From an optimization exercise on the open Yosys and OpenROAD flow, aimed at small area and a short achievable clock period; shortcuts taken in it are not production practice. At most, simulation tests tie the RTL to the original design; equivalence was not proved. Some runs may be left out. An edit can pass the tests and still lose a function that they never use. Function not checked in runs 2, 3, 5 and 6: the RTL went through the layout flow alone.

### config.mk
export PLATFORM = sky130hd
export DESIGN_NAME = rvs192_core
export DESIGN_NICKNAME = rvs192_core
export VERILOG_FILES = /design/flow/design.v
export SDC_FILE = /design/flow/constraint.sdc
export NUM_CORES = 4
export LEC_CHECK = 0
export CAP_MARGIN = 20
export CORE_MARGIN = 2
export CORE_UTILIZATION = 40
export PLACE_DENSITY = 0.6
export SLEW_MARGIN = 20
### constraint.sdc
create_clock -name core_clock -period 12.0 [get_ports {clk}]
set_input_delay 2.4000 -clock core_clock [delete_from_list [all_inputs] [get_ports {clk}]]
set_output_delay 2.4000 -clock core_clock [all_outputs]
set_load 0.01 [all_outputs]
### design.v
package	RVS192_user_parameters;
	parameter	ICACHE_LINE = 128;				 
	parameter	ICACHE_WAY = 2;
	parameter	DCACHE_LINE = 32;				 
	parameter	DCACHE_WAY = 4;
	parameter 	DCACHE_WB_DEPTH = 10;
	parameter	L2_CACHE_LINE = 64;
	parameter 	L2_CACHE_WAY = 8;
	parameter 	L2_CACHE_WB_DEPTH = 16;
	parameter	GSHARE_GPT_INDEX = 5;
	parameter 	LOCAL_LPT_INDEX = 5;
	parameter 	LOCAL_LHT_INDEX = 5;
	parameter 	BTB_INDEX = 3;
	parameter 	BTB_TAG_LENGTH = 30-BTB_INDEX;
endpackage
package	RVS192_package;
	parameter	CACHE_BLOCK_SIZE = 64;
	parameter	GSHARE_HISTORY_LENGTH = 5;
	parameter 	LOCAL_HISTORY_LENGTH = 5;
	parameter 	PC_LENGTH = 32;
	parameter 	INST_LENGTH = 32;	
	parameter	DATA_LENGTH = 32;
	parameter 	CONTROL_LENGTH = 21;
	parameter 	CONTROL_ADDR_LENGTH = 9;
	parameter 	BYTE_OFFSET = 2;
	parameter	WORD_OFFSET = $clog2(CACHE_BLOCK_SIZE/4);
	parameter	MEM_LINE = 2**11;		 
	parameter 	REGISTER_FILE_DEPTH = 32;
endpackage
import RVS192_package::*;
	typedef	enum logic [3:0]	{
		ADD = 4'b0000,
		SUB = 4'b0001,
		LUI = 4'b0010,
		SLL = 4'b0100,
		SRL = 4'b0101,
		SRA = 4'b0110,
		OR = 4'b1000,
		AND = 4'b1001,
		XOR = 4'b1010,
		USC = 4'b1100,
		SC = 4'b1101	
	}	alu_op_type;
	typedef enum logic [1:0]	{
		EQUAL = 2'b00,
		N_EQUAL = 2'b01,
		LT = 2'b10,
		GE = 2'b11
	}	branch_kind_type;
	typedef enum logic [2:0]	{
		B = 3'b000,
		H = 3'b001,
		W = 3'b010,
		BU = 3'b011,
		HU = 3'b100
	}	mem_type;
	typedef enum logic [4:0]	{
		LUI_TYPE = 5'b01101,
		AUIPC_TYPE = 5'b00101,
		JAL_TYPE = 5'b11011,
		JALR_TYPE = 5'b11001,
		B_TYPE = 5'b11000,
		L_TYPE = 5'b00000,
		S_TYPE = 5'b01000,
		I_TYPE = 5'b00100,
		R_TYPE = 5'b01100
	}	op_type;
	typedef struct packed	{
		logic 	[6:0]		imm_op;
		logic 	[4:0]		s2_reg;		
		logic 	[4:0]		s1_reg;
		logic 	[2:0]		op3;
		logic 	[4:0]		des_reg;
		op_type				op5;
		logic 	[1:0]		redundant;
	}	i_extract_type;
	typedef struct packed	{
		logic										wb_sel;
		logic										reg_wen;
	}	control_type_wb;
	typedef struct packed	{
		logic 										cpu_write;
		logic 										cpu_read;	
		mem_type									mem_gen;
		control_type_wb								control_wb;
	}	control_type_mem;
	typedef struct packed	{
		alu_op_type									alu_op;
		logic 										jal;
		logic 										jalr;
		logic 										alu_in1_sel;
		logic 										alu_in2_sel;
		logic 										branch_capture;
		branch_kind_type							branch_kind;
		logic 	[DATA_LENGTH-1:0]					imm_dec;
		control_type_mem							control_mem;
	}	control_type_ex;
		typedef struct packed	{
			logic	[1:0]								GBP_predict;
			logic 	[1:0] 								LBP_predict;
			logic	[1:0]								CPT_predict;
			logic 	[GSHARE_HISTORY_LENGTH-1:0]			GBHR;
			logic 	[LOCAL_HISTORY_LENGTH-1:0]			LBHR;
			logic 										branch_take;
			logic 	[PC_LENGTH-1:0]						target;		 
		}	br_check_type;
		typedef struct packed	{
			logic	[1:0]								GBP_predict_update;
			logic 	[1:0] 								LBP_predict_update;
			logic 	[1:0]								CPT_predict_update;
			logic 	[GSHARE_HISTORY_LENGTH-1:0]			GBHR_old;
			logic 	[LOCAL_HISTORY_LENGTH-1:0]			LBHR_old;	
			logic 										update;
			logic 										wrong;
			logic 										actual;			
		}	br_update_type;
	typedef	struct packed	{
		logic 										update;
		logic 	[INST_LENGTH-1:0]					w1_update;
		logic 	[INST_LENGTH-1:0]					w2_update;
		logic	[ $clog2(CACHE_BLOCK_SIZE/4)-2:0]	addr_update;
	}	cache_update_type;
	typedef struct packed	{
		logic	[PC_LENGTH-1:0]		pc;
		br_check_type 				br_check;
		logic 	[INST_LENGTH-1:0]	inst;
	}	pp_fetch_dec_type;
	typedef struct packed	{
		logic	[PC_LENGTH-1:0]		pc;
		br_check_type 				br_check;	
		logic 	[4:0]				rs1;
		logic 	[4:0]				rs2;	
		logic 	[4:0]				rd;
		logic 	[DATA_LENGTH-1:0]	rs1_out;
		logic 	[DATA_LENGTH-1:0]	rs2_out;
		control_type_ex				control_signals;		
	}	pp_dec_ex_type;
	typedef	struct packed	{
		logic	[4:0]				rd;
		logic 	[DATA_LENGTH-1:0]	alu_out;
		logic 	[DATA_LENGTH-1:0]	rs2_out_fix;
		control_type_mem			control_signals;
	}	pp_ex_mem_type;
	typedef struct packed	{
		logic 	[4:0]				rd;
		logic 	[DATA_LENGTH-1:0]	alu_out;
		logic 	[DATA_LENGTH-1:0]	mem_out;
		control_type_wb				control_signals;
	}	pp_mem_wb_type;
import 	RVS192_package::*;
import	RVS192_user_parameters::*;
module	ALU_RVS192
(
	output	logic	[DATA_LENGTH-1:0]	alu_out,
										add_result,
										target_pc,
	output 	logic						ge,
										eq,
	input 	[DATA_LENGTH-1:0]			branch_cal_out,
										imm_ex,
										pc_ex,
										alu_in1,
										alu_in2,
	input 	alu_op_type					alu_op,
	input 								jal,
										jalr,
										branch_capture
);	
	logic 					 	operate,
								shift_swap,
								sub,
								g_raw;
	logic 	[DATA_LENGTH-1:0]	comp_result,
								shift_result,
								logic_result,
								alu_cal,
								alu_in1_buf,
								alu_in2_buf,
								shift_in,
								shift_out;
	always_comb begin
		sub = 1'b0;
		alu_in1_buf = alu_in1;
		alu_in2_buf = alu_in2;
		if(alu_op == SUB)
		begin
			sub = 1'b1;
			alu_in2_buf = ~alu_in2;
		end
		else if(jalr)
			alu_in2_buf = imm_ex;
		else if(branch_capture || jal)
		begin
			alu_in1_buf = pc_ex;
			alu_in2_buf = imm_ex;
		end		
	end
	assign 	add_result = alu_in1_buf + alu_in2_buf + sub;
	assign 	target_pc = add_result;
	assign 	g_raw = $signed(alu_in1) > $signed(alu_in2) ? 1'b1 : 1'b0; 	 
	assign 	eq = (alu_in1 == alu_in2) ? 1'b1 : 1'b0;
	always_comb begin
		ge = g_raw | eq;
		if(alu_op == USC)
		begin
			if(alu_in1[DATA_LENGTH-1] || alu_in2[DATA_LENGTH-1])
				ge = !g_raw | eq;
		end
	end
	assign	comp_result = (ge||eq) ? '0 : 32'h1;
	always_comb begin
		logic_result = '0;
		case(alu_op)
		OR:		logic_result = alu_in1 | alu_in2;
		AND:	logic_result = alu_in1 & alu_in2;
		XOR:	logic_result = alu_in1 ^ alu_in2;	
		endcase
	end
	assign shift_swap = (alu_op == SLL)	? 1'b1 : 1'b0;
	genvar a;
	generate 
		for(a = 0; a < DATA_LENGTH; a++)
		begin: swap_gen
			assign	shift_in[a] = shift_swap ? alu_in1[DATA_LENGTH-1-a] : alu_in1[a];
			assign 	shift_result[a] = shift_swap ? shift_out[DATA_LENGTH-1-a]: shift_out[a];
		end
	endgenerate	
	always_comb begin
		if(alu_op == SRA)
			shift_out = shift_in >>> alu_in2;
		else 
			shift_out = shift_in >> alu_in2;
	end
	always_comb begin
		case(alu_op[3:2])
		2'b00:	
		begin	
			alu_cal = add_result;
			if(alu_op[1:0] == 2'b10)
				alu_cal = alu_in2;
		end
		2'b01:	alu_cal = shift_result;
		2'b10:	alu_cal = logic_result;
		2'b11:	alu_cal = comp_result;
		endcase
	end
	assign 	alu_out = (jal || jalr) ? branch_cal_out : alu_cal;
endmodule 
import 	RVS192_package::*;
import	RVS192_user_parameters::*;
module	Decoder
(
	output	control_type_ex			control_dec,
	output 	[4:0]					rs1,
									rs2,
									rd,
	input	[INST_LENGTH-1:0]		inst_raw
);
	i_extract_type					inst_union;
	assign 	inst_union = inst_raw;
	always_comb begin
		control_dec.alu_op = ADD;
		control_dec.jal = 1'b0;
		control_dec.jalr = 1'b0;
		control_dec.alu_in1_sel = 1'b0;
		control_dec.alu_in2_sel = 1'b0;
		control_dec.branch_capture = 1'b0;
		control_dec.branch_kind = EQUAL;
		control_dec.imm_dec = 1'b0;
		control_dec.control_mem.cpu_read = 1'b0;
		control_dec.control_mem.cpu_write = 1'b0;
		control_dec.control_mem.mem_gen = W;
		control_dec.control_mem.control_wb.wb_sel = 1'b0;
		control_dec.control_mem.control_wb.reg_wen = 1'b0;
		case (inst_union.op5)
		LUI_TYPE:
		begin	
			control_dec.alu_op = LUI;
			control_dec.alu_in2_sel = 1'b1;
			control_dec.control_mem.control_wb.wb_sel = 1'b1;
			control_dec.control_mem.control_wb.reg_wen = 1'b1;
		end
		AUIPC_TYPE:
		begin
			control_dec.alu_op = ADD;
			control_dec.alu_in1_sel = 1'b1;
			control_dec.alu_in2_sel = 1'b1;
			control_dec.control_mem.control_wb.wb_sel = 1'b1;
			control_dec.control_mem.control_wb.reg_wen = 1'b1;		
		end
		JAL_TYPE:
		begin
			control_dec.alu_op = ADD;
			control_dec.jal = 1'b1;
			control_dec.branch_capture = 1'b1;
			control_dec.alu_in1_sel = 1'b1;
			control_dec.alu_in2_sel = 1'b1;
			control_dec.control_mem.control_wb.wb_sel = 1'b1;
			control_dec.control_mem.control_wb.reg_wen = 1'b1;			
		end
		JALR_TYPE:
		begin
			control_dec.alu_op = ADD;
			control_dec.jalr = 1'b1;
			control_dec.branch_capture = 1'b1;			
			control_dec.alu_in2_sel = 1'b1;
			control_dec.control_mem.control_wb.wb_sel = 1'b1;
			control_dec.control_mem.control_wb.reg_wen = 1'b1;	
		end
		B_TYPE:
		begin
			control_dec.branch_capture = 1'b1;
			control_dec.alu_op = SC;
			case(inst_union.op3)
			3'b000:	control_dec.branch_kind = EQUAL;
			3'b001:	control_dec.branch_kind = N_EQUAL;
			3'b100:	control_dec.branch_kind = LT;
			3'b101:	control_dec.branch_kind = GE;
			3'b110:	
			begin
				control_dec.branch_kind = EQUAL;
				control_dec.alu_op = USC;
			end	
			3'b111:
			begin
				control_dec.branch_kind = EQUAL;
				control_dec.alu_op = USC;
			end
			endcase
		end
		L_TYPE:
		begin
			control_dec.control_mem.cpu_read = 1'b1;
			control_dec.alu_in2_sel = 1'b1;
			control_dec.control_mem.control_wb.reg_wen = 1'b1;
			case(inst_union.op3)
			3'b000:	control_dec.control_mem.mem_gen = B;
			3'b001:	control_dec.control_mem.mem_gen = H;
			3'b010:	control_dec.control_mem.mem_gen = W;
			3'b100:	control_dec.control_mem.mem_gen = BU;
			3'b101:	control_dec.control_mem.mem_gen = HU;
			endcase
		end
		S_TYPE:
		begin
			control_dec.control_mem.cpu_write = 1'b1;
			control_dec.alu_in2_sel = 1'b1;		
			case(inst_union.op3)
			3'b000:	control_dec.control_mem.mem_gen = B;
			3'b001:	control_dec.control_mem.mem_gen = H;
			3'b010:	control_dec.control_mem.mem_gen = W;		
			endcase
		end
		I_TYPE:
		begin
			control_dec.alu_in2_sel = 1'b1;
			control_dec.control_mem.control_wb.wb_sel = 1'b1;
			control_dec.control_mem.control_wb.reg_wen = 1'b1;
			case(inst_union.op3)			
			3'b000:	control_dec.alu_op = ADD;
			3'b010:	control_dec.alu_op = SC;
			3'b011:	control_dec.alu_op = USC;
			3'b100:	control_dec.alu_op = XOR;
			3'b110:	control_dec.alu_op = OR;
			3'b111:	control_dec.alu_op = AND;
			3'b001: control_dec.alu_op = SLL;
			3'b101:
			begin
				if({inst_union.imm_op, inst_union.s2_reg}== 7'b000_0000)
					control_dec.alu_op = SRL;
				else if({inst_union.imm_op, inst_union.s2_reg} == 7'b010_0000)
					control_dec.alu_op = SRA;
			end
			endcase
		end
		R_TYPE:
		begin
			control_dec.control_mem.control_wb.wb_sel = 1'b1;
			control_dec.control_mem.control_wb.reg_wen = 1'b1;
			case(inst_union.op3)
			3'b000:	
			begin
				if({inst_union.imm_op, inst_union.s2_reg} == 7'b010_0000)
					control_dec.alu_op = SUB;
			end
			3'b010:	control_dec.alu_op = SC;
			3'b011:	control_dec.alu_op = USC;
			3'b100:	control_dec.alu_op = XOR;
			3'b110:	control_dec.alu_op = OR;
			3'b111:	control_dec.alu_op = AND;
			3'b001: control_dec.alu_op = SLL;
			3'b101:
			begin
				if({inst_union.imm_op, inst_union.s2_reg}== 7'b000_0000)
					control_dec.alu_op = SRL;
				else if({inst_union.imm_op, inst_union.s2_reg} == 7'b010_0000)
					control_dec.alu_op = SRA;
			end			
			endcase
		end
		endcase
		casez (inst_union.op5)
		I_TYPE, L_TYPE, JALR_TYPE: control_dec.imm_dec = {{20{inst_union[31]}}, inst_union[31:20]};
		S_TYPE:	control_dec.imm_dec = {{20{inst_union[31]}}, inst_union[31:25], inst_union[11:7]};
		B_TYPE: control_dec.imm_dec = {{20{inst_union[31]}}, inst_union[7], inst_union[30:25], inst_union[11:8], 1'b0};
		LUI_TYPE, AUIPC_TYPE: control_dec.imm_dec = {inst_union[31:12], 12'b0};
		JAL_TYPE: control_dec.imm_dec = {{12{inst_union[31]}}, inst_union[19:12], inst_union[20], inst_union[30:21] ,1'b0};
		default: control_dec.imm_dec = '0;
		endcase
	end
	assign 	rs1 = inst_union.s1_reg;
	assign 	rs2 = inst_union.s2_reg;
	assign 	rd = inst_union.des_reg;
endmodule
import 	RVS192_package::*;
import	RVS192_user_parameters::*;
module Forwarding_Unit 
(
	output	logic 	[1:0]	fw_sel_1,
							fw_sel_2,
							mem_fix,
	output					FW_halt,
	input 	[4:0]			rs1_ex,
							rs2_ex,
							rd_mem,
							rd_wb,
	input 					reg_wen_mem,
							reg_wen_wb,
							alu_in1_sel,
							alu_in2_sel,
							wb_mem,
							cpu_write
);
	logic 	halt_op1,
			halt_op2,
			halt_mem;
	always_comb begin															 
		halt_op1 = 1'b0;														 
		fw_sel_1 = {1'b0, alu_in1_sel};											 
		if((rd_mem == rs1_ex) && (rd_mem != '0) && reg_wen_mem && !alu_in1_sel && !wb_mem) 	 
			halt_op1 = 1'b1;
		else if((rd_mem == rs1_ex) && (rd_mem != '0) && reg_wen_mem && !alu_in1_sel && wb_mem)  
			fw_sel_1 = 2'b10;
		else if((rd_wb == rs1_ex) && (rd_wb != '0) && reg_wen_wb && !alu_in1_sel)			 
			fw_sel_1 = 2'b11;
	end
	always_comb begin
		halt_op2 = 1'b0;
		fw_sel_2 = {1'b0, alu_in2_sel};
		if((rd_mem == rs2_ex) && (rd_mem != '0) && reg_wen_mem && !alu_in2_sel && !wb_mem)	 
			halt_op2 = 1'b1;
		else if((rd_mem == rs2_ex) && (rd_mem != '0) && reg_wen_mem && !alu_in2_sel && wb_mem)	 
			fw_sel_2 = 2'b10;
		else if((rd_wb == rs2_ex) && (rd_wb != '0) && reg_wen_wb && !alu_in2_sel)			 
			fw_sel_2 = 2'b11;
	end
	always_comb begin
		mem_fix = 2'b0;	
		halt_mem = 1'b0;
		if(cpu_write && (rd_mem == rs2_ex) && (rd_mem != '0) && reg_wen_mem && !wb_mem)		 
			halt_mem = 1'b1;	
		else if (cpu_write && (rd_mem == rs2_ex) && (rd_mem != '0) && reg_wen_mem && wb_mem)
			mem_fix = 2'b10;																 
		else if(cpu_write && (rd_wb == rs2_ex) && (rd_wb != '0) && reg_wen_wb)
			mem_fix = 2'b01;																 
	end
	assign 	FW_halt = halt_op1 || halt_op2 || halt_mem;
endmodule
import 	RVS192_package::*;
import	RVS192_user_parameters::*;
module DataGen
(
  input  	mem_type					data_type,
  input 	[DATA_LENGTH-1:0]			data_in,
  output 	logic 	[DATA_LENGTH-1:0]	data_out
 );
	always_comb begin
		data_out = '0;
		case(data_type)
        B:  data_out = {{24{data_in[7]}}, data_in[7:0]}; 
        H:  data_out = {{16{data_in[15]}}, data_in[15:0]};
        W:  data_out = data_in;
        BU: data_out = {24'b0, data_in[7:0]};
        HU: data_out = {16'b0, data_in[15:0]};
		endcase
	end
endmodule
import 	RVS192_package::*;
import	RVS192_user_parameters::*;
module Branch_Handling
(
	output 	br_update_type		br_update_ex,
	output 	[PC_LENGTH-1:0]		branch_cal_out,
								actual_pc,
	input 	br_check_type 		br_check_ex,
	input 						ge,
								eq,
								branch_capture,
								non_condition,
	input 	branch_kind_type	branch_kind,							
	input	[DATA_LENGTH-1:0]	imm_ex,
								add_result,
	input 	[PC_LENGTH-1:0]		pc_ex
);
	logic 	condition_check;
	logic 	[1:0]	CPT_check;
	logic 	[PC_LENGTH-1:0]		operand_2;
		assign 	br_update_ex.LBHR_old = br_check_ex.LBHR;	
		assign 	br_update_ex.GBHR_old = br_check_ex.GBHR;
		always_comb begin
			br_update_ex.LBP_predict_update = br_check_ex.LBP_predict;
			if(branch_capture)
			begin
				if(non_condition) 	
					br_update_ex.LBP_predict_update = 2'b11;
				else begin				 
					if((br_check_ex.LBP_predict != 2'b11) && br_update_ex.actual)
						br_update_ex.LBP_predict_update = br_check_ex.LBP_predict + 2'b01;			
					else if((br_check_ex.LBP_predict != 2'b00) && !br_update_ex.actual)				
						br_update_ex.LBP_predict_update = br_check_ex.LBP_predict - 2'b01;
				end		
			end
		end
		always_comb begin
			br_update_ex.GBP_predict_update = br_check_ex.GBP_predict;
			if(branch_capture)
			begin
				if(non_condition)	 
					br_update_ex.GBP_predict_update = 2'b11;		
				else 
				begin       		 
					if((br_check_ex.GBP_predict != 2'b11) && br_update_ex.actual)
						br_update_ex.GBP_predict_update = br_check_ex.GBP_predict + 2'b01;			
					else if((br_check_ex.GBP_predict != 2'b00) && !br_update_ex.actual)				
						br_update_ex.GBP_predict_update = br_check_ex.GBP_predict - 2'b01;
				end
			end
		end		
		always_comb begin
			br_update_ex.CPT_predict_update = br_check_ex.CPT_predict;	
			begin
				if((br_check_ex.CPT_predict != 2'b00)&&(CPT_check == 2'b01))	
					br_update_ex.CPT_predict_update = br_check_ex.CPT_predict - 2'b01;
				else if((br_check_ex.CPT_predict != 2'b11)&&(CPT_check == 2'b10))
					br_update_ex.CPT_predict_update = br_check_ex.CPT_predict + 2'b01;
			end
		end		
	always_comb begin	
		condition_check = 1'b0;
		if(branch_capture && !non_condition)
		begin
			case(branch_kind)
			EQUAL:		condition_check = eq;			
			N_EQUAL:	condition_check = !eq;
			LT:			condition_check = !ge;
			GE:			condition_check = ge;
			endcase  
		end	
	end
	assign 	CPT_check = br_check_ex.CPT_predict ~^ {br_update_ex.actual, br_update_ex.actual};
	assign 	operand_2 = ((br_update_ex.actual)&& ~non_condition) ?	imm_ex : 32'h4;
	assign 	branch_cal_out = pc_ex + operand_2;
	assign 	actual_pc = non_condition ? add_result : branch_cal_out; 
	always_comb begin
		br_update_ex.wrong = 1'b0;
		if(((non_condition || condition_check) ^ br_check_ex.branch_take) && branch_capture)
				br_update_ex.wrong = 1'b1;
		if(br_check_ex.branch_take && br_update_ex.actual && (br_check_ex.target != actual_pc) && branch_capture)
				br_update_ex.wrong = 1'b1;
	end
	assign 	br_update_ex.update = branch_capture;
	assign 	br_update_ex.actual = non_condition || condition_check;
endmodule
import 	RVS192_package::*;
import	RVS192_user_parameters::*;
module	BPU
(
	output	br_check_type	br_check_fetch,
	output 	logic			pc_sel,
							pc_fix,
	output	[PC_LENGTH-1:0]	target_predict,
	input 	br_update_type	br_update_ex,
	input 	[PC_LENGTH-1:0]	pc_ex,
							pc_in,
							target_pc,
	input 					clk,
							rst_n
);
	logic 	[1:0]	byte_index_mem;
	logic 	[PC_LENGTH+BTB_TAG_LENGTH-1:0]	BTB [2**BTB_INDEX-1:0];
	logic 	[2**BTB_INDEX-1:0]	VALID;
	logic 	valid_bit;
	logic 	avail_bit;
	logic 	BTB_hit;
	logic 	[GSHARE_HISTORY_LENGTH-1:0]	GBHR;
	logic	[2**GSHARE_GPT_INDEX-1:0][1:0]	GPT;
	logic 	[GSHARE_GPT_INDEX-1:0]	GPT_index;
	logic 	[GSHARE_GPT_INDEX-1:0]	GPT_index_update;	
	logic	[2**LOCAL_LHT_INDEX-1:0][LOCAL_HISTORY_LENGTH-1:0]	LHT;
	logic 	[2**LOCAL_LPT_INDEX-1:0][1:0]	LPT;
	logic 	[LOCAL_LHT_INDEX-1:0]	LHT_index_update;	
	logic 	[LOCAL_LPT_INDEX-1:0]	LPT_index;	
	logic 	[LOCAL_LPT_INDEX-1:0]	LPT_index_update;
	logic	[2**GSHARE_GPT_INDEX-1:0][1:0]	CPT;
	logic 	[1:0] 	CPT_predict;
	logic 	[GSHARE_GPT_INDEX-1:0]	CPT_index;	
	assign 	byte_index_mem = pc_ex[1:0];
	assign 	GPT_index = pc_in[GSHARE_GPT_INDEX+1:2] ^ GBHR;
	assign	br_check_fetch.GBHR = GBHR;
	assign 	GPT_index_update = pc_ex[GSHARE_GPT_INDEX+1:2] ^ br_update_ex.GBHR_old;
	always_ff @(posedge clk or negedge rst_n)
	begin
		if(!rst_n)
			GPT <= '0;
		else if((byte_index_mem == 2'b0)&&(br_update_ex.update))
			GPT[GPT_index_update] <= br_update_ex.GBP_predict_update;
	end
	assign 	br_check_fetch.GBP_predict = GPT[GPT_index];
	always_ff @(posedge clk or negedge rst_n)
	begin
		if(!rst_n)
			GBHR <= '0;	
		else if((byte_index_mem == 2'b0)&&(br_update_ex.update))
			GBHR <= {br_update_ex.GBHR_old[GSHARE_HISTORY_LENGTH-1:1], br_update_ex.actual};
		else 
			GBHR <= GBHR;
	end
	assign 	LHT_index_update = pc_ex[LOCAL_LHT_INDEX+1:2];	
	assign 	LPT_index = pc_in[LOCAL_LPT_INDEX+1:2] ^ br_check_fetch.LBHR;						 
	assign 	LPT_index_update = pc_ex[LOCAL_LPT_INDEX+1:2] ^ br_update_ex.LBHR_old; 
	always_ff @(posedge clk or negedge rst_n)
	begin
		if(!rst_n)
			LHT <= '0;
		else if((byte_index_mem == 2'b0)&&(br_update_ex.update))
			LHT[LHT_index_update] <= {br_update_ex.LBHR_old[LOCAL_HISTORY_LENGTH-1:1], br_update_ex.actual};
	end
	always_ff @(posedge clk or negedge rst_n)
	begin
		if(!rst_n)
			LPT <= '0;
		else if((byte_index_mem == 2'b00)&&(br_update_ex.update))
			LPT[LPT_index_update] <= br_update_ex.LBP_predict_update;
	end
	assign	br_check_fetch.LBP_predict = LPT[LPT_index];	 
	assign 	br_check_fetch.LBHR = LHT[pc_in[LOCAL_LPT_INDEX+1:2]];
	always_ff @(posedge clk)
	begin
		if((byte_index_mem == 2'b00)&&(br_update_ex.update))
			BTB[pc_ex[BTB_INDEX+1:2]] <= {pc_ex[PC_LENGTH-1:BTB_INDEX+2], target_pc};
	end
	always_ff @(posedge clk or negedge rst_n)
	begin
		if(!rst_n)
			VALID <= '0;
		else if((byte_index_mem == 2'b00)&&(br_update_ex.update))
			VALID[pc_ex[BTB_INDEX+1:2]] <= 1'b1;  
	end
	assign 	target_predict = BTB[pc_in[BTB_INDEX+1:2]][PC_LENGTH-1:0];
	assign 	br_check_fetch.target = target_predict;
	assign	avail_bit = ~|(BTB[pc_in[BTB_INDEX+1:2]][PC_LENGTH+BTB_TAG_LENGTH-1:PC_LENGTH] ^ pc_in[PC_LENGTH-1:BTB_INDEX+2]);
	assign 	valid_bit = VALID[pc_in[BTB_INDEX+1:2]];
	assign	BTB_hit = valid_bit && avail_bit;	
	always_ff @(posedge clk or negedge rst_n)
	begin
		if(!rst_n)
			CPT <= '0;
		else if((byte_index_mem == 2'b0)&&(br_update_ex.update))
			CPT[GPT_index_update] <= br_update_ex.CPT_predict_update;
	end	
	assign 	CPT_index = GPT_index;
	assign 	br_check_fetch.CPT_predict = CPT[CPT_index];
	always_comb begin
		br_check_fetch.branch_take = 1'b0;
		if(BTB_hit)
			br_check_fetch.branch_take = (br_check_fetch.CPT_predict[1]) ? br_check_fetch.GBP_predict[1] : br_check_fetch.LBP_predict[1];
	end
	always_comb begin
		pc_sel = 1'b1;
		if(BTB_hit && br_check_fetch.branch_take)
			pc_sel = 1'b0;
	end
	always_comb begin
		pc_fix = 1'b0;
		if(br_update_ex.wrong)
			pc_fix = 1'b1;
	end
endmodule
import 	RVS192_package::*;
import	RVS192_user_parameters::*;
module	Register_File
(
	output	logic	[DATA_LENGTH-1:0]	rs1_out,
										rs2_out,
	input 	[DATA_LENGTH-1:0]			data_wb,
	input 	[4:0]						rs1,
										rs2,
										rd,
	input		 						reg_wen,
										clk
);
	logic 	[DATA_LENGTH-1:0] register [0:REGISTER_FILE_DEPTH-1];
	always_ff @(posedge clk) begin
		if((reg_wen == 1'b1)&&(rd != 0))
			register[rd] <= data_wb;
		else 
			register[0] <= 32'b0;
	end	
	always_comb begin
		rs1_out = register[rs1];
		rs2_out = register[rs2];
		if((reg_wen == 1'b1)&&(rd != 0)&&(rd == rs1))
			rs1_out = data_wb;
		if((reg_wen == 1'b1)&&(rd != 0)&&(rd == rs2))
			rs2_out = data_wb;
	end
endmodule
import 	RVS192_package::*;
import	RVS192_user_parameters::*;
module 	rvs192_core
(
	input 							clk,
									rst_n,
	output	logic	[PC_LENGTH-1:0]	imem_addr,
	input 			[INST_LENGTH-1:0]	imem_rdata,
	input 							imem_stall,
	output	logic	[DATA_LENGTH-1:0]	dmem_addr,
									dmem_wdata,
	output	logic	[2:0]			dmem_size,
	output	logic					dmem_read,
									dmem_write,
	input 			[DATA_LENGTH-1:0]	dmem_rdata,
	input 							dmem_stall
);
	logic 	[PC_LENGTH-1:0]			pc_in,
									pc_fetch,
									target_predict,
									target_pc,
									actual_pc;
	logic							pc_sel,
									pc_fix,
									FW_halt,
									ICC_halt,
									DCC_halt;
	control_type_ex					raw_control_signals;
	br_update_type					br_update_ex;
	logic	[DATA_LENGTH-1:0]		data_wb;
	logic 	[INST_LENGTH-1:0]		inst;
	logic	[DATA_LENGTH-1:0]		add_result;
	logic							ge,
									eq;
	logic 	[DATA_LENGTH-1:0]		branch_cal_out,
									alu_in1,
									alu_in2,
									data_r,
									data_in;
	logic 	[1:0]					fw_sel_1,
									fw_sel_2,
									mem_fix;
	pp_fetch_dec_type				i_pp_fetch_dec,
									o_pp_fetch_dec;
	pp_dec_ex_type					i_pp_dec_ex,
									o_pp_dec_ex;
	pp_ex_mem_type					i_pp_ex_mem,
									o_pp_ex_mem;
	pp_mem_wb_type					i_pp_mem_wb,
									o_pp_mem_wb;
	logic 							back_halt,
									wrong_dl;
	assign 	imem_addr = pc_fetch;
	assign 	inst = imem_rdata;
	assign 	ICC_halt = imem_stall;
	assign 	dmem_addr = o_pp_ex_mem.alu_out;
	assign 	dmem_wdata = i_pp_mem_wb.mem_out;
	assign 	dmem_size = o_pp_ex_mem.control_signals.mem_gen;
	assign 	dmem_read = o_pp_ex_mem.control_signals.cpu_read;
	assign 	dmem_write = o_pp_ex_mem.control_signals.cpu_write;
	assign 	data_r = dmem_rdata;
	assign 	DCC_halt = dmem_stall && (dmem_read || dmem_write);
	assign 	back_halt = FW_halt || DCC_halt;
	always_ff @(posedge clk or negedge rst_n)
	begin
		if(!rst_n)
			wrong_dl <= 1'b0;
		else if(br_update_ex.wrong && !back_halt)
			wrong_dl <= 1'b1;
		else
			wrong_dl <= 1'b0;
	end
	always_ff @(posedge clk or negedge rst_n)
	begin
		if(!rst_n)
			o_pp_fetch_dec <= '0;
		else if(back_halt)
			o_pp_fetch_dec <= o_pp_fetch_dec;
		else
			o_pp_fetch_dec <= i_pp_fetch_dec;
	end
	always_ff @(posedge clk or negedge rst_n)
	begin
		if(!rst_n)
			o_pp_dec_ex <= '0;
		else if(back_halt)
		begin
			if(o_pp_mem_wb.control_signals.reg_wen && (o_pp_mem_wb.rd != '0) && (o_pp_mem_wb.rd == o_pp_dec_ex.rs1))
				o_pp_dec_ex.rs1_out <= data_wb;
			if(o_pp_mem_wb.control_signals.reg_wen && (o_pp_mem_wb.rd != '0) && (o_pp_mem_wb.rd == o_pp_dec_ex.rs2))
				o_pp_dec_ex.rs2_out <= data_wb;
		end
		else
			o_pp_dec_ex <= i_pp_dec_ex;
	end
	always_ff @(posedge clk or negedge rst_n)
	begin
		if(!rst_n)
			o_pp_ex_mem <= '0;
		else if(DCC_halt)
			o_pp_ex_mem <= o_pp_ex_mem;
		else if(FW_halt)
			o_pp_ex_mem <= '0;
		else
			o_pp_ex_mem <= i_pp_ex_mem;
	end
	always_ff @(posedge clk or negedge rst_n)
	begin
		if(!rst_n)
			o_pp_mem_wb <= '0;
		else
			o_pp_mem_wb <= i_pp_mem_wb;
	end
	BPU	BPU_U
	(
	.br_check_fetch(i_pp_fetch_dec.br_check),
	.pc_sel(pc_sel),
	.pc_fix(pc_fix),
	.target_predict(target_predict),
	.br_update_ex(br_update_ex),
	.pc_ex(o_pp_dec_ex.pc),
	.pc_in(pc_fetch),
	.target_pc(target_pc),
	.clk(clk),
	.rst_n(rst_n)
	);
	always_ff @(posedge clk or negedge rst_n)
	begin
		if(rst_n == 1'b0)
			pc_fetch <= 32'h0000_0ffc;
		else if(back_halt)
			pc_fetch <= pc_fetch;
		else if(pc_fix)
			pc_fetch <= actual_pc;
		else if(ICC_halt)
			pc_fetch <= pc_fetch;
		else
			pc_fetch <= pc_in;
	end
	assign	pc_in = pc_sel ? (pc_fetch + 32'h4) : target_predict;
	assign	i_pp_fetch_dec.pc = pc_fetch;
	assign 	i_pp_fetch_dec.inst = (br_update_ex.wrong || ICC_halt) ? 32'h00007033 : inst;
	assign 	i_pp_dec_ex.pc = o_pp_fetch_dec.pc;
	assign 	i_pp_dec_ex.br_check = o_pp_fetch_dec.br_check;
	Register_File	REG_FILE
	(
	.rs1_out(i_pp_dec_ex.rs1_out),
	.rs2_out(i_pp_dec_ex.rs2_out),
	.data_wb(data_wb),
	.rs1(i_pp_dec_ex.rs1),
	.rs2(i_pp_dec_ex.rs2),
	.rd(o_pp_mem_wb.rd),
	.reg_wen(o_pp_mem_wb.control_signals.reg_wen),
	.clk(clk)
	);
	Decoder	DEC_U
	(
	.control_dec(raw_control_signals),
	.rs1(i_pp_dec_ex.rs1),
	.rs2(i_pp_dec_ex.rs2),
	.rd(i_pp_dec_ex.rd),
	.inst_raw(o_pp_fetch_dec.inst)
	);
	assign 	i_pp_dec_ex.control_signals = (br_update_ex.wrong || wrong_dl) ? '0 : raw_control_signals;
	assign 	i_pp_ex_mem.control_signals = o_pp_dec_ex.control_signals.control_mem;
	assign 	i_pp_ex_mem.rd = o_pp_dec_ex.rd;
	ALU_RVS192	ALU_U
	(
	.alu_out(i_pp_ex_mem.alu_out),
	.add_result(add_result),
	.target_pc(target_pc),
	.ge(ge),
	.eq(eq),
	.branch_cal_out(branch_cal_out),
	.imm_ex(o_pp_dec_ex.control_signals.imm_dec),
	.pc_ex(o_pp_dec_ex.pc),
	.alu_in1(alu_in1),
	.alu_in2(alu_in2),
	.alu_op(o_pp_dec_ex.control_signals.alu_op),
	.jal(o_pp_dec_ex.control_signals.jal),
	.jalr(o_pp_dec_ex.control_signals.jalr),
	.branch_capture(o_pp_dec_ex.control_signals.branch_capture)
	);
	Branch_Handling	BRH_U
	(
	.br_update_ex(br_update_ex),
	.branch_cal_out(branch_cal_out),
	.actual_pc(actual_pc),
	.br_check_ex(o_pp_dec_ex.br_check),
	.ge(ge),
	.eq(eq),
	.branch_capture(o_pp_dec_ex.control_signals.branch_capture),
	.non_condition(o_pp_dec_ex.control_signals.jal || o_pp_dec_ex.control_signals.jalr),
	.branch_kind(o_pp_dec_ex.control_signals.branch_kind),
	.imm_ex(o_pp_dec_ex.control_signals.imm_dec),
	.add_result(add_result),
	.pc_ex(o_pp_dec_ex.pc)
	);
	Forwarding_Unit FW_U
	(
	.fw_sel_1(fw_sel_1),
	.fw_sel_2(fw_sel_2),
	.mem_fix(mem_fix),
	.FW_halt(FW_halt),
	.rs1_ex(o_pp_dec_ex.rs1),
	.rs2_ex(o_pp_dec_ex.rs2),
	.rd_mem(o_pp_ex_mem.rd),
	.rd_wb(o_pp_mem_wb.rd),
	.reg_wen_mem(o_pp_ex_mem.control_signals.control_wb.reg_wen),
	.reg_wen_wb(o_pp_mem_wb.control_signals.reg_wen),
	.alu_in1_sel(o_pp_dec_ex.control_signals.alu_in1_sel),
	.alu_in2_sel(o_pp_dec_ex.control_signals.alu_in2_sel),
	.wb_mem(o_pp_ex_mem.control_signals.control_wb.wb_sel),
	.cpu_write(o_pp_dec_ex.control_signals.control_mem.cpu_write)
	);
	always_comb begin
		alu_in1 = '0;
		case(fw_sel_1)
			2'b00:	alu_in1	= o_pp_dec_ex.rs1_out;
			2'b01:	alu_in1 = o_pp_dec_ex.pc;
			2'b10:	alu_in1 = o_pp_ex_mem.alu_out;
			2'b11:	alu_in1 = data_wb;
		endcase
	end
	always_comb begin
		alu_in2 = '0;
		case(fw_sel_2)
		2'b00:	alu_in2 = o_pp_dec_ex.rs2_out;
		2'b01:	alu_in2 = o_pp_dec_ex.control_signals.imm_dec;
		2'b10:	alu_in2 = o_pp_ex_mem.alu_out;
		2'b11:	alu_in2 = data_wb;
		endcase
	end
	always_comb begin
		i_pp_ex_mem.rs2_out_fix = o_pp_dec_ex.rs2_out;
		if(mem_fix == 2'b01)
			i_pp_ex_mem.rs2_out_fix = data_wb;
		else if(mem_fix == 2'b10)
			i_pp_ex_mem.rs2_out_fix = o_pp_ex_mem.alu_out;
	end
	assign 	i_pp_mem_wb.control_signals = o_pp_ex_mem.control_signals.control_wb;
	assign	i_pp_mem_wb.rd = o_pp_ex_mem.rd;
	assign 	i_pp_mem_wb.alu_out = o_pp_ex_mem.alu_out;
	DataGen	DG_U
	(
	.data_type(o_pp_ex_mem.control_signals.mem_gen),
	.data_in(data_in),
	.data_out(i_pp_mem_wb.mem_out)
	);
	assign 	data_in = o_pp_ex_mem.control_signals.cpu_read ? data_r : o_pp_ex_mem.rs2_out_fix;
	assign data_wb = o_pp_mem_wb.control_signals.wb_sel ? o_pp_mem_wb.alu_out : o_pp_mem_wb.mem_out;
endmodule
### run.sh
#!/bin/bash
# synth_recipe.tcl (not shown) runs the flow's synth.tcl, then flattens the netlist and writes it again
# the make line also repeats each setting of config.mk as NAME=value (left out here)
make -C /OpenROAD-flow-scripts/flow DESIGN_CONFIG=/design/flow/config.mk WORK_HOME=/design/flow/orfs CLKGATE_MAP_FILE= SYNTH_SCRIPT=/design/flow/synth_recipe.tcl finish
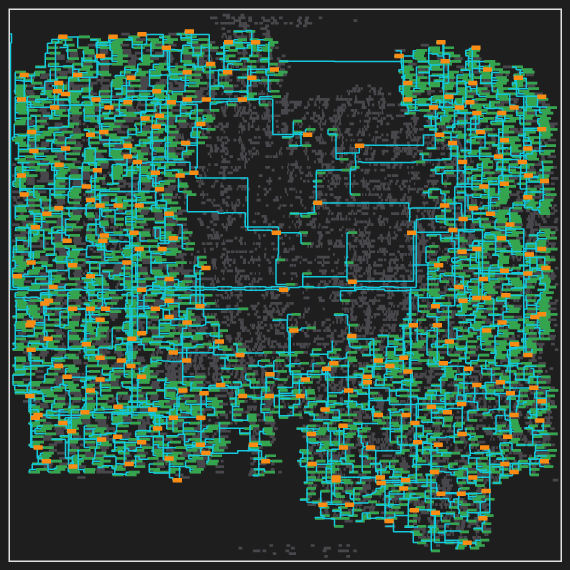
Fig. 1. Clock distribution (run 1).
Drawn at 1 px/um.
Key: orange = cells driving clock nets [count 264]; cyan = clock wires [length 31.2 mm]; green = flip-flops [count 2362]
Position of the flops: spread over the die. There are 265 routed clock nets.
Clock Latency Late Sink: 0.91 ns

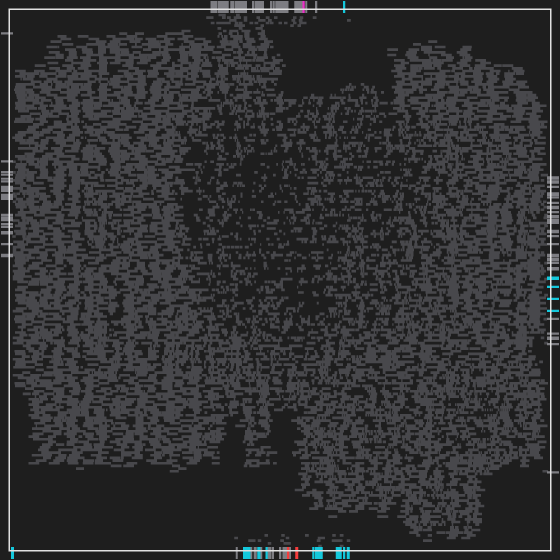
Fig. 2. Pin placement (run 1).
Pins as bars across the die edge, other pins in grey.
Key: magenta = dmem_read [pins 1, direction output, edge top]; cyan = imem_rdata [pins 32, direction input, edge 26 bottom, 5 right, 1 top]; red = dmem_size [pins 3, direction output, edge bottom]
All pins by edge: 59 top, 46 bottom, 39 right, 25 left.

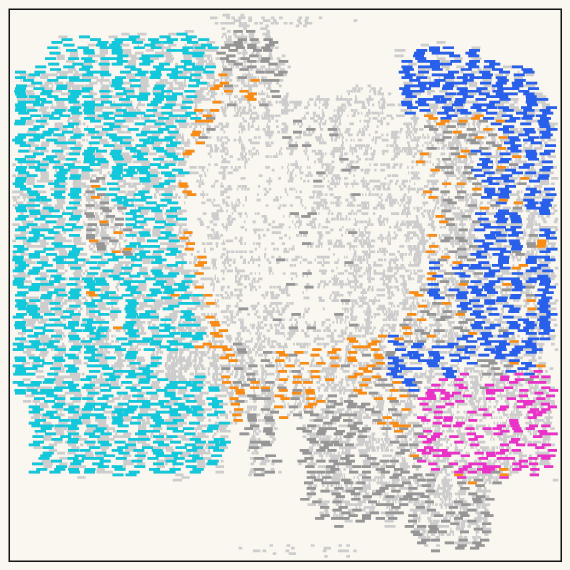
Fig. 3. Sequential cells grouped by signal name (run 1).
Drawn at 1 px/um. Other sequential cells in the stronger grey, the rest of the logic in the fainter grey.
Key: magenta = BPU_U.LHT [sequential cells 160, where bottom right]; orange = o_pp_dec_ex [sequential cells 210]; cyan = REG_FILE.register [sequential cells 1024]; blue = BPU_U.BTB [sequential cells 472]
fraction of area in registers: 0.493
sequential cell area: 66700 um^2
Util after Layout: 0.455

==> notes.md, run 1 <==
* Status: no timing/DRC/antenna violations
* Fill cell count at 26066
* CP Capture Type: flip-flop
* Fmax at 0.0894 GHz
* Crit share post-route at 0.932
* Tapcells at 3939
* Inserted Clock Buffers at 264
* Syn Nets at 9039
* Drt pass-1 iters at 7
* Max cap viols at 0
* Inverters at 167
* Cell count after placement at 12549
* Slowest CP cell: or4_1
* Clk_skew at 0.0598 ns
* Share of the synthesized area in the top cell type at 0.376
* R2R Path End: o_pp_dec_ex[26]$_DFFE_PN0P_
* All-layer global routing usage at 0.284
* Leading area contributor after synthesis: edfxtp_1
* DRT Wirelength at 435000 um
* Initial Utilization at 0.402
* Min cycle time layout at approximately 11 ns
* Core area at between 200000 and 300000 um^2
* Post-synthesis adder-cell area fraction at 0.0183
* Num rows at 200
* Number of synthesized flops with an enable pin at 1496
* CP peak stage delay at 0.70 ns
* Slew Limit Fails at 0
* # clk buffers at 351
* Final hold vios at 0
* Largest family of logic cells by synthesized area: multiplexers
* Rel. slew slack at 0.155
* Hold-fix buffers at CTS at 0
* Grt ovf at 0
* Post-DP HPWL at approximately 290000 um
* Hold Path Origin: o_pp_fetch_dec[44]$_DFFE_PN0P_
* Register area share after synthesis at 0.558
* CP Data Required Time at between 10 and 15 ns
* CP max FO at 35
* WP data arrival at 11.99 ns
* Avg WL per Cell at 33.4 um
* Post-synth ARST share at 0.367
* Post-synthesis xor/xnor area fraction at 0.0171
* Initial antenna violation count at 20
* Die ar. at roughly 300000 um^2
* Synth Area in Compound Gates at 0.0931
* Global-route wire length before repair at 613000 um
* ANT nets after route at 0
* Unique masters post-synth at 100
* FF-to-FF Start: o_pp_ex_mem[72]$_DFFE_PN0N_
* Initial DRC Count at 10428
* Post-CTS setup buffer count at 0
* Synth Area in Simple Gates at 0.0788
* Hold WS at 0.438 ns
* Clock-cell share at 0.0636
* Final worst slack at 0.816 ns
* Max-area cell class: sequential cells
* Hold crit path type: flip-flop to flip-flop
* Critical Path End: o_pp_dec_ex[26]$_DFFE_PN0P_
* Setup Crit Path Kind: flip-flop to flip-flop
* WHS Endpoint: o_pp_dec_ex[141]$_DFFE_PN0P_
* Multi-input gate count at 5545
* Seq_cells at 2362
* Reg2Reg Depth at 34
* Final routed DRC violation total at 0
* Worst-margin pin slew at 1.26 ns
* Mapped Area at 119000 um^2
* Placed cell area at 126000 um^2
* Share of layout cells above drive strength 1 at 0.215
* Clock Tree Buf Depth at 4
* GP Congestion at 0.997
* Count of final setup violators at 0
* Multi-input combinational area share at 0.367
* Largest net degree at the start of global routing at 184
* R2R setup slack at 0.82 ns
* TritonCTS clock tree: built
* Design Area, Final at between 100000 and 150000 um^2
* Clk sinks at 2362
* Cts repair resizes at 0
* Chip width at ~550 um
* Area of the multi-input gates at 49700 um^2
* Die Y at 550 um
* Mux share of post-synthesis cell area at 0.203
* IO Count at between 150 and 200
* Largest cells by area after synthesis: edfxtp_1 (38%), dfrtp_1 (18%), mux4_2 (16%)
* Hold-critical path depth at 2
* Clock slew at reported path FFs at roughly 0.06 ns
* I/O Buffers at 166
* Vias in the first global route at 81087
* Drt via density at 6.27
* Non-Clock Buffer Count at 537
* Final antenna diode count at 11
* Setup tns final at 0 ns
* Dominant synthesized flop cell: edfxtp_1
* Setup crit start kind: flip-flop
* H-tree levels at 5
* Post-synthesis cell count at ~9000
* NonClk Buf Share at 0.0350
* Final #Nets at 9118
* Non-filler instance count after layout at 13028
* RSZ-0062 raised after global routing: false
* Yosys reg bits at between 2000 and 2500
* Clk root buf: clkbuf_16
* Mean area per synthesized cell at roughly 14 um^2
* Via count at 81688
* Setup crit start: o_pp_ex_mem[72]$_DFFE_PN0N_
* Worst slack, placed at between 0.6 and 0.7 ns
* Area Growth Syn to Fin at 13.2%
run 1: layer usage:
metal | global-route usage | vias to the layer above | routed length, um
li1 | - | 34081 | -
met1 | 0.376 | 42778 | 172000
met2 | 0.456 | 3959 | 204000
met3 | 0.0436 | 868 | 34000
met4 | 0.138 | 2 | 24400
met5 | 0 | - | 19
run 1: placed cells by master, fill, tap and decap left out, types with 182 or more instances in the layout:
cell type	instances
buf_4	349
nor2_1	297
clkbuf_16	272
nand2_1	1167
mux2_2	204
dfrtp_1	842
a21oi_1	362
edfxtp_1	1496
mux2i_1	318
a211oi_1	182
mux4_2	830
o21ai_0	415
run 1: synth_stat cells (16+ instances only):
cell type  count
edfxtp_1    1496
nand2_1     1167
dfrtp_1      856
mux4_2       830
clkbuf_1     485
o21ai_0      418
a21oi_1      363
nor2_1       357
mux2i_1      324
mux2_2       204
a211oi_1     183
ha_1         170
inv_1        160
xnor2_1      130
buf_4        104
nand3_1       88
buf_1         86
nor3_1        83
a21o_1        78
a22o_1        76
a22oi_1       76
and3_1        76
xor2_1        67
and2_1        63
nor2b_1       50
nand4_1       45
o211ai_1      44
a32o_1        43
a31oi_1       39
buf_2         39
nand2b_1      37
o221ai_1      37
o21ai_1       36
nor4_1        31
o21a_1        29
or3_1         29
a221oi_1      21
a32oi_1       21
o2111ai_1     21
o31ai_1       21
or2_2         18
o211a_1       17
or4_1         16
run 1: registers in the layout, indices dropped and copies added (netlist names), 32 cells and up:
name,count
o_pp_fetch_dec,111
BPU_U.CPT,64
BPU_U.LHT,160
BPU_U.BTB,472
o_pp_ex_mem,76
pc_fetch,32
BPU_U.GPT,64
REG_FILE.register,1024
o_pp_mem_wb,71
BPU_U.LPT,64
o_pp_dec_ex,210
run 1: critical path: cells and delay by family (launching register included):
family,cells,cell delay [ns]
XOR/XNOR,1,0.16
flip-flops,1,0.44
AO/OA/AOI/OAI,11,3.43
adder cells (fa/ha/maj),3,1.02
AND/OR/NAND/NOR,13,4.76
buffers and inverters,6,1.22
run 1: cell families after synthesis:
logic type,Yosys count
AOI/OAI and AO/OA,1683
and+or+nand+nor,2120
xor gates and xnor gates,211
DFF,2362
buffers and inverters,891
muxes,1358
adders and majority gates,173
Fig. 4: run 1, placement view
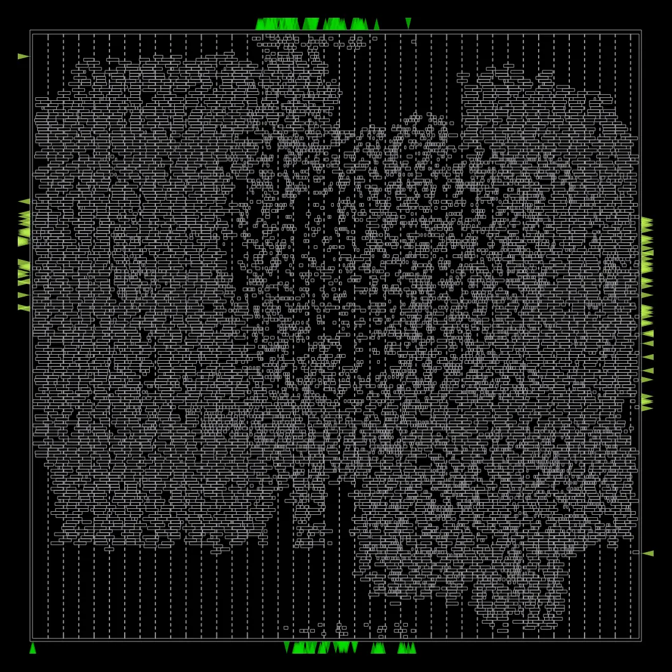

==> run 2: a larger rewrite; changed files in full <==
==> design.v <==
package	RVS192_user_parameters;
	parameter	ICACHE_LINE = 128;				 
	parameter	ICACHE_WAY = 2;
	parameter	DCACHE_LINE = 32;				 
	parameter	DCACHE_WAY = 4;
	parameter 	DCACHE_WB_DEPTH = 10;
	parameter	L2_CACHE_LINE = 64;
	parameter 	L2_CACHE_WAY = 8;
	parameter 	L2_CACHE_WB_DEPTH = 16;
	parameter	GSHARE_GPT_INDEX = 5;
	parameter 	LOCAL_LPT_INDEX = 5;
	parameter 	LOCAL_LHT_INDEX = 5;
	parameter 	BTB_INDEX = 3;
	parameter 	BTB_TAG_LENGTH = 30-BTB_INDEX;
endpackage
package	RVS192_package;
	parameter	CACHE_BLOCK_SIZE = 64;
	parameter	GSHARE_HISTORY_LENGTH = 5;
	parameter 	LOCAL_HISTORY_LENGTH = 5;
	parameter 	PC_LENGTH = 32;
	parameter 	INST_LENGTH = 32;	
	parameter	DATA_LENGTH = 32;
	parameter 	CONTROL_LENGTH = 21;
	parameter 	CONTROL_ADDR_LENGTH = 9;
	parameter 	BYTE_OFFSET = 2;
	parameter	WORD_OFFSET = $clog2(CACHE_BLOCK_SIZE/4);
	parameter	MEM_LINE = 2**11;		 
	parameter 	REGISTER_FILE_DEPTH = 32;
endpackage
import RVS192_package::*;
	typedef	enum logic [3:0]	{
		ADD = 4'b0000,
		SUB = 4'b0001,
		LUI = 4'b0010,
		SLL = 4'b0100,
		SRL = 4'b0101,
		SRA = 4'b0110,
		OR = 4'b1000,
		AND = 4'b1001,
		XOR = 4'b1010,
		USC = 4'b1100,
		SC = 4'b1101	
	}	alu_op_type;
	typedef enum logic [1:0]	{
		EQUAL = 2'b00,
		N_EQUAL = 2'b01,
		LT = 2'b10,
		GE = 2'b11
	}	branch_kind_type;
	typedef enum logic [2:0]	{
		B = 3'b000,
		H = 3'b001,
		W = 3'b010,
		BU = 3'b011,
		HU = 3'b100
	}	mem_type;
	typedef enum logic [4:0]	{
		LUI_TYPE = 5'b01101,
		AUIPC_TYPE = 5'b00101,
		JAL_TYPE = 5'b11011,
		JALR_TYPE = 5'b11001,
		B_TYPE = 5'b11000,
		L_TYPE = 5'b00000,
		S_TYPE = 5'b01000,
		I_TYPE = 5'b00100,
		R_TYPE = 5'b01100
	}	op_type;
	typedef struct packed	{
		logic 	[6:0]		imm_op;
		logic 	[4:0]		s2_reg;		
		logic 	[4:0]		s1_reg;
		logic 	[2:0]		op3;
		logic 	[4:0]		des_reg;
		op_type				op5;
		logic 	[1:0]		redundant;
	}	i_extract_type;
	typedef struct packed	{
		logic										wb_sel;
		logic										reg_wen;
	}	control_type_wb;
	typedef struct packed	{
		logic 										cpu_write;
		logic 										cpu_read;	
		mem_type									mem_gen;
		control_type_wb								control_wb;
	}	control_type_mem;
	typedef struct packed	{
		alu_op_type									alu_op;
		logic 										jal;
		logic 										jalr;
		logic 										alu_in1_sel;
		logic 										alu_in2_sel;
		logic 										branch_capture;
		branch_kind_type							branch_kind;
		logic 	[DATA_LENGTH-1:0]					imm_dec;
		control_type_mem							control_mem;
	}	control_type_ex;
		typedef struct packed	{
			logic	[1:0]								GBP_predict;
			logic 	[1:0] 								LBP_predict;
			logic	[1:0]								CPT_predict;
			logic 	[GSHARE_HISTORY_LENGTH-1:0]			GBHR;
			logic 	[LOCAL_HISTORY_LENGTH-1:0]			LBHR;
			logic 										branch_take;
			logic 	[PC_LENGTH-1:0]						target;		 
		}	br_check_type;
		typedef struct packed	{
			logic	[1:0]								GBP_predict_update;
			logic 	[1:0] 								LBP_predict_update;
			logic 	[1:0]								CPT_predict_update;
			logic 	[GSHARE_HISTORY_LENGTH-1:0]			GBHR_old;
			logic 	[LOCAL_HISTORY_LENGTH-1:0]			LBHR_old;	
			logic 										update;
			logic 										wrong;
			logic 										actual;			
		}	br_update_type;
	typedef	struct packed	{
		logic 										update;
		logic 	[INST_LENGTH-1:0]					w1_update;
		logic 	[INST_LENGTH-1:0]					w2_update;
		logic	[ $clog2(CACHE_BLOCK_SIZE/4)-2:0]	addr_update;
	}	cache_update_type;
	typedef struct packed	{
		logic	[PC_LENGTH-1:0]		pc;
		br_check_type 				br_check;
		logic 	[INST_LENGTH-1:0]	inst;
	}	pp_fetch_dec_type;
	typedef struct packed	{
		logic	[PC_LENGTH-1:0]		pc;
		br_check_type 				br_check;	
		logic 	[4:0]				rs1;
		logic 	[4:0]				rs2;	
		logic 	[4:0]				rd;
		logic 	[DATA_LENGTH-1:0]	rs1_out;
		logic 	[DATA_LENGTH-1:0]	rs2_out;
		control_type_ex				control_signals;		
	}	pp_dec_ex_type;
	typedef	struct packed	{
		logic	[4:0]				rd;
		logic 	[DATA_LENGTH-1:0]	alu_out;
		logic 	[DATA_LENGTH-1:0]	rs2_out_fix;
		control_type_mem			control_signals;
	}	pp_ex_mem_type;
	typedef struct packed	{
		logic 	[4:0]				rd;
		logic 	[DATA_LENGTH-1:0]	alu_out;
		logic 	[DATA_LENGTH-1:0]	mem_out;
		control_type_wb				control_signals;
	}	pp_mem_wb_type;
module 	rvs192_core
(
	input 					clk,
							rst_n,
	output	logic	[31:0]	imem_addr,
	input 			[31:0]	imem_rdata,
	input 					imem_stall,
	output	logic	[31:0]	dmem_addr,
							dmem_wdata,
	output	logic	[2:0]	dmem_size,
	output	logic			dmem_read,
							dmem_write,
	input 			[31:0]	dmem_rdata,
	input 					dmem_stall
);
	localparam	[1:0]	S_F = 2'd0, S_E1 = 2'd1, S_M = 2'd2, S_E2 = 2'd3;
	logic	[4:0]	cnt;
	logic	[1:0]	st;
	logic	[31:2]	ir;
	logic	[31:0]	pc, A, D;
	logic			ok, cX, cY, eqf, cond, sgn, rd_f, wr_f;
	logic	[4:0]	shamt;
	logic	[2:0]	sz;
	wire	k0 = (cnt == 5'd0);
	wire	k31 = (cnt == 5'd31);
	wire	k2 = (cnt == 5'd2);
	wire	inF = (st == S_F);
	wire	inE1 = (st == S_E1);
	wire	inM = (st == S_M);
	wire	inE2 = (st == S_E2);
	wire	[4:0]	op = ir[6:2];
	wire	[2:0]	f3 = ir[14:12];
	wire	isLUI = (op == 5'b01101);
	wire	isAUIPC = (op == 5'b00101);
	wire	isJAL = (op == 5'b11011);
	wire	isJALR = (op == 5'b11001);
	wire	isBR = (op == 5'b11000);
	wire	isLD = (op == 5'b00000);
	wire	isST = (op == 5'b01000);
	wire	isOPI = (op == 5'b00100);
	wire	isOP = (op == 5'b01100);
	wire	isALU = isOP || isOPI;
	wire	isSLT = isALU && (f3[2:1] == 2'b01);
	wire	isSLL = isALU && (f3 == 3'b001);
	wire	isCMP = isBR || isSLT;
	wire	imm32 = (ir[31:20] == 12'h020);		 
	logic	[31:0]	imm;
	always_comb begin
		if(isST)
			imm = {{20{ir[31]}}, ir[31:25], ir[11:7]};
		else if(isBR)
			imm = {{20{ir[31]}}, ir[7], ir[30:25], ir[11:8], 1'b0};
		else if(isLUI || isAUIPC)
			imm = {ir[31:12], 12'b0};
		else if(isJAL)
			imm = {{12{ir[31]}}, ir[19:12], ir[20], ir[30:21], 1'b0};
		else
			imm = {{20{ir[31]}}, ir[31:20]};
	end
	logic	immb;
	always_ff @(posedge clk)
		immb <= imm[cnt + 5'd1];
	logic	[31:0]	q1;
	logic			wbit, rf_we, wbit_d, we_d, rs1b, rs2b;
	assign	q1[0] = 1'b0;
	genvar g;
	generate
		for(g = 1; g < 32; g++)
		begin: rf
			logic	[31:0]	r;
			always_ff @(posedge clk)
				r <= {r[0], (we_d && (ir[11:7] == g)) ? wbit_d : r[31], r[30:1]};
			assign	q1[g] = r[1];
		end
	endgenerate
	always_ff @(posedge clk)
	begin
		rs1b <= q1[ir[19:15]];
		rs2b <= q1[ir[24:20]];
		wbit_d <= wbit;
		we_d <= rf_we;
	end
	wire	abit = (isJAL || isAUIPC) ? pc[0] : rs1b;
	wire	bsrc = (isOP || isBR) ? rs2b : immb;
	wire	bx = bsrc ^ isCMP;
	wire	xcin = k0 ? isCMP : cX;
	wire	xs = abit ^ bx ^ xcin;
	wire	xc = (abit & bx) | (abit & xcin) | (bx & xcin);
	wire	eq_all = eqf && (abit == bsrc);
	wire	lt_u = !xc;
	wire	lt_s = !((!abit & bsrc) | (!abit & xcin) | (bsrc & xcin));
	logic	cmpres;
	always_comb begin
		if(isBR)
			case(f3)
			3'b001:	cmpres = !eq_all;
			3'b100:	cmpres = lt_s;
			3'b101:	cmpres = !lt_s;
			default: cmpres = eq_all;
			endcase
		else if(!f3[0])
			cmpres = lt_s;
		else
			cmpres = (abit && bsrc) ? (!lt_u && !eq_all) : lt_u;
	end
	wire	yb = (inE2 && cond) ? immb : k2;
	wire	ycin = k0 ? 1'b0 : cY;
	wire	ys = pc[0] ^ yb ^ ycin;
	wire	yc = (pc[0] & yb) | (pc[0] & ycin) | (yb & ycin);
	logic	alub;
	always_comb begin
		case(f3)
		3'b100:	alub = abit ^ bsrc;
		3'b110:	alub = abit | bsrc;
		3'b111:	alub = abit & bsrc;
		3'b101:	alub = (isOPI && imm32) ? 1'b0 : xs;
		default: alub = xs;
		endcase
	end
	wire	lim8 = (f3[1:0] == 2'b00) && (isLD || !f3[2]);
	wire	lim16 = (f3[1:0] == 2'b01) && (isLD || !f3[2]);
	wire	sgnd = !(isLD && f3[2]);
	wire	ebit = isLD ? D[0] : rs2b;
	wire	hi = (lim8 && (cnt[4:3] != 2'b00)) || (lim16 && cnt[4]);
	wire	extb = hi ? (sgnd && sgn) : ebit;
	logic	[31:0]	drev;
	always_comb begin
		drev[0] = D[0];
		for(int j = 1; j < 32; j++)
			drev[j] = D[32-j];
	end
	wire	sllb = (cnt >= shamt) && !cond && drev[shamt];
	always_comb begin
		rf_we = 1'b0;
		wbit = 1'b0;
		if(inE1)
		begin
			rf_we = isLUI || isAUIPC || isJAL || isJALR || (isALU && !isSLT && !isSLL);
			if(isLUI)
				wbit = immb;
			else if(isAUIPC)
				wbit = xs;
			else if(isJAL || isJALR)
				wbit = ys;
			else
				wbit = alub;
		end
		else if(inE2)
		begin
			rf_we = isLD || isSLT || isSLL;
			if(isLD)
				wbit = extb;
			else if(isSLT)
				wbit = k0 && cond;
			else
				wbit = sllb;
		end
	end
	wire	mdone = k0 ? !dmem_stall : ok;
	wire	mem_next = (inE1 && (isLD || isST)) || (inM && !mdone);
	always_ff @(posedge clk or negedge rst_n)
	begin
		if(!rst_n)
		begin
			cnt <= 5'd0;
			st <= S_F;
			rd_f <= 1'b0;
			wr_f <= 1'b0;
		end
		else
		begin
			cnt <= cnt + 5'd1;
			if(k31)
			begin
				rd_f <= mem_next && isLD;
				wr_f <= mem_next && isST;
				case(st)
				S_F:	st <= ok ? S_E1 : S_F;
				S_E1:	st <= (isLD || isST) ? S_M : ((isBR || isSLT || isSLL) ? S_E2 : S_F);
				S_M:	st <= ok ? (isLD ? S_E2 : S_F) : S_M;
				default: st <= S_F;
				endcase
			end
			else if(k0)
			begin
				rd_f <= 1'b0;
				wr_f <= 1'b0;
			end
		end
	end
	always_ff @(posedge clk)
	begin
		if(k0)
			ok <= inF ? !imem_stall : !dmem_stall;
		if(inF && k0)
			ir <= imem_rdata[31:2];
		cX <= xc;
		cY <= yc;
		eqf <= (k0 || eqf) && (abit == bsrc);
		if(inE1 && isSLL)
			cond <= (!k0 && cond) || ((cnt >= 5'd5) && bsrc);
		else if(inE1 && k31)
			cond <= cmpres;
		if(inE1 && isSLL && (cnt < 5'd5))
			shamt <= {bsrc, shamt[4:1]};
		if((lim8 && cnt == 5'd7) || (lim16 && cnt == 5'd15))
			sgn <= ebit;
		if(inM && k0 && isLD)
			D <= {dmem_rdata[0], dmem_rdata[31:1]};
		else
			D <= {inE1 ? (isST ? extb : rs1b) : D[0], D[31:1]};
		if(f3 == 3'b000)
			sz <= 3'd0;
		else if(f3 == 3'b001)
			sz <= 3'd1;
		else if(isLD && f3 == 3'b100)
			sz <= 3'd3;
		else if(isLD && f3 == 3'b101)
			sz <= 3'd4;
		else
			sz <= 3'd2;
	end
	logic	pcn, an;
	always_comb begin
		pcn = pc[0];
		an = A[0];
		if(inE1)
		begin
			pcn = (isJAL || isJALR) ? xs : (isBR ? pc[0] : ys);
			an = (isLD || isST || isJAL || isJALR) ? xs : ys;
		end
		else if(inM)
			an = mdone ? pc[0] : A[0];
		else if(inE2 && isBR)
		begin
			pcn = ys;
			an = ys;
		end
	end
	always_ff @(posedge clk or negedge rst_n)
	begin
		if(!rst_n)
		begin
			pc <= 32'h0000_0ffc;
			A <= 32'h0000_0ffc;
		end
		else
		begin
			pc <= {pcn, pc[31:1]};
			A <= {an, A[31:1]};
		end
	end
	assign	imem_addr = A;
	assign	dmem_addr = A;
	assign	dmem_wdata = D;
	assign	dmem_size = sz;
	assign	dmem_read = rd_f;
	assign	dmem_write = wr_f;
endmodule
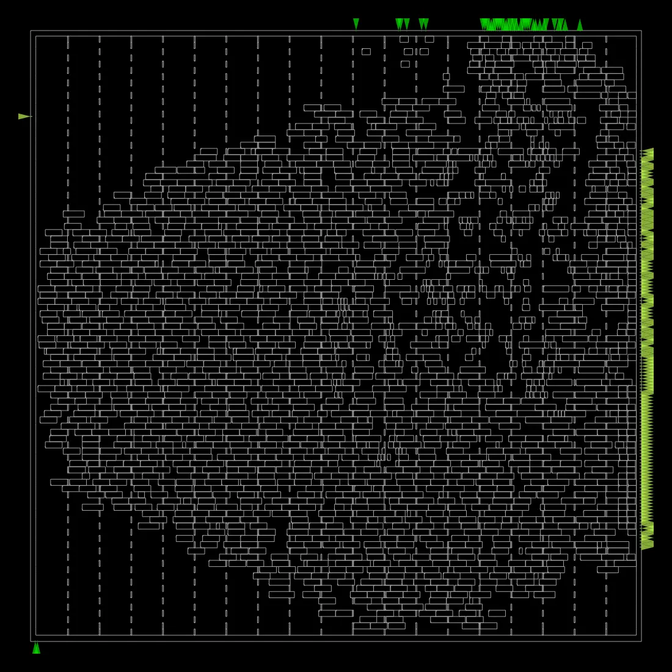
Fig. 5. Placement view (run 2).
Util after Layout: 0.489
non-filler instance count after layout: 2810
seq_cells: 1146

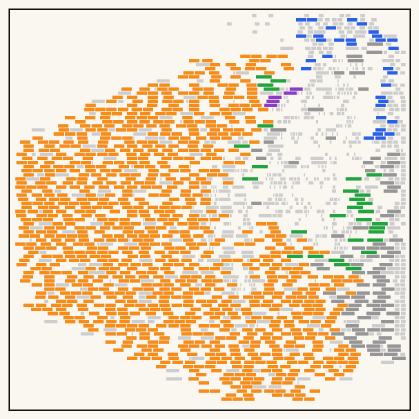
Fig. 6. Sequential cells grouped by signal name (run 2).
Drawn at 1.5 px/um. Other sequential cells in the stronger grey, the rest of the logic in the fainter grey.
Key: green = ir [sequential cells 30, where right middle]; orange = rf.r [sequential cells 992]; purple = cnt [sequential cells 5]; blue = D [sequential cells 32, where top right]

==> run 2 against run 1 <==
  * Critical endpoint is now dmem_wdata[0]
  * Clock skew fell by 0.041 ns
  * Sequential share of layout area is 22 points higher
  * Design area fell by 75%
  * Via count decreased by 85%
==> notes.md, run 2 <==
* Top Usage Layer GRT: met2
* Largest net degree at the start of global routing at 74
* CP peak stage delay at approximately 0.61 ns
* Commonest non-fill, non-tap cell in the layout: dfxtp_1
* Fmax at 0.240 GHz
* Share of layout cells above drive strength 1 at 0.154
* RSZ-0062 raised after global routing: false
* Critical path cell sequence: clkdlybuf4s50_1
* Unique masters post-synth at 68
* Avg WL per Cell at about 15 um
* Post-synthesis cell count at 1635
* Post-synth ARST share at 0.0637
* Rel. slew slack at 0.386
* DRT Wirelength at 43400 um
* Setup tns final at 0 ns
* Hold Path Origin: rf[13].r[15]$_DFF_P_
* Clk sinks at between 1000 and 1500
* Grt met3 use at 0.0314
* Yosys reg bits at 1146
* ANT nets after route at 0
* Vias in the first global route at between 10000 and 15000
* Setup Crit Path Kind: flip-flop to output pin
* Status: no timing/DRC/antenna violations
* Leading area contributor after synthesis: dfxtp_1
* Global-route wire length before repair at 67700 um
* Slowest CP cell: clkdlybuf4s50_1
* Largest cells by area after synthesis: dfxtp_1 (75%), dfrtp_1 (4.8%), edfxtp_1 (4.1%)
* All-layer global routing usage at 0.124
* Mean area per synthesized cell at 16.8 um^2
* Die Y at around 270 um
* Reg2Reg Depth at 13
* WHS Endpoint: rf[13].r[14]$_DFF_P_
* Max reg flops at slightly below 1000
* Clk_skew at 0.0189 ns
* Top-count cell post-synth: dfxtp_1
* Met1 Usage GRT at 0.172
* Dominant synthesized flop cell: dfxtp_1
* Initial DRC Count at slightly above 600
* Grt ovf at 0
* Min cycle time layout at 4.16 ns
* IO Count at 169
* Drt via density at 4.27
* GP Congestion at about 0.82
* Slew Limit Fails at 0
* Clock slew at reported path FFs at 0.06 ns
* Post-synth top cells: dfxtp_1 (1035), mux2_2 (70), dfrtp_1 (53), nand2_1 (44), nor2_1 (39)
* Sequential cell area at 23700 um^2
* Syn Nets at 1719
* Most flops, register: rf.r
* Die ar. at 70900 um^2
* Num rows at 96
* Worst-margin pin slew at between 0.9 and 1 ns
* Grt met2 use at 0.185
* Fill cell count at 5642
* H-tree levels at 3
* Final #Nets at 1924
* Hold-critical path depth at 0
* Area Growth Syn to Fin at 21.4%
* Area of the multi-input gates at 3320 um^2
* R2R Path End: cond$_DFFE_PP_
* R2R setup slack at 8.03 ns
* Commonest non-fill, non-tap cells in the layout: dfxtp_1 (1034), clkdlybuf4s50_1 (165), clkbuf_16 (105)
* Count of final setup violators at 0
* Delay-heaviest family, CP: buffers and inverters
* CP max FO at 5
* Setup crit start kind: flip-flop
* Number of synthesized flops with an enable pin at 38
* FF-to-FF Start: cnt[0]$_DFF_PN0_
* Share of the synthesized area in the top cell type at 0.753
* YS warnings at 1
* Core area at 68300 um^2
* Post-CTS setup buffer count at 0
* Post-DP HPWL at 27100 um
* Clock Tree Buf Depth at 3
* Via count at 12003
* TritonCTS clock tree: built
* Final hold vios at 0
* I/O Buffers at between 150 and 200
* Hold crit path type: flip-flop to flip-flop
* Chip width at 266 um
* Initial Utilization at 0.403
* Inserted Clock Buffers at 102
* Register area share after synthesis at 0.862
* Initial antenna violation count at 2
* Crit share post-route at 0.347
* Hold-fix buffers at CTS at 0
* Drt pass-1 iters at 5
* Mapped Area at 27500 um^2
* Final routed DRC violation total at 0
* Worst Path Buf+Inv at 1
* CP Data Required Time at 9.60 ns
* Cts repair resizes at 0
* Clk root buf: clkbuf_16
* WP data arrival at around 1.8 ns
* Max cap viols at 0
* CP Capture Type: output pin
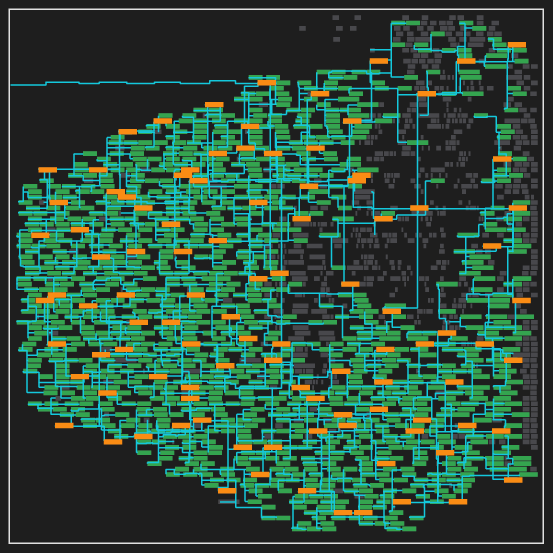
Fig. 7. Clock distribution (run 2).
Drawn at 2 px/um.
Key: green = flip-flops [count 1146]; cyan = clock wires [length 11100 um]; orange = cells driving clock nets [count 102]
Position of the flops: spread over the die. There are 103 routed clock nets.
Clock Latency Late Sink: 0.65 ns

## run 2: cell count changes in the layout (fill, tap and decap cells not counted), moves of 394 or more
cell      delta
edfxtp_1  -1458
nand2_1   -1123
dfxtp_1   +1034
mux4_2     -803
dfrtp_1    -789
o21ai_0    -394
## run 2: logic make-up (layout without fill, tap and decap cells)
logic type,Yosys count,after routing,share of synthesized area
mux,113,113,0.0566
xor+xnor,4,4,0.00127
flops,1146,1146,0.862
compound gates,98,98,0.0241
buf+inv,91,382,0.0179
other cells,0,2,0
fa+ha+maj,16,16,0.00782
simple gates,167,167,0.0305
## run 2: area by class of cell
cell class	count	area share
Tap cell	882	0.0330
Sequential cell	1146	0.710
Multi-Input combinational cell	398	0.0994
Clock buffer	149	0.0908
Antenna cell	2	0.000150
Timing Repair Buffer	170	0.0505
Clock inverter	41	0.0134
Inverter	22	0.00247
## run 2: metrics by stage
stage               hold WS, ns  setup slack (ns)  instance area [um^2]  std cells
floorplan                 0.310              8.32                 27500       1635
global placement          0.310              8.05                 29900       2618
detailed placement        0.312              8.05                 29900       2618
CTS                       0.310              7.78                 33400       2808
global route              0.311              7.69                 33400       2808
finish                    0.308              7.84                 33400       2810
## run 2: worst max-delay path by stage
stage | startpoint | cells past startpoint | slack (ns) | to
finish | D[0]$_DFF_P_ | 1 | 7.84 | dmem_wdata[0]
global route | cnt[0]$_DFF_PN0_ | 13 | 7.69 | cond$_DFFE_PP_
CTS | A[10]$_DFF_PN1_ | 1 | 7.78 | dmem_addr[10]
detailed placement | cnt[0]$_DFF_PN0_ | 13 | 8.05 | cond$_DFFE_PP_
global placement | cnt[0]$_DFF_PN0_ | 13 | 8.05 | cond$_DFFE_PP_
floorplan | cnt[0]$_DFF_PN0_ | 6 | 8.32 | ir[10]$_DFFE_PP_
## run 2: layer usage
layer | share of wire | wire (um)
met5 | 0 | 0
met3 | 0.058 | 2510
met4 | 0.031 | 1340
met2 | 0.43 | 18800
met1 | 0.48 | 20700
Fig. 8: run 2, logic cells by family
Drawn at 2 px/um.
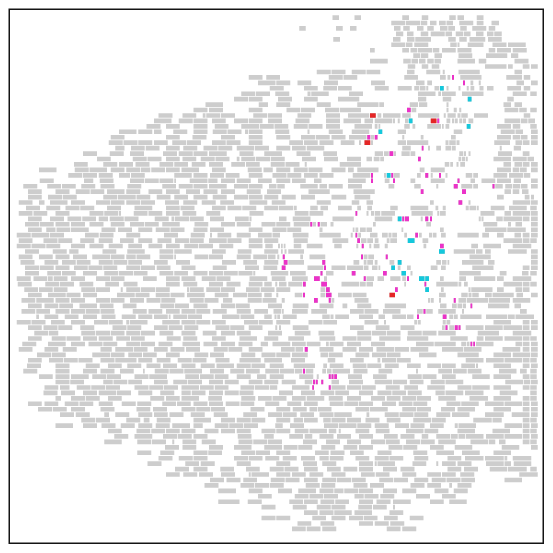

## Run 3: what changed since run 2
--- a/config.mk
+++ b/config.mk
@@ -10,2 +10,4 @@
 export CORE_UTILIZATION = 40
+export CTS_BUF_LIST = sky130_fd_sc_hd__clkbuf_4 sky130_fd_sc_hd__clkbuf_8
+export CTS_CLUSTER_SIZE = 30
 export PLACE_DENSITY = 0.6
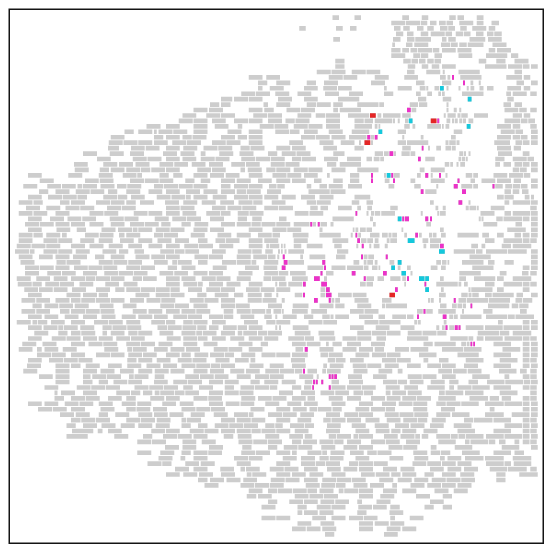
Fig. 9. Logic cells by family (run 3).
Drawn at 2 px/um.
Key: magenta = NAND gates [cells 75, most used nand2_1]; red = XOR/XNOR gates [cells 4, most used xor2_1]; cyan = AND and OR gates [cells 15, most used and3_1, where right middle]

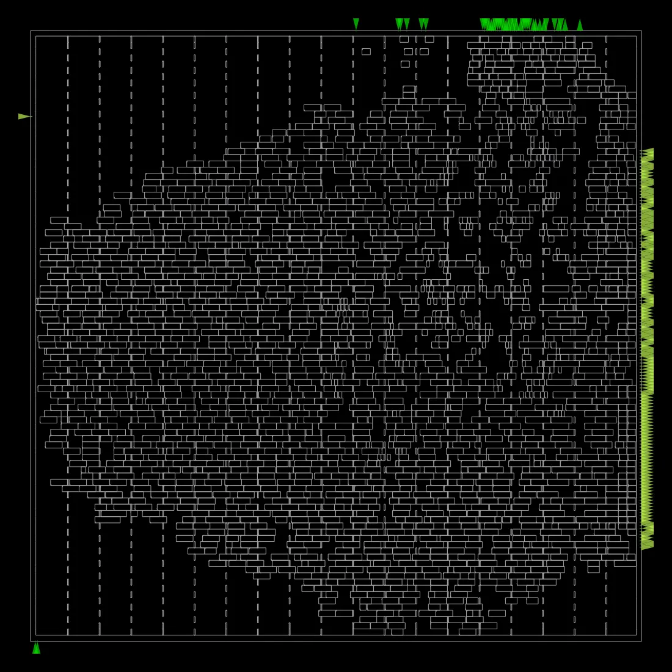
Fig. 10. Placement view (run 3).
Util after Layout: 0.488
num rows: 96
fill cell count: 5679

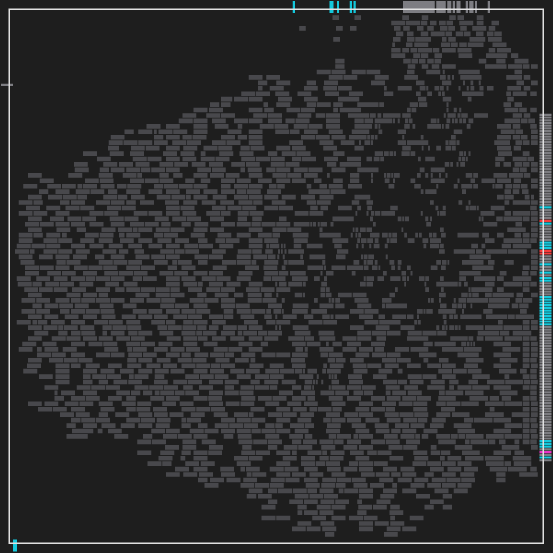
Fig. 11. Pin placement (run 3).
Drawn at 2 px/um. Pins as bars across the die edge, other pins in grey.
Key: magenta = dmem_read [pins 1, direction output, edge right]; red = dmem_size [pins 3, direction output, edge right]; cyan = imem_rdata [pins 32, direction input, edge 24 right, 6 top, 2 bottom]
All pins by edge: 128 right, 38 top, 2 bottom, 1 left.
Die Y: 266 um
chip width: 266 um

==> run 3 against run 2 <==
  * Still clean
  * Sequential share of layout area grew 0.14 points
  * Largest cell class unchanged
  * First-iteration DRC count shrank 8.4%
  * Critical endpoint unchanged
  * Count of clock-buffer cells in the layout grew 103
==> notes.md, run 3 <==
* Via count at 12296
* Slowest CP cell: clkdlybuf4s50_1
* Worst Path Buf+Inv at 1
* Cell count after placement at 2618
* Sequential cell area at 23700 um^2
* GP Congestion at 0.822
* Vias in the first global route at approximately 13000
* Max reg flops at approximately 1000
* Area of the multi-input gates at approximately 3300 um^2
* Non-filler instance count after layout at 2899
* Design Area, Final at about 33000 um^2
* Most flops, register: rf.r
* Largest net degree at the start of global routing at 74
* Post-synthesis cell count at between 1500 and 2000
* Placed cell area at 29900 um^2
* Post-synth ARST share at 0.0637
* Clk_skew at 0.0322 ns
* ANT nets after route at 0
* Count of final setup violators at 0
* Largest cells by area after synthesis: dfxtp_1 (75%), dfrtp_1 (4.8%), edfxtp_1 (4.1%)
* Avg WL per Cell at around 15 um
* Dominant synthesized flop cell: dfxtp_1
* Final hold vios at 0
* Hold-fix buffers at CTS at 0
* Clk root buf: clkbuf_8
* Register area share after synthesis at 0.862
* Clock Latency Late Sink at 0.79 ns
* Core area at 68300 um^2
* Post-CTS setup buffer count at 0
* Max cap viols at 0
* YS warnings at 1
* Delay-heaviest family, CP: buffers and inverters
* Area Growth Syn to Fin at 21.1%
* Share of layout cells above drive strength 1 at 0.203
* Top-count cell post-synth: dfxtp_1
* Initial Utilization at 0.403
* All-layer global routing usage at 0.127
* Final worst slack at around 7.7 ns
* CP Data Required Time at approximately 9.6 ns
* Slew Limit Fails at 0
* Mean area per synthesized cell at 16.8 um^2
* Leading area contributor after synthesis: dfxtp_1
* Global-route wire length before repair at between 60000 and 70000 um
* IO Count at 169
* Critical path cell sequence: clkdlybuf4s50_1
* Commonest non-fill, non-tap cells in the layout: dfxtp_1 (1034), clkbuf_8 (196), clkdlybuf4s50_1 (165)
* CP peak stage delay at 0.61 ns
* Min cycle time layout at 4.31 ns
* TritonCTS clock tree: built
* Setup Crit Path Kind: flip-flop to output pin
* Share of the synthesized area in the top cell type at 0.753
* Clock Tree Buf Depth at 3
* Initial DRC Count at 553
* Mapped Area at 27500 um^2
* Inserted Clock Buffers at 163
* Commonest non-fill, non-tap cell in the layout: dfxtp_1
* Setup tns final at 0 ns
* Worst-margin pin slew at 0.924 ns
* Status: no timing/DRC/antenna violations
==> run 3: cell counts after synthesis <==
No cell type changed its count.
==> run 3: metal layers <==
metal  vias to the layer above  track usage  routed length (um)
met5                         -            0                   0
met4                         0       0.0706                1320
met3                       103       0.0371                2520
met2                       339        0.185               18900
met1                      5892        0.171               21200
li1                       5962            -                   -
==> run 3: cells by family (layout without fill, tap and decap cells) <==
family / after synthesis / in the layout / synth area share
AO/OA/AOI/OAI: 98 / 98 / 0.0241
flip-flops: 1146 / 1146 / 0.862
buffers and inverters: 91 / 471 / 0.0179
AND/OR/NAND/NOR: 167 / 167 / 0.0305
XOR/XNOR: 4 / 4 / 0.00127
other: 0 / 2 / 0
adder cells (fa/ha/maj): 16 / 16 / 0.00782
multiplexers: 113 / 113 / 0.0566
==> run 3: layout make-up <==
cell class              instances  area share
well taps                     882      0.0331
inverters                      22     0.00248
diodes                          2    0.000150
clock buffers                 252      0.0936
repair buffers                170      0.0506
flip-flops and latches       1146       0.712
clock inverters                27     0.00886
multi-input cells             398      0.0996
==> run 3: final timing paths <==
| kind | from | end | slack [ns] | cells after the start |
|---|---|---|---|---|
| setup / recovery | D[0]$_DFF_P_ | dmem_wdata[0] | 7.69 | 1 |
| hold / removal | rf[5].r[6]$_DFF_P_ | rf[5].r[5]$_DFF_P_ | 0.30 | 0 |
| setup reg to reg | cnt[0]$_DFF_PN0_ | cond$_DFFE_PP_ | 7.98 | 13 |
| hold reg to reg | rf[5].r[6]$_DFF_P_ | rf[5].r[5]$_DFF_P_ | 0.30 | 0 |
| max in group asynchronous | rst_n | pc[16]$_DFF_PN0_ | 9.55 | 2 |
| min in group asynchronous | rst_n | A[0]$_DFF_PN0_ | 1.83 | 2 |
Fig. 12: run 3, clock distribution
Drawn at 2 px/um.
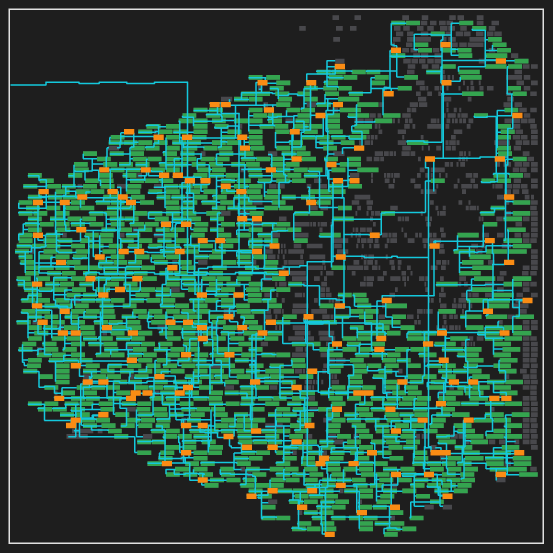

## Run 4: what changed since run 3
--- a/design.v
+++ b/design.v
@@ -208,8 +208,6 @@
 	end
-	logic	immb;
-	always_ff @(posedge clk)
-		immb <= imm[cnt + 5'd1];
-	logic	[31:0]	q1;
-	logic			wbit, rf_we, wbit_d, we_d, rs1b, rs2b;
-	assign	q1[0] = 1'b0;
+	wire	immb = imm[cnt];
+	logic	[31:0]	q0;
+	logic			wbit, rf_we;
+	assign	q0[0] = 1'b0;
 	genvar g;
@@ -220,13 +218,8 @@
 			always_ff @(posedge clk)
-				r <= {r[0], (we_d && (ir[11:7] == g)) ? wbit_d : r[31], r[30:1]};
-			assign	q1[g] = r[1];
+				r <= {(rf_we && (ir[11:7] == g)) ? wbit : r[0], r[31:1]};
+			assign	q0[g] = r[0];
 		end
 	endgenerate
-	always_ff @(posedge clk)
-	begin
-		rs1b <= q1[ir[19:15]];
-		rs2b <= q1[ir[24:20]];
-		wbit_d <= wbit;
-		we_d <= rf_we;
-	end
+	wire	rs1b = q0[ir[19:15]];
+	wire	rs2b = q0[ir[24:20]];
 	wire	abit = (isJAL || isAUIPC) ? pc[0] : rs1b;
--- a/config.mk
+++ b/config.mk
@@ -10,4 +10,2 @@
 export CORE_UTILIZATION = 40
-export CTS_BUF_LIST = sky130_fd_sc_hd__clkbuf_4 sky130_fd_sc_hd__clkbuf_8
-export CTS_CLUSTER_SIZE = 30
 export PLACE_DENSITY = 0.6
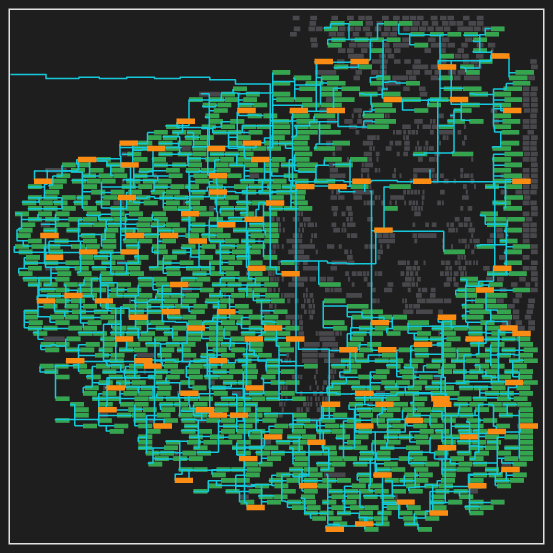
Fig. 13. Clock distribution (run 4).
Drawn at 2 px/um.
Key: orange = cells driving clock nets [count 100]; green = flip-flops [count 1141]; cyan = clock wires [length 10700 um]
There are 101 routed clock nets.
Clock Latency Late Sink: 0.64 ns

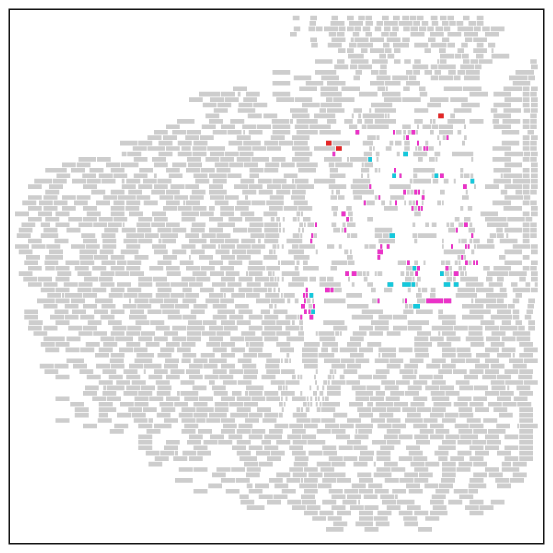
Fig. 14. Logic cells by family (run 4).
Drawn at 2 px/um.
Key: cyan = AND and OR gates [cells 16, most used and3_1, where right middle]; magenta = NAND gates [cells 68, most used nand2_1]; red = XOR/XNOR gates [cells 3, most used xnor2_1]
commonest non-fill, non-tap cell in the layout: dfxtp_1
non-filler instance count after layout: 2830
multi-input combinational area share: 0.102

==> run 4 against run 3 <==
  * Largest cell class unchanged
  * Die area grew 0.16%
  * Core utilization fell by 0.16 points
  * Wire length shrank 2.4%
  * Maximum frequency down 14%
  * Register-to-register slack worse by 1.0 ns
  * Synthesized cell count up 2.0%
  * Area after synthesis is 0.16% higher
  * Non-clock buffer count up 2
  * Critical path depth up 12
==> notes.md, run 4 <==
* Post-DP HPWL at 27100 um
* Worst-margin pin slew at 0.995 ns
* TritonCTS clock tree: built
* WP data arrival at 5.51 ns
* CP Capture Type: flip-flop
* CP max FO at 31
* RSZ-0062 raised after global routing: false
* Final routed DRC violation total at 0
* Fmax at 0.199 GHz
* Area Growth Syn to Fin at 20.5%
* Syn Nets at roughly 1800
* Max cap viols at 0
* Critical path cell sequence: nand4bb_1, a211oi_2, o221ai_1, o22ai_1, or3b_1, nand2_1, xnor2_1, fa_1, o221ai_1, o211ai_1, o311ai_4, buf_4, a41oi_1
* Final hold vios at 0
* Dominant synthesized flop cell: dfxtp_1
* Clk_skew at approximately 0.022 ns
* I/O Buffers at 166
* Post-synthesis cell count at 1667
* YS warnings at 1
* Slew Limit Fails at 0
* Grt ovf at 0
* Delay-heaviest family, CP: compound AO/OA/AOI/OAI gates
* Slowest CP cell: nand4bb_1
* Setup tns final at 0 ns
* Register area share after synthesis at 0.857
* Largest net degree at the start of global routing at 74
* Clock Tree Buf Depth at 3
* Unique masters post-synth at between 70 and 80
* GP Congestion at 0.797
* CP peak stage delay at about 0.70 ns
* DRT Wirelength at 42900 um
* Vias in the first global route at 12285
* Setup Crit Path Kind: flip-flop to flip-flop
* Global-route wire length before repair at 67100 um
* ANT nets after route at 0
* Setup crit start kind: flip-flop
* Commonest non-fill, non-tap cells in the layout: dfxtp_1 (1030), clkdlybuf4s50_1 (165), clkbuf_16 (101)
* All-layer global routing usage at 0.122
* CP Data Required Time at around 12 ns
* Num rows at 96
* Worst Path Buf+Inv at 1
* Avg WL per Cell at approximately 15 um
* Initial DRC Count at 595
* Final worst slack at 6.96 ns
* Yosys reg bits at approximately 1100
* Share of the synthesized area in the top cell type at 0.748
* Worst slack, placed at about 7.0 ns
* Cell repeated most along the worst path: o221ai_1
* Clk root buf: clkbuf_16
* Chip width at 266 um
* IO Count at 169
* Initial Utilization at 0.403
* Mapped Area at 27600 um^2
* Max reg flops at 992
* Post-synth ARST share at 0.0640
* Rel. slew slack at 0.336
* Inserted Clock Buffers at 100
* Initial antenna violation count at 3
* Top-count cell post-synth: dfxtp_1
* Number of synthesized flops with an enable pin at 38
* Die ar. at just over 70000 um^2
* Drt pass-1 iters at 5
* Leading area contributor after synthesis: dfxtp_1
* Clock slew at reported path FFs at about 0.060 ns
* Final #Nets at 1950
* Via count at 12167
* Drt via density at 4.30
* Min cycle time layout at between 5 and 6 ns
* Cts repair resizes at 0
* Clk sinks at about 1100
* Die Y at 266 um
* Hold crit path type: flip-flop to flip-flop
* Setup crit start: ir[2]$_DFFE_PP_
* Count of final setup violators at 0
* Post-synth top cells: dfxtp_1 (1030), nor2_1 (81), dfrtp_1 (53), a31oi_1 (42)
* H-tree levels at 3
* Most flops, register: rf.r
* Core area at around 68000 um^2
* Status: no timing/DRC/antenna violations
* Share of layout cells above drive strength 1 at 0.135
* Hold Path Origin: rf[28].r[1]$_DFF_P_
* Post-CTS setup buffer count at 0
* FF-to-FF Start: ir[2]$_DFFE_PP_
* Hold-fix buffers at CTS at 0
* Largest cells by area after synthesis: dfxtp_1 (75%), dfrtp_1 (4.8%), edfxtp_1 (4.1%)
* Fill cell count at 5743
* Mean area per synthesized cell at 16.5 um^2
* Crit share post-route at 0.420
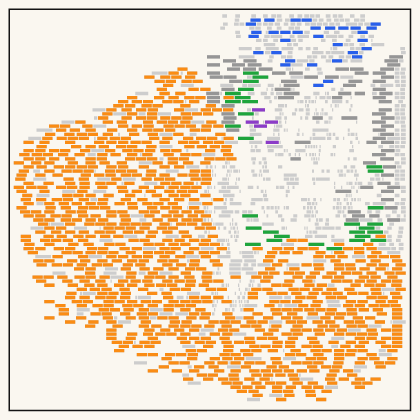
Fig. 15. Sequential cells grouped by signal name (run 4).
Drawn at 1.5 px/um. Other sequential cells in the stronger grey, the rest of the logic in the fainter grey.
Key: orange = rf.r [sequential cells 992]; purple = cnt [sequential cells 5]; green = ir [sequential cells 30]; blue = D [sequential cells 32, where top right]
Another 82 sequential cells are not coloured.
Util after Layout: 0.486
sequential cell area: 23600 um^2
fraction of area in registers: 0.711

-- run 4: final timing paths --
kind	end	depth (start not counted)	slack, ns
worst min register to register	rf[28].r[0]$_DFF_P_	0	0.31
worst max register to register	rf[13].r[31]$_DFF_P_	13	6.96
max in group asynchronous	cnt[1]$_DFF_PN0_	2	9.44
min in group asynchronous	A[27]$_DFF_PN0_	2	1.93
worst min-delay path	rf[28].r[0]$_DFF_P_	0	0.31
worst max-delay path	rf[13].r[31]$_DFF_P_	13	6.96
-- run 4: layout make-up --
| class | instances | area [um^2] | share of cell area |
|---|---|---|---|
| Sequential cell | 1141 | 23600 | 0.711 |
| Multi-Input combinational cell | 428 | 3400 | 0.102 |
| Clock buffer | 146 | 2910 | 0.0875 |
| Timing Repair Buffer | 172 | 1700 | 0.0512 |
| Tap cell | 882 | 1100 | 0.0332 |
| Clock inverter | 36 | 399 | 0.0120 |
| Inverter | 23 | 86.3 | 0.00260 |
| Antenna cell | 2 | 5.00 | 0.000151 |
-- run 4: through the flow --
stage                     std cells  cell area [um^2]  hold slack, ns
final                          2830             33200           0.314
after global routing           2828             33200           0.324
after CTS                      2828             33200           0.314
after detailed placement       2646             29900           0.312
after global placement         2646             29900           0.310
after floorplan                1667             27600           0.310
-- run 4: cells by family (layout without fill, tap and decap cells) --
logic type / count (synthesis) / in the layout / synth area share
buffers and inverters: 98 / 377 / 0.0202
multiplexers: 83 / 83 / 0.0449
AND/OR/NAND/NOR: 193 / 193 / 0.0360
AO/OA/AOI/OAI: 133 / 133 / 0.0333
adder cells (fa/ha/maj): 16 / 16 / 0.00781
flip-flops: 1141 / 1141 / 0.857
other: 0 / 2 / 0
XOR/XNOR: 3 / 3 / 0.000954
-- run 4: routing by layer --
| metal | share of wire | wire (um) | track usage |
|---|---|---|---|
| met4 | 0.023 | 990 | 0.0428 |
| met3 | 0.047 | 2010 | 0.0315 |
| met5 | 0.00019 | 8 | 0 |
| met1 | 0.50 | 21200 | 0.169 |
| met2 | 0.43 | 18600 | 0.184 |
Fig. 16: run 4, pin placement
Drawn at 2 px/um. Pins as bars across the die edge, other pins in grey.
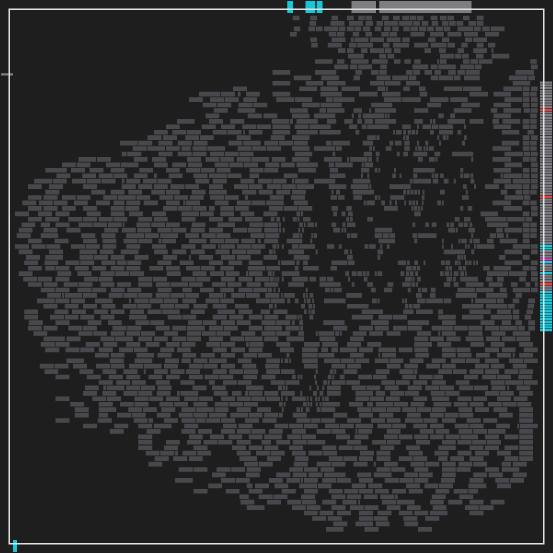

## Run 5: what changed since run 4
--- a/design.v
+++ b/design.v
@@ -172,5 +172,22 @@
 	logic	[2:0]	sz;
-	wire	k0 = (cnt == 5'd0);
-	wire	k31 = (cnt == 5'd31);
-	wire	k2 = (cnt == 5'd2);
+	logic	k0, k31, k2, k7, k15, ge5, ge8, ge16;
+	always_ff @(posedge clk or negedge rst_n)
+	begin
+		if(!rst_n)
+		begin
+			k0 <= 1'b1;
+			{k31, k2, k7, k15, ge5, ge8, ge16} <= '0;
+		end
+		else
+		begin
+			k0 <= (cnt == 5'd31);
+			k31 <= (cnt == 5'd30);
+			k2 <= (cnt == 5'd1);
+			k7 <= (cnt == 5'd6);
+			k15 <= (cnt == 5'd14);
+			ge5 <= (cnt >= 5'd4) && (cnt != 5'd31);
+			ge8 <= (cnt >= 5'd7) && (cnt != 5'd31);
+			ge16 <= (cnt >= 5'd15) && (cnt != 5'd31);
+		end
+	end
 	wire	inF = (st == S_F);
@@ -208,6 +225,8 @@
 	end
-	wire	immb = imm[cnt];
-	logic	[31:0]	q0;
-	logic			wbit, rf_we;
-	assign	q0[0] = 1'b0;
+	logic	immb;
+	always_ff @(posedge clk)
+		immb <= imm[cnt + 5'd1];
+	logic	[31:0]	q1;
+	logic			wbit, rf_we, wbit_d, we_d, rs1b, rs2b;
+	assign	q1[0] = 1'b0;
 	genvar g;
@@ -218,8 +237,13 @@
 			always_ff @(posedge clk)
-				r <= {(rf_we && (ir[11:7] == g)) ? wbit : r[0], r[31:1]};
-			assign	q0[g] = r[0];
+				r <= {r[0], (we_d && (ir[11:7] == g)) ? wbit_d : r[31], r[30:1]};
+			assign	q1[g] = r[1];
 		end
 	endgenerate
-	wire	rs1b = q0[ir[19:15]];
-	wire	rs2b = q0[ir[24:20]];
+	always_ff @(posedge clk)
+	begin
+		rs1b <= q1[ir[19:15]];
+		rs2b <= q1[ir[24:20]];
+		wbit_d <= wbit;
+		we_d <= rf_we;
+	end
 	wire	abit = (isJAL || isAUIPC) ? pc[0] : rs1b;
@@ -265,3 +289,3 @@
 	wire	ebit = isLD ? D[0] : rs2b;
-	wire	hi = (lim8 && (cnt[4:3] != 2'b00)) || (lim16 && cnt[4]);
+	wire	hi = (lim8 && ge8) || (lim16 && ge16);
 	wire	extb = hi ? (sgnd && sgn) : ebit;
@@ -342,8 +366,8 @@
 		if(inE1 && isSLL)
-			cond <= (!k0 && cond) || ((cnt >= 5'd5) && bsrc);
+			cond <= (!k0 && cond) || (ge5 && bsrc);
 		else if(inE1 && k31)
 			cond <= cmpres;
-		if(inE1 && isSLL && (cnt < 5'd5))
+		if(inE1 && isSLL && !ge5)
 			shamt <= {bsrc, shamt[4:1]};
-		if((lim8 && cnt == 5'd7) || (lim16 && cnt == 5'd15))
+		if((lim8 && k7) || (lim16 && k15))
 			sgn <= ebit;
@@ -366,3 +390,3 @@
 	always_comb begin
-		pcn = pc[0];
+		pcn = inF ? A[0] : pc[0];
 		an = A[0];
@@ -384,12 +408,8 @@
 		if(!rst_n)
-		begin
-			pc <= 32'h0000_0ffc;
 			A <= 32'h0000_0ffc;
-		end
 		else
-		begin
-			pc <= {pcn, pc[31:1]};
 			A <= {an, A[31:1]};
-		end
 	end
+	always_ff @(posedge clk)
+		pc <= {pcn, pc[31:1]};
 	assign	imem_addr = A;
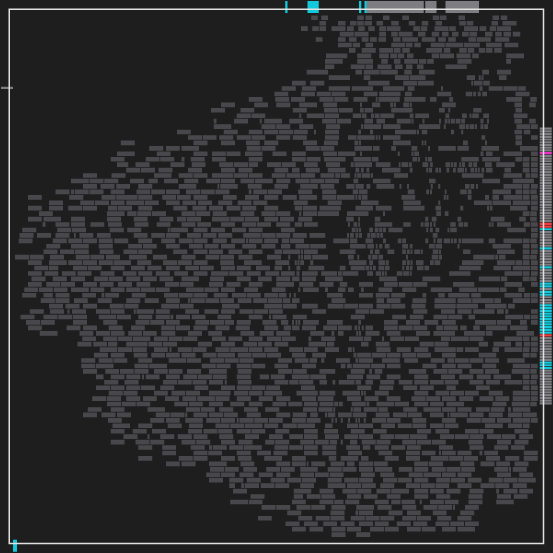
Fig. 17. Pin placement (run 5).
Drawn at 2 px/um. Pins as bars across the die edge, other pins in grey.
Key: cyan = imem_rdata [pins 32, direction input, edge 21 right, 9 top, 2 bottom]; magenta = dmem_read [pins 1, direction output, edge right]; red = dmem_size [pins 3, direction output, edge right]

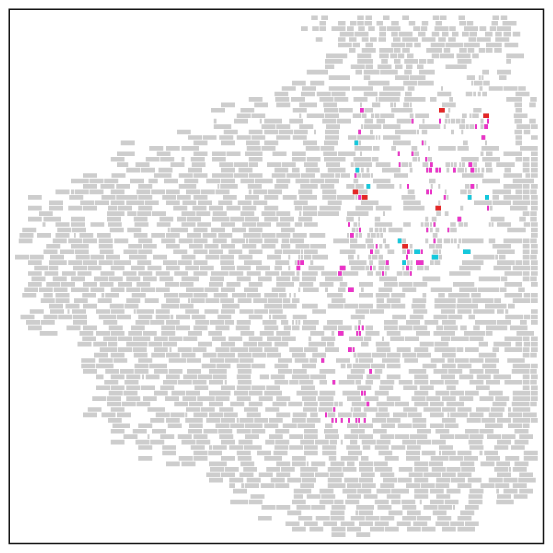
Fig. 18. Logic cells by family (run 5).
Drawn at 2 px/um.
Key: red = XOR/XNOR gates [cells 6]; cyan = AND and OR gates [cells 10, most used and3_1, where right middle]; magenta = NAND gates [cells 76, most used nand2_1]

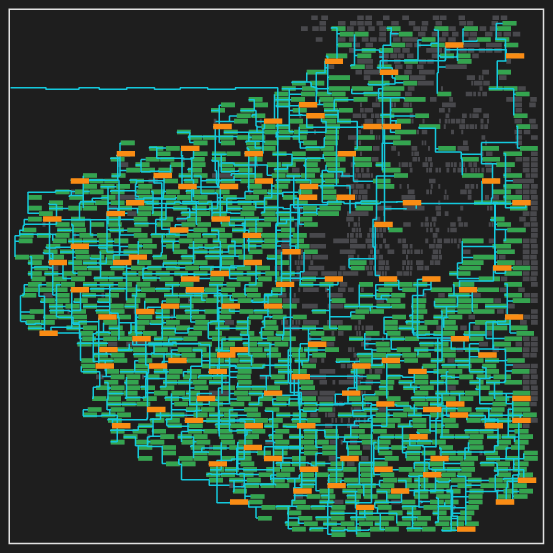
Fig. 19. Clock distribution (run 5).
Drawn at 2 px/um.
Key: cyan = clock wires [length 11000 um]; green = flip-flops [count 1154]; orange = cells driving clock nets [count 102]
Position of the flops: spread over the die. There are 103 routed clock nets.
clk_skew: 0.0434 ns
Clock Latency Late Sink: 0.67 ns

==> run 5 against run 4 <==
  * Non-clock buffer count shrank 1
  * Via count fell by 1.7%
  * Sequential cell count is 13 higher
  * Synthesized cell count fell by 2.2%
  * First-iteration DRC count decreased by 12%
  * Critical path type is now flip-flop to output pin
  * Critical endpoint is now dmem_addr[2]
  * Largest cell class unchanged
  * Highest routed layer unchanged
==> notes.md, run 5 <==
* Drt via density at 4.26
* Global-route wire length before repair at 67300 um
* Max reg flops at 992
* Setup crit start: A[2]$_DFF_PN1_
* Final #Nets at 1922
* Final routed DRC violation total at 0
* Post-synth ARST share at 0.0425
* Syn Nets at about 1700
* Cell count after placement at around 2600
* CP peak stage delay at 0.55 ns
* Design Area, Final at 33400 um^2
* Clk root buf: clkbuf_16
* Hold Path Origin: rf[18].r[19]$_DFF_P_
* Avg WL per Cell at 15.4 um
* Critical path cell sequence: clkdlybuf4s50_1
* Number of synthesized flops with an enable pin at 38
* H-tree levels at 3
* Dominant synthesized flop cell: dfxtp_1
* Commonest non-fill, non-tap cells in the layout: dfxtp_1 (1066), clkdlybuf4s50_1 (165), clkbuf_16 (103)
* Largest net degree at the start of global routing at 50
* Post-synth top cells: dfxtp_1 (1067), mux2_2 (70), nor2_1 (47), nand2_1 (45)
* Initial antenna violation count at 3
* Leading area contributor after synthesis: dfxtp_1
* Share of the synthesized area in the top cell type at 0.776
* Drt pass-1 iters at 4
* WP data arrival at about 1.8 ns
* Post-CTS setup buffer count at 0
* Setup tns final at 0 ns
* IO Count at 169
* Setup Crit Path Kind: flip-flop to output pin
* Clock Tree Buf Depth at 3
* Yosys reg bits at about 1200
* I/O Buffers at between 150 and 200
* Chip width at around 270 um
* Mean area per synthesized cell at 16.9 um^2
* Min cycle time layout at between 4 and 5 ns
* CP Capture Type: output pin
* Unique masters post-synth at between 60 and 70
* Fmax at 0.241 GHz
* Hold crit path type: flip-flop to flip-flop
* All-layer global routing usage at 0.122
* Initial Utilization at 0.403
* Register area share after synthesis at 0.862
* Area Growth Syn to Fin at 21.3%
* Most flops, register: rf.r
* Via count at 11965
* Grt ovf at 0
* GP Congestion at 0.807
* Worst-margin pin slew at 0.850 ns
* Clock slew at reported path FFs at 0.07 ns
* Slew Limit Fails at 0
* Hold-fix buffers at CTS at 0
* Max cap viols at 0
* Share of layout cells above drive strength 1 at 0.150
* Die ar. at 71000 um^2
* ANT nets after route at 0
* Rel. slew slack at 0.425
* Vias in the first global route at 12159
* Core area at 68300 um^2
* TritonCTS clock tree: built
* YS warnings at 1
* Slowest CP cell: dfstp_2
* Die Y at 266 um
* Initial DRC Count at about 530
* Num rows at 96
* CP max FO at 3
* Util after Layout at 0.489
* Placed cell area at 29900 um^2
* Mapped Area at 27500 um^2
* FF-to-FF Start: ir[5]$_DFFE_PP_
* Crit share post-route at 0.346
* Setup crit start kind: flip-flop
* Cts repair resizes at 0
* Post-DP HPWL at 26900 um
* Worst Path Buf+Inv at 1
* Post-synthesis cell count at 1630
* DRT Wirelength at 43200 um
* Status: no timing/DRC/antenna violations
* Commonest non-fill, non-tap cell in the layout: dfxtp_1
* Non-filler instance count after layout at 2809
* Inserted Clock Buffers at 102
* Delay-heaviest family, CP: flip-flops
* RSZ-0062 raised after global routing: false
* CP Data Required Time at 9.60 ns
* Count of final setup violators at 0
* Clk sinks at 1154
* Final hold vios at 0
* Largest cells by area after synthesis: dfxtp_1 (78%), edfxtp_1 (4.1%), dfrtp_1 (3.5%)
* Top-count cell post-synth: dfxtp_1
[run 5: worst paths after layout]
| path | to | slack (ns) | depth (start not counted) |
|---|---|---|---|
| hold / removal | rf[18].r[18]$_DFF_P_ | 0.28 | 0 |
| min in group asynchronous | A[1]$_DFF_PN0_ | 1.76 | 1 |
| setup / recovery | dmem_addr[2] | 7.85 | 1 |
| setup reg to reg | pc[31]$_DFF_P_ | 8.42 | 7 |
| max in group asynchronous | cnt[4]$_DFF_PN0_ | 9.82 | 1 |
| hold reg to reg | rf[18].r[18]$_DFF_P_ | 0.28 | 0 |
[run 5: per-layer routing]
layer  up-vias  track usage  share of wire
li1       5795            -              -
met1      5742        0.165           0.47
met2       325        0.185           0.44
met3       101       0.0357          0.061
met4         2       0.0478          0.027
met5         -            0        0.00030
[run 5: final cells by class]
| cell class | count | area [um^2] |
|---|---|---|
| well taps | 882 | 1100 |
| flip-flops and latches | 1154 | 23700 |
| repair buffers | 171 | 1700 |
| fillers | 5643 | 34900 |
| multi-input cells | 391 | 3330 |
| diodes | 2 | 5.00 |
| clock inverters | 36 | 449 |
| inverters | 19 | 71.3 |
| clock buffers | 154 | 3010 |
[run 5: stage by stage]
step | setup WS [ns] | hold WS [ns]
finish | 7.85 | 0.285
CTS | 7.79 | 0.292
global route | 7.78 | 0.293
floorplan | 8.77 | 0.310
global placement | 8.33 | 0.310
detailed placement | 8.43 | 0.312
[run 5: cell families after synthesis]
| group | after synthesis | synth area share |
|---|---|---|
| mux | 116 | 0.0603 |
| simple gates | 166 | 0.0300 |
| xor+xnor | 6 | 0.00191 |
| fa+ha+maj | 15 | 0.00736 |
| flops | 1154 | 0.862 |
| compound gates | 88 | 0.0210 |
| buf+inv | 85 | 0.0172 |
[run 5: worst reg2reg max path, stage by stage, from the launching register on]
cell and delay [ns]:
edfxtp_1 0.61, nor4b_1 0.45, o21ai_0 0.18, mux2i_1 0.68, fa_1 0.64, nor2_1 0.14, a21oi_1 0.05, a221oi_1 0.61
Fig. 20: run 5, placement view
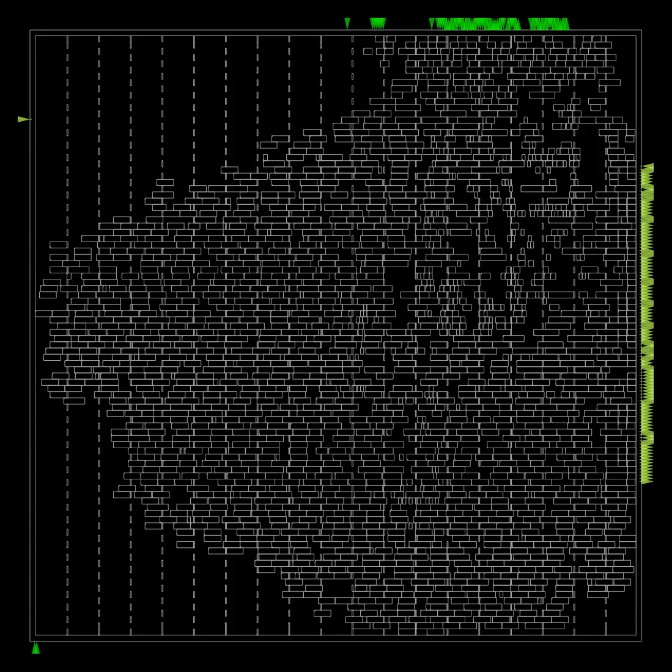

## Run 6: what changed since run 5
==> flow/run.sh (new file) <==
#!/bin/bash
# Standard layout (standard.sh: standard synthesis, floorplan, power grid,
# placement, CTS, routing) with two changes:
#  - port buffers are buf_2 cells instead of the default delay buffer;
#  - timing repair aims for setup slack of SETUP_MARGIN ns at the design's
#    clock period, so the repair steps work on the paths that set the achieved
#    period (the constraints themselves are unchanged).
set -euo pipefail
SETUP_MARGIN=${SETUP_MARGIN:-8.5}
bash standard.sh "SETUP_SLACK_MARGIN=${SETUP_MARGIN}" \
  "BUFFER_PORTS_ARGS=-buffer_cell sky130_fd_sc_hd__buf_2" \
  finish > make_finish.log 2>&1
==> standard.sh (new file) <==
#!/bin/bash
# synth_recipe.tcl (not shown) runs the flow's synth.tcl, then flattens the netlist and writes it again
# the make line also repeats each setting of config.mk as NAME=value (left out here)
make -C /OpenROAD-flow-scripts/flow DESIGN_CONFIG=/design/flow/config.mk WORK_HOME=/design/flow/orfs CLKGATE_MAP_FILE= SYNTH_SCRIPT=/design/flow/synth_recipe.tcl "${@:-finish}"
removed: run.sh
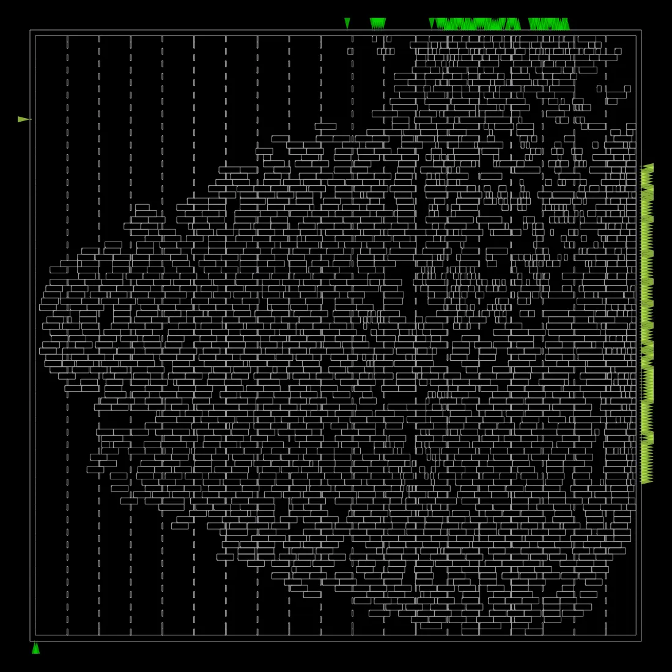
Fig. 21. Placement view (run 6).
fraction of area in registers: 0.706
Util after Layout: 0.493
non-filler instance count after layout: 2872
fill cell count: 5558

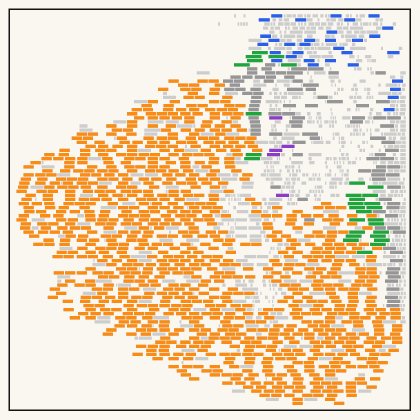
Fig. 22. Sequential cells grouped by signal name (run 6).
Drawn at 1.5 px/um. Other sequential cells in the stronger grey, the rest of the logic in the fainter grey.
Key: purple = cnt [sequential cells 5]; blue = D [sequential cells 32, where top right]; orange = rf.r [sequential cells 992]; green = ir [sequential cells 30]

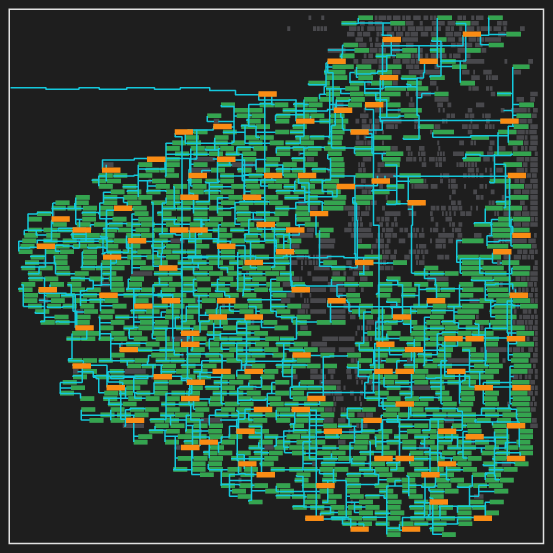
Fig. 23. Clock distribution (run 6).
Drawn at 2 px/um.
Key: cyan = clock wires [length 10900 um]; green = flip-flops [count 1154]; orange = cells driving clock nets [count 103]
There are 104 routed clock nets.

==> run 6 against run 5 <==
  * Via count is 3.1% higher
  * Count of clock-buffer cells in the layout fell by 17
  * Design area up 0.94%
  * Global-route usage increased by 0.12 points
  * Maximum frequency up 12%
  * Core utilization increased by 0.46 points
  * Sequential share of layout area fell by 0.52 points
  * Clock skew up 0.017 ns
  * Synthesized cell count unchanged
  * Highest routed layer is now met4
==> notes.md, run 6 <==
* Vias in the first global route at ~13000
* Fmax at 0.269 GHz
* Slew Limit Fails at 0
* Inserted Clock Buffers at 103
* RSZ-0062 raised after global routing: true
* Slowest CP cell: dfstp_2
* Min cycle time layout at around 3.7 ns
* Final routed DRC violation total at 0
* CP Capture Type: output pin
* Clock slew at reported path FFs at around 0.060 ns
* Mapped Area at 27500 um^2
* Worst slack, placed at 8.46 ns
* Status: no timing/DRC/antenna violations
* Via count at 12335
* Die Y at 266 um
* TritonCTS clock tree: built
* DRT Wirelength at 43600 um
* Mean area per synthesized cell at about 17 um^2
* Share of the synthesized area in the top cell type at 0.776
* Final #Nets at 1984
* Post-synth top cells: dfxtp_1 (1067), mux2_2 (70), nor2_1 (47), nand2_1 (45)
* YS warnings at 1
* Worst Path Buf+Inv at 1
* Top Usage Layer GRT: met2
* Yosys reg bits at about 1200
* Post-DP HPWL at 25900 um
* Largest net degree at the start of global routing at 50
* H-tree levels at 3
* Initial antenna violation count at 3
* Delay-heaviest family, CP: flip-flops
* Avg WL per Cell at 15.2 um
* Core area at 68300 um^2
* Initial Utilization at 0.403
* Area Growth Syn to Fin at 22.5%
* CP max FO at 3
* CP peak stage delay at 0.59 ns
* Dominant synthesized flop cell: dfxtp_1
* CP Data Required Time at around 9.6 ns
* Clk_skew at ~0.06 ns
* Design Area, Final at 33700 um^2
* Post-synth ARST share at 0.0425
* WP data arrival at 1.32 ns
* Setup crit start kind: flip-flop
* IO Count at 169
* GP Congestion at a little over 0.8
* Num rows at 96
* Share of layout cells above drive strength 1 at 0.283
* Count of final setup violators at 0
* Clk sinks at 1154
* Clock Latency Late Sink at 0.67 ns
* Top-count cell post-synth: dfxtp_1
* Global-route wire length before repair at 68300 um
* Rel. slew slack at 0.320
* Grt met3 use at 0.0302
* Worst-margin pin slew at between 1 and 1.5 ns
* ANT nets after route at 0
* Initial DRC Count at roughly 730
* Syn Nets at 1713
* Commonest non-fill, non-tap cells in the layout: dfxtp_1 (1032), clkbuf_16 (104), buf_2 (100)
* Largest cells by area after synthesis: dfxtp_1 (78%), edfxtp_1 (4.1%), dfrtp_1 (3.5%)
* I/O Buffers at 166
* Hold crit path type: flip-flop to flip-flop
* Drt via density at between 4 and 5
* Grt ovf at 0
* Max reg flops at around 1000
* Die ar. at ~70000 um^2
* Setup Crit Path Kind: flip-flop to output pin
* Placed cell area at 29100 um^2
* Final worst slack at 8.28 ns
* Post-synthesis cell count at 1630
* Unique masters post-synth at 61
* Drt pass-1 iters at 5
* Commonest non-fill, non-tap cell in the layout: dfxtp_1
* Leading area contributor after synthesis: dfxtp_1
* Number of synthesized flops with an enable pin at 38
* All-layer global routing usage at 0.123
* Setup tns final at 0 ns
* Clk root buf: clkbuf_16
* Hold-fix buffers at CTS at 0
* Chip width at 266 um
* Most flops, register: rf.r
* Clock Tree Buf Depth at 3
* Final hold vios at 0
## run 6: timing repair
item,in CTS,in global routing
setup endpoints to repair,101,103
resized for setup,88,17
pin swaps,0,0
setup buffers,51,11
## run 6: through the flow
step | hold slack [ns] | cells | utilization
3_3_place_gp | 0.310 | 2616 | 0.426
2_1_floorplan | 0.310 | 1630 | -
6_report | 0.280 | 2872 | 0.493
4_1_cts | 0.278 | 2859 | 0.491
3_5_place_dp | 0.312 | 2616 | 0.426
5_1_grt | 0.282 | 2870 | 0.493
## run 6: cell type report
cell class | instances | area (um^2)
antenna | 2 | 5.00
clock buffer | 137 | 2880
clock inverter | 55 | 792
fill | 5558 | 34600
inverter | 19 | 71.3
multi-input combinational | 391 | 3350
sequential | 1154 | 23800
tap | 882 | 1100
timing repair buffer | 232 | 1740
## run 6: cells by family after synthesis
logic type	share of synthesized area
AO/OA/AOI/OAI	0.0210
multiplexers	0.0603
AND/OR/NAND/NOR	0.0300
XOR/XNOR	0.00191
flip-flops	0.862
adder cells (fa/ha/maj)	0.00736
buffers and inverters	0.0172
## run 6: worst paths after layout
check                                    startpoint             endpoint  slack, ns  cells after the start
worst max-delay path                 A[9]$_DFF_PN1_         dmem_addr[9]       8.28                      1
worst min-delay path            rf[14].r[4]$_DFF_P_  rf[14].r[3]$_DFF_P_       0.28                      0
worst max register to register      ir[6]$_DFFE_PP_       pc[31]$_DFF_P_       8.74                      9
worst min register to register  rf[14].r[4]$_DFF_P_  rf[14].r[3]$_DFF_P_       0.28                      0
max in group asynchronous                     rst_n       A[0]$_DFF_PN0_       9.73                      1
min in group asynchronous                     rst_n      A[29]$_DFF_PN0_       1.77                      1
## run 6: metal layers
metal | up-vias | share of wire
met3 | 82 | 0.058
met5 | - | 0
met4 | 0 | 0.021
met2 | 350 | 0.45
li1 | 5936 | -
met1 | 5967 | 0.47
Fig. 24: run 6, logic cells by family
Drawn at 2 px/um.
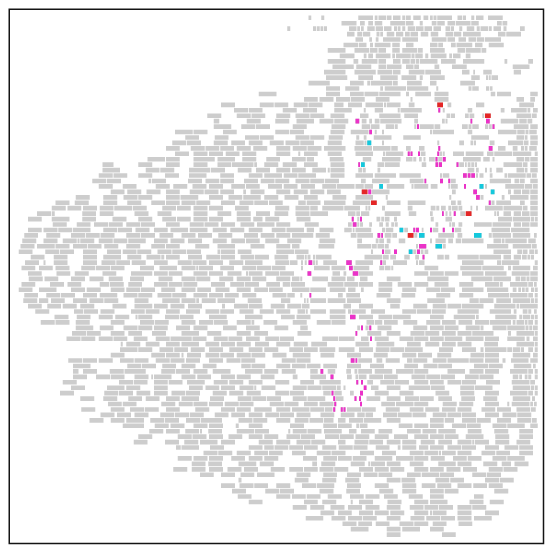

## Run 7: what changed since run 6
--- a/design.v
+++ b/design.v
@@ -405,3 +405,3 @@
 	end
-	always_ff @(posedge clk or negedge rst_n)
+	always_ff @(posedge clk)
 	begin
--- a/flow/run.sh
+++ b/flow/run.sh
@@ -8,3 +8,3 @@
 set -euo pipefail
-SETUP_MARGIN=${SETUP_MARGIN:-8.5}
+SETUP_MARGIN=${SETUP_MARGIN:-8.6}
 bash standard.sh "SETUP_SLACK_MARGIN=${SETUP_MARGIN}" \
--- a/config.mk
+++ b/config.mk
@@ -9,4 +9,4 @@
 export CORE_MARGIN = 2
-export CORE_UTILIZATION = 40
-export PLACE_DENSITY = 0.6
+export CORE_UTILIZATION = 70
+export PLACE_DENSITY = 0.8
 export SLEW_MARGIN = 20
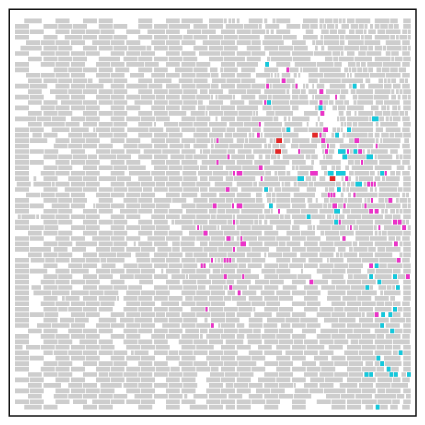
Fig. 25. Logic cells by family (run 7).
Drawn at 2 px/um.
Key: magenta = NAND gates [cells 83, most used nand2_1]; red = XOR/XNOR gates [cells 4, most used xnor2_1]; cyan = AND and OR gates [cells 44, most used and2_1]

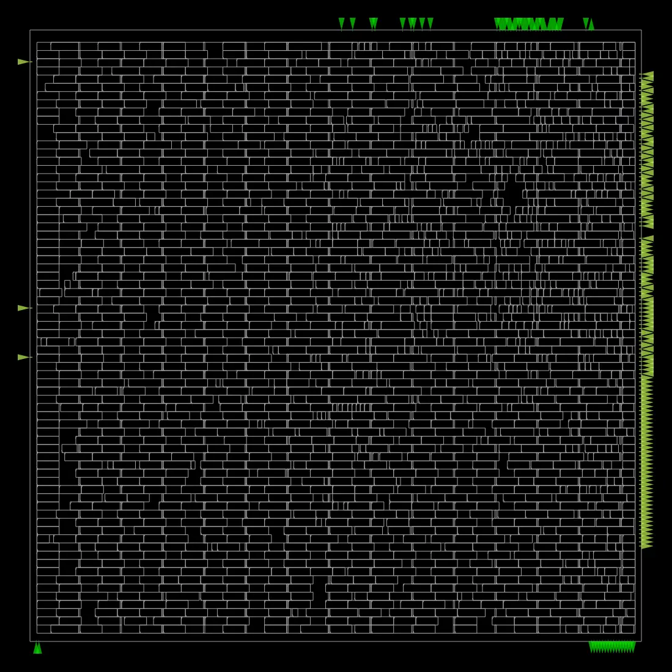
Fig. 26. Placement view (run 7).
Util after Layout: 0.865
fraction of area in registers: 0.706

==> run 7 against run 6 <==
  * Clock skew decreased by 0.031 ns
  * Maximum frequency increased by 3.6%
  * Via count up 11%
  * Design area decreased by 0.35%
  * First-iteration DRC count grew 66%
==> notes.md, run 7 <==
* Status: no timing/DRC/antenna violations
* H-tree levels at 3
* Post-synthesis cell count at 1672
* Hold WS at 0.308 ns
* Setup crit start kind: flip-flop
* Fmax at 0.279 GHz
* Routed metal-1 wirelength at 22500 um
* Top-count cell post-synth: dfxtp_1
* ANT nets after route at 0
* Dominant synthesized flop cell: dfxtp_1
* CP Data Required Time at 9.60 ns
* Setup tns final at 0 ns
* CP peak stage delay at 0.42 ns
* YS warnings at 1
* Rel. slew slack at 0.242
* Drt pass-1 iters at 8
* Commonest non-fill, non-tap cells in the layout: dfxtp_1 (1033), clkbuf_16 (102), buf_6 (98)
* TritonCTS clock tree: built
* Share of layout cells above drive strength 1 at 0.287
* Post-synth ARST share at 0.0147
* Largest net degree at the start of global routing at 50
* Crit share post-route at 0.299
* Largest cells by area after synthesis: dfxtp_1 (80%), edfxtp_1 (4.1%), mux2_2 (3.0%)
* Num rows at 72
* Grt ovf at 0
* Clk root buf: clkbuf_16
* Uppermost layer routed: met5
* Critical path cell sequence: buf_2
* Clock Latency Late Sink at 0.64 ns
* Clock Tree Buf Depth at 3
* Count of final setup violators at 0
* Die ar. at 41100 um^2
* Share of the synthesized area in the top cell type at 0.796
* I/O Buffers at 166
* Met2 Wirelength at between 30000 and 40000 um
* Chip width at 203 um
* RSZ-0062 raised after global routing: true
* Initial Utilization at 0.711
* Post-DP HPWL at 27600 um
* Unique masters post-synth at 69
* Avg WL per Cell at around 24 um
* Setup Crit Path Kind: flip-flop to output pin
* IO Count at 169
* Die Y at 203 um
* Initial DRC Count at 1214
* Final routed DRC violation total at 0
* Hold-fix buffers at CTS at 0
* Area Growth Syn to Fin at 21.6%
* Clk_skew at between 0.02 and 0.03 ns
* WP data arrival at 1.19 ns
* Register area share after synthesis at 0.853
* Delay-heaviest family, CP: flip-flops
* Mapped Area at 27600 um^2
* Post-synth top cells: dfxtp_1 (1099), mux2_2 (73), nand2_1 (42), nor2_1 (41), edfxtp_1 (38)
* Final hold vios at 0
* Slew Limit Fails at 0
* Mean area per synthesized cell at 16.5 um^2
* CP Capture Type: output pin
* All-layer global routing usage at 0.298
* Core area at 38800 um^2
* Commonest non-fill, non-tap cell in the layout: dfxtp_1
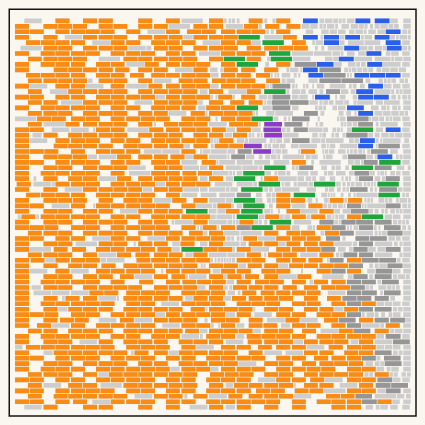
Fig. 27. Sequential cells grouped by signal name (run 7).
Drawn at 2 px/um. Other sequential cells in the stronger grey, the rest of the logic in the fainter grey.
Key: orange = rf.r [sequential cells 992, where spread over the die]; green = ir [sequential cells 30]; purple = cnt [sequential cells 5]; blue = D [sequential cells 32, where top right]
Another 95 sequential cells are not coloured.
sequential cell area: 23700 um^2

## run 7: path summary, 6_finish.rpt
kind | from | to | slack [ns] | cells past startpoint
min reg2reg | rf[6].r[21]$_DFF_P_ | rf[6].r[20]$_DFF_P_ | 0.31 | 0
min | rf[6].r[21]$_DFF_P_ | rf[6].r[20]$_DFF_P_ | 0.31 | 0
min in group asynchronous | rst_n | k2$_DFF_PN0_ | 1.92 | 1
max in group asynchronous | rst_n | wr_f$_DFFE_PN0P_ | 9.49 | 1
max reg2reg | ir[2]$_DFFE_PP_ | wbit_d$_DFF_P_ | 8.72 | 11
max | rd_f$_DFFE_PN0P_ | dmem_read | 8.41 | 1
## run 7: kinds of logic (layout without fill, tap and decap cells)
family          Yosys count  in the layout  synth area share
flops                  1154           1154             0.853
simple gates            202            202            0.0404
mux                     112            112            0.0575
compound gates           94             94            0.0223
buf+inv                  91            422            0.0180
fa+ha+maj                15             15           0.00734
xor+xnor                  4              4           0.00127
other cells               0              1                 0
## run 7: layer usage
| layer | vias up | GRT usage |
|---|---|---|
| met5 | - | 0 |
| met4 | 4 | 0.119 |
| met3 | 250 | 0.0624 |
| met2 | 793 | 0.521 |
| met1 | 6623 | 0.363 |
| li1 | 6016 | - |
## run 7: stage by stage
| stage | worst slack [ns] | util | cells | area, um^2 |
|---|---|---|---|---|
| final | 8.41 | 0.865 | 2522 | 33600 |
| after global routing | 8.39 | 0.865 | 2521 | 33600 |
| after CTS | 8.43 | 0.860 | 2503 | 33400 |
| after detailed placement | 8.47 | 0.739 | 2283 | 28700 |
| after global placement | 8.50 | 0.739 | 2283 | 28700 |
| after floorplan | 8.81 | - | 1672 | 27600 |
## run 7: final cells by class
class | instances | area (um^2)
clock buffers | 137 | 2920
repair buffers | 225 | 1890
fillers | 1408 | 5230
well taps | 518 | 648
flip-flops and latches | 1154 | 23700
diodes | 1 | 2.50
multi-input cells | 427 | 3570
clock inverters | 44 | 798
inverters | 16 | 60.1
## run 7: timing repair
item                       4_1_cts  5_1_grt
gates cloned                     0        0
pin swaps                        0        0
setup endpoints to repair      103      103
buffers inserted                39       18
resized for setup              172       20
Fig. 28: run 7, pin placement
Drawn at 2 px/um. Pins as bars across the die edge, other pins in grey.
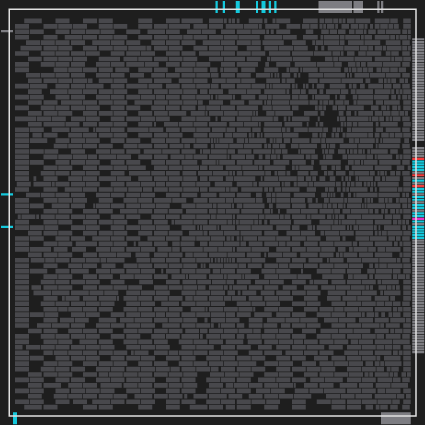

## Run 8: what changed since run 7
--- a/config.mk
+++ b/config.mk
@@ -10,2 +10,4 @@
 export CORE_UTILIZATION = 70
+export CTS_CLUSTER_DIAMETER = 60
+export CTS_CLUSTER_SIZE = 25
 export PLACE_DENSITY = 0.8
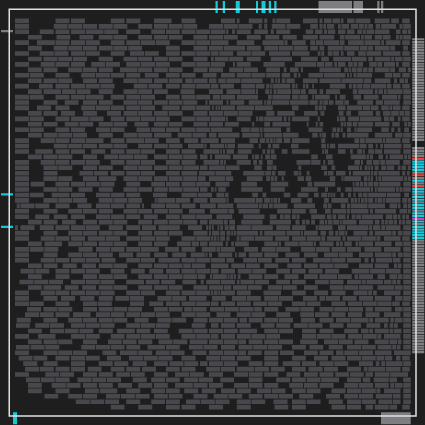
Fig. 29. Pin placement (run 8).
Drawn at 2 px/um. Pins as bars across the die edge, other pins in grey.
Key: cyan = imem_rdata [pins 32, direction input, edge 19 right, 9 top, 2 bottom, 2 left]; magenta = dmem_read [pins 1, direction output, edge right]; red = dmem_size [pins 3, direction output, edge right]
All pins by edge: 114 right, 34 top, 18 bottom, 3 left.
I/O Buffers: 166
Die Y: 203 um
chip width: 203 um

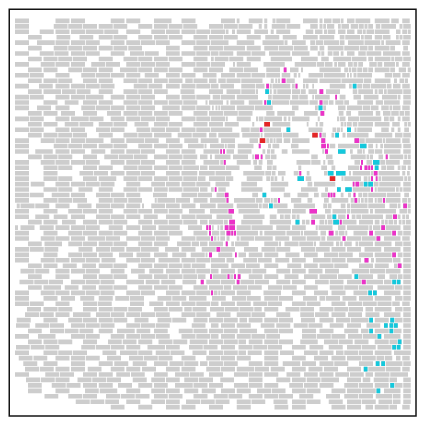
Fig. 30. Logic cells by family (run 8).
Drawn at 2 px/um.
Key: cyan = AND and OR gates [cells 44, most used and2_1]; magenta = NAND gates [cells 83, most used nand2_1]; red = XOR/XNOR gates [cells 4, most used xnor2_1]

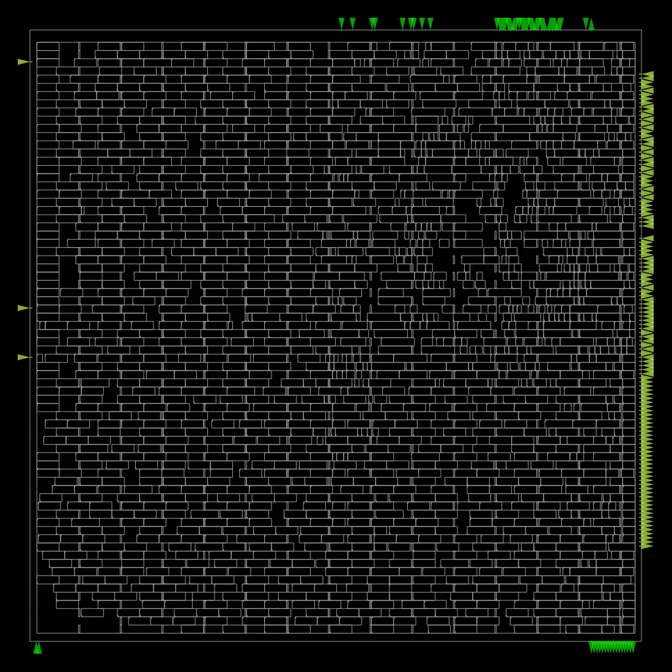
Fig. 31. Placement view (run 8).
Util after Layout: 0.808
num rows: 72
fraction of area in registers: 0.756

==> run 8 against run 7 <==
  * Worst hold slack better by 0.017 ns
  * Largest cell class unchanged
  * Via count is 8.2% lower
  * Critical path type unchanged
  * Still clean
  * Count of clock-buffer cells in the layout is 76 lower
  * Highest routed layer unchanged
==> notes.md, run 8 <==
* Status: no timing/DRC/antenna violations
* Register area share after synthesis at 0.853
* Commonest non-fill, non-tap cell in the layout: dfxtp_1
* Avg WL per Cell at 21.5 um
* Largest net degree at the start of global routing at 50
* Number of synthesized flops with an enable pin at 38
* Delay-heaviest family, CP: flip-flops
* Cell count after placement at ~2300
* DRT Wirelength at ~52000 um
* Post-synthesis adder-cell area fraction at 0.00734
* Post-synthesis cell count at approximately 1700
* Count of final setup violators at 0
* Clk_skew at 0.0166 ns
* Yosys reg bits at 1154
* TritonCTS clock tree: built
* Top-count cell post-synth: dfxtp_1
* Hold-fix buffers at CTS at 0
* CP peak stage delay at 0.41 ns
* Most flops, register: rf.r
* Initial antenna violation count at 3
* Post-synth top cells: dfxtp_1 (1099), mux2_2 (73), nand2_1 (42), nor2_1 (41), edfxtp_1 (38)
* YS warnings at 1
* Dominant synthesized flop cell: dfxtp_1
* GP Congestion at 0.865
* Setup tns final at 0 ns
* IO Count at 169
* Worst Path Buf+Inv at 1
* Area Growth Syn to Fin at 13.6%
* CP max FO at 2
* Die ar. at 41100 um^2
* Grt ovf at 0
* Mean area per synthesized cell at 16.5 um^2
* Share of layout cells above drive strength 1 at 0.247
* Final routed DRC violation total at 0
* WP data arrival at approximately 1.2 ns
* Clk sinks at ~1200
* Leading area contributor after synthesis: dfxtp_1
* ANT nets after route at 0
* Syn Nets at 1755
* H-tree levels at 2
* Commonest non-fill, non-tap cells in the layout: dfxtp_1 (1033), buf_6 (97), mux2_2 (73)
* Post-synth ARST share at 0.0147
* Critical path cell sequence: buf_2
* Via count at approximately 13000
* Mapped Area at 27600 um^2
* Crit share post-route at 0.299
* RSZ-0062 raised after global routing: true
* Final #Nets at 1957
* Max cap viols at 0
* Drt pass-1 iters at 6
* Synth Area in Compound Gates at 0.0223
* CP Capture Type: output pin
* Worst-margin pin slew at 0.922 ns
* Slowest CP cell: dfrtp_1
* Vias in the first global route at 13109
* Slew Limit Fails at 0
* Global-route wire length before repair at approximately 78000 um
* Design Area, Final at 31400 um^2
* Fmax at 0.279 GHz
* Post-DP HPWL at 27600 um
* Mux share of post-synthesis cell area at 0.0575
* Largest family of logic cells by synthesized area: multiplexers
* Synth Area in Simple Gates at 0.0404
* Hold crit path type: flip-flop to flip-flop
* Min cycle time layout at around 3.6 ns
* Inserted Clock Buffers at 54
* Clock Latency Late Sink at 0.63 ns
* Largest cells by area after synthesis: dfxtp_1 (80%), edfxtp_1 (4.1%), mux2_2 (3.0%)
* Final hold vios at 0
* Placed cell area at ~29000 um^2
* Share of the synthesized area in the top cell type at 0.796
* Rel. slew slack at 0.385
* Post-synthesis xor/xnor area fraction at 0.00127
* Max reg flops at 992
* CP Data Required Time at 9.60 ns
* Setup Crit Path Kind: flip-flop to output pin
* Non-filler instance count after layout at 2407
* Initial Utilization at 0.711
* Core area at 38800 um^2
* Clock Tree Buf Depth at 3
* Clock slew at reported path FFs at 0.10 ns
* Fill cell count at 1862
* Unique masters post-synth at 69
* Drt via density at roughly 5.2
* Setup crit start kind: flip-flop
* All-layer global routing usage at 0.253
* Initial DRC Count at 797
* Clk root buf: clkbuf_16
run 8: worst paths after layout:
check	slack, ns	from	depth (start not counted)	end
setup / recovery	8.42	wr_f$_DFFE_PN0P_	1	dmem_write
hold / removal	0.32	rf[12].r[16]$_DFF_P_	0	rf[12].r[15]$_DFF_P_
setup reg to reg	8.74	ir[5]$_DFFE_PP_	10	wbit_d$_DFF_P_
hold reg to reg	0.32	rf[12].r[16]$_DFF_P_	0	rf[12].r[15]$_DFF_P_
max in group asynchronous	9.53	rst_n	1	k2$_DFF_PN0_
min in group asynchronous	1.90	rst_n	1	cnt[0]$_DFF_PN0_
run 8: repair_timing:
item,4_1_cts,5_1_grt
pin swaps,0,0
setup buffers,37,16
cloned,0,0
resized for setup,172,20
endpoints found under the setup margin,103,103
run 8: area by class of cell:
class | count | area [um^2] | area share
sequential | 1154 | 23700 | 0.756
multi-input combinational | 427 | 3570 | 0.114
timing repair buffer | 221 | 1860 | 0.0594
clock buffer | 61 | 1400 | 0.0446
tap | 518 | 648 | 0.0207
clock inverter | 9 | 116 | 0.00371
inverter | 16 | 60.1 | 0.00191
antenna | 1 | 2.50 | 0.0000798
run 8: logic make-up (layout without fill, tap and decap cells):
kind of cell	count (synthesis)	after routing
DFF	1154	1154
and+or+nand+nor	202	202
muxes	112	112
AOI/OAI and AO/OA	94	94
buffers and inverters	91	307
adders and majority gates	15	15
xor gates and xnor gates	4	4
other	0	1
run 8: layer usage:
metal,global-route usage,vias up,wire length (um)
met5,0,-,18
met1,0.322,6078,20700
met3,0.0483,112,3350
met2,0.444,515,26400
met4,0.0735,2,1290
li1,-,5862,-
run 8: per-stage QoR:
step                worst slack [ns]  utilization  hold slack (ns)
global route                    8.38        0.808            0.332
finish                          8.42        0.808            0.325
detailed placement              8.47        0.739            0.312
global placement                8.50        0.739            0.310
CTS                             8.42        0.803            0.326
floorplan                       8.81            -            0.310
Fig. 32: run 8, clock distribution
Drawn at 3 px/um.
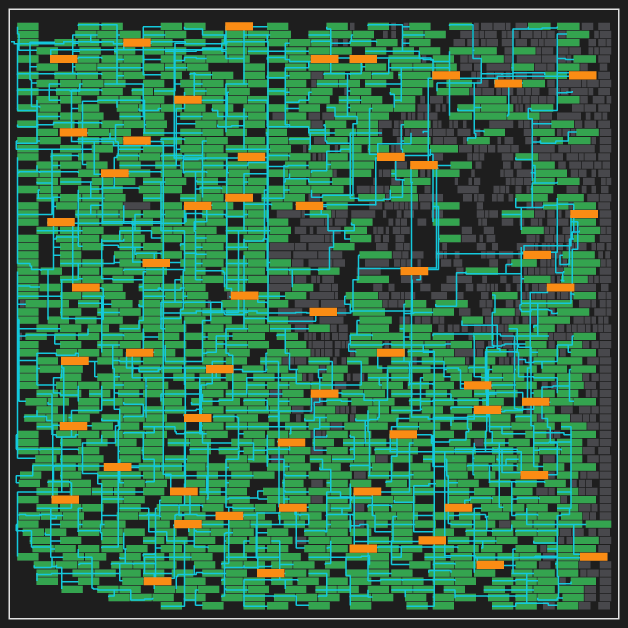

## Run 9: what changed since run 8
--- a/flow/run.sh
+++ b/flow/run.sh
@@ -8,5 +8,5 @@
 set -euo pipefail
-SETUP_MARGIN=${SETUP_MARGIN:-8.6}
+SETUP_MARGIN=${SETUP_MARGIN:-8.45}
 bash standard.sh "SETUP_SLACK_MARGIN=${SETUP_MARGIN}" \
-  "BUFFER_PORTS_ARGS=-buffer_cell sky130_fd_sc_hd__buf_2" \
+  "BUFFER_PORTS_ARGS=-buffer_cell sky130_fd_sc_hd__buf_1" \
   finish > make_finish.log 2>&1
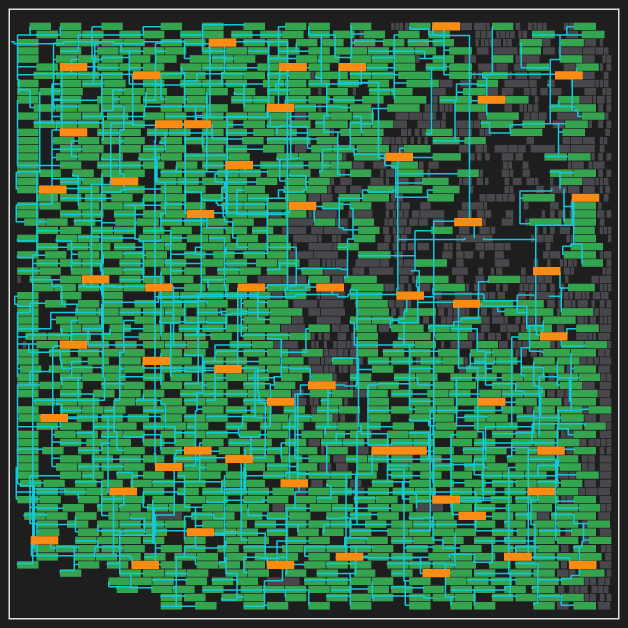
Fig. 33. Clock distribution (run 9).
Drawn at 3 px/um.
Key: green = flip-flops [count 1154]; orange = cells driving clock nets [count 54]; cyan = clock wires [length 10500 um]
There are 55 routed clock nets. Position of the flops: spread over the die.
Clock Latency Late Sink: 0.63 ns
clk_skew: 0.0225 ns

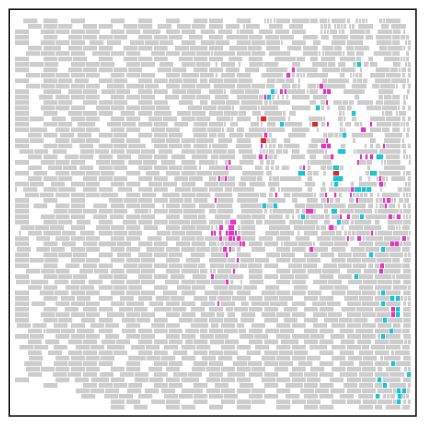
Fig. 34. Logic cells by family (run 9).
Drawn at 2 px/um.
Key: red = XOR/XNOR gates [cells 4, most used xnor2_1]; cyan = AND and OR gates [cells 44, most used and2_1]; magenta = NAND gates [cells 83, most used nand2_1]
non-filler instance count after layout: 2376
multi-input combinational area share: 0.116

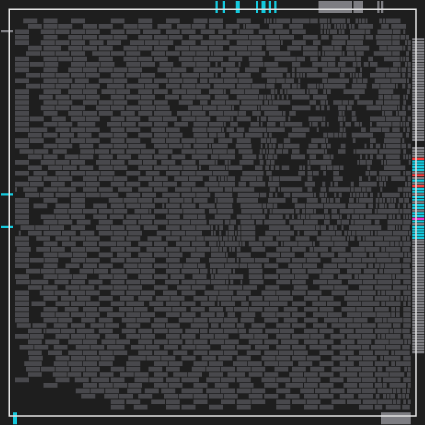
Fig. 35. Pin placement (run 9).
Drawn at 2 px/um. Pins as bars across the die edge, other pins in grey.
Key: red = dmem_size [pins 3, direction output, edge right]; cyan = imem_rdata [pins 32, direction input, edge 19 right, 9 top, 2 bottom, 2 left]; magenta = dmem_read [pins 1, direction output, edge right]
All pins by edge: 114 right, 34 top, 18 bottom, 3 left.

==> run 9 against run 8 <==
  * Global-route usage is 1.3 points lower
  * Sequential cell count stayed put
  * Sequential share of layout area is 1.7 points higher
  * Largest cell class unchanged
  * Count of clock-buffer cells in the layout is 3 higher
  * Via count is 3.5% lower
  * Highest routed layer unchanged
  * Maximum frequency is 0.29% lower
==> notes.md, run 9 <==
* Area of the multi-input gates at 3560 um^2
* Core area at just under 40000 um^2
* Clk root buf: clkbuf_16
* Num rows at 72
* Clk sinks at 1154
* Setup Crit Path Kind: flip-flop to output pin
* I/O Buffers at 166
* Initial antenna violation count at 3
* Met1 Usage GRT at 0.315
* Area Growth Syn to Fin at 10.8%
* Largest net degree at the start of global routing at 50
* CP Data Required Time at 9.60 ns
* Crit share post-route at 0.299
* Number of synthesized flops with an enable pin at 38
* Final worst slack at between 8 and 9 ns
* Grt ovf at 0
* Max reg flops at 992
* Post-synthesis cell count at around 1700
* Register area share after synthesis at 0.853
* Initial DRC Count at 772
* Routed metal-1 wirelength at 20500 um
* Clock slew at reported path FFs at 0.10 ns
* CP peak stage delay at just over 0.4 ns
* RSZ-0062 raised after global routing: true
* Min cycle time layout at 3.59 ns
* Mapped Area at 27600 um^2
* Critical path cell sequence: buf_2
* DRT Wirelength at slightly below 50000 um
* Worst slack, placed at 8.37 ns
* Uppermost layer routed: met5
* WP data arrival at 1.19 ns
* Grt met2 use at 0.410
* Drt pass-1 iters at 5
* Slew Limit Fails at 0
* Hold crit path type: flip-flop to flip-flop
* Initial Utilization at 0.711
* Post-synth top cells: dfxtp_1 (1099), mux2_2 (73), nand2_1 (42), nor2_1 (41), edfxtp_1 (38)
* Commonest non-fill, non-tap cell in the layout: dfxtp_1
* R2R setup slack at approximately 8.5 ns
* Slowest CP cell: dfrtp_1
* IO Count at about 170
* Share of the synthesized area in the top cell type at 0.796
* Leading area contributor after synthesis: dfxtp_1
* Commonest non-fill, non-tap cells in the layout: dfxtp_1 (1041), mux2_2 (73), buf_1 (67)
* Share of layout cells above drive strength 1 at 0.192
* Via count at about 12000
* Most flops, register: rf.r
* Top Usage Layer GRT: met2
* Clock Tree Buf Depth at 3
* Grt met3 use at 0.0380
* CP max FO at 2
* Worst-margin pin slew at 1.06 ns
* Delay-heaviest family, CP: flip-flops
* ANT nets after route at 0
* Dominant synthesized flop cell: dfxtp_1
* All-layer global routing usage at 0.240
* Chip width at 203 um
* Avg WL per Cell at around 20 um
* Vias in the first global route at 12670
* Die ar. at 41100 um^2
* Post-synth ARST share at 0.0147
* Max cap viols at 0
* Setup tns final at 0 ns
* Top-count cell post-synth: dfxtp_1
* Drt via density at around 5.1
* Largest cells by area after synthesis: dfxtp_1 (80%), edfxtp_1 (4.1%), mux2_2 (3.0%)
* CP Capture Type: output pin
* Met2 Wirelength at 24200 um
* Hold WS at 0.321 ns
* Sequential cell area at 23700 um^2
* TritonCTS clock tree: built
* Fmax at 0.278 GHz
* Inserted Clock Buffers at 54
* Die Y at 203 um
* Rel. slew slack at 0.294
* Count of final setup violators at 0
* Syn Nets at 1755
* Worst Path Buf+Inv at 1
* Status: no timing/DRC/antenna violations
* Met3 WL at 2570 um
* Final #Nets at roughly 1900
* Mean area per synthesized cell at 16.5 um^2
* Util after Layout at 0.788
* Final routed DRC violation total at 0
* GP Congestion at 0.862
* Unique masters post-synth at 69
* Setup crit start kind: flip-flop
* YS warnings at 1
* Post-DP HPWL at around 27000 um
* Fill cell count at approximately 2000
* H-tree levels at 2
* Global-route wire length before repair at 74100 um
* Yosys reg bits at 1154
* Final hold vios at 0
## run 9: changes by cell type in the layout (fill, tap and decap cells not counted), moves of 4 or more
| cell | previous run | this run |
|---|---|---|
| buf_1 | 0 | 67 |
| buf_6 | 97 | 30 |
| buf_4 | 54 | 23 |
| dfxtp_4 | 27 | 11 |
| dfxtp_1 | 1033 | 1041 |
| dfxtp_2 | 39 | 47 |
| buf_2 | 69 | 65 |
## run 9: logic make-up (layout without fill, tap and decap cells)
group | Yosys count | in the layout | synth area share
AOI/OAI and AO/OA | 94 | 94 | 0.0223
adders and majority gates | 15 | 15 | 0.00734
muxes | 112 | 112 | 0.0575
DFF | 1154 | 1154 | 0.853
and+or+nand+nor | 202 | 202 | 0.0404
buffers and inverters | 91 | 274 | 0.0180
xor gates and xnor gates | 4 | 4 | 0.00127
other | 0 | 3 | 0
## run 9: final cells by class
cell class / instances / area share
diodes: 3 / 0.000245
multi-input cells: 427 / 0.116
inverters: 16 / 0.00196
clock buffers: 64 / 0.0468
well taps: 518 / 0.0212
flip-flops and latches: 1154 / 0.773
clock inverters: 7 / 0.00446
repair buffers: 187 / 0.0358
## run 9: path summary, 6_finish.rpt
check                                      start          endpoint  cells after the start
worst min register to register    pc[28]$_DFF_P_    pc[27]$_DFF_P_                      0
worst max register to register   ir[2]$_DFFE_PP_    wbit_d$_DFF_P_                     10
max in group asynchronous                  rst_n  rd_f$_DFFE_PN0P_                      1
worst max-delay path            wr_f$_DFFE_PN0P_        dmem_write                      1
min in group asynchronous                  rst_n  wr_f$_DFFE_PN0P_                      1
worst min-delay path              pc[28]$_DFF_P_    pc[27]$_DFF_P_                      0
## run 9: timing repair
| action | 4_1_cts | 5_1_grt |
|---|---|---|
| hold buffers | 0 | 0 |
| setup endpoints to repair | 98 | 45 |
| resized for setup | 165 | 39 |
| hold endpoints to repair | 0 | 0 |
| buffers inserted | 10 | 9 |
## run 9: per-stage QoR
stage                     cell area, um^2  cells
after floorplan                     27600   1672
after global placement              28500   2283
after detailed placement            28500   2283
after CTS                           30400   2364
after global routing                30600   2373
final                               30600   2376
Fig. 36: run 9, sequential cells grouped by signal name
Drawn at 2 px/um. Other sequential cells in the stronger grey, the rest of the logic in the fainter grey.
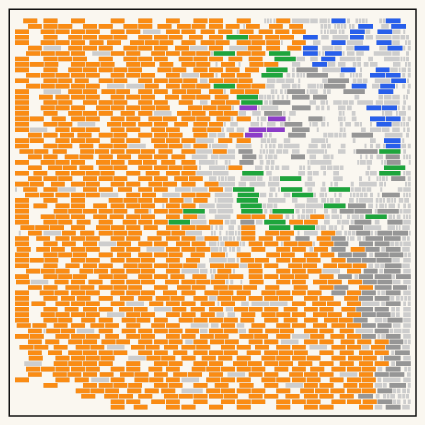

## Run 10: what changed since run 9
--- a/design.v
+++ b/design.v
@@ -172,3 +172,3 @@
 	logic	[2:0]	sz;
-	logic	k0, k31, k2, k7, k15, ge5, ge8, ge16;
+	logic	k0, k31, k2;
 	always_ff @(posedge clk or negedge rst_n)
@@ -178,3 +178,3 @@
 			k0 <= 1'b1;
-			{k31, k2, k7, k15, ge5, ge8, ge16} <= '0;
+			{k31, k2} <= '0;
 		end
@@ -185,9 +185,9 @@
 			k2 <= (cnt == 5'd1);
-			k7 <= (cnt == 5'd6);
-			k15 <= (cnt == 5'd14);
-			ge5 <= (cnt >= 5'd4) && (cnt != 5'd31);
-			ge8 <= (cnt >= 5'd7) && (cnt != 5'd31);
-			ge16 <= (cnt >= 5'd15) && (cnt != 5'd31);
 		end
 	end
+	wire	k7 = (cnt == 5'd7);
+	wire	k15 = (cnt == 5'd15);
+	wire	ge5 = (cnt >= 5'd5);
+	wire	ge8 = cnt[4] || cnt[3];
+	wire	ge16 = cnt[4];
 	wire	inF = (st == S_F);
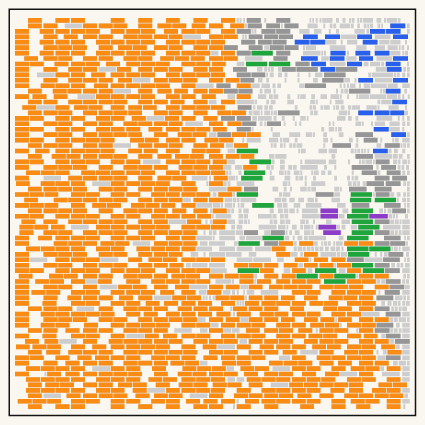
Fig. 37. Sequential cells grouped by signal name (run 10).
Drawn at 2 px/um. Other sequential cells in the stronger grey, the rest of the logic in the fainter grey.
Key: purple = cnt [sequential cells 5, where right middle]; blue = D [sequential cells 32, where top right]; orange = rf.r [sequential cells 992, where spread over the die]; green = ir [sequential cells 30, where right middle]
Another 90 sequential cells are not coloured.
sequential cell area: 23500 um^2
fraction of area in registers: 0.773
Util after Layout: 0.786

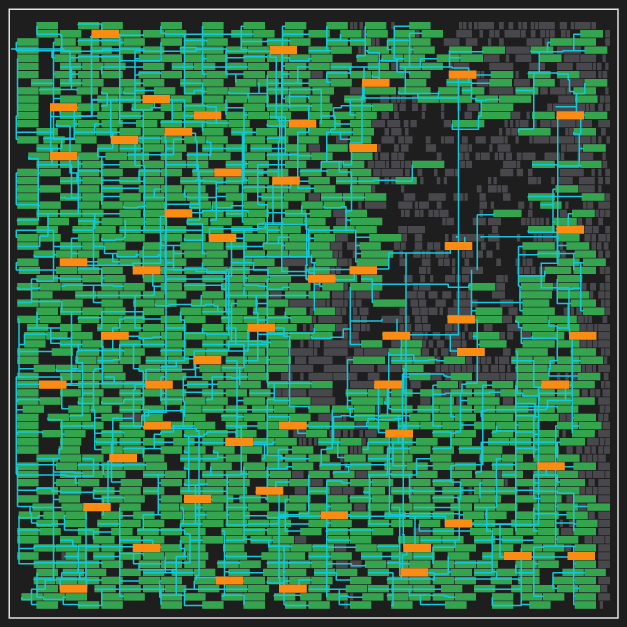
Fig. 38. Clock distribution (run 10).
Drawn at 3 px/um.
Key: orange = cells driving clock nets [count 53]; green = flip-flops [count 1149]; cyan = clock wires [length 9930 um]
Position of the flops: spread over the die.
clk_skew: 0.0249 ns

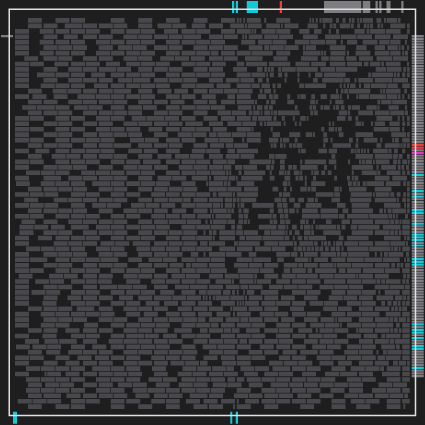
Fig. 39. Pin placement (run 10).
Drawn at 2 px/um. Pins as bars across the die edge, other pins in grey.
Key: cyan = imem_rdata [pins 32, direction input, edge 20 right, 8 top, 4 bottom]; magenta = dmem_read [pins 1, direction output, edge right]; red = dmem_size [pins 3, direction output, edge 2 right, 1 top]
chip width: 202 um
Die Y: 202 um

==> run 10 against run 9 <==
  * Clock skew is 0.0024 ns higher
  * First-iteration DRC count rose by 18%
  * Global-route usage increased by 0.62 points
  * Final cell count decreased by 0.13%
  * Wire length is 2.2% higher
==> notes.md, run 10 <==
* Global-route wire length before repair at 75600 um
* R2R setup slack at 8.55 ns
* Initial DRC Count at roughly 900
* Dominant synthesized flop cell: dfxtp_1
* H-tree levels at 2
* CP peak stage delay at around 0.38 ns
* Largest net degree at the start of global routing at 45
* Setup Crit Path Kind: flip-flop to output pin
* ANT nets after route at 0
* Initial Utilization at 0.711
* Largest cells by area after synthesis: dfxtp_1 (80%), edfxtp_1 (4.1%), mux4_2 (2.5%)
* Cell count after placement at 2283
* Area Growth Syn to Fin at 10.5%
* Mux share of post-synthesis cell area at 0.0620
* Top-count cell post-synth: dfxtp_1
* Post-synth ARST share at 0.0104
* Fmax at 0.281 GHz
* RSZ-0062 raised after global routing: true
* Register area share after synthesis at 0.851
* Final routed DRC violation total at 0
* Syn Nets at between 1500 and 2000
* Number of synthesized flops with an enable pin at 38
* Non-filler instance count after layout at 2373
* Largest family of logic cells by synthesized area: multiplexers
* Slowest CP cell: dfxtp_2
* Post-synth top cells: dfxtp_1 (1099), nand2_1 (45), mux2_2 (39), edfxtp_1 (38), nor2_1 (38)
* Drt pass-1 iters at 7
* Worst-margin pin slew at 1.11 ns
* Clock Tree Buf Depth at 3
* Num rows at 72
* Final worst slack at 8.44 ns
* Drt via density at 5.17
* DRT Wirelength at 49700 um
* Setup crit start kind: flip-flop
* Max cap viols at 0
* Hold crit path type: flip-flop to flip-flop
* Core area at 38700 um^2
* Mapped Area at 27600 um^2
* Initial antenna violation count at 1
* Avg WL per Cell at 21.0 um
* I/O Buffers at 166
* Unique masters post-synth at 64
* CP Data Required Time at 9.60 ns
* Slew Limit Fails at 0
* Final #Nets at ~1900
* All-layer global routing usage at 0.246
* CP max FO at 3
* Worst Path Buf+Inv at 1
* Grt ovf at 0
* Worst slack, placed at around 8.3 ns
* Status: no timing/DRC/antenna violations
* Vias in the first global route at between 10000 and 15000
* Max reg flops at between 900 and 1000
* Post-synthesis xor/xnor area fraction at 0.00159
* Most flops, register: rf.r
* GP Congestion at 0.830
* Synth Area in Simple Gates at 0.0390
* Post-DP HPWL at approximately 28000 um
* Share of the synthesized area in the top cell type at 0.798
* YS warnings at 1
* Placed cell area at 28400 um^2
* IO Count at 169
* Critical path cell sequence: buf_2
* Min cycle time layout at roughly 3.6 ns
* Rel. slew slack at 0.259
* Setup tns final at 0 ns
* Crit share post-route at 0.296
* Inserted Clock Buffers at 53
* Clk root buf: clkbuf_16
* Commonest non-fill, non-tap cell in the layout: dfxtp_1
* Design Area, Final at 30500 um^2
* TritonCTS clock tree: built
* Clock Latency Late Sink at 0.63 ns
* Hold WS at 0.322 ns
* Hold-fix buffers at CTS at 0
* Die ar. at between 40000 and 50000 um^2
* Count of final setup violators at 0
* Clk sinks at 1149
* Clock slew at reported path FFs at 0.09 ns
* Via count at 12269
* Delay-heaviest family, CP: flip-flops
* Post-synthesis cell count at 1666
* WP data arrival at 1.16 ns
* Synth Area in Compound Gates at 0.0211
* Share of layout cells above drive strength 1 at 0.186
* Leading area contributor after synthesis: dfxtp_1
* Commonest non-fill, non-tap cells in the layout: dfxtp_1 (1040), buf_1 (68), buf_2 (68)
* CP Capture Type: output pin
* Post-synthesis adder-cell area fraction at 0.00736
* Yosys reg bits at 1149
* Mean area per synthesized cell at ~17 um^2
* Final hold vios at 0
==> run 10: logic make-up (layout without fill, tap and decap cells) <==
logic type / Yosys count / count (layout)
AOI/OAI and AO/OA: 89 / 89
xor gates and xnor gates: 5 / 5
adders and majority gates: 15 / 15
buffers and inverters: 92 / 277
DFF: 1149 / 1149
muxes: 113 / 113
other: 0 / 4
and+or+nand+nor: 203 / 203
==> run 10: area by class of cell <==
| cell class | count | area [um^2] |
|---|---|---|
| diodes | 4 | 10.0 |
| clock buffers | 61 | 1360 |
| clock inverters | 8 | 145 |
| fillers | 1963 | 8280 |
| inverters | 23 | 86.3 |
| multi-input cells | 425 | 3640 |
| flip-flops and latches | 1149 | 23500 |
| well taps | 518 | 648 |
| repair buffers | 185 | 1040 |
==> run 10: final timing paths <==
kind	from	to	cells past startpoint
setup / recovery	A[19]$_SDFF_PN0_	dmem_addr[19]	1
hold / removal	rf[6].r[29]$_DFF_P_	rf[6].r[28]$_DFF_P_	0
setup reg to reg	ir[6]$_DFFE_PP_	wbit_d$_DFF_P_	10
hold reg to reg	rf[6].r[29]$_DFF_P_	rf[6].r[28]$_DFF_P_	0
max in group asynchronous	rst_n	k0$_DFF_PN1_	2
min in group asynchronous	rst_n	wr_f$_DFFE_PN0P_	2
==> run 10: per-layer routing <==
metal	routed length (um)	track usage	vias to the layer above
li1	-	-	5767
met1	20700	0.320	5939
met2	24300	0.415	434
met5	0	0	-
met3	2820	0.0414	129
met4	1950	0.0985	0
==> run 10: repair_timing <==
action | CTS | global route
gates resized for setup | 158 | 40
setup endpoints to repair | 99 | 51
setup buffers | 5 | 12
==> run 10: worst register-to-register path: cells and delay by family (launching register included) <==
family | cells | cell delay [ns]
flops | 1 | 0.63
compound gates | 5 | 1.13
mux | 1 | 0.31
fa+ha+maj | 1 | 0.61
buf+inv | 1 | 0.09
simple gates | 2 | 0.57
Fig. 40: run 10, placement view
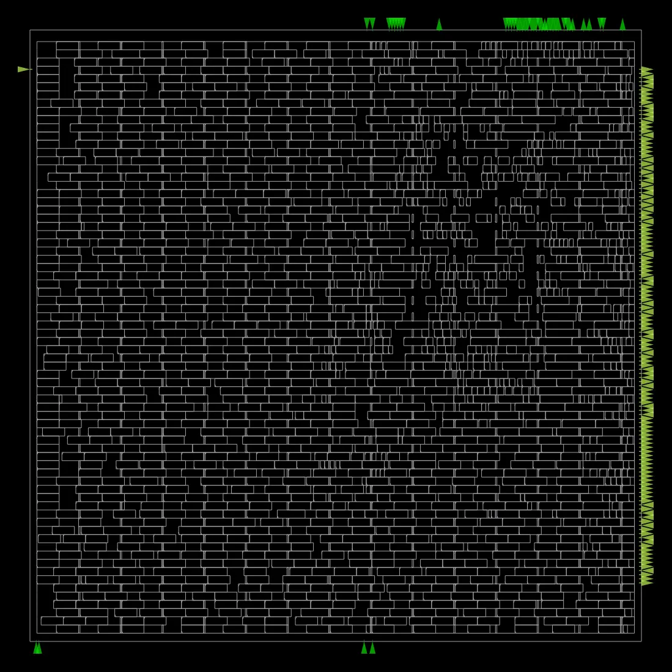

## Run 11: what changed since run 10
--- a/config.mk
+++ b/config.mk
@@ -7,2 +7,3 @@
 export LEC_CHECK = 0
+export ABC_AREA = 1
 export CAP_MARGIN = 20
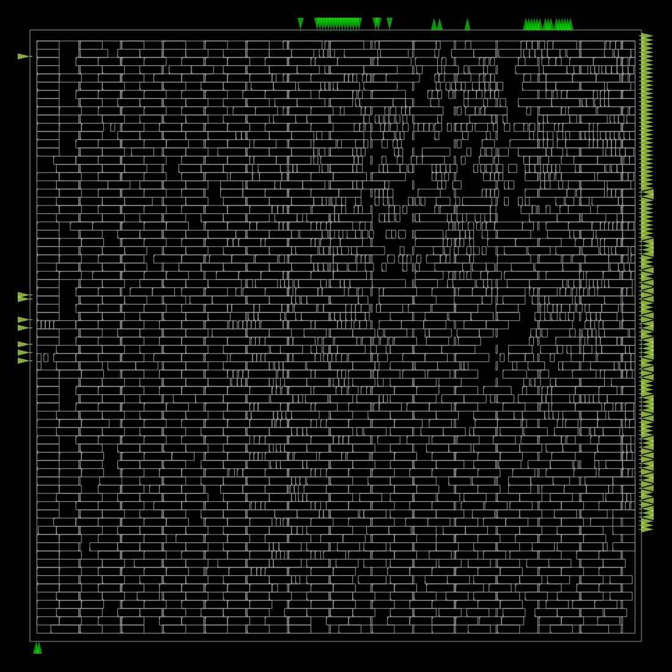
Fig. 41. Placement view (run 11).
fraction of area in registers: 0.768
non-filler instance count after layout: 2649

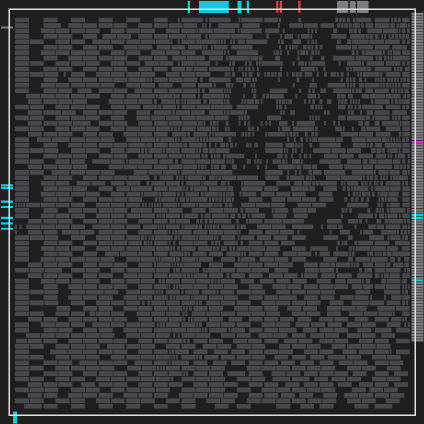
Fig. 42. Pin placement (run 11).
Drawn at 2 px/um. Pins as bars across the die edge, other pins in grey.
Key: magenta = dmem_read [pins 1, direction output, edge right]; red = dmem_size [pins 3, direction output, edge top]; cyan = imem_rdata [pins 32, direction input, edge 20 top, 7 left, 3 right, 2 bottom]
All pins by edge: 121 right, 38 top, 8 left, 2 bottom.

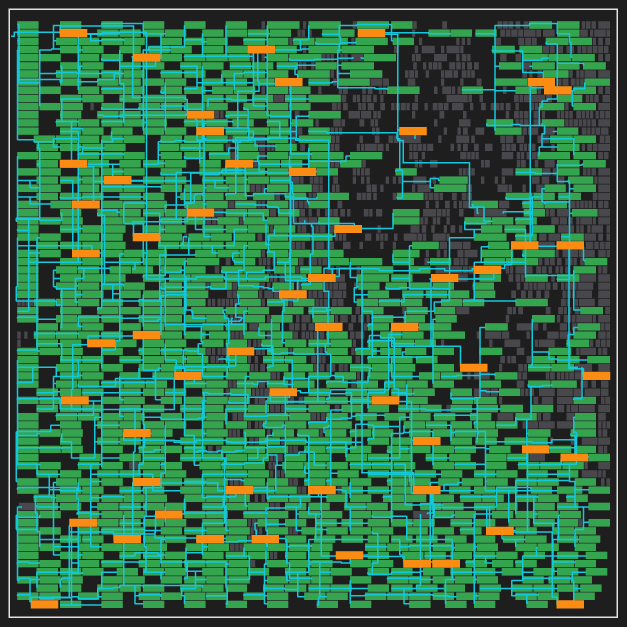
Fig. 43. Clock distribution (run 11).
Drawn at 3 px/um.
Key: cyan = clock wires [length 10200 um]; green = flip-flops [count 1149]; orange = cells driving clock nets [count 55]
There are 56 routed clock nets.
clk_skew: 0.0403 ns
Clock Latency Late Sink: 0.66 ns

==> run 11 against run 10 <==
  * Non-clock buffer count grew 12
  * Die area is 0.21% lower
  * Area after synthesis decreased by 0.21%
  * Via count increased by 17%
  * Register-to-register slack better by 0.55 ns
  * Synthesized cell count is 15% higher
  * Design area increased by 0.65%
  * Worst hold slack worse by 0.0084 ns
  * First-iteration DRC count is 57% higher
  * Highest routed layer is now met5
==> notes.md, run 11 <==
* H-tree levels at 2
* Mean area per synthesized cell at 14.4 um^2
* Initial DRC Count at 1427
* Rel. slew slack at 0.389
* Dominant synthesized flop cell: dfxtp_1
* WP data arrival at about 1.2 ns
* Final #Nets at 2195
* Largest cells by area after synthesis: dfxtp_1 (80%), edfxtp_1 (4.1%), nand2_1 (2.8%)
* Status: no timing/DRC/antenna violations
* CP Data Required Time at between 9 and 10 ns
* Met2 Wirelength at 28600 um
* YS warnings at 1
* Max cap viols at 0
* Final routed DRC violation total at 0
* Slowest CP cell: dfrtp_1
* Most flops, register: rf.r
* Share of layout cells above drive strength 1 at 0.148
* RSZ-0062 raised after global routing: true
* Delay-heaviest family, CP: flip-flops
* Largest family of logic cells by synthesized area: simple AND/OR/NAND/NOR gates
* Drt pass-1 iters at 8
* Worst-margin pin slew at 0.915 ns
* Critical path cell sequence: buf_2
* WHS Endpoint: rf[12].r[13]$_DFF_P_
* Num rows at 72
* CP peak stage delay at 0.40 ns
* Clock slew at reported path FFs at about 0.11 ns
* R2R Path End: rs2b$_DFF_P_
* Die Y at 202 um
* I/O Buffers at approximately 170
* All-layer global routing usage at 0.294
* Grt ovf at 0
* Number of synthesized flops with an enable pin at 38
* DRT Wirelength at 59600 um
* Chip width at between 200 and 250 um
* Routed metal-1 wirelength at roughly 23000 um
* Met1 Usage GRT at 0.368
* TritonCTS clock tree: built
* Post-synth ARST share at 0.0104
* Largest net degree at the start of global routing at 35
* Clk root buf: clkbuf_16
* Util after Layout at 0.792
* Syn Nets at 1996
* Grt met3 use at 0.0671
* Final worst slack at 8.41 ns
* Final hold vios at 0
* Fmax at 0.279 GHz
* Initial antenna violation count at 9
* Min cycle time layout at 3.59 ns
* Inserted Clock Buffers at 55
* Commonest non-fill, non-tap cell in the layout: dfxtp_1
* Yosys reg bits at 1149
* Vias in the first global route at 14713
* Setup tns final at 0 ns
* Crit share post-route at 0.299
* Die ar. at 40900 um^2
* CP max FO at 2
* Mux share of post-synthesis cell area at 0.0176
* Leading area contributor after synthesis: dfxtp_1
* Post-synthesis xor/xnor area fraction at 0.000637
* Top-count cell post-synth: dfxtp_1
* FF-to-FF Start: ir[20]$_DFFE_PP_
* Share of the synthesized area in the top cell type at 0.800
* Global-route wire length before repair at 89300 um
* Initial Utilization at 0.710
* Avg WL per Cell at 22.5 um
* Top Usage Layer GRT: met2
* Worst slack, placed at 8.46 ns
* Post-synthesis cell count at between 1500 and 2000
* Reg2Reg Depth at 7
* Hold Path Origin: rf[12].r[14]$_DFF_P_
* Mapped Area at 27500 um^2
* Synth Area in Simple Gates at 0.0607
* ANT nets after route at 0
* Synth Area in Compound Gates at 0.0336
* Drt via density at approximately 5.4
* Unique masters post-synth at 46
* Area Growth Syn to Fin at 11.5%
* Post-DP HPWL at ~34000 um
* Uppermost layer routed: met5
* Clock Tree Buf Depth at 3
* Setup Crit Path Kind: flip-flop to output pin
* Clk sinks at roughly 1100
* Commonest non-fill, non-tap cells in the layout: dfxtp_1 (1036), nand2_1 (203), inv_1 (102)
* Slew Limit Fails at 0
* Hold-critical path depth at 0
* Post-synthesis adder-cell area fraction at 0.00737
* Max reg flops at 992
* Via count at 14294
* Worst Path Buf+Inv at 1
* R2R setup slack at 9.10 ns
* Register area share after synthesis at 0.852
* Grt met2 use at 0.492
* Hold-fix buffers at CTS at 0
* Met3 WL at ~4600 um
* IO Count at 169
* Core area at 38700 um^2
* Setup crit start kind: flip-flop
* Count of final setup violators at 0
* CP Capture Type: output pin
* GP Congestion at about 0.93
* Post-synth top cells: dfxtp_1 (1099), nand2_1 (203), inv_1 (102), nor2_1 (87), o21ai_0 (79)
* Hold crit path type: flip-flop to flip-flop
[run 11: cell count changes in the layout (fill, tap and decap cells not counted), moves of 31 or more]
cell | before | now
mux2_2 | 39 | 3
o21ai_0 | 22 | 79
nor2_1 | 37 | 87
nand3_1 | 18 | 67
mux4_2 | 31 | 0
inv_1 | 23 | 102
nand2_1 | 45 | 203
[run 11: final cells by class]
class | instances | area (um^2)
Multi-Input combinational cell | 603 | 3310
Clock inverter | 13 | 176
Fill cell | 1922 | 8080
Tap cell | 518 | 648
Inverter | 106 | 398
Timing Repair Buffer | 197 | 1180
Clock buffer | 61 | 1400
Sequential cell | 1149 | 23500
Antenna cell | 2 | 5.00
[run 11: repair_timing]
action                     CTS  global route
setup endpoints to repair   98            50
gates resized for setup    175            38
buffers inserted            16            12
[run 11: how the worst max path moves through the flow]
stage                startpoint               end  slack [ns]  cells after the start
2_1_floorplan      k0$_DFF_PN1_  ir[10]$_DFFE_PP_        8.70                      3
3_3_place_gp              rst_n  A[11]$_SDFF_PN1_        8.49                      4
3_5_place_dp              rst_n   A[7]$_SDFF_PN1_        8.46                      4
4_1_cts        rd_f$_DFFE_PN0P_         dmem_read        8.40                      1
5_1_grt        rd_f$_DFFE_PN0P_         dmem_read        8.38                      1
6_report       wr_f$_DFFE_PN0P_        dmem_write        8.41                      1
[run 11: metrics by stage]
stage | cell area, um^2 | hold WS [ns] | cells
floorplan | 27500 | 0.310 | 1913
global placement | 28400 | 0.310 | 2545
detailed placement | 28400 | 0.312 | 2545
CTS | 30400 | 0.317 | 2635
global route | 30700 | 0.314 | 2647
finish | 30700 | 0.314 | 2649
[run 11: cells by family after synthesis]
family | Yosys count
flip-flops | 1149
AND/OR/NAND/NOR | 392
buffers and inverters | 161
AO/OA/AOI/OAI | 160
multiplexers | 34
adder cells (fa/ha/maj) | 15
XOR/XNOR | 2
## Run 12: what changed since run 11
--- a/config.mk
+++ b/config.mk
@@ -7,9 +7,8 @@
 export LEC_CHECK = 0
-export ABC_AREA = 1
 export CAP_MARGIN = 20
 export CORE_MARGIN = 2
-export CORE_UTILIZATION = 70
+export CORE_UTILIZATION = 85
 export CTS_CLUSTER_DIAMETER = 60
 export CTS_CLUSTER_SIZE = 25
-export PLACE_DENSITY = 0.8
+export PLACE_DENSITY = 0.9
 export SLEW_MARGIN = 20
==> run 12 against run 11 <==
  * Area after synthesis grew 0.21%
  * Synthesized cell count shrank 13%
  * The flow now stops in detailed placement (3_5_place_dp)
==> notes.md, run 12 <==
* Status: did not finish
* Exit stage: detailed placement (3_5_place_dp)
* Err: [ERROR DPL-0033] detailed placement checks failed during check placement.
* Share of the synthesized area in the top cell type at 0.798
* IO Count at 169
* Die Y at 184 um
* Mapped Area at 27600 um^2
* Post-synth ARST share at 0.0104
* Top-count cell post-synth: dfxtp_1
* Chip width at 184 um
* Unique masters post-synth at 64
* Register area share after synthesis at 0.851
* Post-synth top cells: dfxtp_1 (1099), nand2_1 (45), mux2_2 (39), edfxtp_1 (38), nor2_1 (38)
* Num rows at 65
* Leading area contributor after synthesis: dfxtp_1
* Post-synthesis cell count at 1666
* Syn Nets at roughly 1700
* Yosys reg bits at 1149
* Initial Utilization at 0.869
* Largest cells by area after synthesis: dfxtp_1 (80%), edfxtp_1 (4.1%), mux4_2 (2.5%)
* I/O Buffers at 166
* Post-DP HPWL at 44800 um
* YS warnings at 1
* Dominant synthesized flop cell: dfxtp_1
* GP Congestion at 0.882
* Mean area per synthesized cell at 16.5 um^2
* Number of synthesized flops with an enable pin at 38
[run 12: kinds of logic after synthesis]
group / after synthesis / synth area share
multiplexers: 113 / 0.0620
flip-flops: 1149 / 0.851
XOR/XNOR: 5 / 0.00159
AO/OA/AOI/OAI: 89 / 0.0211
adder cells (fa/ha/maj): 15 / 0.00736
AND/OR/NAND/NOR: 203 / 0.0390
buffers and inverters: 92 / 0.0183
[run 12: how the worst max path moves through the flow]
stage / depth (start not counted) / startpoint / to / slack (ns)
after global placement: 10 / ir[4]$_DFFE_PP_ / wbit_d$_DFF_P_ / 7.97
after floorplan: 3 / k0$_DFF_PN1_ / ir[10]$_DFFE_PP_ / 8.59
[run 12: stage by stage]
stage	std cells	instance area, um^2	hold slack [ns]
2_1_floorplan	1666	27600	0.310
3_3_place_gp	2167	28300	0.310
## Run 13: what changed since run 12
==> flow/run.sh (replaced) <==
#!/bin/bash
# Standard layout (standard.sh: standard synthesis, floorplan, power grid,
# placement, CTS, routing) with these changes:
#  - port buffers are buf_1 cells instead of the default delay buffer;
#  - timing repair aims for setup slack of SETUP_MARGIN ns at the design's
#    clock period, so the repair steps work on the paths that set the achieved
#    period (the constraints themselves are unchanged);
#  - clock tree: clustered sinks, clkbuf_8 sink buffers, no dummy loads.
set -euo pipefail
SETUP_MARGIN=${SETUP_MARGIN:-8.45}
CTS="-sink_clustering_enable -repair_clock_nets -sink_clustering_size 20 -sink_clustering_max_diameter 50"
CTS="$CTS -dont_use_dummy_load -root_buf sky130_fd_sc_hd__clkbuf_16 -sink_clustering_buffer sky130_fd_sc_hd__clkbuf_8"
CTS="$CTS -buf_list {sky130_fd_sc_hd__clkbuf_8 sky130_fd_sc_hd__clkbuf_16}"
bash standard.sh "SETUP_SLACK_MARGIN=${SETUP_MARGIN}" \
  "BUFFER_PORTS_ARGS=-buffer_cell sky130_fd_sc_hd__buf_1" \
  "CTS_ARGS=${CTS}" "RECOVER_POWER=100" \
  finish > make_finish.log 2>&1
--- a/config.mk
+++ b/config.mk
@@ -9,6 +9,6 @@
 export CORE_MARGIN = 2
-export CORE_UTILIZATION = 85
+export CORE_UTILIZATION = 70
 export CTS_CLUSTER_DIAMETER = 60
 export CTS_CLUSTER_SIZE = 25
-export PLACE_DENSITY = 0.9
+export PLACE_DENSITY = 0.8
 export SLEW_MARGIN = 20
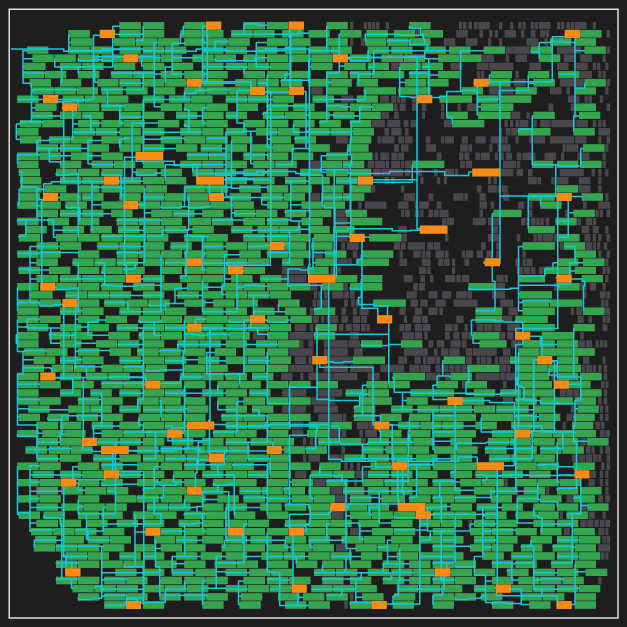
Fig. 44. Clock distribution (run 13).
Drawn at 3 px/um.
Key: green = flip-flops [count 1149]; cyan = clock wires [length 9640 um]; orange = cells driving clock nets [count 70]
There are 71 routed clock nets. Position of the flops: spread over the die.
clk_skew: 0.0762 ns
Clock Latency Late Sink: 0.59 ns

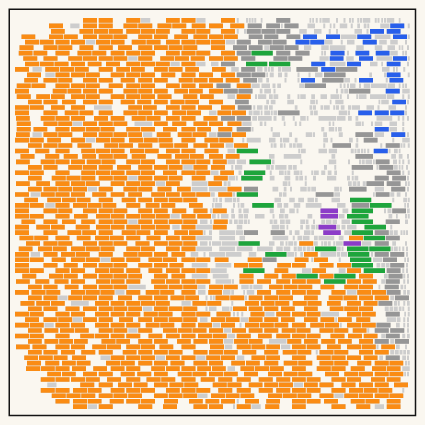
Fig. 45. Sequential cells grouped by signal name (run 13).
Drawn at 2 px/um. Other sequential cells in the stronger grey, the rest of the logic in the fainter grey.
Key: orange = rf.r [sequential cells 992, where spread over the die]; blue = D [sequential cells 32, where top right]; purple = cnt [sequential cells 5, where right middle]; green = ir [sequential cells 30, where right middle]
Util after Layout: 0.761
sequential cell area: 23400 um^2
fraction of area in registers: 0.795

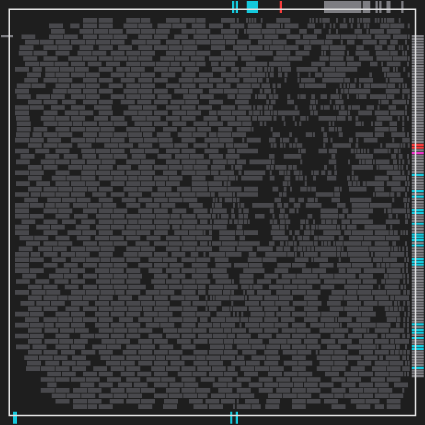
Fig. 46. Pin placement (run 13).
Drawn at 2 px/um. Pins as bars across the die edge, other pins in grey.
Key: magenta = dmem_read [pins 1, direction output, edge right]; red = dmem_size [pins 3, direction output, edge 2 right, 1 top]; cyan = imem_rdata [pins 32, direction input, edge 20 right, 8 top, 4 bottom]
All pins by edge: 126 right, 38 top, 4 bottom, 1 left.

==> run 13 against run 12 <==
  * Now fails the layout checks on capacitance limit, slew limit
  * Synthesized cell count did not move
  * Area after synthesis unchanged
==> notes.md, run 13 <==
* Status: finished with violations
* SO Viols: capacitance limit, slew limit
* Leading area contributor after synthesis: dfxtp_1
* Post-synth ARST share at 0.0104
* Drt pass-1 iters at 8
* Drt via density at just over 5
* Delay-heaviest family, CP: buffers and inverters
* Setup crit start kind: primary input
* Cell count after placement at 2283
* Hold-fix buffers at CTS at 0
* GP Congestion at 0.830
* Syn Nets at 1749
* Vias in the first global route at ~12000
* Share of layout cells above drive strength 1 at 0.0772
* Clk sinks at 1149
* Global-route wire length before repair at 67400 um
* CP peak stage delay at 1.26 ns
* Slew Limit Fails at around 60
* Largest cells by area after synthesis: dfxtp_1 (80%), edfxtp_1 (4.1%), mux4_2 (2.5%)
* Commonest non-fill, non-tap cell in the layout: dfxtp_1
* I/O Buffers at 166
* Clock slew at reported path FFs at 0.11 ns
* Setup tns final at 0 ns
* Initial antenna violation count at 1
* Register area share after synthesis at 0.851
* Worst Path Buf+Inv at 2
* Unique masters post-synth at 64
* TritonCTS clock tree: built
* Die Y at 202 um
* Chip width at 202 um
* Max reg flops at 992
* WP data arrival at between 4 and 5 ns
* ANT nets after route at 0
* Final hold vios at 0
* Top-count cell post-synth: dfxtp_1
* Core area at 38700 um^2
* Grt ovf at 0
* Avg WL per Cell at between 15 and 20 um
* Num rows at 72
* Final routed DRC violation total at 0
* Crit share post-route at 0.315
* DRT Wirelength at 43700 um
* Commonest non-fill, non-tap cells in the layout: dfxtp_1 (1099), buf_1 (109), clkbuf_8 (61)
* CP max FO at 44
* Dominant synthesized flop cell: dfxtp_1
* Mapped Area at 27600 um^2
* Hold crit path type: flip-flop to flip-flop
* Fmax at 0.265 GHz
* Post-synth top cells: dfxtp_1 (1099), nand2_1 (45), mux2_2 (39), edfxtp_1 (38), nor2_1 (38)
* Clk root buf: clkbuf_16
* RSZ-0062 raised after global routing: true
* Critical path cell sequence: buf_1, clkbuf_1, o21ai_0, a31oi_1
* CP Data Required Time at 12.48 ns
* Max cap viols at 2
* All-layer global routing usage at 0.218
* YS warnings at 1
* Worst-margin pin slew at roughly 2.0 ns
* H-tree levels at 3
* Largest net degree at the start of global routing at 45
* Clock Tree Buf Depth at 3
* Non-filler instance count after layout at 2361
* Via count at around 12000
* Die ar. at between 40000 and 50000 um^2
* Share of the synthesized area in the top cell type at 0.798
* Post-DP HPWL at about 28000 um
* Inserted Clock Buffers at 70
* Most flops, register: rf.r
* Yosys reg bits at 1149
* Min cycle time layout at 3.78 ns
* Slowest CP cell: clkbuf_1
* Rel. slew slack at -0.364
* CP Capture Type: flip-flop
* Post-synthesis cell count at around 1700
* Setup Crit Path Kind: primary input to flip-flop
* IO Count at 169
* Number of synthesized flops with an enable pin at 38
* Hold WS at 0.273 ns
* Count of final setup violators at 0
* Design Area, Final at 29500 um^2
* Mean area per synthesized cell at around 17 um^2
* Initial DRC Count at 683
* Area Growth Syn to Fin at 6.94%
* Placed cell area at 28400 um^2
* Final #Nets at between 1500 and 2000
* Initial Utilization at 0.711
-- run 13: cell counts after synthesis --
Identical to the previous run, type by type.
-- run 13: worst paths after layout --
| path | from | end | slack [ns] | cells past startpoint |
|---|---|---|---|---|
| min in group asynchronous | rst_n | k2$_DFF_PN0_ | 2.38 | 2 |
| setup reg to reg | k0$_DFF_PN1_ | ir[21]$_DFFE_PP_ | 8.27 | 3 |
| setup / recovery | rst_n | A[31]$_SDFF_PN0_ | 8.22 | 4 |
| hold reg to reg | rf[11].r[0]$_DFF_P_ | rf[11].r[31]$_DFF_P_ | 0.27 | 0 |
| hold / removal | rf[11].r[0]$_DFF_P_ | rf[11].r[31]$_DFF_P_ | 0.27 | 0 |
| max in group asynchronous | rst_n | cnt[4]$_DFF_PN0_ | 8.54 | 2 |
-- run 13: through the flow --
step	setup slack [ns]
after floorplan	8.59
after global placement	8.26
after detailed placement	8.28
after CTS	8.40
after global routing	7.93
final	8.22
-- run 13: cell families (layout without fill, tap and decap cells) --
family | after synthesis | count (layout) | synth area share
DFF | 1149 | 1149 | 0.851
and+or+nand+nor | 203 | 203 | 0.0390
muxes | 113 | 113 | 0.0620
buffers and inverters | 92 | 266 | 0.0183
AOI/OAI and AO/OA | 89 | 89 | 0.0211
adders and majority gates | 15 | 15 | 0.00736
xor gates and xnor gates | 5 | 5 | 0.00159
other | 0 | 3 | 0
-- run 13: timing repair --
action | CTS | global route
resized for setup | 39 | 54
buffers inserted | 1 | 4
setup endpoints to repair | 34 | 49
-- run 13: metal layers --
metal / up-vias / share of wire / global-route usage
met5: - / 0 / 0
met4: 0 / 0.042 / 0.0928
met3: 118 / 0.058 / 0.0514
met2: 385 / 0.46 / 0.351
met1: 5639 / 0.44 / 0.286
li1: 5742 / - / -
-- run 13: final cells by class --
cell class / count / area, um^2
timing repair buffer: 173 / 711
clock buffer: 70 / 1060
tap: 518 / 648
multi-input combinational: 425 / 3510
sequential: 1149 / 23400
antenna: 3 / 7.51
inverter: 23 / 86.3
fill: 2209 / 9270
Fig. 47: run 13, placement view
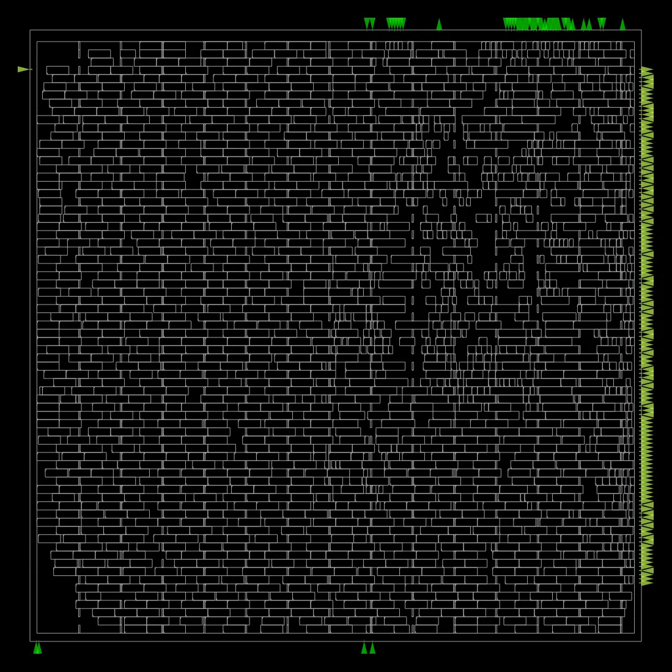

## Run 14: what changed since run 13
--- a/flow/run.sh
+++ b/flow/run.sh
@@ -15,3 +15,3 @@
   "BUFFER_PORTS_ARGS=-buffer_cell sky130_fd_sc_hd__buf_1" \
-  "CTS_ARGS=${CTS}" "RECOVER_POWER=100" \
+  "CTS_ARGS=${CTS}" \
   finish > make_finish.log 2>&1
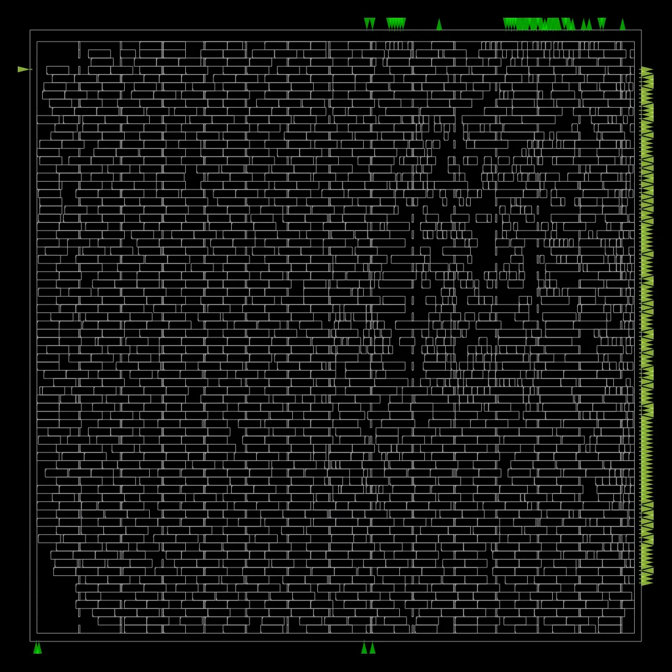
Fig. 48. Placement view (run 14).
seq_cells: 1149
non-filler instance count after layout: 2363
Tapcells: 518
Util after Layout: 0.767
fill cell count: 2123

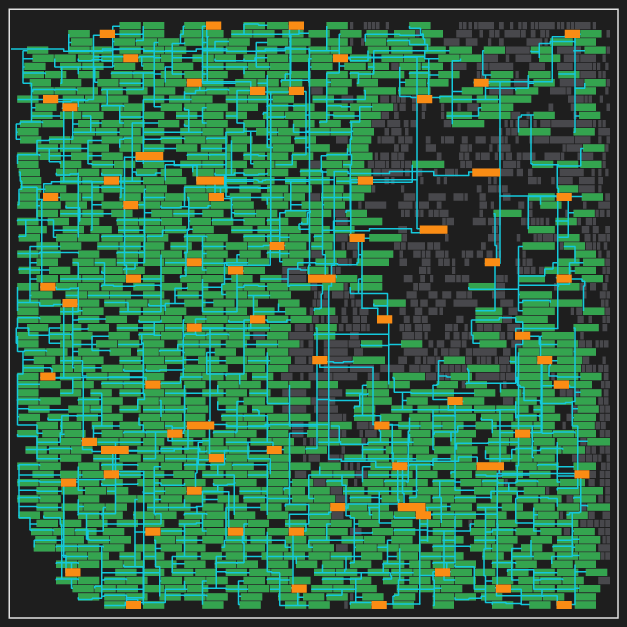
Fig. 49. Clock distribution (run 14).
Drawn at 3 px/um.
Key: orange = cells driving clock nets [count 70]; green = flip-flops [count 1149]; cyan = clock wires [length 9640 um]
Position of the flops: spread over the die.

==> run 14 against run 13 <==
  * The run now finishes clean
  * Maximum frequency is 7.6% higher
  * Wire length hardly changed
  * Non-clock buffer count stayed put
  * Core utilization is 0.61 points higher
  * Critical endpoint is now imem_addr[13]
==> notes.md, run 14 <==
* Status: no timing/DRC/antenna violations
* Mean area per synthesized cell at between 15 and 20 um^2
* Grt ovf at 0
* Critical path cell sequence: buf_2
* Cts repair resizes at 39
* DRT Wirelength at 43700 um
* CP max FO at 3
* Worst-margin pin slew at ~1.0 ns
* Mapped Area at 27600 um^2
* Die ar. at 41000 um^2
* IO Count at roughly 170
* CP peak stage delay at just under 0.4 ns
* Commonest non-fill, non-tap cell in the layout: dfxtp_1
* Vias in the first global route at 12172
* Post-synth top cells: dfxtp_1 (1099), nand2_1 (45), mux2_2 (39), edfxtp_1 (38), nor2_1 (38)
* Drt pass-1 iters at 5
* Crit share post-route at 0.292
* Largest net degree at the start of global routing at 45
* Max cap viols at 0
* Initial DRC Count at approximately 740
* Setup Crit Path Kind: flip-flop to output pin
* Unique masters post-synth at 64
* ANT nets after route at 0
* I/O Buffers at about 170
* Post-DP HPWL at 28400 um
* Commonest non-fill, non-tap cells in the layout: dfxtp_1 (1077), buf_1 (109), clkbuf_8 (61)
* Chip width at 202 um
* Delay-heaviest family, CP: flip-flops
* Placed cell area at approximately 28000 um^2
* Max reg flops at 992
* Post-synth ARST share at 0.0104
* Syn Nets at 1749
* RSZ-0062 raised after global routing: true
* Share of the synthesized area in the top cell type at 0.798
* Post-CTS setup buffer count at 1
* Number of synthesized flops with an enable pin at 38
* Drt via density at 5.02
* Reg2Reg Depth at 9
* Setup tns final at 0 ns
* WP depth at 1
* Via count at 11852
* Area of the multi-input gates at 3640 um^2
* Rel. slew slack at 0.300
* Yosys reg bits at 1149
* Fmax at 0.285 GHz
* Hold crit path type: flip-flop to flip-flop
* TritonCTS clock tree: built
* Initial antenna violation count at 1
* Design Area, Final at roughly 30000 um^2
* Hold-fix buffers at CTS at 0
* Min cycle time layout at 3.51 ns
* Largest cells by area after synthesis: dfxtp_1 (80%), edfxtp_1 (4.1%), mux4_2 (2.5%)
* Global-route wire length before repair at approximately 67000 um
* All-layer global routing usage at 0.218
* Clk root buf: clkbuf_16
* GP Congestion at 0.830
* Clock Tree Buf Depth at 3
* Leading area contributor after synthesis: dfxtp_1
* Most flops, register: rf.r
* Inserted Clock Buffers at 70
* WP data arrival at 1.11 ns
* Worst Path Buf+Inv at 1
* CP Capture Type: output pin
* Final hold vios at 0
* Share of layout cells above drive strength 1 at 0.143
* Clock slew at reported path FFs at 0.11 ns
* Clk_skew at 0.0723 ns
* Clock Latency Late Sink at 0.58 ns
* Slowest CP cell: dfxtp_2
* CP Data Required Time at 9.60 ns
* H-tree levels at 3
* Final routed DRC violation total at 0
* Die Y at 202 um
* Avg WL per Cell at 18.5 um
* YS warnings at 1
* Dominant synthesized flop cell: dfxtp_1
* Count of final setup violators at 0
* Slew Limit Fails at 0
* Clk sinks at 1149
* Core area at ~39000 um^2
* Hold-critical path depth at 0
* Area Growth Syn to Fin at 7.80%
* Initial Utilization at 0.711
* Num rows at about 70
* Post-synthesis cell count at 1666
* Final #Nets at 1925
* Register area share after synthesis at 0.851
* Setup crit start kind: flip-flop
* Sequential cell area at 23500 um^2
* Top-count cell post-synth: dfxtp_1
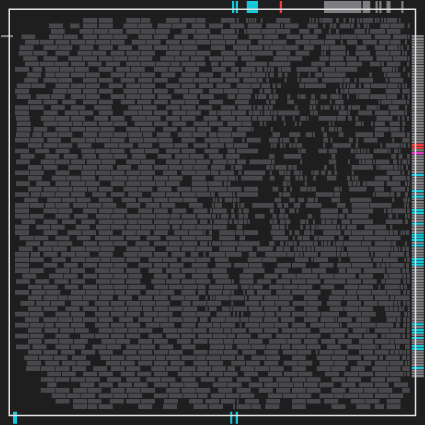
Fig. 50. Pin placement (run 14).
Drawn at 2 px/um. Pins as bars across the die edge, other pins in grey.
Key: cyan = imem_rdata [pins 32, direction input, edge 20 right, 8 top, 4 bottom]; magenta = dmem_read [pins 1, direction output, edge right]; red = dmem_size [pins 3, direction output, edge 2 right, 1 top]
All pins by edge: 126 right, 38 top, 4 bottom, 1 left.

-- run 14: cell count changes in the layout (fill, tap and decap cells not counted), moves of 3 or more --
cell and delta:
and2_0 -14, mux2_2 +25, and2_1 +14, buf_4 +3
buf_2 +16, dfxtp_4 +4, mux2_1 -53, dfxtp_2 +18
clkbuf_2 +20, dfxtp_1 -22, mux2_4 +28, clkbuf_1 -40
-- run 14: logic make-up (layout without fill, tap and decap cells) --
group / Yosys count / count (layout) / synth area share
xor+xnor: 5 / 5 / 0.00159
other cells: 0 / 5 / 0
mux: 113 / 113 / 0.0620
flops: 1149 / 1149 / 0.851
buf+inv: 92 / 266 / 0.0183
simple gates: 203 / 203 / 0.0390
compound gates: 89 / 89 / 0.0211
fa+ha+maj: 15 / 15 / 0.00736
-- run 14: layout make-up --
cell class	count	area share
flip-flops and latches	1149	0.790
inverters	23	0.00291
clock buffers	70	0.0358
multi-input cells	425	0.122
repair buffers	173	0.0261
well taps	518	0.0218
diodes	5	0.000421
-- run 14: routing by layer --
metal,vias to the layer above,part of all wire,global-route usage
met2,378,0.46,0.351
met1,5607,0.44,0.286
li1,5745,-,-
met4,0,0.044,0.0928
met3,122,0.057,0.0514
met5,-,0,0
-- run 14: metrics by stage --
step	hold WS (ns)	worst slack, ns	cells
global placement	0.310	8.26	2283
global route	0.271	8.43	2358
finish	0.276	8.49	2363
CTS	0.267	8.40	2354
detailed placement	0.312	8.28	2283
floorplan	0.310	8.59	1666
-- run 14: path summary, 6_finish.rpt --
kind                                     start                   end  slack (ns)
max                           A[13]$_SDFF_PN0_         imem_addr[13]        8.49
min                        rf[11].r[0]$_DFF_P_  rf[11].r[31]$_DFF_P_        0.28
max reg2reg                    ir[3]$_DFFE_PP_        wbit_d$_DFF_P_        8.54
min reg2reg                rf[11].r[0]$_DFF_P_  rf[11].r[31]$_DFF_P_        0.28
max in group asynchronous                rst_n          k0$_DFF_PN1_        9.76
min in group asynchronous                rst_n          k2$_DFF_PN0_        1.85
Fig. 51: run 14, logic cells by family
Drawn at 2 px/um.
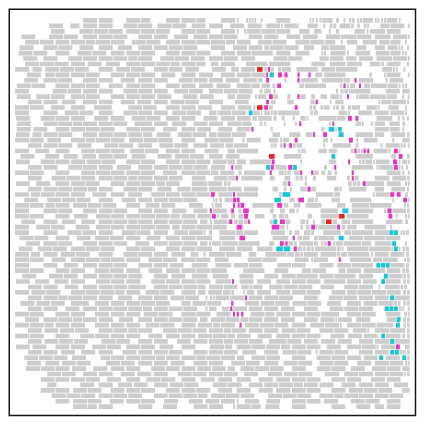

## Run 15: what changed since run 14
--- a/design.v
+++ b/design.v
@@ -291,9 +291,5 @@
 	wire	extb = hi ? (sgnd && sgn) : ebit;
-	logic	[31:0]	drev;
-	always_comb begin
-		drev[0] = D[0];
-		for(int j = 1; j < 32; j++)
-			drev[j] = D[32-j];
-	end
-	wire	sllb = (cnt >= shamt) && !cond && drev[shamt];
+	logic	pb;
+	wire	shiftnow = (shamt != 5'd0);
+	wire	sllb = shiftnow ? (!k0 && pb) : D[0];
 	always_comb begin
@@ -321,3 +317,3 @@
 			else
-				wbit = sllb;
+				wbit = !cond && sllb;
 		end
@@ -346,3 +342,3 @@
 				S_M:	st <= ok ? (isLD ? S_E2 : S_F) : S_M;
-				default: st <= S_F;
+				default: st <= (isSLL && !cond && (shamt > 5'd1)) ? S_E2 : S_F;
 				endcase
@@ -371,2 +367,5 @@
 			shamt <= {bsrc, shamt[4:1]};
+		else if(inE2 && isSLL && k31)
+			shamt <= shamt - 5'd1;
+		pb <= D[0];
 		if((lim8 && k7) || (lim16 && k15))
@@ -376,3 +375,3 @@
 		else
-			D <= {inE1 ? (isST ? extb : rs1b) : D[0], D[31:1]};
+			D <= {inE1 ? (isST ? extb : rs1b) : ((inE2 && isSLL) ? sllb : D[0]), D[31:1]};
 		if(f3 == 3'b000)
--- a/flow/run.sh
+++ b/flow/run.sh
@@ -9,3 +9,3 @@
 set -euo pipefail
-SETUP_MARGIN=${SETUP_MARGIN:-8.45}
+SETUP_MARGIN=${SETUP_MARGIN:-8.35}
 CTS="-sink_clustering_enable -repair_clock_nets -sink_clustering_size 20 -sink_clustering_max_diameter 50"
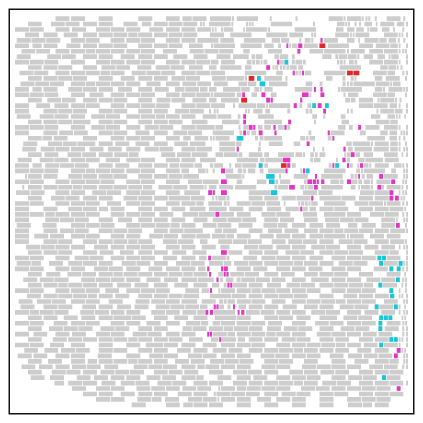
Fig. 52. Logic cells by family (run 15).
Drawn at 2 px/um.
Key: magenta = NAND gates [cells 94, most used nand2_1]; cyan = AND and OR gates [cells 33, most used and2_1]; red = XOR/XNOR gates [cells 6, most used xor2_1]
non-filler instance count after layout: 2340
multi-input combinational area share: 0.115

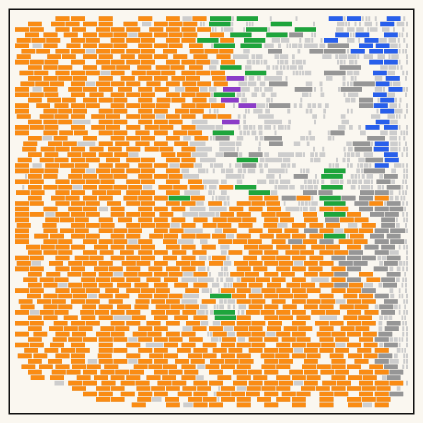
Fig. 53. Sequential cells grouped by signal name (run 15).
Drawn at 2 px/um. Other sequential cells in the stronger grey, the rest of the logic in the fainter grey.
Key: green = ir [sequential cells 30]; blue = D [sequential cells 32, where top right]; orange = rf.r [sequential cells 992, where spread over the die]; purple = cnt [sequential cells 5, where top middle]
fraction of area in registers: 0.802
sequential cell area: 23500 um^2
Util after Layout: 0.759

==> run 15 against run 14 <==
  * Still clean on timing, DRC and antenna
  * Die area shrank 0.91%
  * Sequential cell count grew 1
  * Core utilization shrank 0.78 points
  * Largest cell class unchanged
==> notes.md, run 15 <==
* Status: no timing/DRC/antenna violations
* Inserted Clock Buffers at 70
* CP max FO at 3
* Chip width at slightly above 200 um
* Share of the synthesized area in the top cell type at 0.807
* Avg WL per Cell at 17.8 um
* Post-CTS setup buffer count at 0
* CP Capture Type: output pin
* Count of final setup violators at 0
* WP data arrival at 1.17 ns
* H-tree levels at 3
* Min cycle time layout at 3.57 ns
* Final hold vios at 0
* Worst-margin pin slew at 1.08 ns
* Initial Utilization at 0.708
* Die Y at 201 um
* Dominant synthesized flop cell: dfxtp_1
* Slowest CP cell: dfxtp_1
* Hold-fix buffers at CTS at 0
* Worst Path Buf+Inv at 1
* All-layer global routing usage at 0.210
* Design Area, Final at 29300 um^2
* Via count at 11607
* Mux share of post-synthesis cell area at 0.0531
* Commonest non-fill, non-tap cell in the layout: dfxtp_1
* Final #Nets at 1903
* Max reg flops at just under 1000
* ANT nets after route at 0
* Share of layout cells above drive strength 1 at 0.0967
* DRT Wirelength at roughly 42000 um
* Post-DP HPWL at about 27000 um
* Leading area contributor after synthesis: dfxtp_1
* Syn Nets at 1729
* Post-synthesis cell count at roughly 1600
* Clock Tree Buf Depth at 3
* Commonest non-fill, non-tap cells in the layout: dfxtp_1 (1098), buf_1 (166), mux2_2 (67)
* Initial antenna violation count at 2
* TritonCTS clock tree: built
* YS warnings at 1
* Clk sinks at 1150
* Post-synth ARST share at 0.0104
* Yosys reg bits at 1150
* Met1 Usage GRT at 0.280
* Post-synthesis adder-cell area fraction at 0.00605
* Post-synthesis xor/xnor area fraction at 0.00192
* Grt met2 use at 0.349
* Setup Crit Path Kind: flip-flop to output pin
* Rel. slew slack at 0.278
* Fmax at 0.280 GHz
* Vias in the first global route at approximately 12000
* Die ar. at about 41000 um^2
* Global-route wire length before repair at roughly 65000 um
* Post-synth top cells: dfxtp_1 (1100), mux2_2 (67), nand2_1 (43), nor2_1 (42), edfxtp_1 (38)
* Max cap viols at 0
* Top Usage Layer GRT: met2
* Clock slew at reported path FFs at 0.11 ns
* Unique masters post-synth at 73
* Top-count cell post-synth: dfxtp_1
* Setup tns final at 0 ns
* Largest family of logic cells by synthesized area: multiplexers
* Grt met3 use at 0.0381
* Setup crit start kind: flip-flop
* Hold crit path type: flip-flop to flip-flop
* RSZ-0062 raised after global routing: false
* Initial DRC Count at 571
* Drt pass-1 iters at 5
* Clk root buf: clkbuf_16
* Critical path cell sequence: buf_1
* Largest net degree at the start of global routing at 45
* GP Congestion at 0.830
* Final worst slack at 8.43 ns
* Mapped Area at 27300 um^2
* Register area share after synthesis at 0.859
* Most flops, register: rf.r
* Number of synthesized flops with an enable pin at 38
* I/O Buffers at between 150 and 200
* Worst slack, placed at 8.75 ns
* Grt ovf at 0
* Clk_skew at 0.0570 ns
* Crit share post-route at 0.298
* Final routed DRC violation total at 0
* Mean area per synthesized cell at 16.6 um^2
* Slew Limit Fails at 0
* Drt via density at approximately 5.0
* Largest cells by area after synthesis: dfxtp_1 (81%), edfxtp_1 (4.2%), mux2_2 (2.8%)
* Synth Area in Compound Gates at 0.0208
* Placed cell area at 28200 um^2
* CP Data Required Time at ~9.6 ns
* IO Count at approximately 170
* Num rows at 72
* Delay-heaviest family, CP: flip-flops
* Cts repair resizes at 1
* Synth Area in Simple Gates at 0.0411
* CP peak stage delay at about 0.42 ns
* Area Growth Syn to Fin at 7.19%
* Clock Latency Late Sink at 0.58 ns
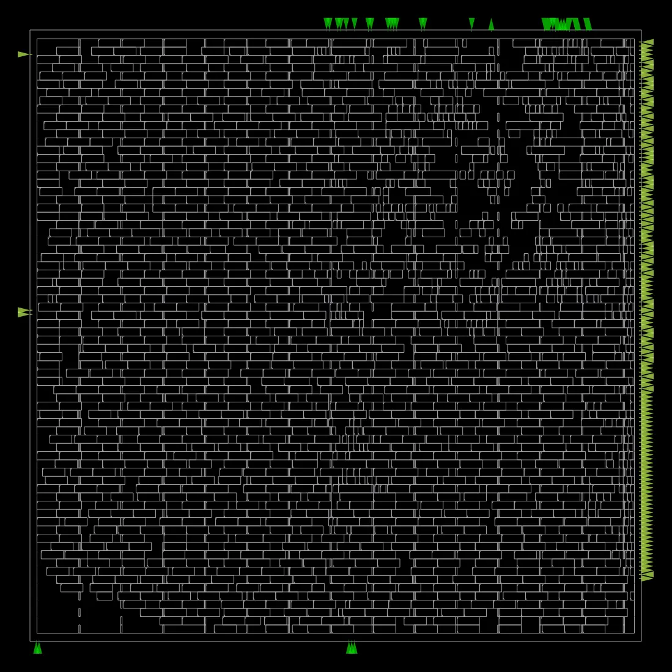
Fig. 54. Placement view (run 15).
fill cell count: 2146
core area: 38600 um^2
seq_cells: 1150

-- run 15: cell count changes in the layout (fill, tap and decap cells not counted), sizes merged, moves of 4 or more --
cell    delta
clkbuf    -31
buf       +27
mux4       -8
a211oi     -5
a21oi      +5
nand4      +5
nor2       +5
o21ai      -5
diode      -4
nand2b     -4
-- run 15: worst paths after layout --
| kind | depth (start not counted) | endpoint | slack (ns) | startpoint |
|---|---|---|---|---|
| min reg2reg | 0 | rf[20].r[31]$_DFF_P_ | 0.28 | rf[20].r[0]$_DFF_P_ |
| max | 1 | imem_addr[3] | 8.43 | A[3]$_SDFF_PN1_ |
| max reg2reg | 9 | cond$_DFFE_PP_ | 8.88 | ir[6]$_DFFE_PP_ |
| min | 0 | rf[20].r[31]$_DFF_P_ | 0.28 | rf[20].r[0]$_DFF_P_ |
| min in group asynchronous | 2 | cnt[1]$_DFF_PN0_ | 1.85 | rst_n |
| max in group asynchronous | 2 | k0$_DFF_PN1_ | 9.77 | rst_n |
-- run 15: cells by family after synthesis --
kind of cell,Yosys count
flops,1150
simple gates,203
mux,105
buf+inv,87
compound gates,86
fa+ha+maj,12
xor+xnor,6
-- run 15: stage by stage --
stage / hold WS [ns] / util / std cells
after floorplan: 0.310 / - / 1649
after global placement: 0.310 / 0.731 / 2269
after detailed placement: 0.312 / 0.731 / 2269
after CTS: 0.271 / 0.759 / 2339
after global routing: 0.285 / 0.759 / 2339
final: 0.285 / 0.759 / 2340
-- run 15: area by class of cell --
| cell class | count | area, um^2 |
|---|---|---|
| Sequential cell | 1150 | 23500 |
| Fill cell | 2146 | 9290 |
| Multi-Input combinational cell | 412 | 3360 |
| Clock buffer | 70 | 1060 |
| Tap cell | 518 | 648 |
| Timing Repair Buffer | 169 | 646 |
| Inverter | 20 | 75.1 |
| Antenna cell | 1 | 2.50 |
-- run 15: routing by layer --
metal	wire, um	vias up
li1	-	5663
met1	18700	5523
met2	19800	339
met3	2040	82
met4	1060	0
met5	0	-
Fig. 55: run 15, pin placement
Drawn at 2 px/um. Pins as bars across the die edge, other pins in grey.
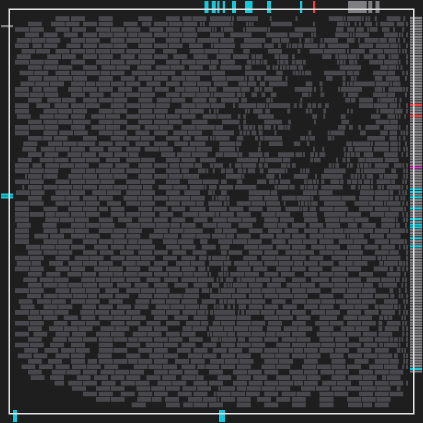

## Run 16: what changed since run 15
--- a/flow/run.sh
+++ b/flow/run.sh
@@ -9,3 +9,3 @@
 set -euo pipefail
-SETUP_MARGIN=${SETUP_MARGIN:-8.35}
+SETUP_MARGIN=${SETUP_MARGIN:-8.45}
 CTS="-sink_clustering_enable -repair_clock_nets -sink_clustering_size 20 -sink_clustering_max_diameter 50"
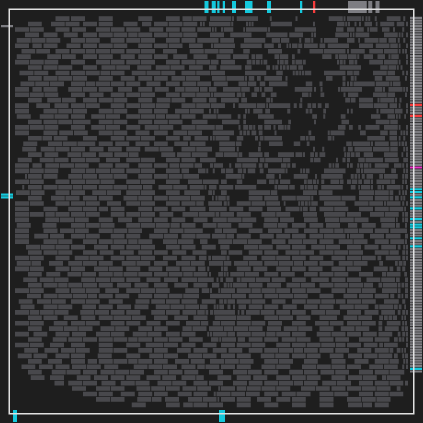
Fig. 56. Pin placement (run 16).
Drawn at 2 px/um. Pins as bars across the die edge, other pins in grey.
Key: red = dmem_size [pins 3, direction output, edge 2 right, 1 top]; magenta = dmem_read [pins 1, direction output, edge right]; cyan = imem_rdata [pins 32, direction input, edge 15 top, 10 right, 5 bottom, 2 left]

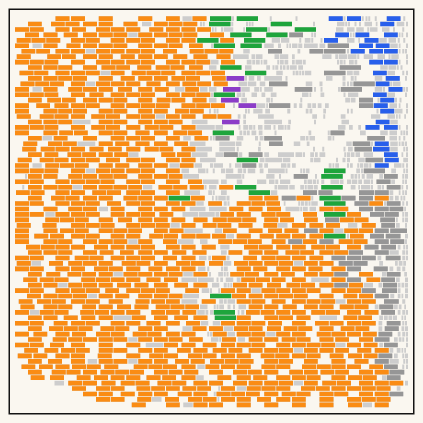
Fig. 57. Sequential cells grouped by signal name (run 16).
Drawn at 2 px/um. Other sequential cells in the stronger grey, the rest of the logic in the fainter grey.
Key: orange = rf.r [sequential cells 992, where spread over the die]; green = ir [sequential cells 30]; blue = D [sequential cells 32, where top right]; purple = cnt [sequential cells 5, where top middle]
fraction of area in registers: 0.801
sequential cell area: 23500 um^2

==> run 16 against run 15 <==
  * Final cell count is essentially flat
  * Sequential cell count did not move
  * Wire length is 0.48% higher
  * Count of clock-buffer cells in the layout unchanged
  * Clock skew grew 0.0029 ns
  * Critical path type unchanged
  * Highest routed layer unchanged
==> notes.md, run 16 <==
* Status: no timing/DRC/antenna violations
* All-layer global routing usage at 0.210
* CP max FO at 3
* Largest family of logic cells by synthesized area: multiplexers
* Synth Area in Compound Gates at 0.0208
* Crit share post-route at 0.293
* Commonest non-fill, non-tap cell in the layout: dfxtp_1
* WHS Endpoint: rf[20].r[31]$_DFF_P_
* H-tree levels at 3
* Initial Utilization at 0.708
* CP peak stage delay at 0.38 ns
* Clock Latency Late Sink at 0.59 ns
* Slew Limit Fails at 0
* Area Growth Syn to Fin at 7.41%
* Worst Path Buf+Inv at 1
* I/O Buffers at 166
* Leading area contributor after synthesis: dfxtp_1
* RSZ-0062 raised after global routing: true
* CP Capture Type: output pin
* Post-synthesis adder-cell area fraction at 0.00605
* Inserted Clock Buffers at 70
* Num rows at 72
* Count of final setup violators at 0
* Min cycle time layout at 3.51 ns
* R2R setup slack at 8.88 ns
* Grt ovf at 0
* Unique masters post-synth at 73
* Synth Area in Simple Gates at 0.0411
* Avg WL per Cell at about 18 um
* Chip width at 201 um
* Drt pass-1 iters at 5
* Worst slack, placed at 8.75 ns
* WP data arrival at approximately 1.1 ns
* Die Y at 201 um
* Clk sinks at between 1000 and 1500
* Post-synthesis xor/xnor area fraction at 0.00192
* Drt via density at 4.97
* Rel. slew slack at 0.265
* GP Congestion at just over 0.8
* Clk root buf: clkbuf_16
* Top-count cell post-synth: dfxtp_1
* Mux share of post-synthesis cell area at 0.0531
* Largest cells by area after synthesis: dfxtp_1 (81%), edfxtp_1 (4.2%), mux2_2 (2.8%)
* Reg2Reg Depth at 10
* Commonest non-fill, non-tap cells in the layout: dfxtp_1 (1089), buf_1 (135), mux2_2 (67)
* Max reg flops at 992
* Clock Tree Buf Depth at 3
* Worst-margin pin slew at 1.10 ns
* Mapped Area at 27300 um^2
* Post-synth top cells: dfxtp_1 (1100), mux2_2 (67), nand2_1 (43), nor2_1 (42), edfxtp_1 (38)
* Critical path cell sequence: clkbuf_2
* Initial DRC Count at 579
* Global-route wire length before repair at about 65000 um
* Post-synth ARST share at 0.0104
* Cell count after placement at 2269
* Share of layout cells above drive strength 1 at 0.119
* Fmax at about 0.28 GHz
* IO Count at 169
* Final hold vios at 0
* Yosys reg bits at approximately 1200
* Slowest CP cell: dfxtp_1
* Syn Nets at 1729
* Non-filler instance count after layout at 2341
* Hold-critical path depth at 0
* Final #Nets at 1904
* FF-to-FF Start: ir[2]$_DFFE_PP_
* Mean area per synthesized cell at 16.6 um^2
* Die ar. at 40600 um^2
* Hold crit path type: flip-flop to flip-flop
* Vias in the first global route at roughly 12000
* Setup tns final at 0 ns
* Share of the synthesized area in the top cell type at 0.807
* CP Data Required Time at between 9 and 10 ns
* YS warnings at 1
* Hold WS at 0.281 ns
* Initial antenna violation count at 2
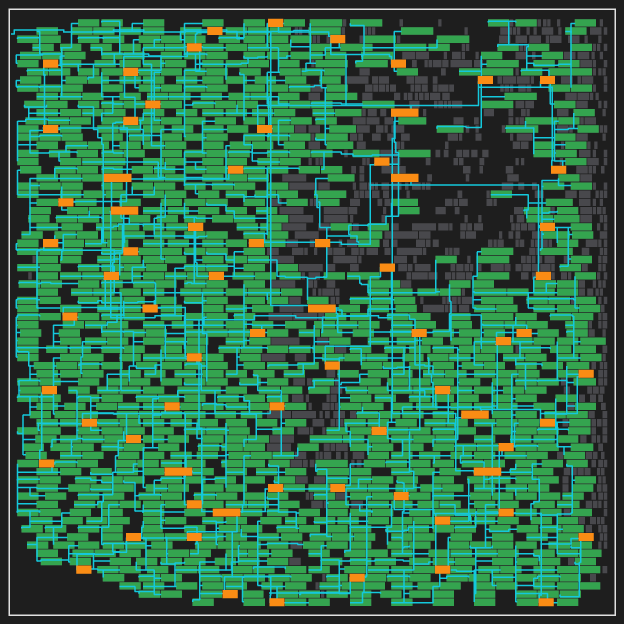
Fig. 58. Clock distribution (run 16).
Drawn at 3 px/um.
Key: green = flip-flops [count 1150]; orange = cells driving clock nets [count 70]; cyan = clock wires [length 9480 um]
There are 71 routed clock nets.
clk_skew: 0.0600 ns

-- run 16: final cells by class --
| cell class | count | area [um^2] |
|---|---|---|
| Fill cell | 2129 | 9230 |
| Antenna cell | 1 | 2.50 |
| Inverter | 20 | 75.1 |
| Tap cell | 518 | 648 |
| Clock buffer | 70 | 1060 |
| Multi-Input combinational cell | 412 | 3360 |
| Sequential cell | 1150 | 23500 |
| Timing Repair Buffer | 170 | 692 |
-- run 16: layer usage --
| layer | vias up | share of wire | track usage | wire (um) |
|---|---|---|---|---|
| li1 | 5667 | - | - | - |
| met1 | 5541 | 0.45 | 0.280 | 18800 |
| met2 | 335 | 0.48 | 0.350 | 19900 |
| met3 | 82 | 0.049 | 0.0377 | 2060 |
| met4 | 0 | 0.025 | 0.0783 | 1050 |
| met5 | - | 0 | 0 | 0 |
-- run 16: logic make-up (layout without fill, tap and decap cells) --
logic type	count (synthesis)	in the layout
compound gates	86	86
xor+xnor	6	6
fa+ha+maj	12	12
buf+inv	87	260
flops	1150	1150
mux	105	105
other cells	0	1
simple gates	203	203
-- run 16: worst max-delay path by stage --
| stage | from | endpoint | slack, ns | depth (start not counted) |
|---|---|---|---|---|
| floorplan | k0$_DFF_PN1_ | ir[10]$_DFFE_PP_ | 8.59 | 3 |
| global placement | dmem_stall | A[31]$_SDFF_PN0_ | 8.68 | 6 |
| CTS | A[0]$_SDFF_PN0_ | imem_addr[0] | 8.43 | 1 |
| detailed placement | dmem_stall | rd_f$_DFFE_PN0P_ | 8.75 | 4 |
| global route | A[25]$_SDFF_PN0_ | imem_addr[25] | 8.43 | 1 |
| finish | A[25]$_SDFF_PN0_ | imem_addr[25] | 8.49 | 1 |
-- run 16: stage by stage --
| stage | cell area, um^2 |
|---|---|
| finish | 29300 |
| global route | 29300 |
| CTS | 29300 |
| detailed placement | 28200 |
| global placement | 28200 |
| floorplan | 27300 |
-- run 16: timing repair --
| item | in CTS | in global routing |
|---|---|---|
| pin swaps | 0 | 0 |
| buffers inserted | 0 | 1 |
| gates resized for setup | 18 | 26 |
| endpoints found under the setup margin | 21 | 28 |
Fig. 59: run 16, logic cells by family
Drawn at 2 px/um.
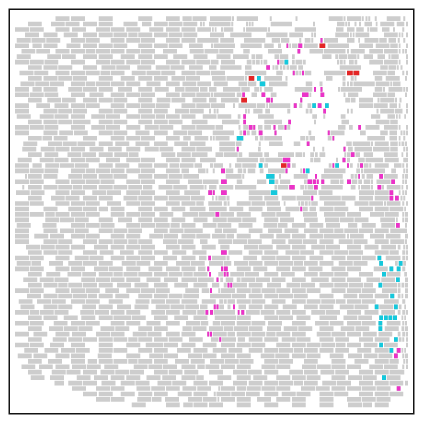

## Run 17: what changed since run 16
--- a/config.mk
+++ b/config.mk
@@ -9,6 +9,6 @@
 export CORE_MARGIN = 2
-export CORE_UTILIZATION = 70
+export CORE_UTILIZATION = 75
 export CTS_CLUSTER_DIAMETER = 60
 export CTS_CLUSTER_SIZE = 25
-export PLACE_DENSITY = 0.8
+export PLACE_DENSITY = 0.85
 export SLEW_MARGIN = 20
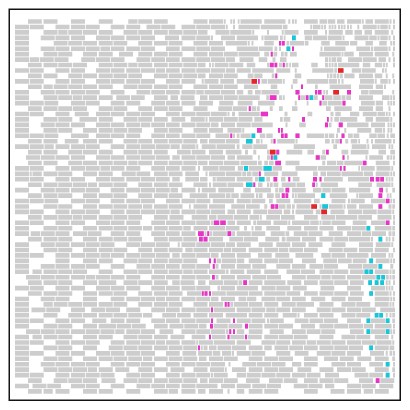
Fig. 60. Logic cells by family (run 17).
Drawn at 2 px/um.
Key: magenta = NAND gates [cells 94, most used nand2_1]; cyan = AND and OR gates [cells 33, most used and2_1]; red = XOR/XNOR gates [cells 6, most used xor2_1]

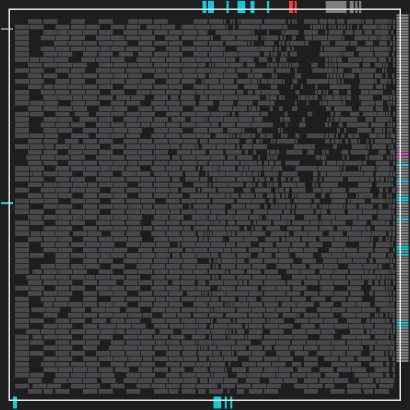
Fig. 61. Pin placement (run 17).
Drawn at 2 px/um. Pins as bars across the die edge, other pins in grey.
Key: magenta = dmem_read [pins 1, direction output, edge right]; red = dmem_size [pins 3, direction output, edge top]; cyan = imem_rdata [pins 32, direction input, edge 13 top, 10 right, 8 bottom, 1 left]
chip width: 195 um
Die Y: 195 um

==> run 17 against run 16 <==
  * Maximum frequency is essentially flat
  * Critical path depth is the same
  * Clock skew grew 0.0050 ns
  * Largest cell class unchanged
  * Count of clock-buffer cells in the layout is the same
  * Highest routed layer is now met5
  * Critical path type unchanged
  * Final cell count shrank 2.3%
  * Synthesized cell count is the same
  * Still clean on timing, DRC and antenna
  * Worst hold slack lost 0.020 ns
==> notes.md, run 17 <==
* ANT nets after route at 0
* Final #Nets at 1905
* WP data arrival at approximately 1.1 ns
* CP Capture Type: output pin
* GP Congestion at 0.831
* CP max FO at 3
* Final hold vios at 0
* Commonest non-fill, non-tap cell in the layout: dfxtp_1
* WP depth at 1
* Initial antenna violation count at 4
* Clk root buf: clkbuf_16
* Share of layout cells above drive strength 1 at 0.112
* Hold WS at around 0.26 ns
* Inserted Clock Buffers at 70
* Post-synth ARST share at 0.0104
* Post-synthesis cell count at 1649
* Clock Tree Buf Depth at 3
* Most flops, register: rf.r
* CP peak stage delay at 0.38 ns
* Grt ovf at 0
* IO Count at 169
* Delay-heaviest family, CP: flip-flops
* Min cycle time layout at ~3.5 ns
* Post-DP HPWL at 30400 um
* Avg WL per Cell at ~22 um
* Clock slew at reported path FFs at 0.11 ns
* Largest cells by area after synthesis: dfxtp_1 (81%), edfxtp_1 (4.2%), mux2_2 (2.8%)
* Die ar. at 37900 um^2
* Count of final setup violators at 0
* Setup Crit Path Kind: flip-flop to output pin
* Drt via density at approximately 5.3
* Leading area contributor after synthesis: dfxtp_1
* Area Growth Syn to Fin at 7.15%
* Rel. slew slack at 0.414
* Top-count cell post-synth: dfxtp_1
* Setup crit start kind: flip-flop
* Vias in the first global route at 12869
* Max reg flops at 992
* Num rows at 69
* Number of synthesized flops with an enable pin at 38
* Share of the synthesized area in the top cell type at 0.807
* CP Data Required Time at 9.60 ns
* Via count at 12178
* Max cap viols at 0
* Syn Nets at roughly 1700
* Drt pass-1 iters at 7
* Setup tns final at 0 ns
* Register area share after synthesis at 0.859
* Largest net degree at the start of global routing at 45
* Status: no timing/DRC/antenna violations
* Critical Path End: dmem_addr[16]
* Global-route wire length before repair at 75900 um
* Critical path cell sequence: buf_1
* Hold-fix buffers at CTS at 0
* TritonCTS clock tree: built
* Slew Limit Fails at 0
* Hold crit path type: flip-flop to flip-flop
* Final worst slack at 8.48 ns
* Worst Path Buf+Inv at 1
* FF-to-FF Start: ir[6]$_DFFE_PP_
* Unique masters post-synth at 73
* Crit share post-route at 0.293
* Mean area per synthesized cell at 16.6 um^2
* Post-synth top cells: dfxtp_1 (1100), mux2_2 (67), nand2_1 (43), nor2_1 (42), edfxtp_1 (38)
* Clk sinks at between 1000 and 1500
* Initial DRC Count at 597
* All-layer global routing usage at 0.270
* Mapped Area at 27300 um^2
* Worst-margin pin slew at 0.877 ns
* Dominant synthesized flop cell: dfxtp_1
* YS warnings at 1
* Final routed DRC violation total at 0
* Initial Utilization at 0.764
* I/O Buffers at 166
* R2R Path End: pc[31]$_DFF_P_
* Setup crit start: A[16]$_SDFF_PN0_
* Slowest CP cell: dfxtp_1
* Worst slack, placed at 8.68 ns
* Reg2Reg Depth at 9
* R2R setup slack at 8.88 ns
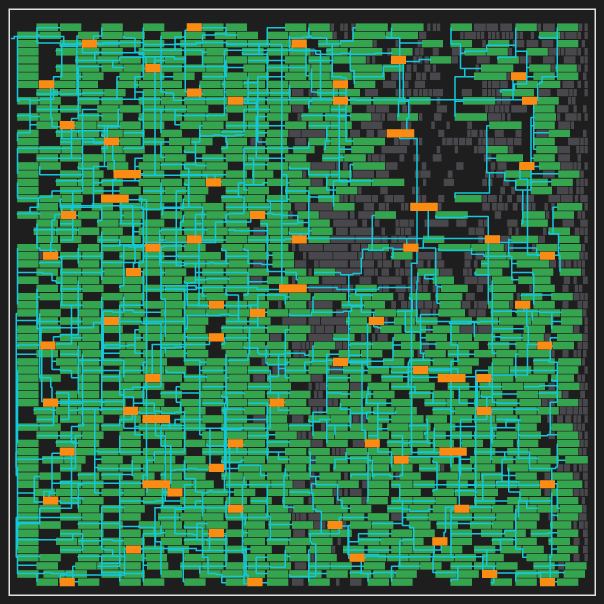
Fig. 62. Clock distribution (run 17).
Drawn at 3 px/um.
Key: cyan = clock wires [length 9850 um]; green = flip-flops [count 1150]; orange = cells driving clock nets [count 70]
Position of the flops: spread over the die. There are 71 routed clock nets.
Clock Latency Late Sink: 0.57 ns
clk_skew: 0.0649 ns

run 17: cell counts after synthesis:
Identical to the previous run, type by type.
run 17: layer usage:
| layer | track usage | share of wire | up-vias |
|---|---|---|---|
| met5 | 0 | 0.00026 | - |
| met2 | 0.470 | 0.50 | 500 |
| met3 | 0.0517 | 0.058 | 143 |
| li1 | - | - | 5671 |
| met1 | 0.332 | 0.40 | 5862 |
| met4 | 0.120 | 0.044 | 2 |
run 17: final cells by class:
cell class                      instances  area, um^2
Sequential cell                      1150       23500
Antenna cell                            3        7.51
Clock buffer                           70        1060
Tap cell                              461         577
Fill cell                            1559        6480
Timing Repair Buffer                  171         684
Inverter                               20        75.1
Multi-Input combinational cell        412        3360
run 17: logic make-up after synthesis:
family | share of synthesized area
flops | 0.859
simple gates | 0.0411
mux | 0.0531
buf+inv | 0.0176
compound gates | 0.0208
fa+ha+maj | 0.00605
xor+xnor | 0.00192
run 17: repair_timing:
item | CTS | global route
endpoints found under the setup margin | 15 | 21
gates resized for setup | 11 | 20
buffers inserted | 1 | 0
run 17: worst min path at each step:
stage                        start                   to  slack, ns  cells past startpoint
6_report             pc[6]$_DFF_P_        pc[5]$_DFF_P_       0.26                      0
5_1_grt              pc[6]$_DFF_P_        pc[5]$_DFF_P_       0.25                      0
4_1_cts              pc[6]$_DFF_P_        pc[5]$_DFF_P_       0.25                      0
3_5_place_dp   rf[4].r[30]$_DFF_P_  rf[4].r[29]$_DFF_P_       0.31                      0
3_3_place_gp   rf[6].r[14]$_DFF_P_  rf[6].r[13]$_DFF_P_       0.31                      0
2_1_floorplan        pc[1]$_DFF_P_        pc[0]$_DFF_P_       0.31                      0
run 17: metrics by stage:
step	cells	utilization	cell area, um^2
2_1_floorplan	1649	-	27300
5_1_grt	2284	0.818	29200
4_1_cts	2284	0.818	29200
6_report	2287	0.819	29300
3_3_place_gp	2213	0.787	28100
3_5_place_dp	2213	0.787	28100
Fig. 63: run 17, placement view
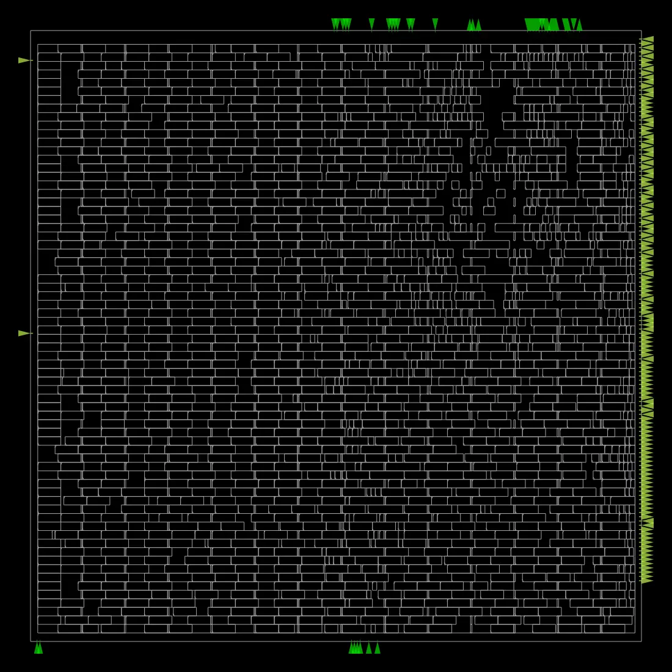

## Run 18: what changed since run 17
--- a/config.mk
+++ b/config.mk
@@ -7,8 +7,7 @@
 export LEC_CHECK = 0
+export ABC_AREA = 1
 export CAP_MARGIN = 20
 export CORE_MARGIN = 2
-export CORE_UTILIZATION = 75
-export CTS_CLUSTER_DIAMETER = 60
-export CTS_CLUSTER_SIZE = 25
-export PLACE_DENSITY = 0.85
+export CORE_UTILIZATION = 70
+export PLACE_DENSITY = 0.8
 export SLEW_MARGIN = 20
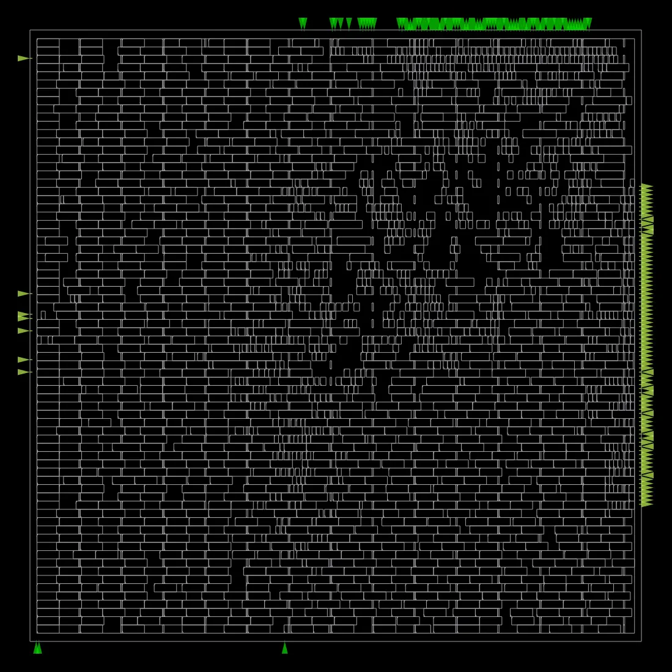
Fig. 64. Placement view (run 18).
fill cell count: 2171
non-filler instance count after layout: 2653

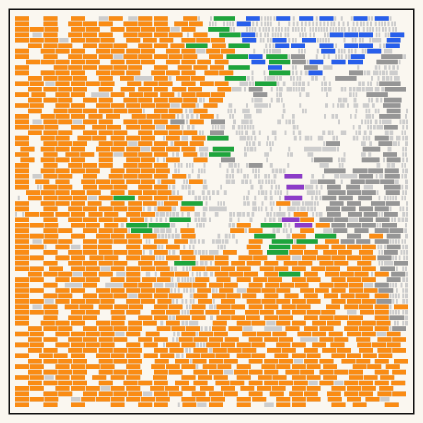
Fig. 65. Sequential cells grouped by signal name (run 18).
Drawn at 2 px/um. Other sequential cells in the stronger grey, the rest of the logic in the fainter grey.
Key: orange = rf.r [sequential cells 992, where spread over the die]; blue = D [sequential cells 32, where top right]; green = ir [sequential cells 30]; purple = cnt [sequential cells 5]
Another 91 sequential cells are not coloured.
Util after Layout: 0.760
sequential cell area: 23500 um^2

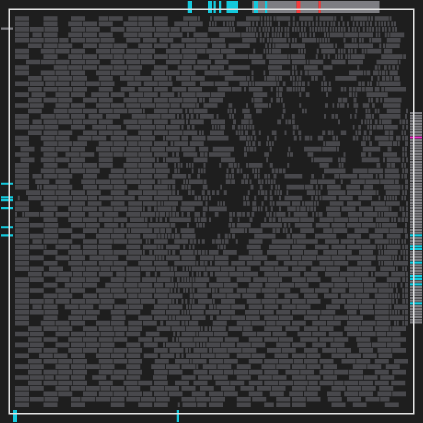
Fig. 66. Pin placement (run 18).
Drawn at 2 px/um. Pins as bars across the die edge, other pins in grey.
Key: magenta = dmem_read [pins 1, direction output, edge right]; red = dmem_size [pins 3, direction output, edge top]; cyan = imem_rdata [pins 32, direction input, edge 15 top, 8 right, 6 left, 3 bottom]
All pins by edge: 81 top, 78 right, 7 left, 3 bottom.
chip width: 201 um
Die Y: 201 um

==> run 18 against run 17 <==
  * Via count rose by 7.6%
  * Sequential share of layout area fell by 0.16 points
  * Register-to-register slack improved by 0.12 ns
  * Wire length fell by 3.6%
  * Clock skew fell by 0.011 ns
  * Critical endpoint is now imem_addr[18]
  * Worst hold slack improved by 0.039 ns
  * Non-clock buffer count fell by 2
==> notes.md, run 18 <==
* Critical path cell sequence: clkbuf_2
* Post-synth top cells: dfxtp_1 (1100), nand2_1 (278), inv_1 (95), nor2_1 (88), o21ai_0 (88)
* Delay-heaviest family, CP: flip-flops
* Drt via density at 4.94
* Core area at 38600 um^2
* Hold-fix buffers at CTS at 0
* Most flops, register: rf.r
* Clk sinks at 1150
* Final hold vios at 0
* Setup tns final at 0 ns
* Final routed DRC violation total at 0
* Hold crit path type: flip-flop to flip-flop
* GP Congestion at 0.887
* Inserted Clock Buffers at 69
* Max reg flops at 992
* Worst-margin pin slew at 0.864 ns
* Largest cells by area after synthesis: dfxtp_1 (81%), edfxtp_1 (4.2%), nand2_1 (3.8%)
* Hold WS at 0.300 ns
* Commonest non-fill, non-tap cells in the layout: dfxtp_1 (1090), nand2_1 (278), buf_1 (144)
* Register area share after synthesis at 0.860
* Post-CTS setup buffer count at 0
* Worst Path Buf+Inv at 1
* Leading area contributor after synthesis: dfxtp_1
* Initial antenna violation count at 2
* Reg2Reg Depth at 14
* CP Data Required Time at 9.60 ns
* CP peak stage delay at 0.39 ns
* Post-synthesis cell count at 1952
* Clock slew at reported path FFs at around 0.11 ns
* RSZ-0062 raised after global routing: true
* Avg WL per Cell at 18.1 um
* Setup Crit Path Kind: flip-flop to output pin
* WP data arrival at 1.12 ns
* Clock Latency Late Sink at 0.59 ns
* Slew Limit Fails at 0
* Cell count after placement at 2581
* WHS Endpoint: rf[11].r[26]$_DFF_P_
* IO Count at 169
* Unique masters post-synth at 45
* Setup crit start kind: flip-flop
* Status: no timing/DRC/antenna violations
* Crit share post-route at 0.293
* Post-synth ARST share at 0.0104
* Yosys reg bits at between 1000 and 1500
* Min cycle time layout at 3.52 ns
* CP max FO at 3
* Drt pass-1 iters at 5
* Mapped Area at 27300 um^2
* TritonCTS clock tree: built
* Share of the synthesized area in the top cell type at 0.807
* ANT nets after route at 0
* Post-DP HPWL at between 30000 and 40000 um
* Via count at roughly 13000
* Initial DRC Count at 895
* Vias in the first global route at approximately 14000
* R2R setup slack at roughly 9.0 ns
* Area Growth Syn to Fin at 7.39%
* Top-count cell post-synth: dfxtp_1
* R2R Path End: immb$_DFF_P_
* Die ar. at about 41000 um^2
* Rel. slew slack at 0.423
* Clk_skew at 0.0543 ns
* Number of synthesized flops with an enable pin at 38
* Hold-critical path depth at 0
* H-tree levels at 3
* I/O Buffers at 166
* Clock Tree Buf Depth at 3
* Final #Nets at 2214
* Mean area per synthesized cell at ~14 um^2
* Global-route wire length before repair at between 70000 and 80000 um
* All-layer global routing usage at 0.244
* FF-to-FF Start: cnt[0]$_DFF_PN0_
* Commonest non-fill, non-tap cell in the layout: dfxtp_1
* Initial Utilization at 0.708
* CP Capture Type: output pin
* Share of layout cells above drive strength 1 at 0.0629
* Hold Path Origin: rf[11].r[27]$_DFF_P_
* YS warnings at 1
* Max cap viols at 0
* DRT Wirelength at 48000 um
* Dominant synthesized flop cell: dfxtp_1
* Grt ovf at 0
* Clk root buf: clkbuf_16
* Largest net degree at the start of global routing at 35
* Syn Nets at 2032
* Num rows at 72
* Slowest CP cell: dfxtp_1
* Fmax at ~0.28 GHz
* Count of final setup violators at 0
[run 18: cell types whose count changed in the layout (fill, tap and decap cells not counted), sizes merged, moves of 28 or more]
cell	before	now
nor2	43	95
nand3	20	48
mux2	70	0
o21ai	17	90
nand2	43	282
inv	20	98
[run 18: timing repair]
action                                  CTS  global route
resized for setup                         5            28
endpoints found under the setup margin    9            27
pin swaps                                 0             0
[run 18: how the worst max path moves through the flow]
stage,from,to,slack [ns],depth (start not counted)
final,A[18]$_SDFF_PN0_,imem_addr[18],8.48,1
after global routing,A[31]$_SDFF_PN0_,imem_addr[31],8.44,1
after CTS,A[28]$_SDFF_PN0_,dmem_addr[28],8.45,1
after detailed placement,rst_n,A[6]$_SDFF_PN1_,8.49,4
after global placement,rst_n,A[7]$_SDFF_PN1_,8.55,4
after floorplan,k0$_DFF_PN1_,ir[10]$_DFFE_PP_,8.66,2
[run 18: cell type report]
class,instances,area (um^2),area share
diodes,3,7.51,0.000256
inverters,101,379,0.0129
well taps,518,648,0.0221
repair buffers,169,673,0.0230
multi-input cells,643,3070,0.105
clock buffers,69,1050,0.0359
flip-flops and latches,1150,23500,0.801
[run 18: logic make-up after synthesis]
group | synth area share
DFF | 0.860
xor gates and xnor gates | 0.00128
AOI/OAI and AO/OA | 0.0348
and+or+nand+nor | 0.0695
adders and majority gates | 0.00605
muxes | 0.000734
buffers and inverters | 0.0279
[run 18: per-stage QoR]
step                      setup slack, ns  cell area (um^2)
after global placement               8.55             28200
final                                8.48             29300
after global routing                 8.44             29300
after detailed placement             8.49             28200
after floorplan                      8.66             27300
after CTS                            8.45             29300
[run 18: routing by layer]
layer,part of all wire,wire length (um),vias to the layer above,GRT usage
met5,0,0,-,0
met3,0.043,2080,92,0.0363
li1,-,-,6422,-
met2,0.49,23400,366,0.412
met1,0.44,21100,6225,0.325
met4,0.031,1480,0,0.0888
Fig. 67: run 18, logic cells by family
Drawn at 2 px/um.
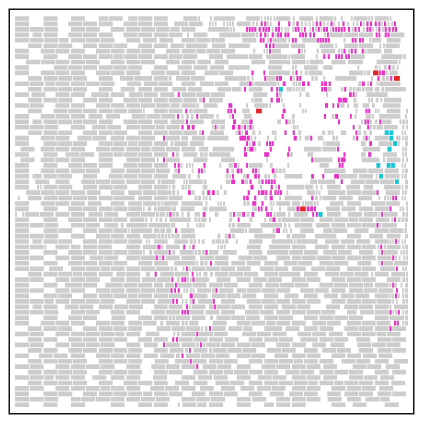

## Run 19: what changed since run 18
--- a/flow/run.sh
+++ b/flow/run.sh
@@ -9,3 +9,3 @@
 set -euo pipefail
-SETUP_MARGIN=${SETUP_MARGIN:-8.45}
+SETUP_MARGIN=${SETUP_MARGIN:-8.52}
 CTS="-sink_clustering_enable -repair_clock_nets -sink_clustering_size 20 -sink_clustering_max_diameter 50"
@@ -15,3 +15,3 @@
   "BUFFER_PORTS_ARGS=-buffer_cell sky130_fd_sc_hd__buf_1" \
-  "CTS_ARGS=${CTS}" \
+  "CTS_ARGS=${CTS}" "SETUP_MOVE_SEQUENCE=sizeup,swap" \
   finish > make_finish.log 2>&1
--- a/config.mk
+++ b/config.mk
@@ -7,3 +7,2 @@
 export LEC_CHECK = 0
-export ABC_AREA = 1
 export CAP_MARGIN = 20
@@ -11,2 +10,4 @@
 export CORE_UTILIZATION = 70
+export CTS_CLUSTER_DIAMETER = 60
+export CTS_CLUSTER_SIZE = 25
 export PLACE_DENSITY = 0.8
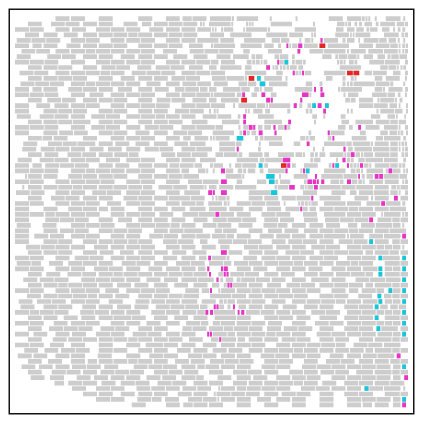
Fig. 68. Logic cells by family (run 19).
Drawn at 2 px/um.
Key: cyan = AND and OR gates [cells 33, most used and2_1]; red = XOR/XNOR gates [cells 6, most used xor2_1]; magenta = NAND gates [cells 94, most used nand2_1]

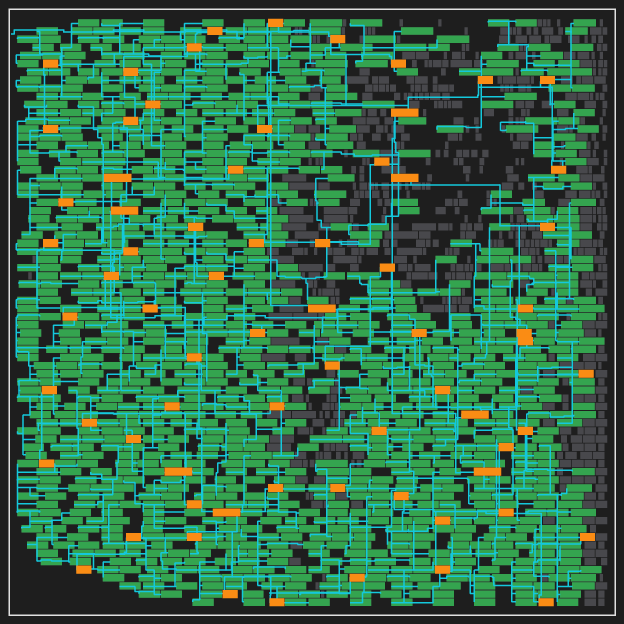
Fig. 69. Clock distribution (run 19).
Drawn at 3 px/um.
Key: cyan = clock wires [length 9680 um]; green = flip-flops [count 1150]; orange = cells driving clock nets [count 70]
There are 71 routed clock nets. Position of the flops: spread over the die.

==> run 19 against run 18 <==
  * Still clean
  * Design area rose by 1.9%
  * Area after synthesis is essentially flat
  * Register-to-register slack worse by 0.15 ns
  * Sequential share of layout area shrank 1.2 points
  * Wire length fell by 7.6%
  * Clock skew is 0.0089 ns higher
  * Final cell count shrank 12%
  * Non-clock buffer count did not move
  * Sequential cell count is the same
  * First-iteration DRC count is 38% lower
==> notes.md, run 19 <==
* All-layer global routing usage at 0.218
* Final hold vios at 0
* Final worst slack at 8.49 ns
* H-tree levels at 3
* Clock Latency Late Sink at 0.59 ns
* FF-to-FF Start: ir[6]$_DFFE_PP_
* Delay-heaviest family, CP: flip-flops
* Worst slack, placed at between 8 and 9 ns
* CP Capture Type: output pin
* Status: no timing/DRC/antenna violations
* I/O Buffers at 166
* Leading area contributor after synthesis: dfxtp_1
* CP peak stage delay at 0.41 ns
* Cell count after placement at ~2300
* Core area at 38600 um^2
* Share of layout cells above drive strength 1 at 0.173
* Initial DRC Count at 556
* Hold-critical path depth at 0
* ANT nets after route at 0
* Clock slew at reported path FFs at 0.11 ns
* Fmax at 0.285 GHz
* Post-DP HPWL at 27000 um
* DRT Wirelength at 44400 um
* Setup crit start: A[0]$_SDFF_PN0_
* Mean area per synthesized cell at ~17 um^2
* Reg2Reg Depth at 9
* Num rows at 72
* Largest family of logic cells by synthesized area: multiplexers
* Clk sinks at around 1200
* WP depth at 1
* Final routed DRC violation total at 0
* Global-route wire length before repair at 67100 um
* Clk root buf: clkbuf_16
* Unique masters post-synth at 73
* Critical path cell sequence: buf_6
* RSZ-0062 raised after global routing: true
* Count of final setup violators at 0
* Critical Path End: imem_addr[0]
* GP Congestion at ~0.83
* Inserted Clock Buffers at 70
* Slew Limit Fails at 0
* Initial antenna violation count at 2
* Drt via density at 5.02
* Setup tns final at 0 ns
* Syn Nets at roughly 1700
* Vias in the first global route at ~12000
* Max cap viols at 0
* R2R Path End: cond$_DFFE_PP_
* R2R setup slack at 8.85 ns
* Final #Nets at 1903
* Area Growth Syn to Fin at 9.35%
* Die ar. at 40600 um^2
* Share of the synthesized area in the top cell type at 0.807
* Number of synthesized flops with an enable pin at 38
* Register area share after synthesis at 0.859
* Initial Utilization at 0.708
* Clk_skew at 0.0632 ns
* Slowest CP cell: dfxtp_4
* Min cycle time layout at 3.51 ns
* Clock Tree Buf Depth at 3
* Post-CTS setup buffer count at 0
* Die Y at between 200 and 250 um
* Post-synthesis adder-cell area fraction at 0.00605
* Synth Area in Simple Gates at 0.0411
* CP max FO at 4
* Largest net degree at the start of global routing at 45
* Mux share of post-synthesis cell area at 0.0531
* Mapped Area at about 27000 um^2
* Post-synth ARST share at 0.0104
* Hold WS at 0.289 ns
* Synth Area in Compound Gates at 0.0208
* Grt ovf at 0
* Yosys reg bits at 1150
* Rel. slew slack at 0.277
* Commonest non-fill, non-tap cell in the layout: dfxtp_1
* Avg WL per Cell at about 19 um
* Chip width at 201 um
* IO Count at 169
* Worst-margin pin slew at between 1 and 1.5 ns
* Max reg flops at 992
* Post-synth top cells: dfxtp_1 (1100), mux2_2 (67), nand2_1 (43), nor2_1 (42), edfxtp_1 (38)
* Most flops, register: rf.r
* WP data arrival at 1.11 ns
* CP Data Required Time at between 9 and 10 ns
* Top-count cell post-synth: dfxtp_1
* Post-synthesis cell count at 1649
* TritonCTS clock tree: built
* Commonest non-fill, non-tap cells in the layout: dfxtp_1 (1055), buf_1 (70), mux2_2 (67)
* Via count at around 12000
* Largest cells by area after synthesis: dfxtp_1 (81%), edfxtp_1 (4.2%), mux2_2 (2.8%)
* Setup Crit Path Kind: flip-flop to output pin
* Drt pass-1 iters at 5
* Worst Path Buf+Inv at 1
* Crit share post-route at 0.293
* Dominant synthesized flop cell: dfxtp_1
* YS warnings at 1
* Setup crit start kind: flip-flop
* Hold crit path type: flip-flop to flip-flop
* Post-synthesis xor/xnor area fraction at 0.00192
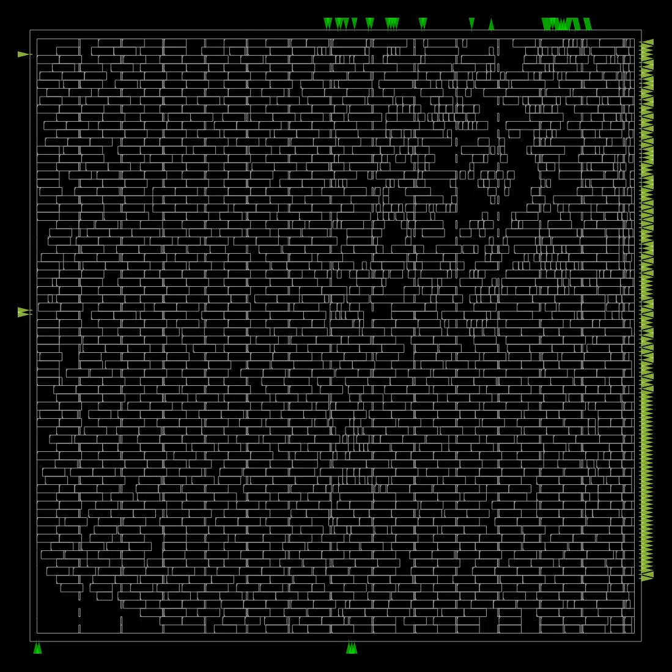
Fig. 70. Placement view (run 19).
non-filler instance count after layout: 2340
fill cell count: 2024
fraction of area in registers: 0.789
Util after Layout: 0.774

-- run 19: cell count changes after synthesis, sizes merged, moves of 10 or more --
cell	change
mux4	+23
a21oi	-15
and2	+23
or2	-12
inv	-78
mux2	+70
o21ai	-73
nand2	-239
mux2i	+10
nand2b	+17
nor2	-52
nand3	-28
-- run 19: worst min path at each step --
stage | start | endpoint | slack [ns]
3_3_place_gp | rf[24].r[0]$_DFF_P_ | rf[24].r[31]$_DFF_P_ | 0.31
6_report | rf[20].r[0]$_DFF_P_ | rf[20].r[31]$_DFF_P_ | 0.29
3_5_place_dp | rf[10].r[27]$_DFF_P_ | rf[10].r[26]$_DFF_P_ | 0.31
4_1_cts | rf[20].r[0]$_DFF_P_ | rf[20].r[31]$_DFF_P_ | 0.27
2_1_floorplan | pc[1]$_DFF_P_ | pc[0]$_DFF_P_ | 0.31
5_1_grt | rf[20].r[0]$_DFF_P_ | rf[20].r[31]$_DFF_P_ | 0.29
-- run 19: metrics by stage --
stage,instance area (um^2)
finish,29900
global route,29900
CTS,29600
detailed placement,28200
global placement,28200
floorplan,27300
-- run 19: logic make-up after synthesis --
| family | Yosys count |
|---|---|
| flip-flops | 1150 |
| AND/OR/NAND/NOR | 203 |
| multiplexers | 105 |
| buffers and inverters | 87 |
| AO/OA/AOI/OAI | 86 |
| adder cells (fa/ha/maj) | 12 |
| XOR/XNOR | 6 |
-- run 19: final cells by class --
type / instances / area [um^2]
flip-flops and latches: 1150 / 23600
fillers: 2024 / 8700
multi-input cells: 412 / 3360
repair buffers: 169 / 1130
clock buffers: 70 / 1060
well taps: 518 / 648
inverters: 20 / 75.1
diodes: 1 / 2.50
-- run 19: repair_timing --
| action | CTS | global route |
|---|---|---|
| hold buffers | 0 | 0 |
| gates resized for setup | 158 | 63 |
| setup endpoints to repair | 83 | 86 |
-- run 19: per-layer routing --
layer  vias up  global-route usage  part of all wire
met5         -                   0                 0
met1      5645               0.282              0.44
li1       5668                   -                 -
met4         0              0.0793             0.025
met2       356               0.369              0.49
met3        84              0.0428             0.052
Fig. 71: run 19, pin placement
Drawn at 2 px/um. Pins as bars across the die edge, other pins in grey.
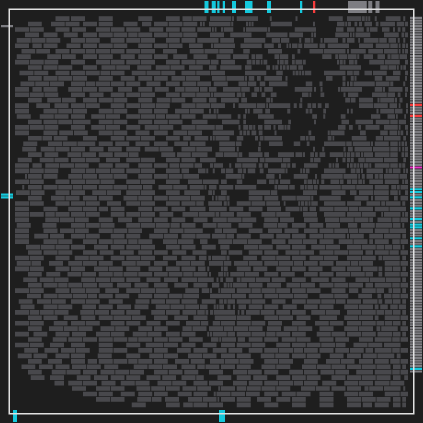

## Run 20: what changed since run 19
--- a/flow/run.sh
+++ b/flow/run.sh
@@ -9,3 +9,3 @@
 set -euo pipefail
-SETUP_MARGIN=${SETUP_MARGIN:-8.52}
+SETUP_MARGIN=${SETUP_MARGIN:-8.6}
 CTS="-sink_clustering_enable -repair_clock_nets -sink_clustering_size 20 -sink_clustering_max_diameter 50"
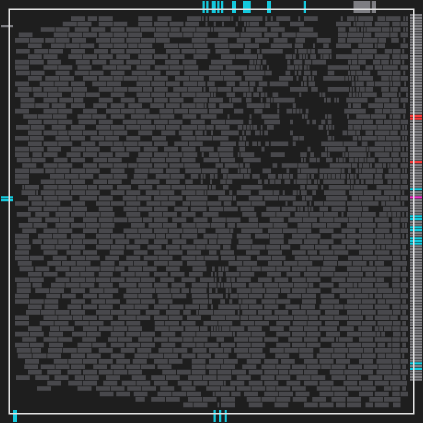
Fig. 72. Pin placement (run 20).
Drawn at 2 px/um. Pins as bars across the die edge, other pins in grey.
Key: cyan = imem_rdata [pins 32, direction input, edge 15 top, 10 right, 5 bottom, 2 left]; magenta = dmem_read [pins 1, direction output, edge right]; red = dmem_size [pins 3, direction output, edge right]
All pins by edge: 135 right, 26 top, 5 bottom, 3 left.
chip width: 201 um
Die Y: 201 um

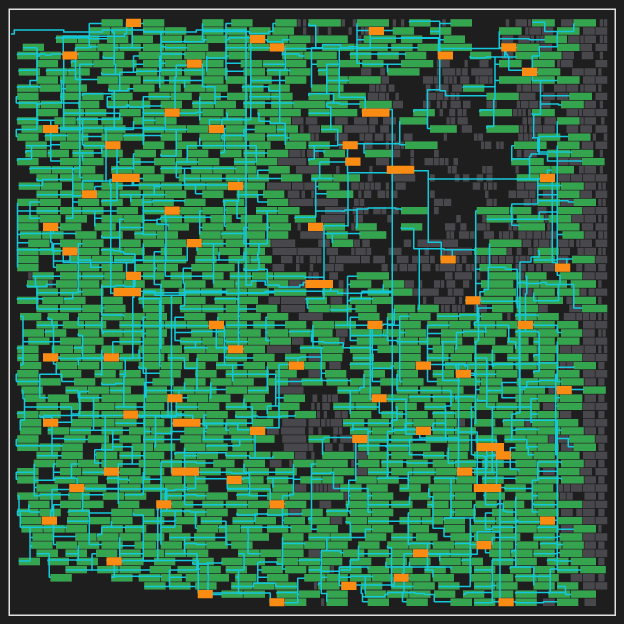
Fig. 73. Clock distribution (run 20).
Drawn at 3 px/um.
Key: cyan = clock wires [length 9760 um]; green = flip-flops [count 1150]; orange = cells driving clock nets [count 70]
Position of the flops: spread over the die.

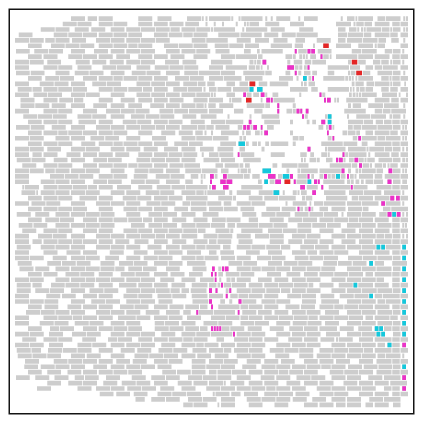
Fig. 74. Logic cells by family (run 20).
Drawn at 2 px/um.
Key: magenta = NAND gates [cells 94, most used nand2_1]; cyan = AND and OR gates [cells 33, most used and2_1]; red = XOR/XNOR gates [cells 6, most used xor2_1, where top right]

==> run 20 against run 19 <==
  * Still clean
  * Non-clock buffer count unchanged
  * Worst setup slack worse by 0.026 ns
  * Sequential share of layout area down 0.66 points
  * Largest cell class unchanged
  * Final cell count about the same
  * First-iteration DRC count up 15%
  * Via count about the same
  * Synthesized cell count unchanged
  * Die area unchanged
  * Critical endpoint is now dmem_read
==> notes.md, run 20 <==
* Clk sinks at between 1000 and 1500
* IO Count at 169
* Avg WL per Cell at 18.6 um
* Worst-margin pin slew at 1.08 ns
* Global-route wire length before repair at 66800 um
* Clock Latency Late Sink at 0.59 ns
* Post-DP HPWL at 26300 um
* Max cap viols at 0
* Area Growth Syn to Fin at 10.3%
* Largest net degree at the start of global routing at between 40 and 50
* Drt pass-1 iters at 5
* Commonest non-fill, non-tap cell in the layout: dfxtp_1
* Post-CTS setup buffer count at 0
* YS warnings at 1
* I/O Buffers at 166
* Core area at about 39000 um^2
* Grt ovf at 0
* Initial Utilization at 0.708
* Final #Nets at 1903
* Number of synthesized flops with an enable pin at 38
* Status: no timing/DRC/antenna violations
* Commonest non-fill, non-tap cells in the layout: dfxtp_1 (1034), buf_6 (98), mux2_2 (67)
* TritonCTS clock tree: built
* DRT Wirelength at ~44000 um
* RSZ-0062 raised after global routing: true
* Mean area per synthesized cell at 16.6 um^2
* Util after Layout at 0.781
* Register area share after synthesis at 0.859
* Initial antenna violation count at 2
* Sequential cell area at 23600 um^2
* Post-synth top cells: dfxtp_1 (1100), mux2_2 (67), nand2_1 (43), nor2_1 (42), edfxtp_1 (38)
* Share of the synthesized area in the top cell type at 0.807
* Unique masters post-synth at 73
* Final routed DRC violation total at 0
* Rel. slew slack at 0.281
* Delay-heaviest family, CP: flip-flops
* Initial DRC Count at 638
* Setup crit start kind: flip-flop
* Hold crit path type: flip-flop to flip-flop
* Drt via density at 5.02
* Fill cell count at about 2000
* Slew Limit Fails at 0
* Clock Tree Buf Depth at 3
* Crit share post-route at 0.295
* Post-synth ARST share at 0.0104
* Area of the multi-input gates at approximately 3400 um^2
* Setup crit start: rd_f$_DFFE_PN0P_
* CP max FO at 2
* Largest cells by area after synthesis: dfxtp_1 (81%), edfxtp_1 (4.2%), mux2_2 (2.8%)
* CP peak stage delay at 0.41 ns
* Via count at around 12000
* All-layer global routing usage at 0.216
* Worst Path Buf+Inv at 1
* Post-synthesis cell count at 1649
* Most flops, register: rf.r
* Leading area contributor after synthesis: dfxtp_1
* Hold Path Origin: rf[10].r[21]$_DFF_P_
* ANT nets after route at 0
* Clock slew at reported path FFs at 0.12 ns
* Final antenna diode count at 0
* Die ar. at 40600 um^2
* WP data arrival at between 1 and 1.5 ns
* Max reg flops at approximately 990
* Clk_skew at 0.0775 ns
* CP Data Required Time at 9.60 ns
* Clk root buf: clkbuf_16
* Hold-fix buffers at CTS at 0
* Share of layout cells above drive strength 1 at 0.187
* CP Capture Type: output pin
* Count of final setup violators at 0
* Num rows at slightly above 70
* Mapped Area at 27300 um^2
* FF-to-FF Start: ir[2]$_DFFE_PP_
* Inserted Clock Buffers at 70
* Dominant synthesized flop cell: dfxtp_1
* Setup tns final at 0 ns
* Slowest CP cell: dfrtp_1
* Yosys reg bits at 1150
* Critical path cell sequence: buf_2
* Vias in the first global route at 11942
* Setup Crit Path Kind: flip-flop to output pin
* Fmax at 0.283 GHz
* Min cycle time layout at 3.54 ns
* H-tree levels at 3
* Syn Nets at 1729
* Final hold vios at 0
* Top-count cell post-synth: dfxtp_1
* GP Congestion at 0.866
## run 20: metal layers
layer	global-route usage	vias to the layer above	part of all wire	wire [um]
met5	0	-	0	0
met4	0.0777	0	0.024	1030
met3	0.0397	67	0.053	2320
met2	0.361	368	0.49	21200
met1	0.287	5644	0.44	19000
li1	-	5669	-	-
## run 20: area by class of cell
type                            instances  area share
Sequential cell                      1150       0.783
Multi-Input combinational cell        412       0.112
Timing Repair Buffer                  169      0.0460
Clock buffer                           70      0.0354
Tap cell                              518      0.0215
Inverter                               20     0.00249
## run 20: through the flow
| stage | area (um^2) | hold WS (ns) | std cells | setup WS, ns |
|---|---|---|---|---|
| floorplan | 27300 | 0.310 | 1649 | 8.91 |
| global placement | 28200 | 0.310 | 2269 | 8.71 |
| CTS | 30100 | 0.304 | 2339 | 8.46 |
| finish | 30100 | 0.301 | 2339 | 8.46 |
| global route | 30100 | 0.308 | 2339 | 8.43 |
| detailed placement | 28200 | 0.312 | 2269 | 8.65 |
## run 20: timing repair
item,in CTS,in global routing
endpoints found under the setup margin,101,101
gates resized for setup,272,8
pin swaps,0,0
## run 20: logic make-up after synthesis
family,after synthesis,synth area share
buffers and inverters,87,0.0176
flip-flops,1150,0.859
multiplexers,105,0.0531
AND/OR/NAND/NOR,203,0.0411
AO/OA/AOI/OAI,86,0.0208
adder cells (fa/ha/maj),12,0.00605
XOR/XNOR,6,0.00192
## run 20: worst paths after layout
kind / endpoint / slack [ns] / cells past startpoint
max: dmem_read / 8.46 / 1
min: rf[10].r[20]$_DFF_P_ / 0.30 / 0
max reg2reg: cond$_DFFE_PP_ / 8.86 / 10
min reg2reg: rf[10].r[20]$_DFF_P_ / 0.30 / 0
max in group asynchronous: cnt[1]$_DFF_PN0_ / 9.77 / 2
min in group asynchronous: rd_f$_DFFE_PN0P_ / 1.86 / 2
Fig. 75: run 20, sequential cells grouped by signal name
Drawn at 2 px/um. Other sequential cells in the stronger grey, the rest of the logic in the fainter grey.
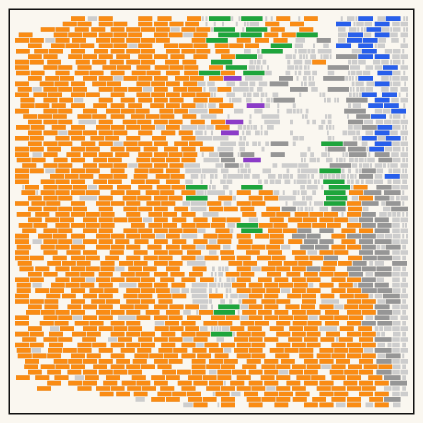

## Run 21: what changed since run 20
--- a/flow/run.sh
+++ b/flow/run.sh
@@ -9,4 +9,4 @@
 set -euo pipefail
-SETUP_MARGIN=${SETUP_MARGIN:-8.6}
-CTS="-sink_clustering_enable -repair_clock_nets -sink_clustering_size 20 -sink_clustering_max_diameter 50"
+SETUP_MARGIN=${SETUP_MARGIN:-8.45}
+CTS="-sink_clustering_enable -repair_clock_nets -sink_clustering_size 22 -sink_clustering_max_diameter 55"
 CTS="$CTS -dont_use_dummy_load -root_buf sky130_fd_sc_hd__clkbuf_16 -sink_clustering_buffer sky130_fd_sc_hd__clkbuf_8"
@@ -15,3 +15,3 @@
   "BUFFER_PORTS_ARGS=-buffer_cell sky130_fd_sc_hd__buf_1" \
-  "CTS_ARGS=${CTS}" "SETUP_MOVE_SEQUENCE=sizeup,swap" \
+  "CTS_ARGS=${CTS}" \
   finish > make_finish.log 2>&1
--- a/config.mk
+++ b/config.mk
@@ -10,4 +10,2 @@
 export CORE_UTILIZATION = 70
-export CTS_CLUSTER_DIAMETER = 60
-export CTS_CLUSTER_SIZE = 25
 export PLACE_DENSITY = 0.8
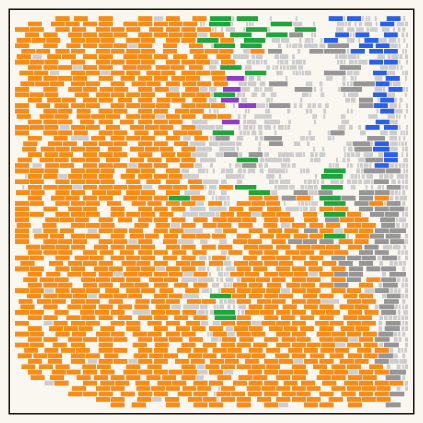
Fig. 76. Sequential cells grouped by signal name (run 21).
Drawn at 2 px/um. Other sequential cells in the stronger grey, the rest of the logic in the fainter grey.
Key: orange = rf.r [sequential cells 992, where spread over the die]; purple = cnt [sequential cells 5, where top middle]; blue = D [sequential cells 32, where top right]; green = ir [sequential cells 30]
fraction of area in registers: 0.803
sequential cell area: 23500 um^2
Util after Layout: 0.759

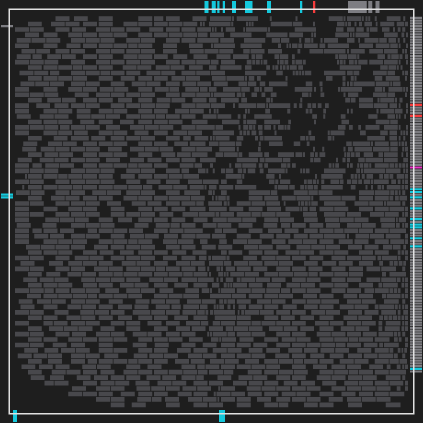
Fig. 77. Pin placement (run 21).
Drawn at 2 px/um. Pins as bars across the die edge, other pins in grey.
Key: red = dmem_size [pins 3, direction output, edge 2 right, 1 top]; cyan = imem_rdata [pins 32, direction input, edge 15 top, 10 right, 5 bottom, 2 left]; magenta = dmem_read [pins 1, direction output, edge right]
All pins by edge: 131 right, 30 top, 5 bottom, 3 left.

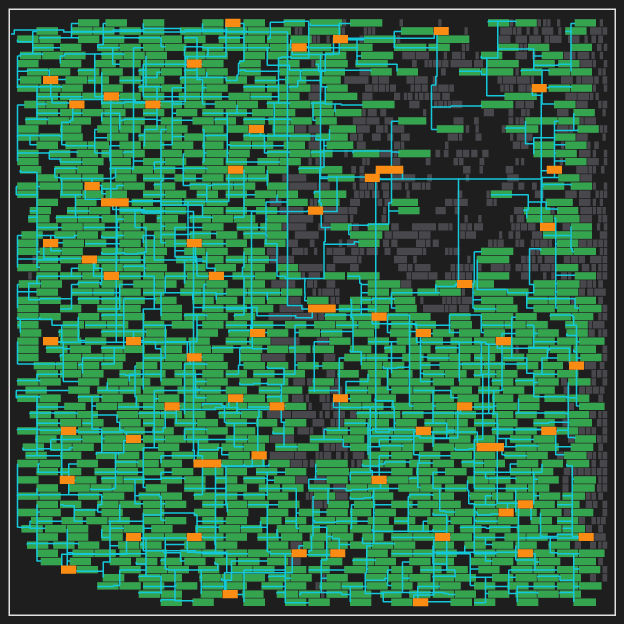
Fig. 78. Clock distribution (run 21).
Drawn at 3 px/um.
Key: cyan = clock wires [length 9360 um]; green = flip-flops [count 1150]; orange = cells driving clock nets [count 60]
Position of the flops: spread over the die.
clk_skew: 0.0529 ns

==> run 21 against run 20 <==
  * Final cell count is 0.13% lower
  * Worst setup slack better by 0.017 ns
  * Via count is 1.4% lower
  * First-iteration DRC count is 5.5% lower
  * Sequential share of layout area is 2.0 points higher
  * Maximum frequency is 0.48% higher
  * Sequential cell count stayed put
  * Critical path depth stayed put
  * Count of clock-buffer cells in the layout is 10 lower
==> notes.md, run 21 <==
* Status: no timing/DRC/antenna violations
* Mapped Area at between 20000 and 30000 um^2
* Setup tns final at 0 ns
* Drt pass-1 iters at 8
* Met2 Wirelength at 19600 um
* CP Capture Type: output pin
* Commonest non-fill, non-tap cells in the layout: dfxtp_1 (1073), buf_1 (92), mux2_2 (67)
* Vias in the first global route at 11598
* Share of layout cells above drive strength 1 at 0.148
* Hold-critical path depth at 0
* Setup Crit Path Kind: flip-flop to output pin
* Slowest CP cell: dfrtp_1
* Post-synth ARST share at 0.0104
* Max cap viols at 0
* Setup crit start: rd_f$_DFFE_PN0P_
* Largest net degree at the start of global routing at 45
* GP Congestion at 0.830
* Critical Path End: dmem_read
* Fmax at around 0.28 GHz
* Grt ovf at 0
* Reg2Reg Depth at 10
* Via count at 11589
* TritonCTS clock tree: built
* Count of final setup violators at 0
* Critical path cell sequence: buf_2
* All-layer global routing usage at 0.206
* Register area share after synthesis at 0.859
* RSZ-0062 raised after global routing: true
* Chip width at a little over 200 um
* H-tree levels at 2
* Commonest non-fill, non-tap cell in the layout: dfxtp_1
* Worst Path Buf+Inv at 1
* CP Data Required Time at 9.60 ns
* Drt via density at 4.96
* Non-filler instance count after layout at 2336
* Share of the synthesized area in the top cell type at 0.807
* Hold crit path type: flip-flop to flip-flop
* Clk sinks at around 1200
* Min cycle time layout at about 3.5 ns
* R2R Path End: cond$_DFFE_PP_
* WP data arrival at ~1.1 ns
* Die ar. at 40600 um^2
* Largest cells by area after synthesis: dfxtp_1 (81%), edfxtp_1 (4.2%), mux2_2 (2.8%)
* Leading area contributor after synthesis: dfxtp_1
* Setup crit start kind: flip-flop
* Clock Latency Late Sink at 0.58 ns
* Avg WL per Cell at 17.8 um
* IO Count at around 170
* Syn Nets at 1729
* Hold-fix buffers at CTS at 0
* CP max FO at 2
* Inserted Clock Buffers at 60
run 21: logic make-up (layout without fill, tap and decap cells):
logic type,Yosys count,count (layout),share of synthesized area
muxes,105,105,0.0531
AOI/OAI and AO/OA,86,86,0.0208
other,0,3,0
xor gates and xnor gates,6,6,0.00192
buffers and inverters,87,253,0.0176
and+or+nand+nor,203,203,0.0411
DFF,1150,1150,0.859
adders and majority gates,12,12,0.00605
run 21: metal layers:
metal  track usage  vias up
li1              -     5656
met1         0.279     5537
met2         0.339      327
met3        0.0356       69
met4        0.0725        0
met5             0        -
run 21: area by class of cell:
cell class | count | area (um^2)
flip-flops and latches | 1150 | 23500
fillers | 2120 | 9280
multi-input cells | 412 | 3360
clock buffers | 60 | 882
repair buffers | 173 | 796
well taps | 518 | 648
inverters | 20 | 75.1
diodes | 3 | 7.51
run 21: stage by stage:
step / hold WS (ns) / instance area [um^2] / utilization / worst slack [ns]
after floorplan: 0.310 / 27300 / - / 8.59
after global placement: 0.310 / 28200 / 0.731 / 8.68
after detailed placement: 0.312 / 28200 / 0.731 / 8.75
after CTS: 0.277 / 29200 / 0.757 / 8.42
after global routing: 0.265 / 29300 / 0.759 / 8.43
final: 0.280 / 29300 / 0.759 / 8.48
run 21: what timing repair did:
action | in CTS | in global routing
gates cloned | 0 | 0
pin swaps | 0 | 0
buffers inserted | 3 | 1
gates resized for setup | 48 | 62
setup endpoints to repair | 46 | 67

[port drivers added, routing unchanged]
How much do the figures lean on ideal ports? The routed layouts below were timed once more, with nothing changed but the port constraints. Step 1: set_driving_cell puts a clkbuf_16 on clk and a buf_2 on each other input, an assumption about the parent block. Step 2 adds t to the input delays and takes it off the output delays; t is the mean of the earliest and latest rising clock arrival at the registers after step 1. Input paths then give back, and output paths get back, about the clock's delay inside the block. Three values: ideal, step 1, step 2; two values: the first two.
run | shift t [ns] | slack for setup (ns) | worst data-port slew with drivers (ns) | cell pins on the clock port's net
run 1 | 0.978 | 0.816 / 0.816 / 0.816 | 0.20 | 1
run 2 | 0.691 | 7.837 / 7.783 / 8.032 | 0.09 | 1
run 3 | 0.821 | 7.693 / 7.642 / 7.984 | 0.10 | 1
run 4 | 0.687 | 6.964 / 6.964 / 6.964 | 0.06 | 1
run 5 | 0.699 | 7.853 / 7.800 / 8.406 | 0.07 | 1
run 6 | 0.688 | 8.281 / 8.230 / 8.668 | 0.06 | 1
run 7 | 0.683 | 8.411 / 8.355 / 8.092 | 0.08 | 1
run 8 | 0.680 | 8.418 / 8.360 / 8.334 | 0.10 | 1
run 9 | 0.678 | 8.407 / 8.353 / 8.388 | 0.08 | 1
run 10 | 0.673 | 8.444 / 8.390 / 8.531 | 0.07 | 1
run 11 | 0.699 | 8.414 / 8.356 / 8.391 | 0.08 | 1
run 13 | 0.602 | 8.225 / 8.255 / 7.653 | 0.07 | 1
run 14 | 0.599 | 8.492 / 8.440 / 8.538 | 0.07 | 1
run 15 | 0.609 | 8.429 / 8.373 / 8.701 | 0.05 | 1
run 16 | 0.611 | 8.486 / 8.430 / 8.703 | 0.06 | 1
run 17 | 0.601 | 8.483 / 8.429 / 8.659 | 0.08 | 1
run 18 | 0.622 | 8.480 / 8.421 / 8.483 | 0.04 | 1
run 19 | 0.615 | 8.490 / 8.434 / 8.663 | 0.06 | 1
run 20 | 0.604 | 8.463 / 8.410 / 8.539 | 0.06 | 1
run 21 | 0.622 | 8.480 / 8.424 / 8.729 | 0.06 | 1
For run 13, which loses most, drivers alone change the setup slack by +0.030 ns; drivers and shift together by -0.572 ns.
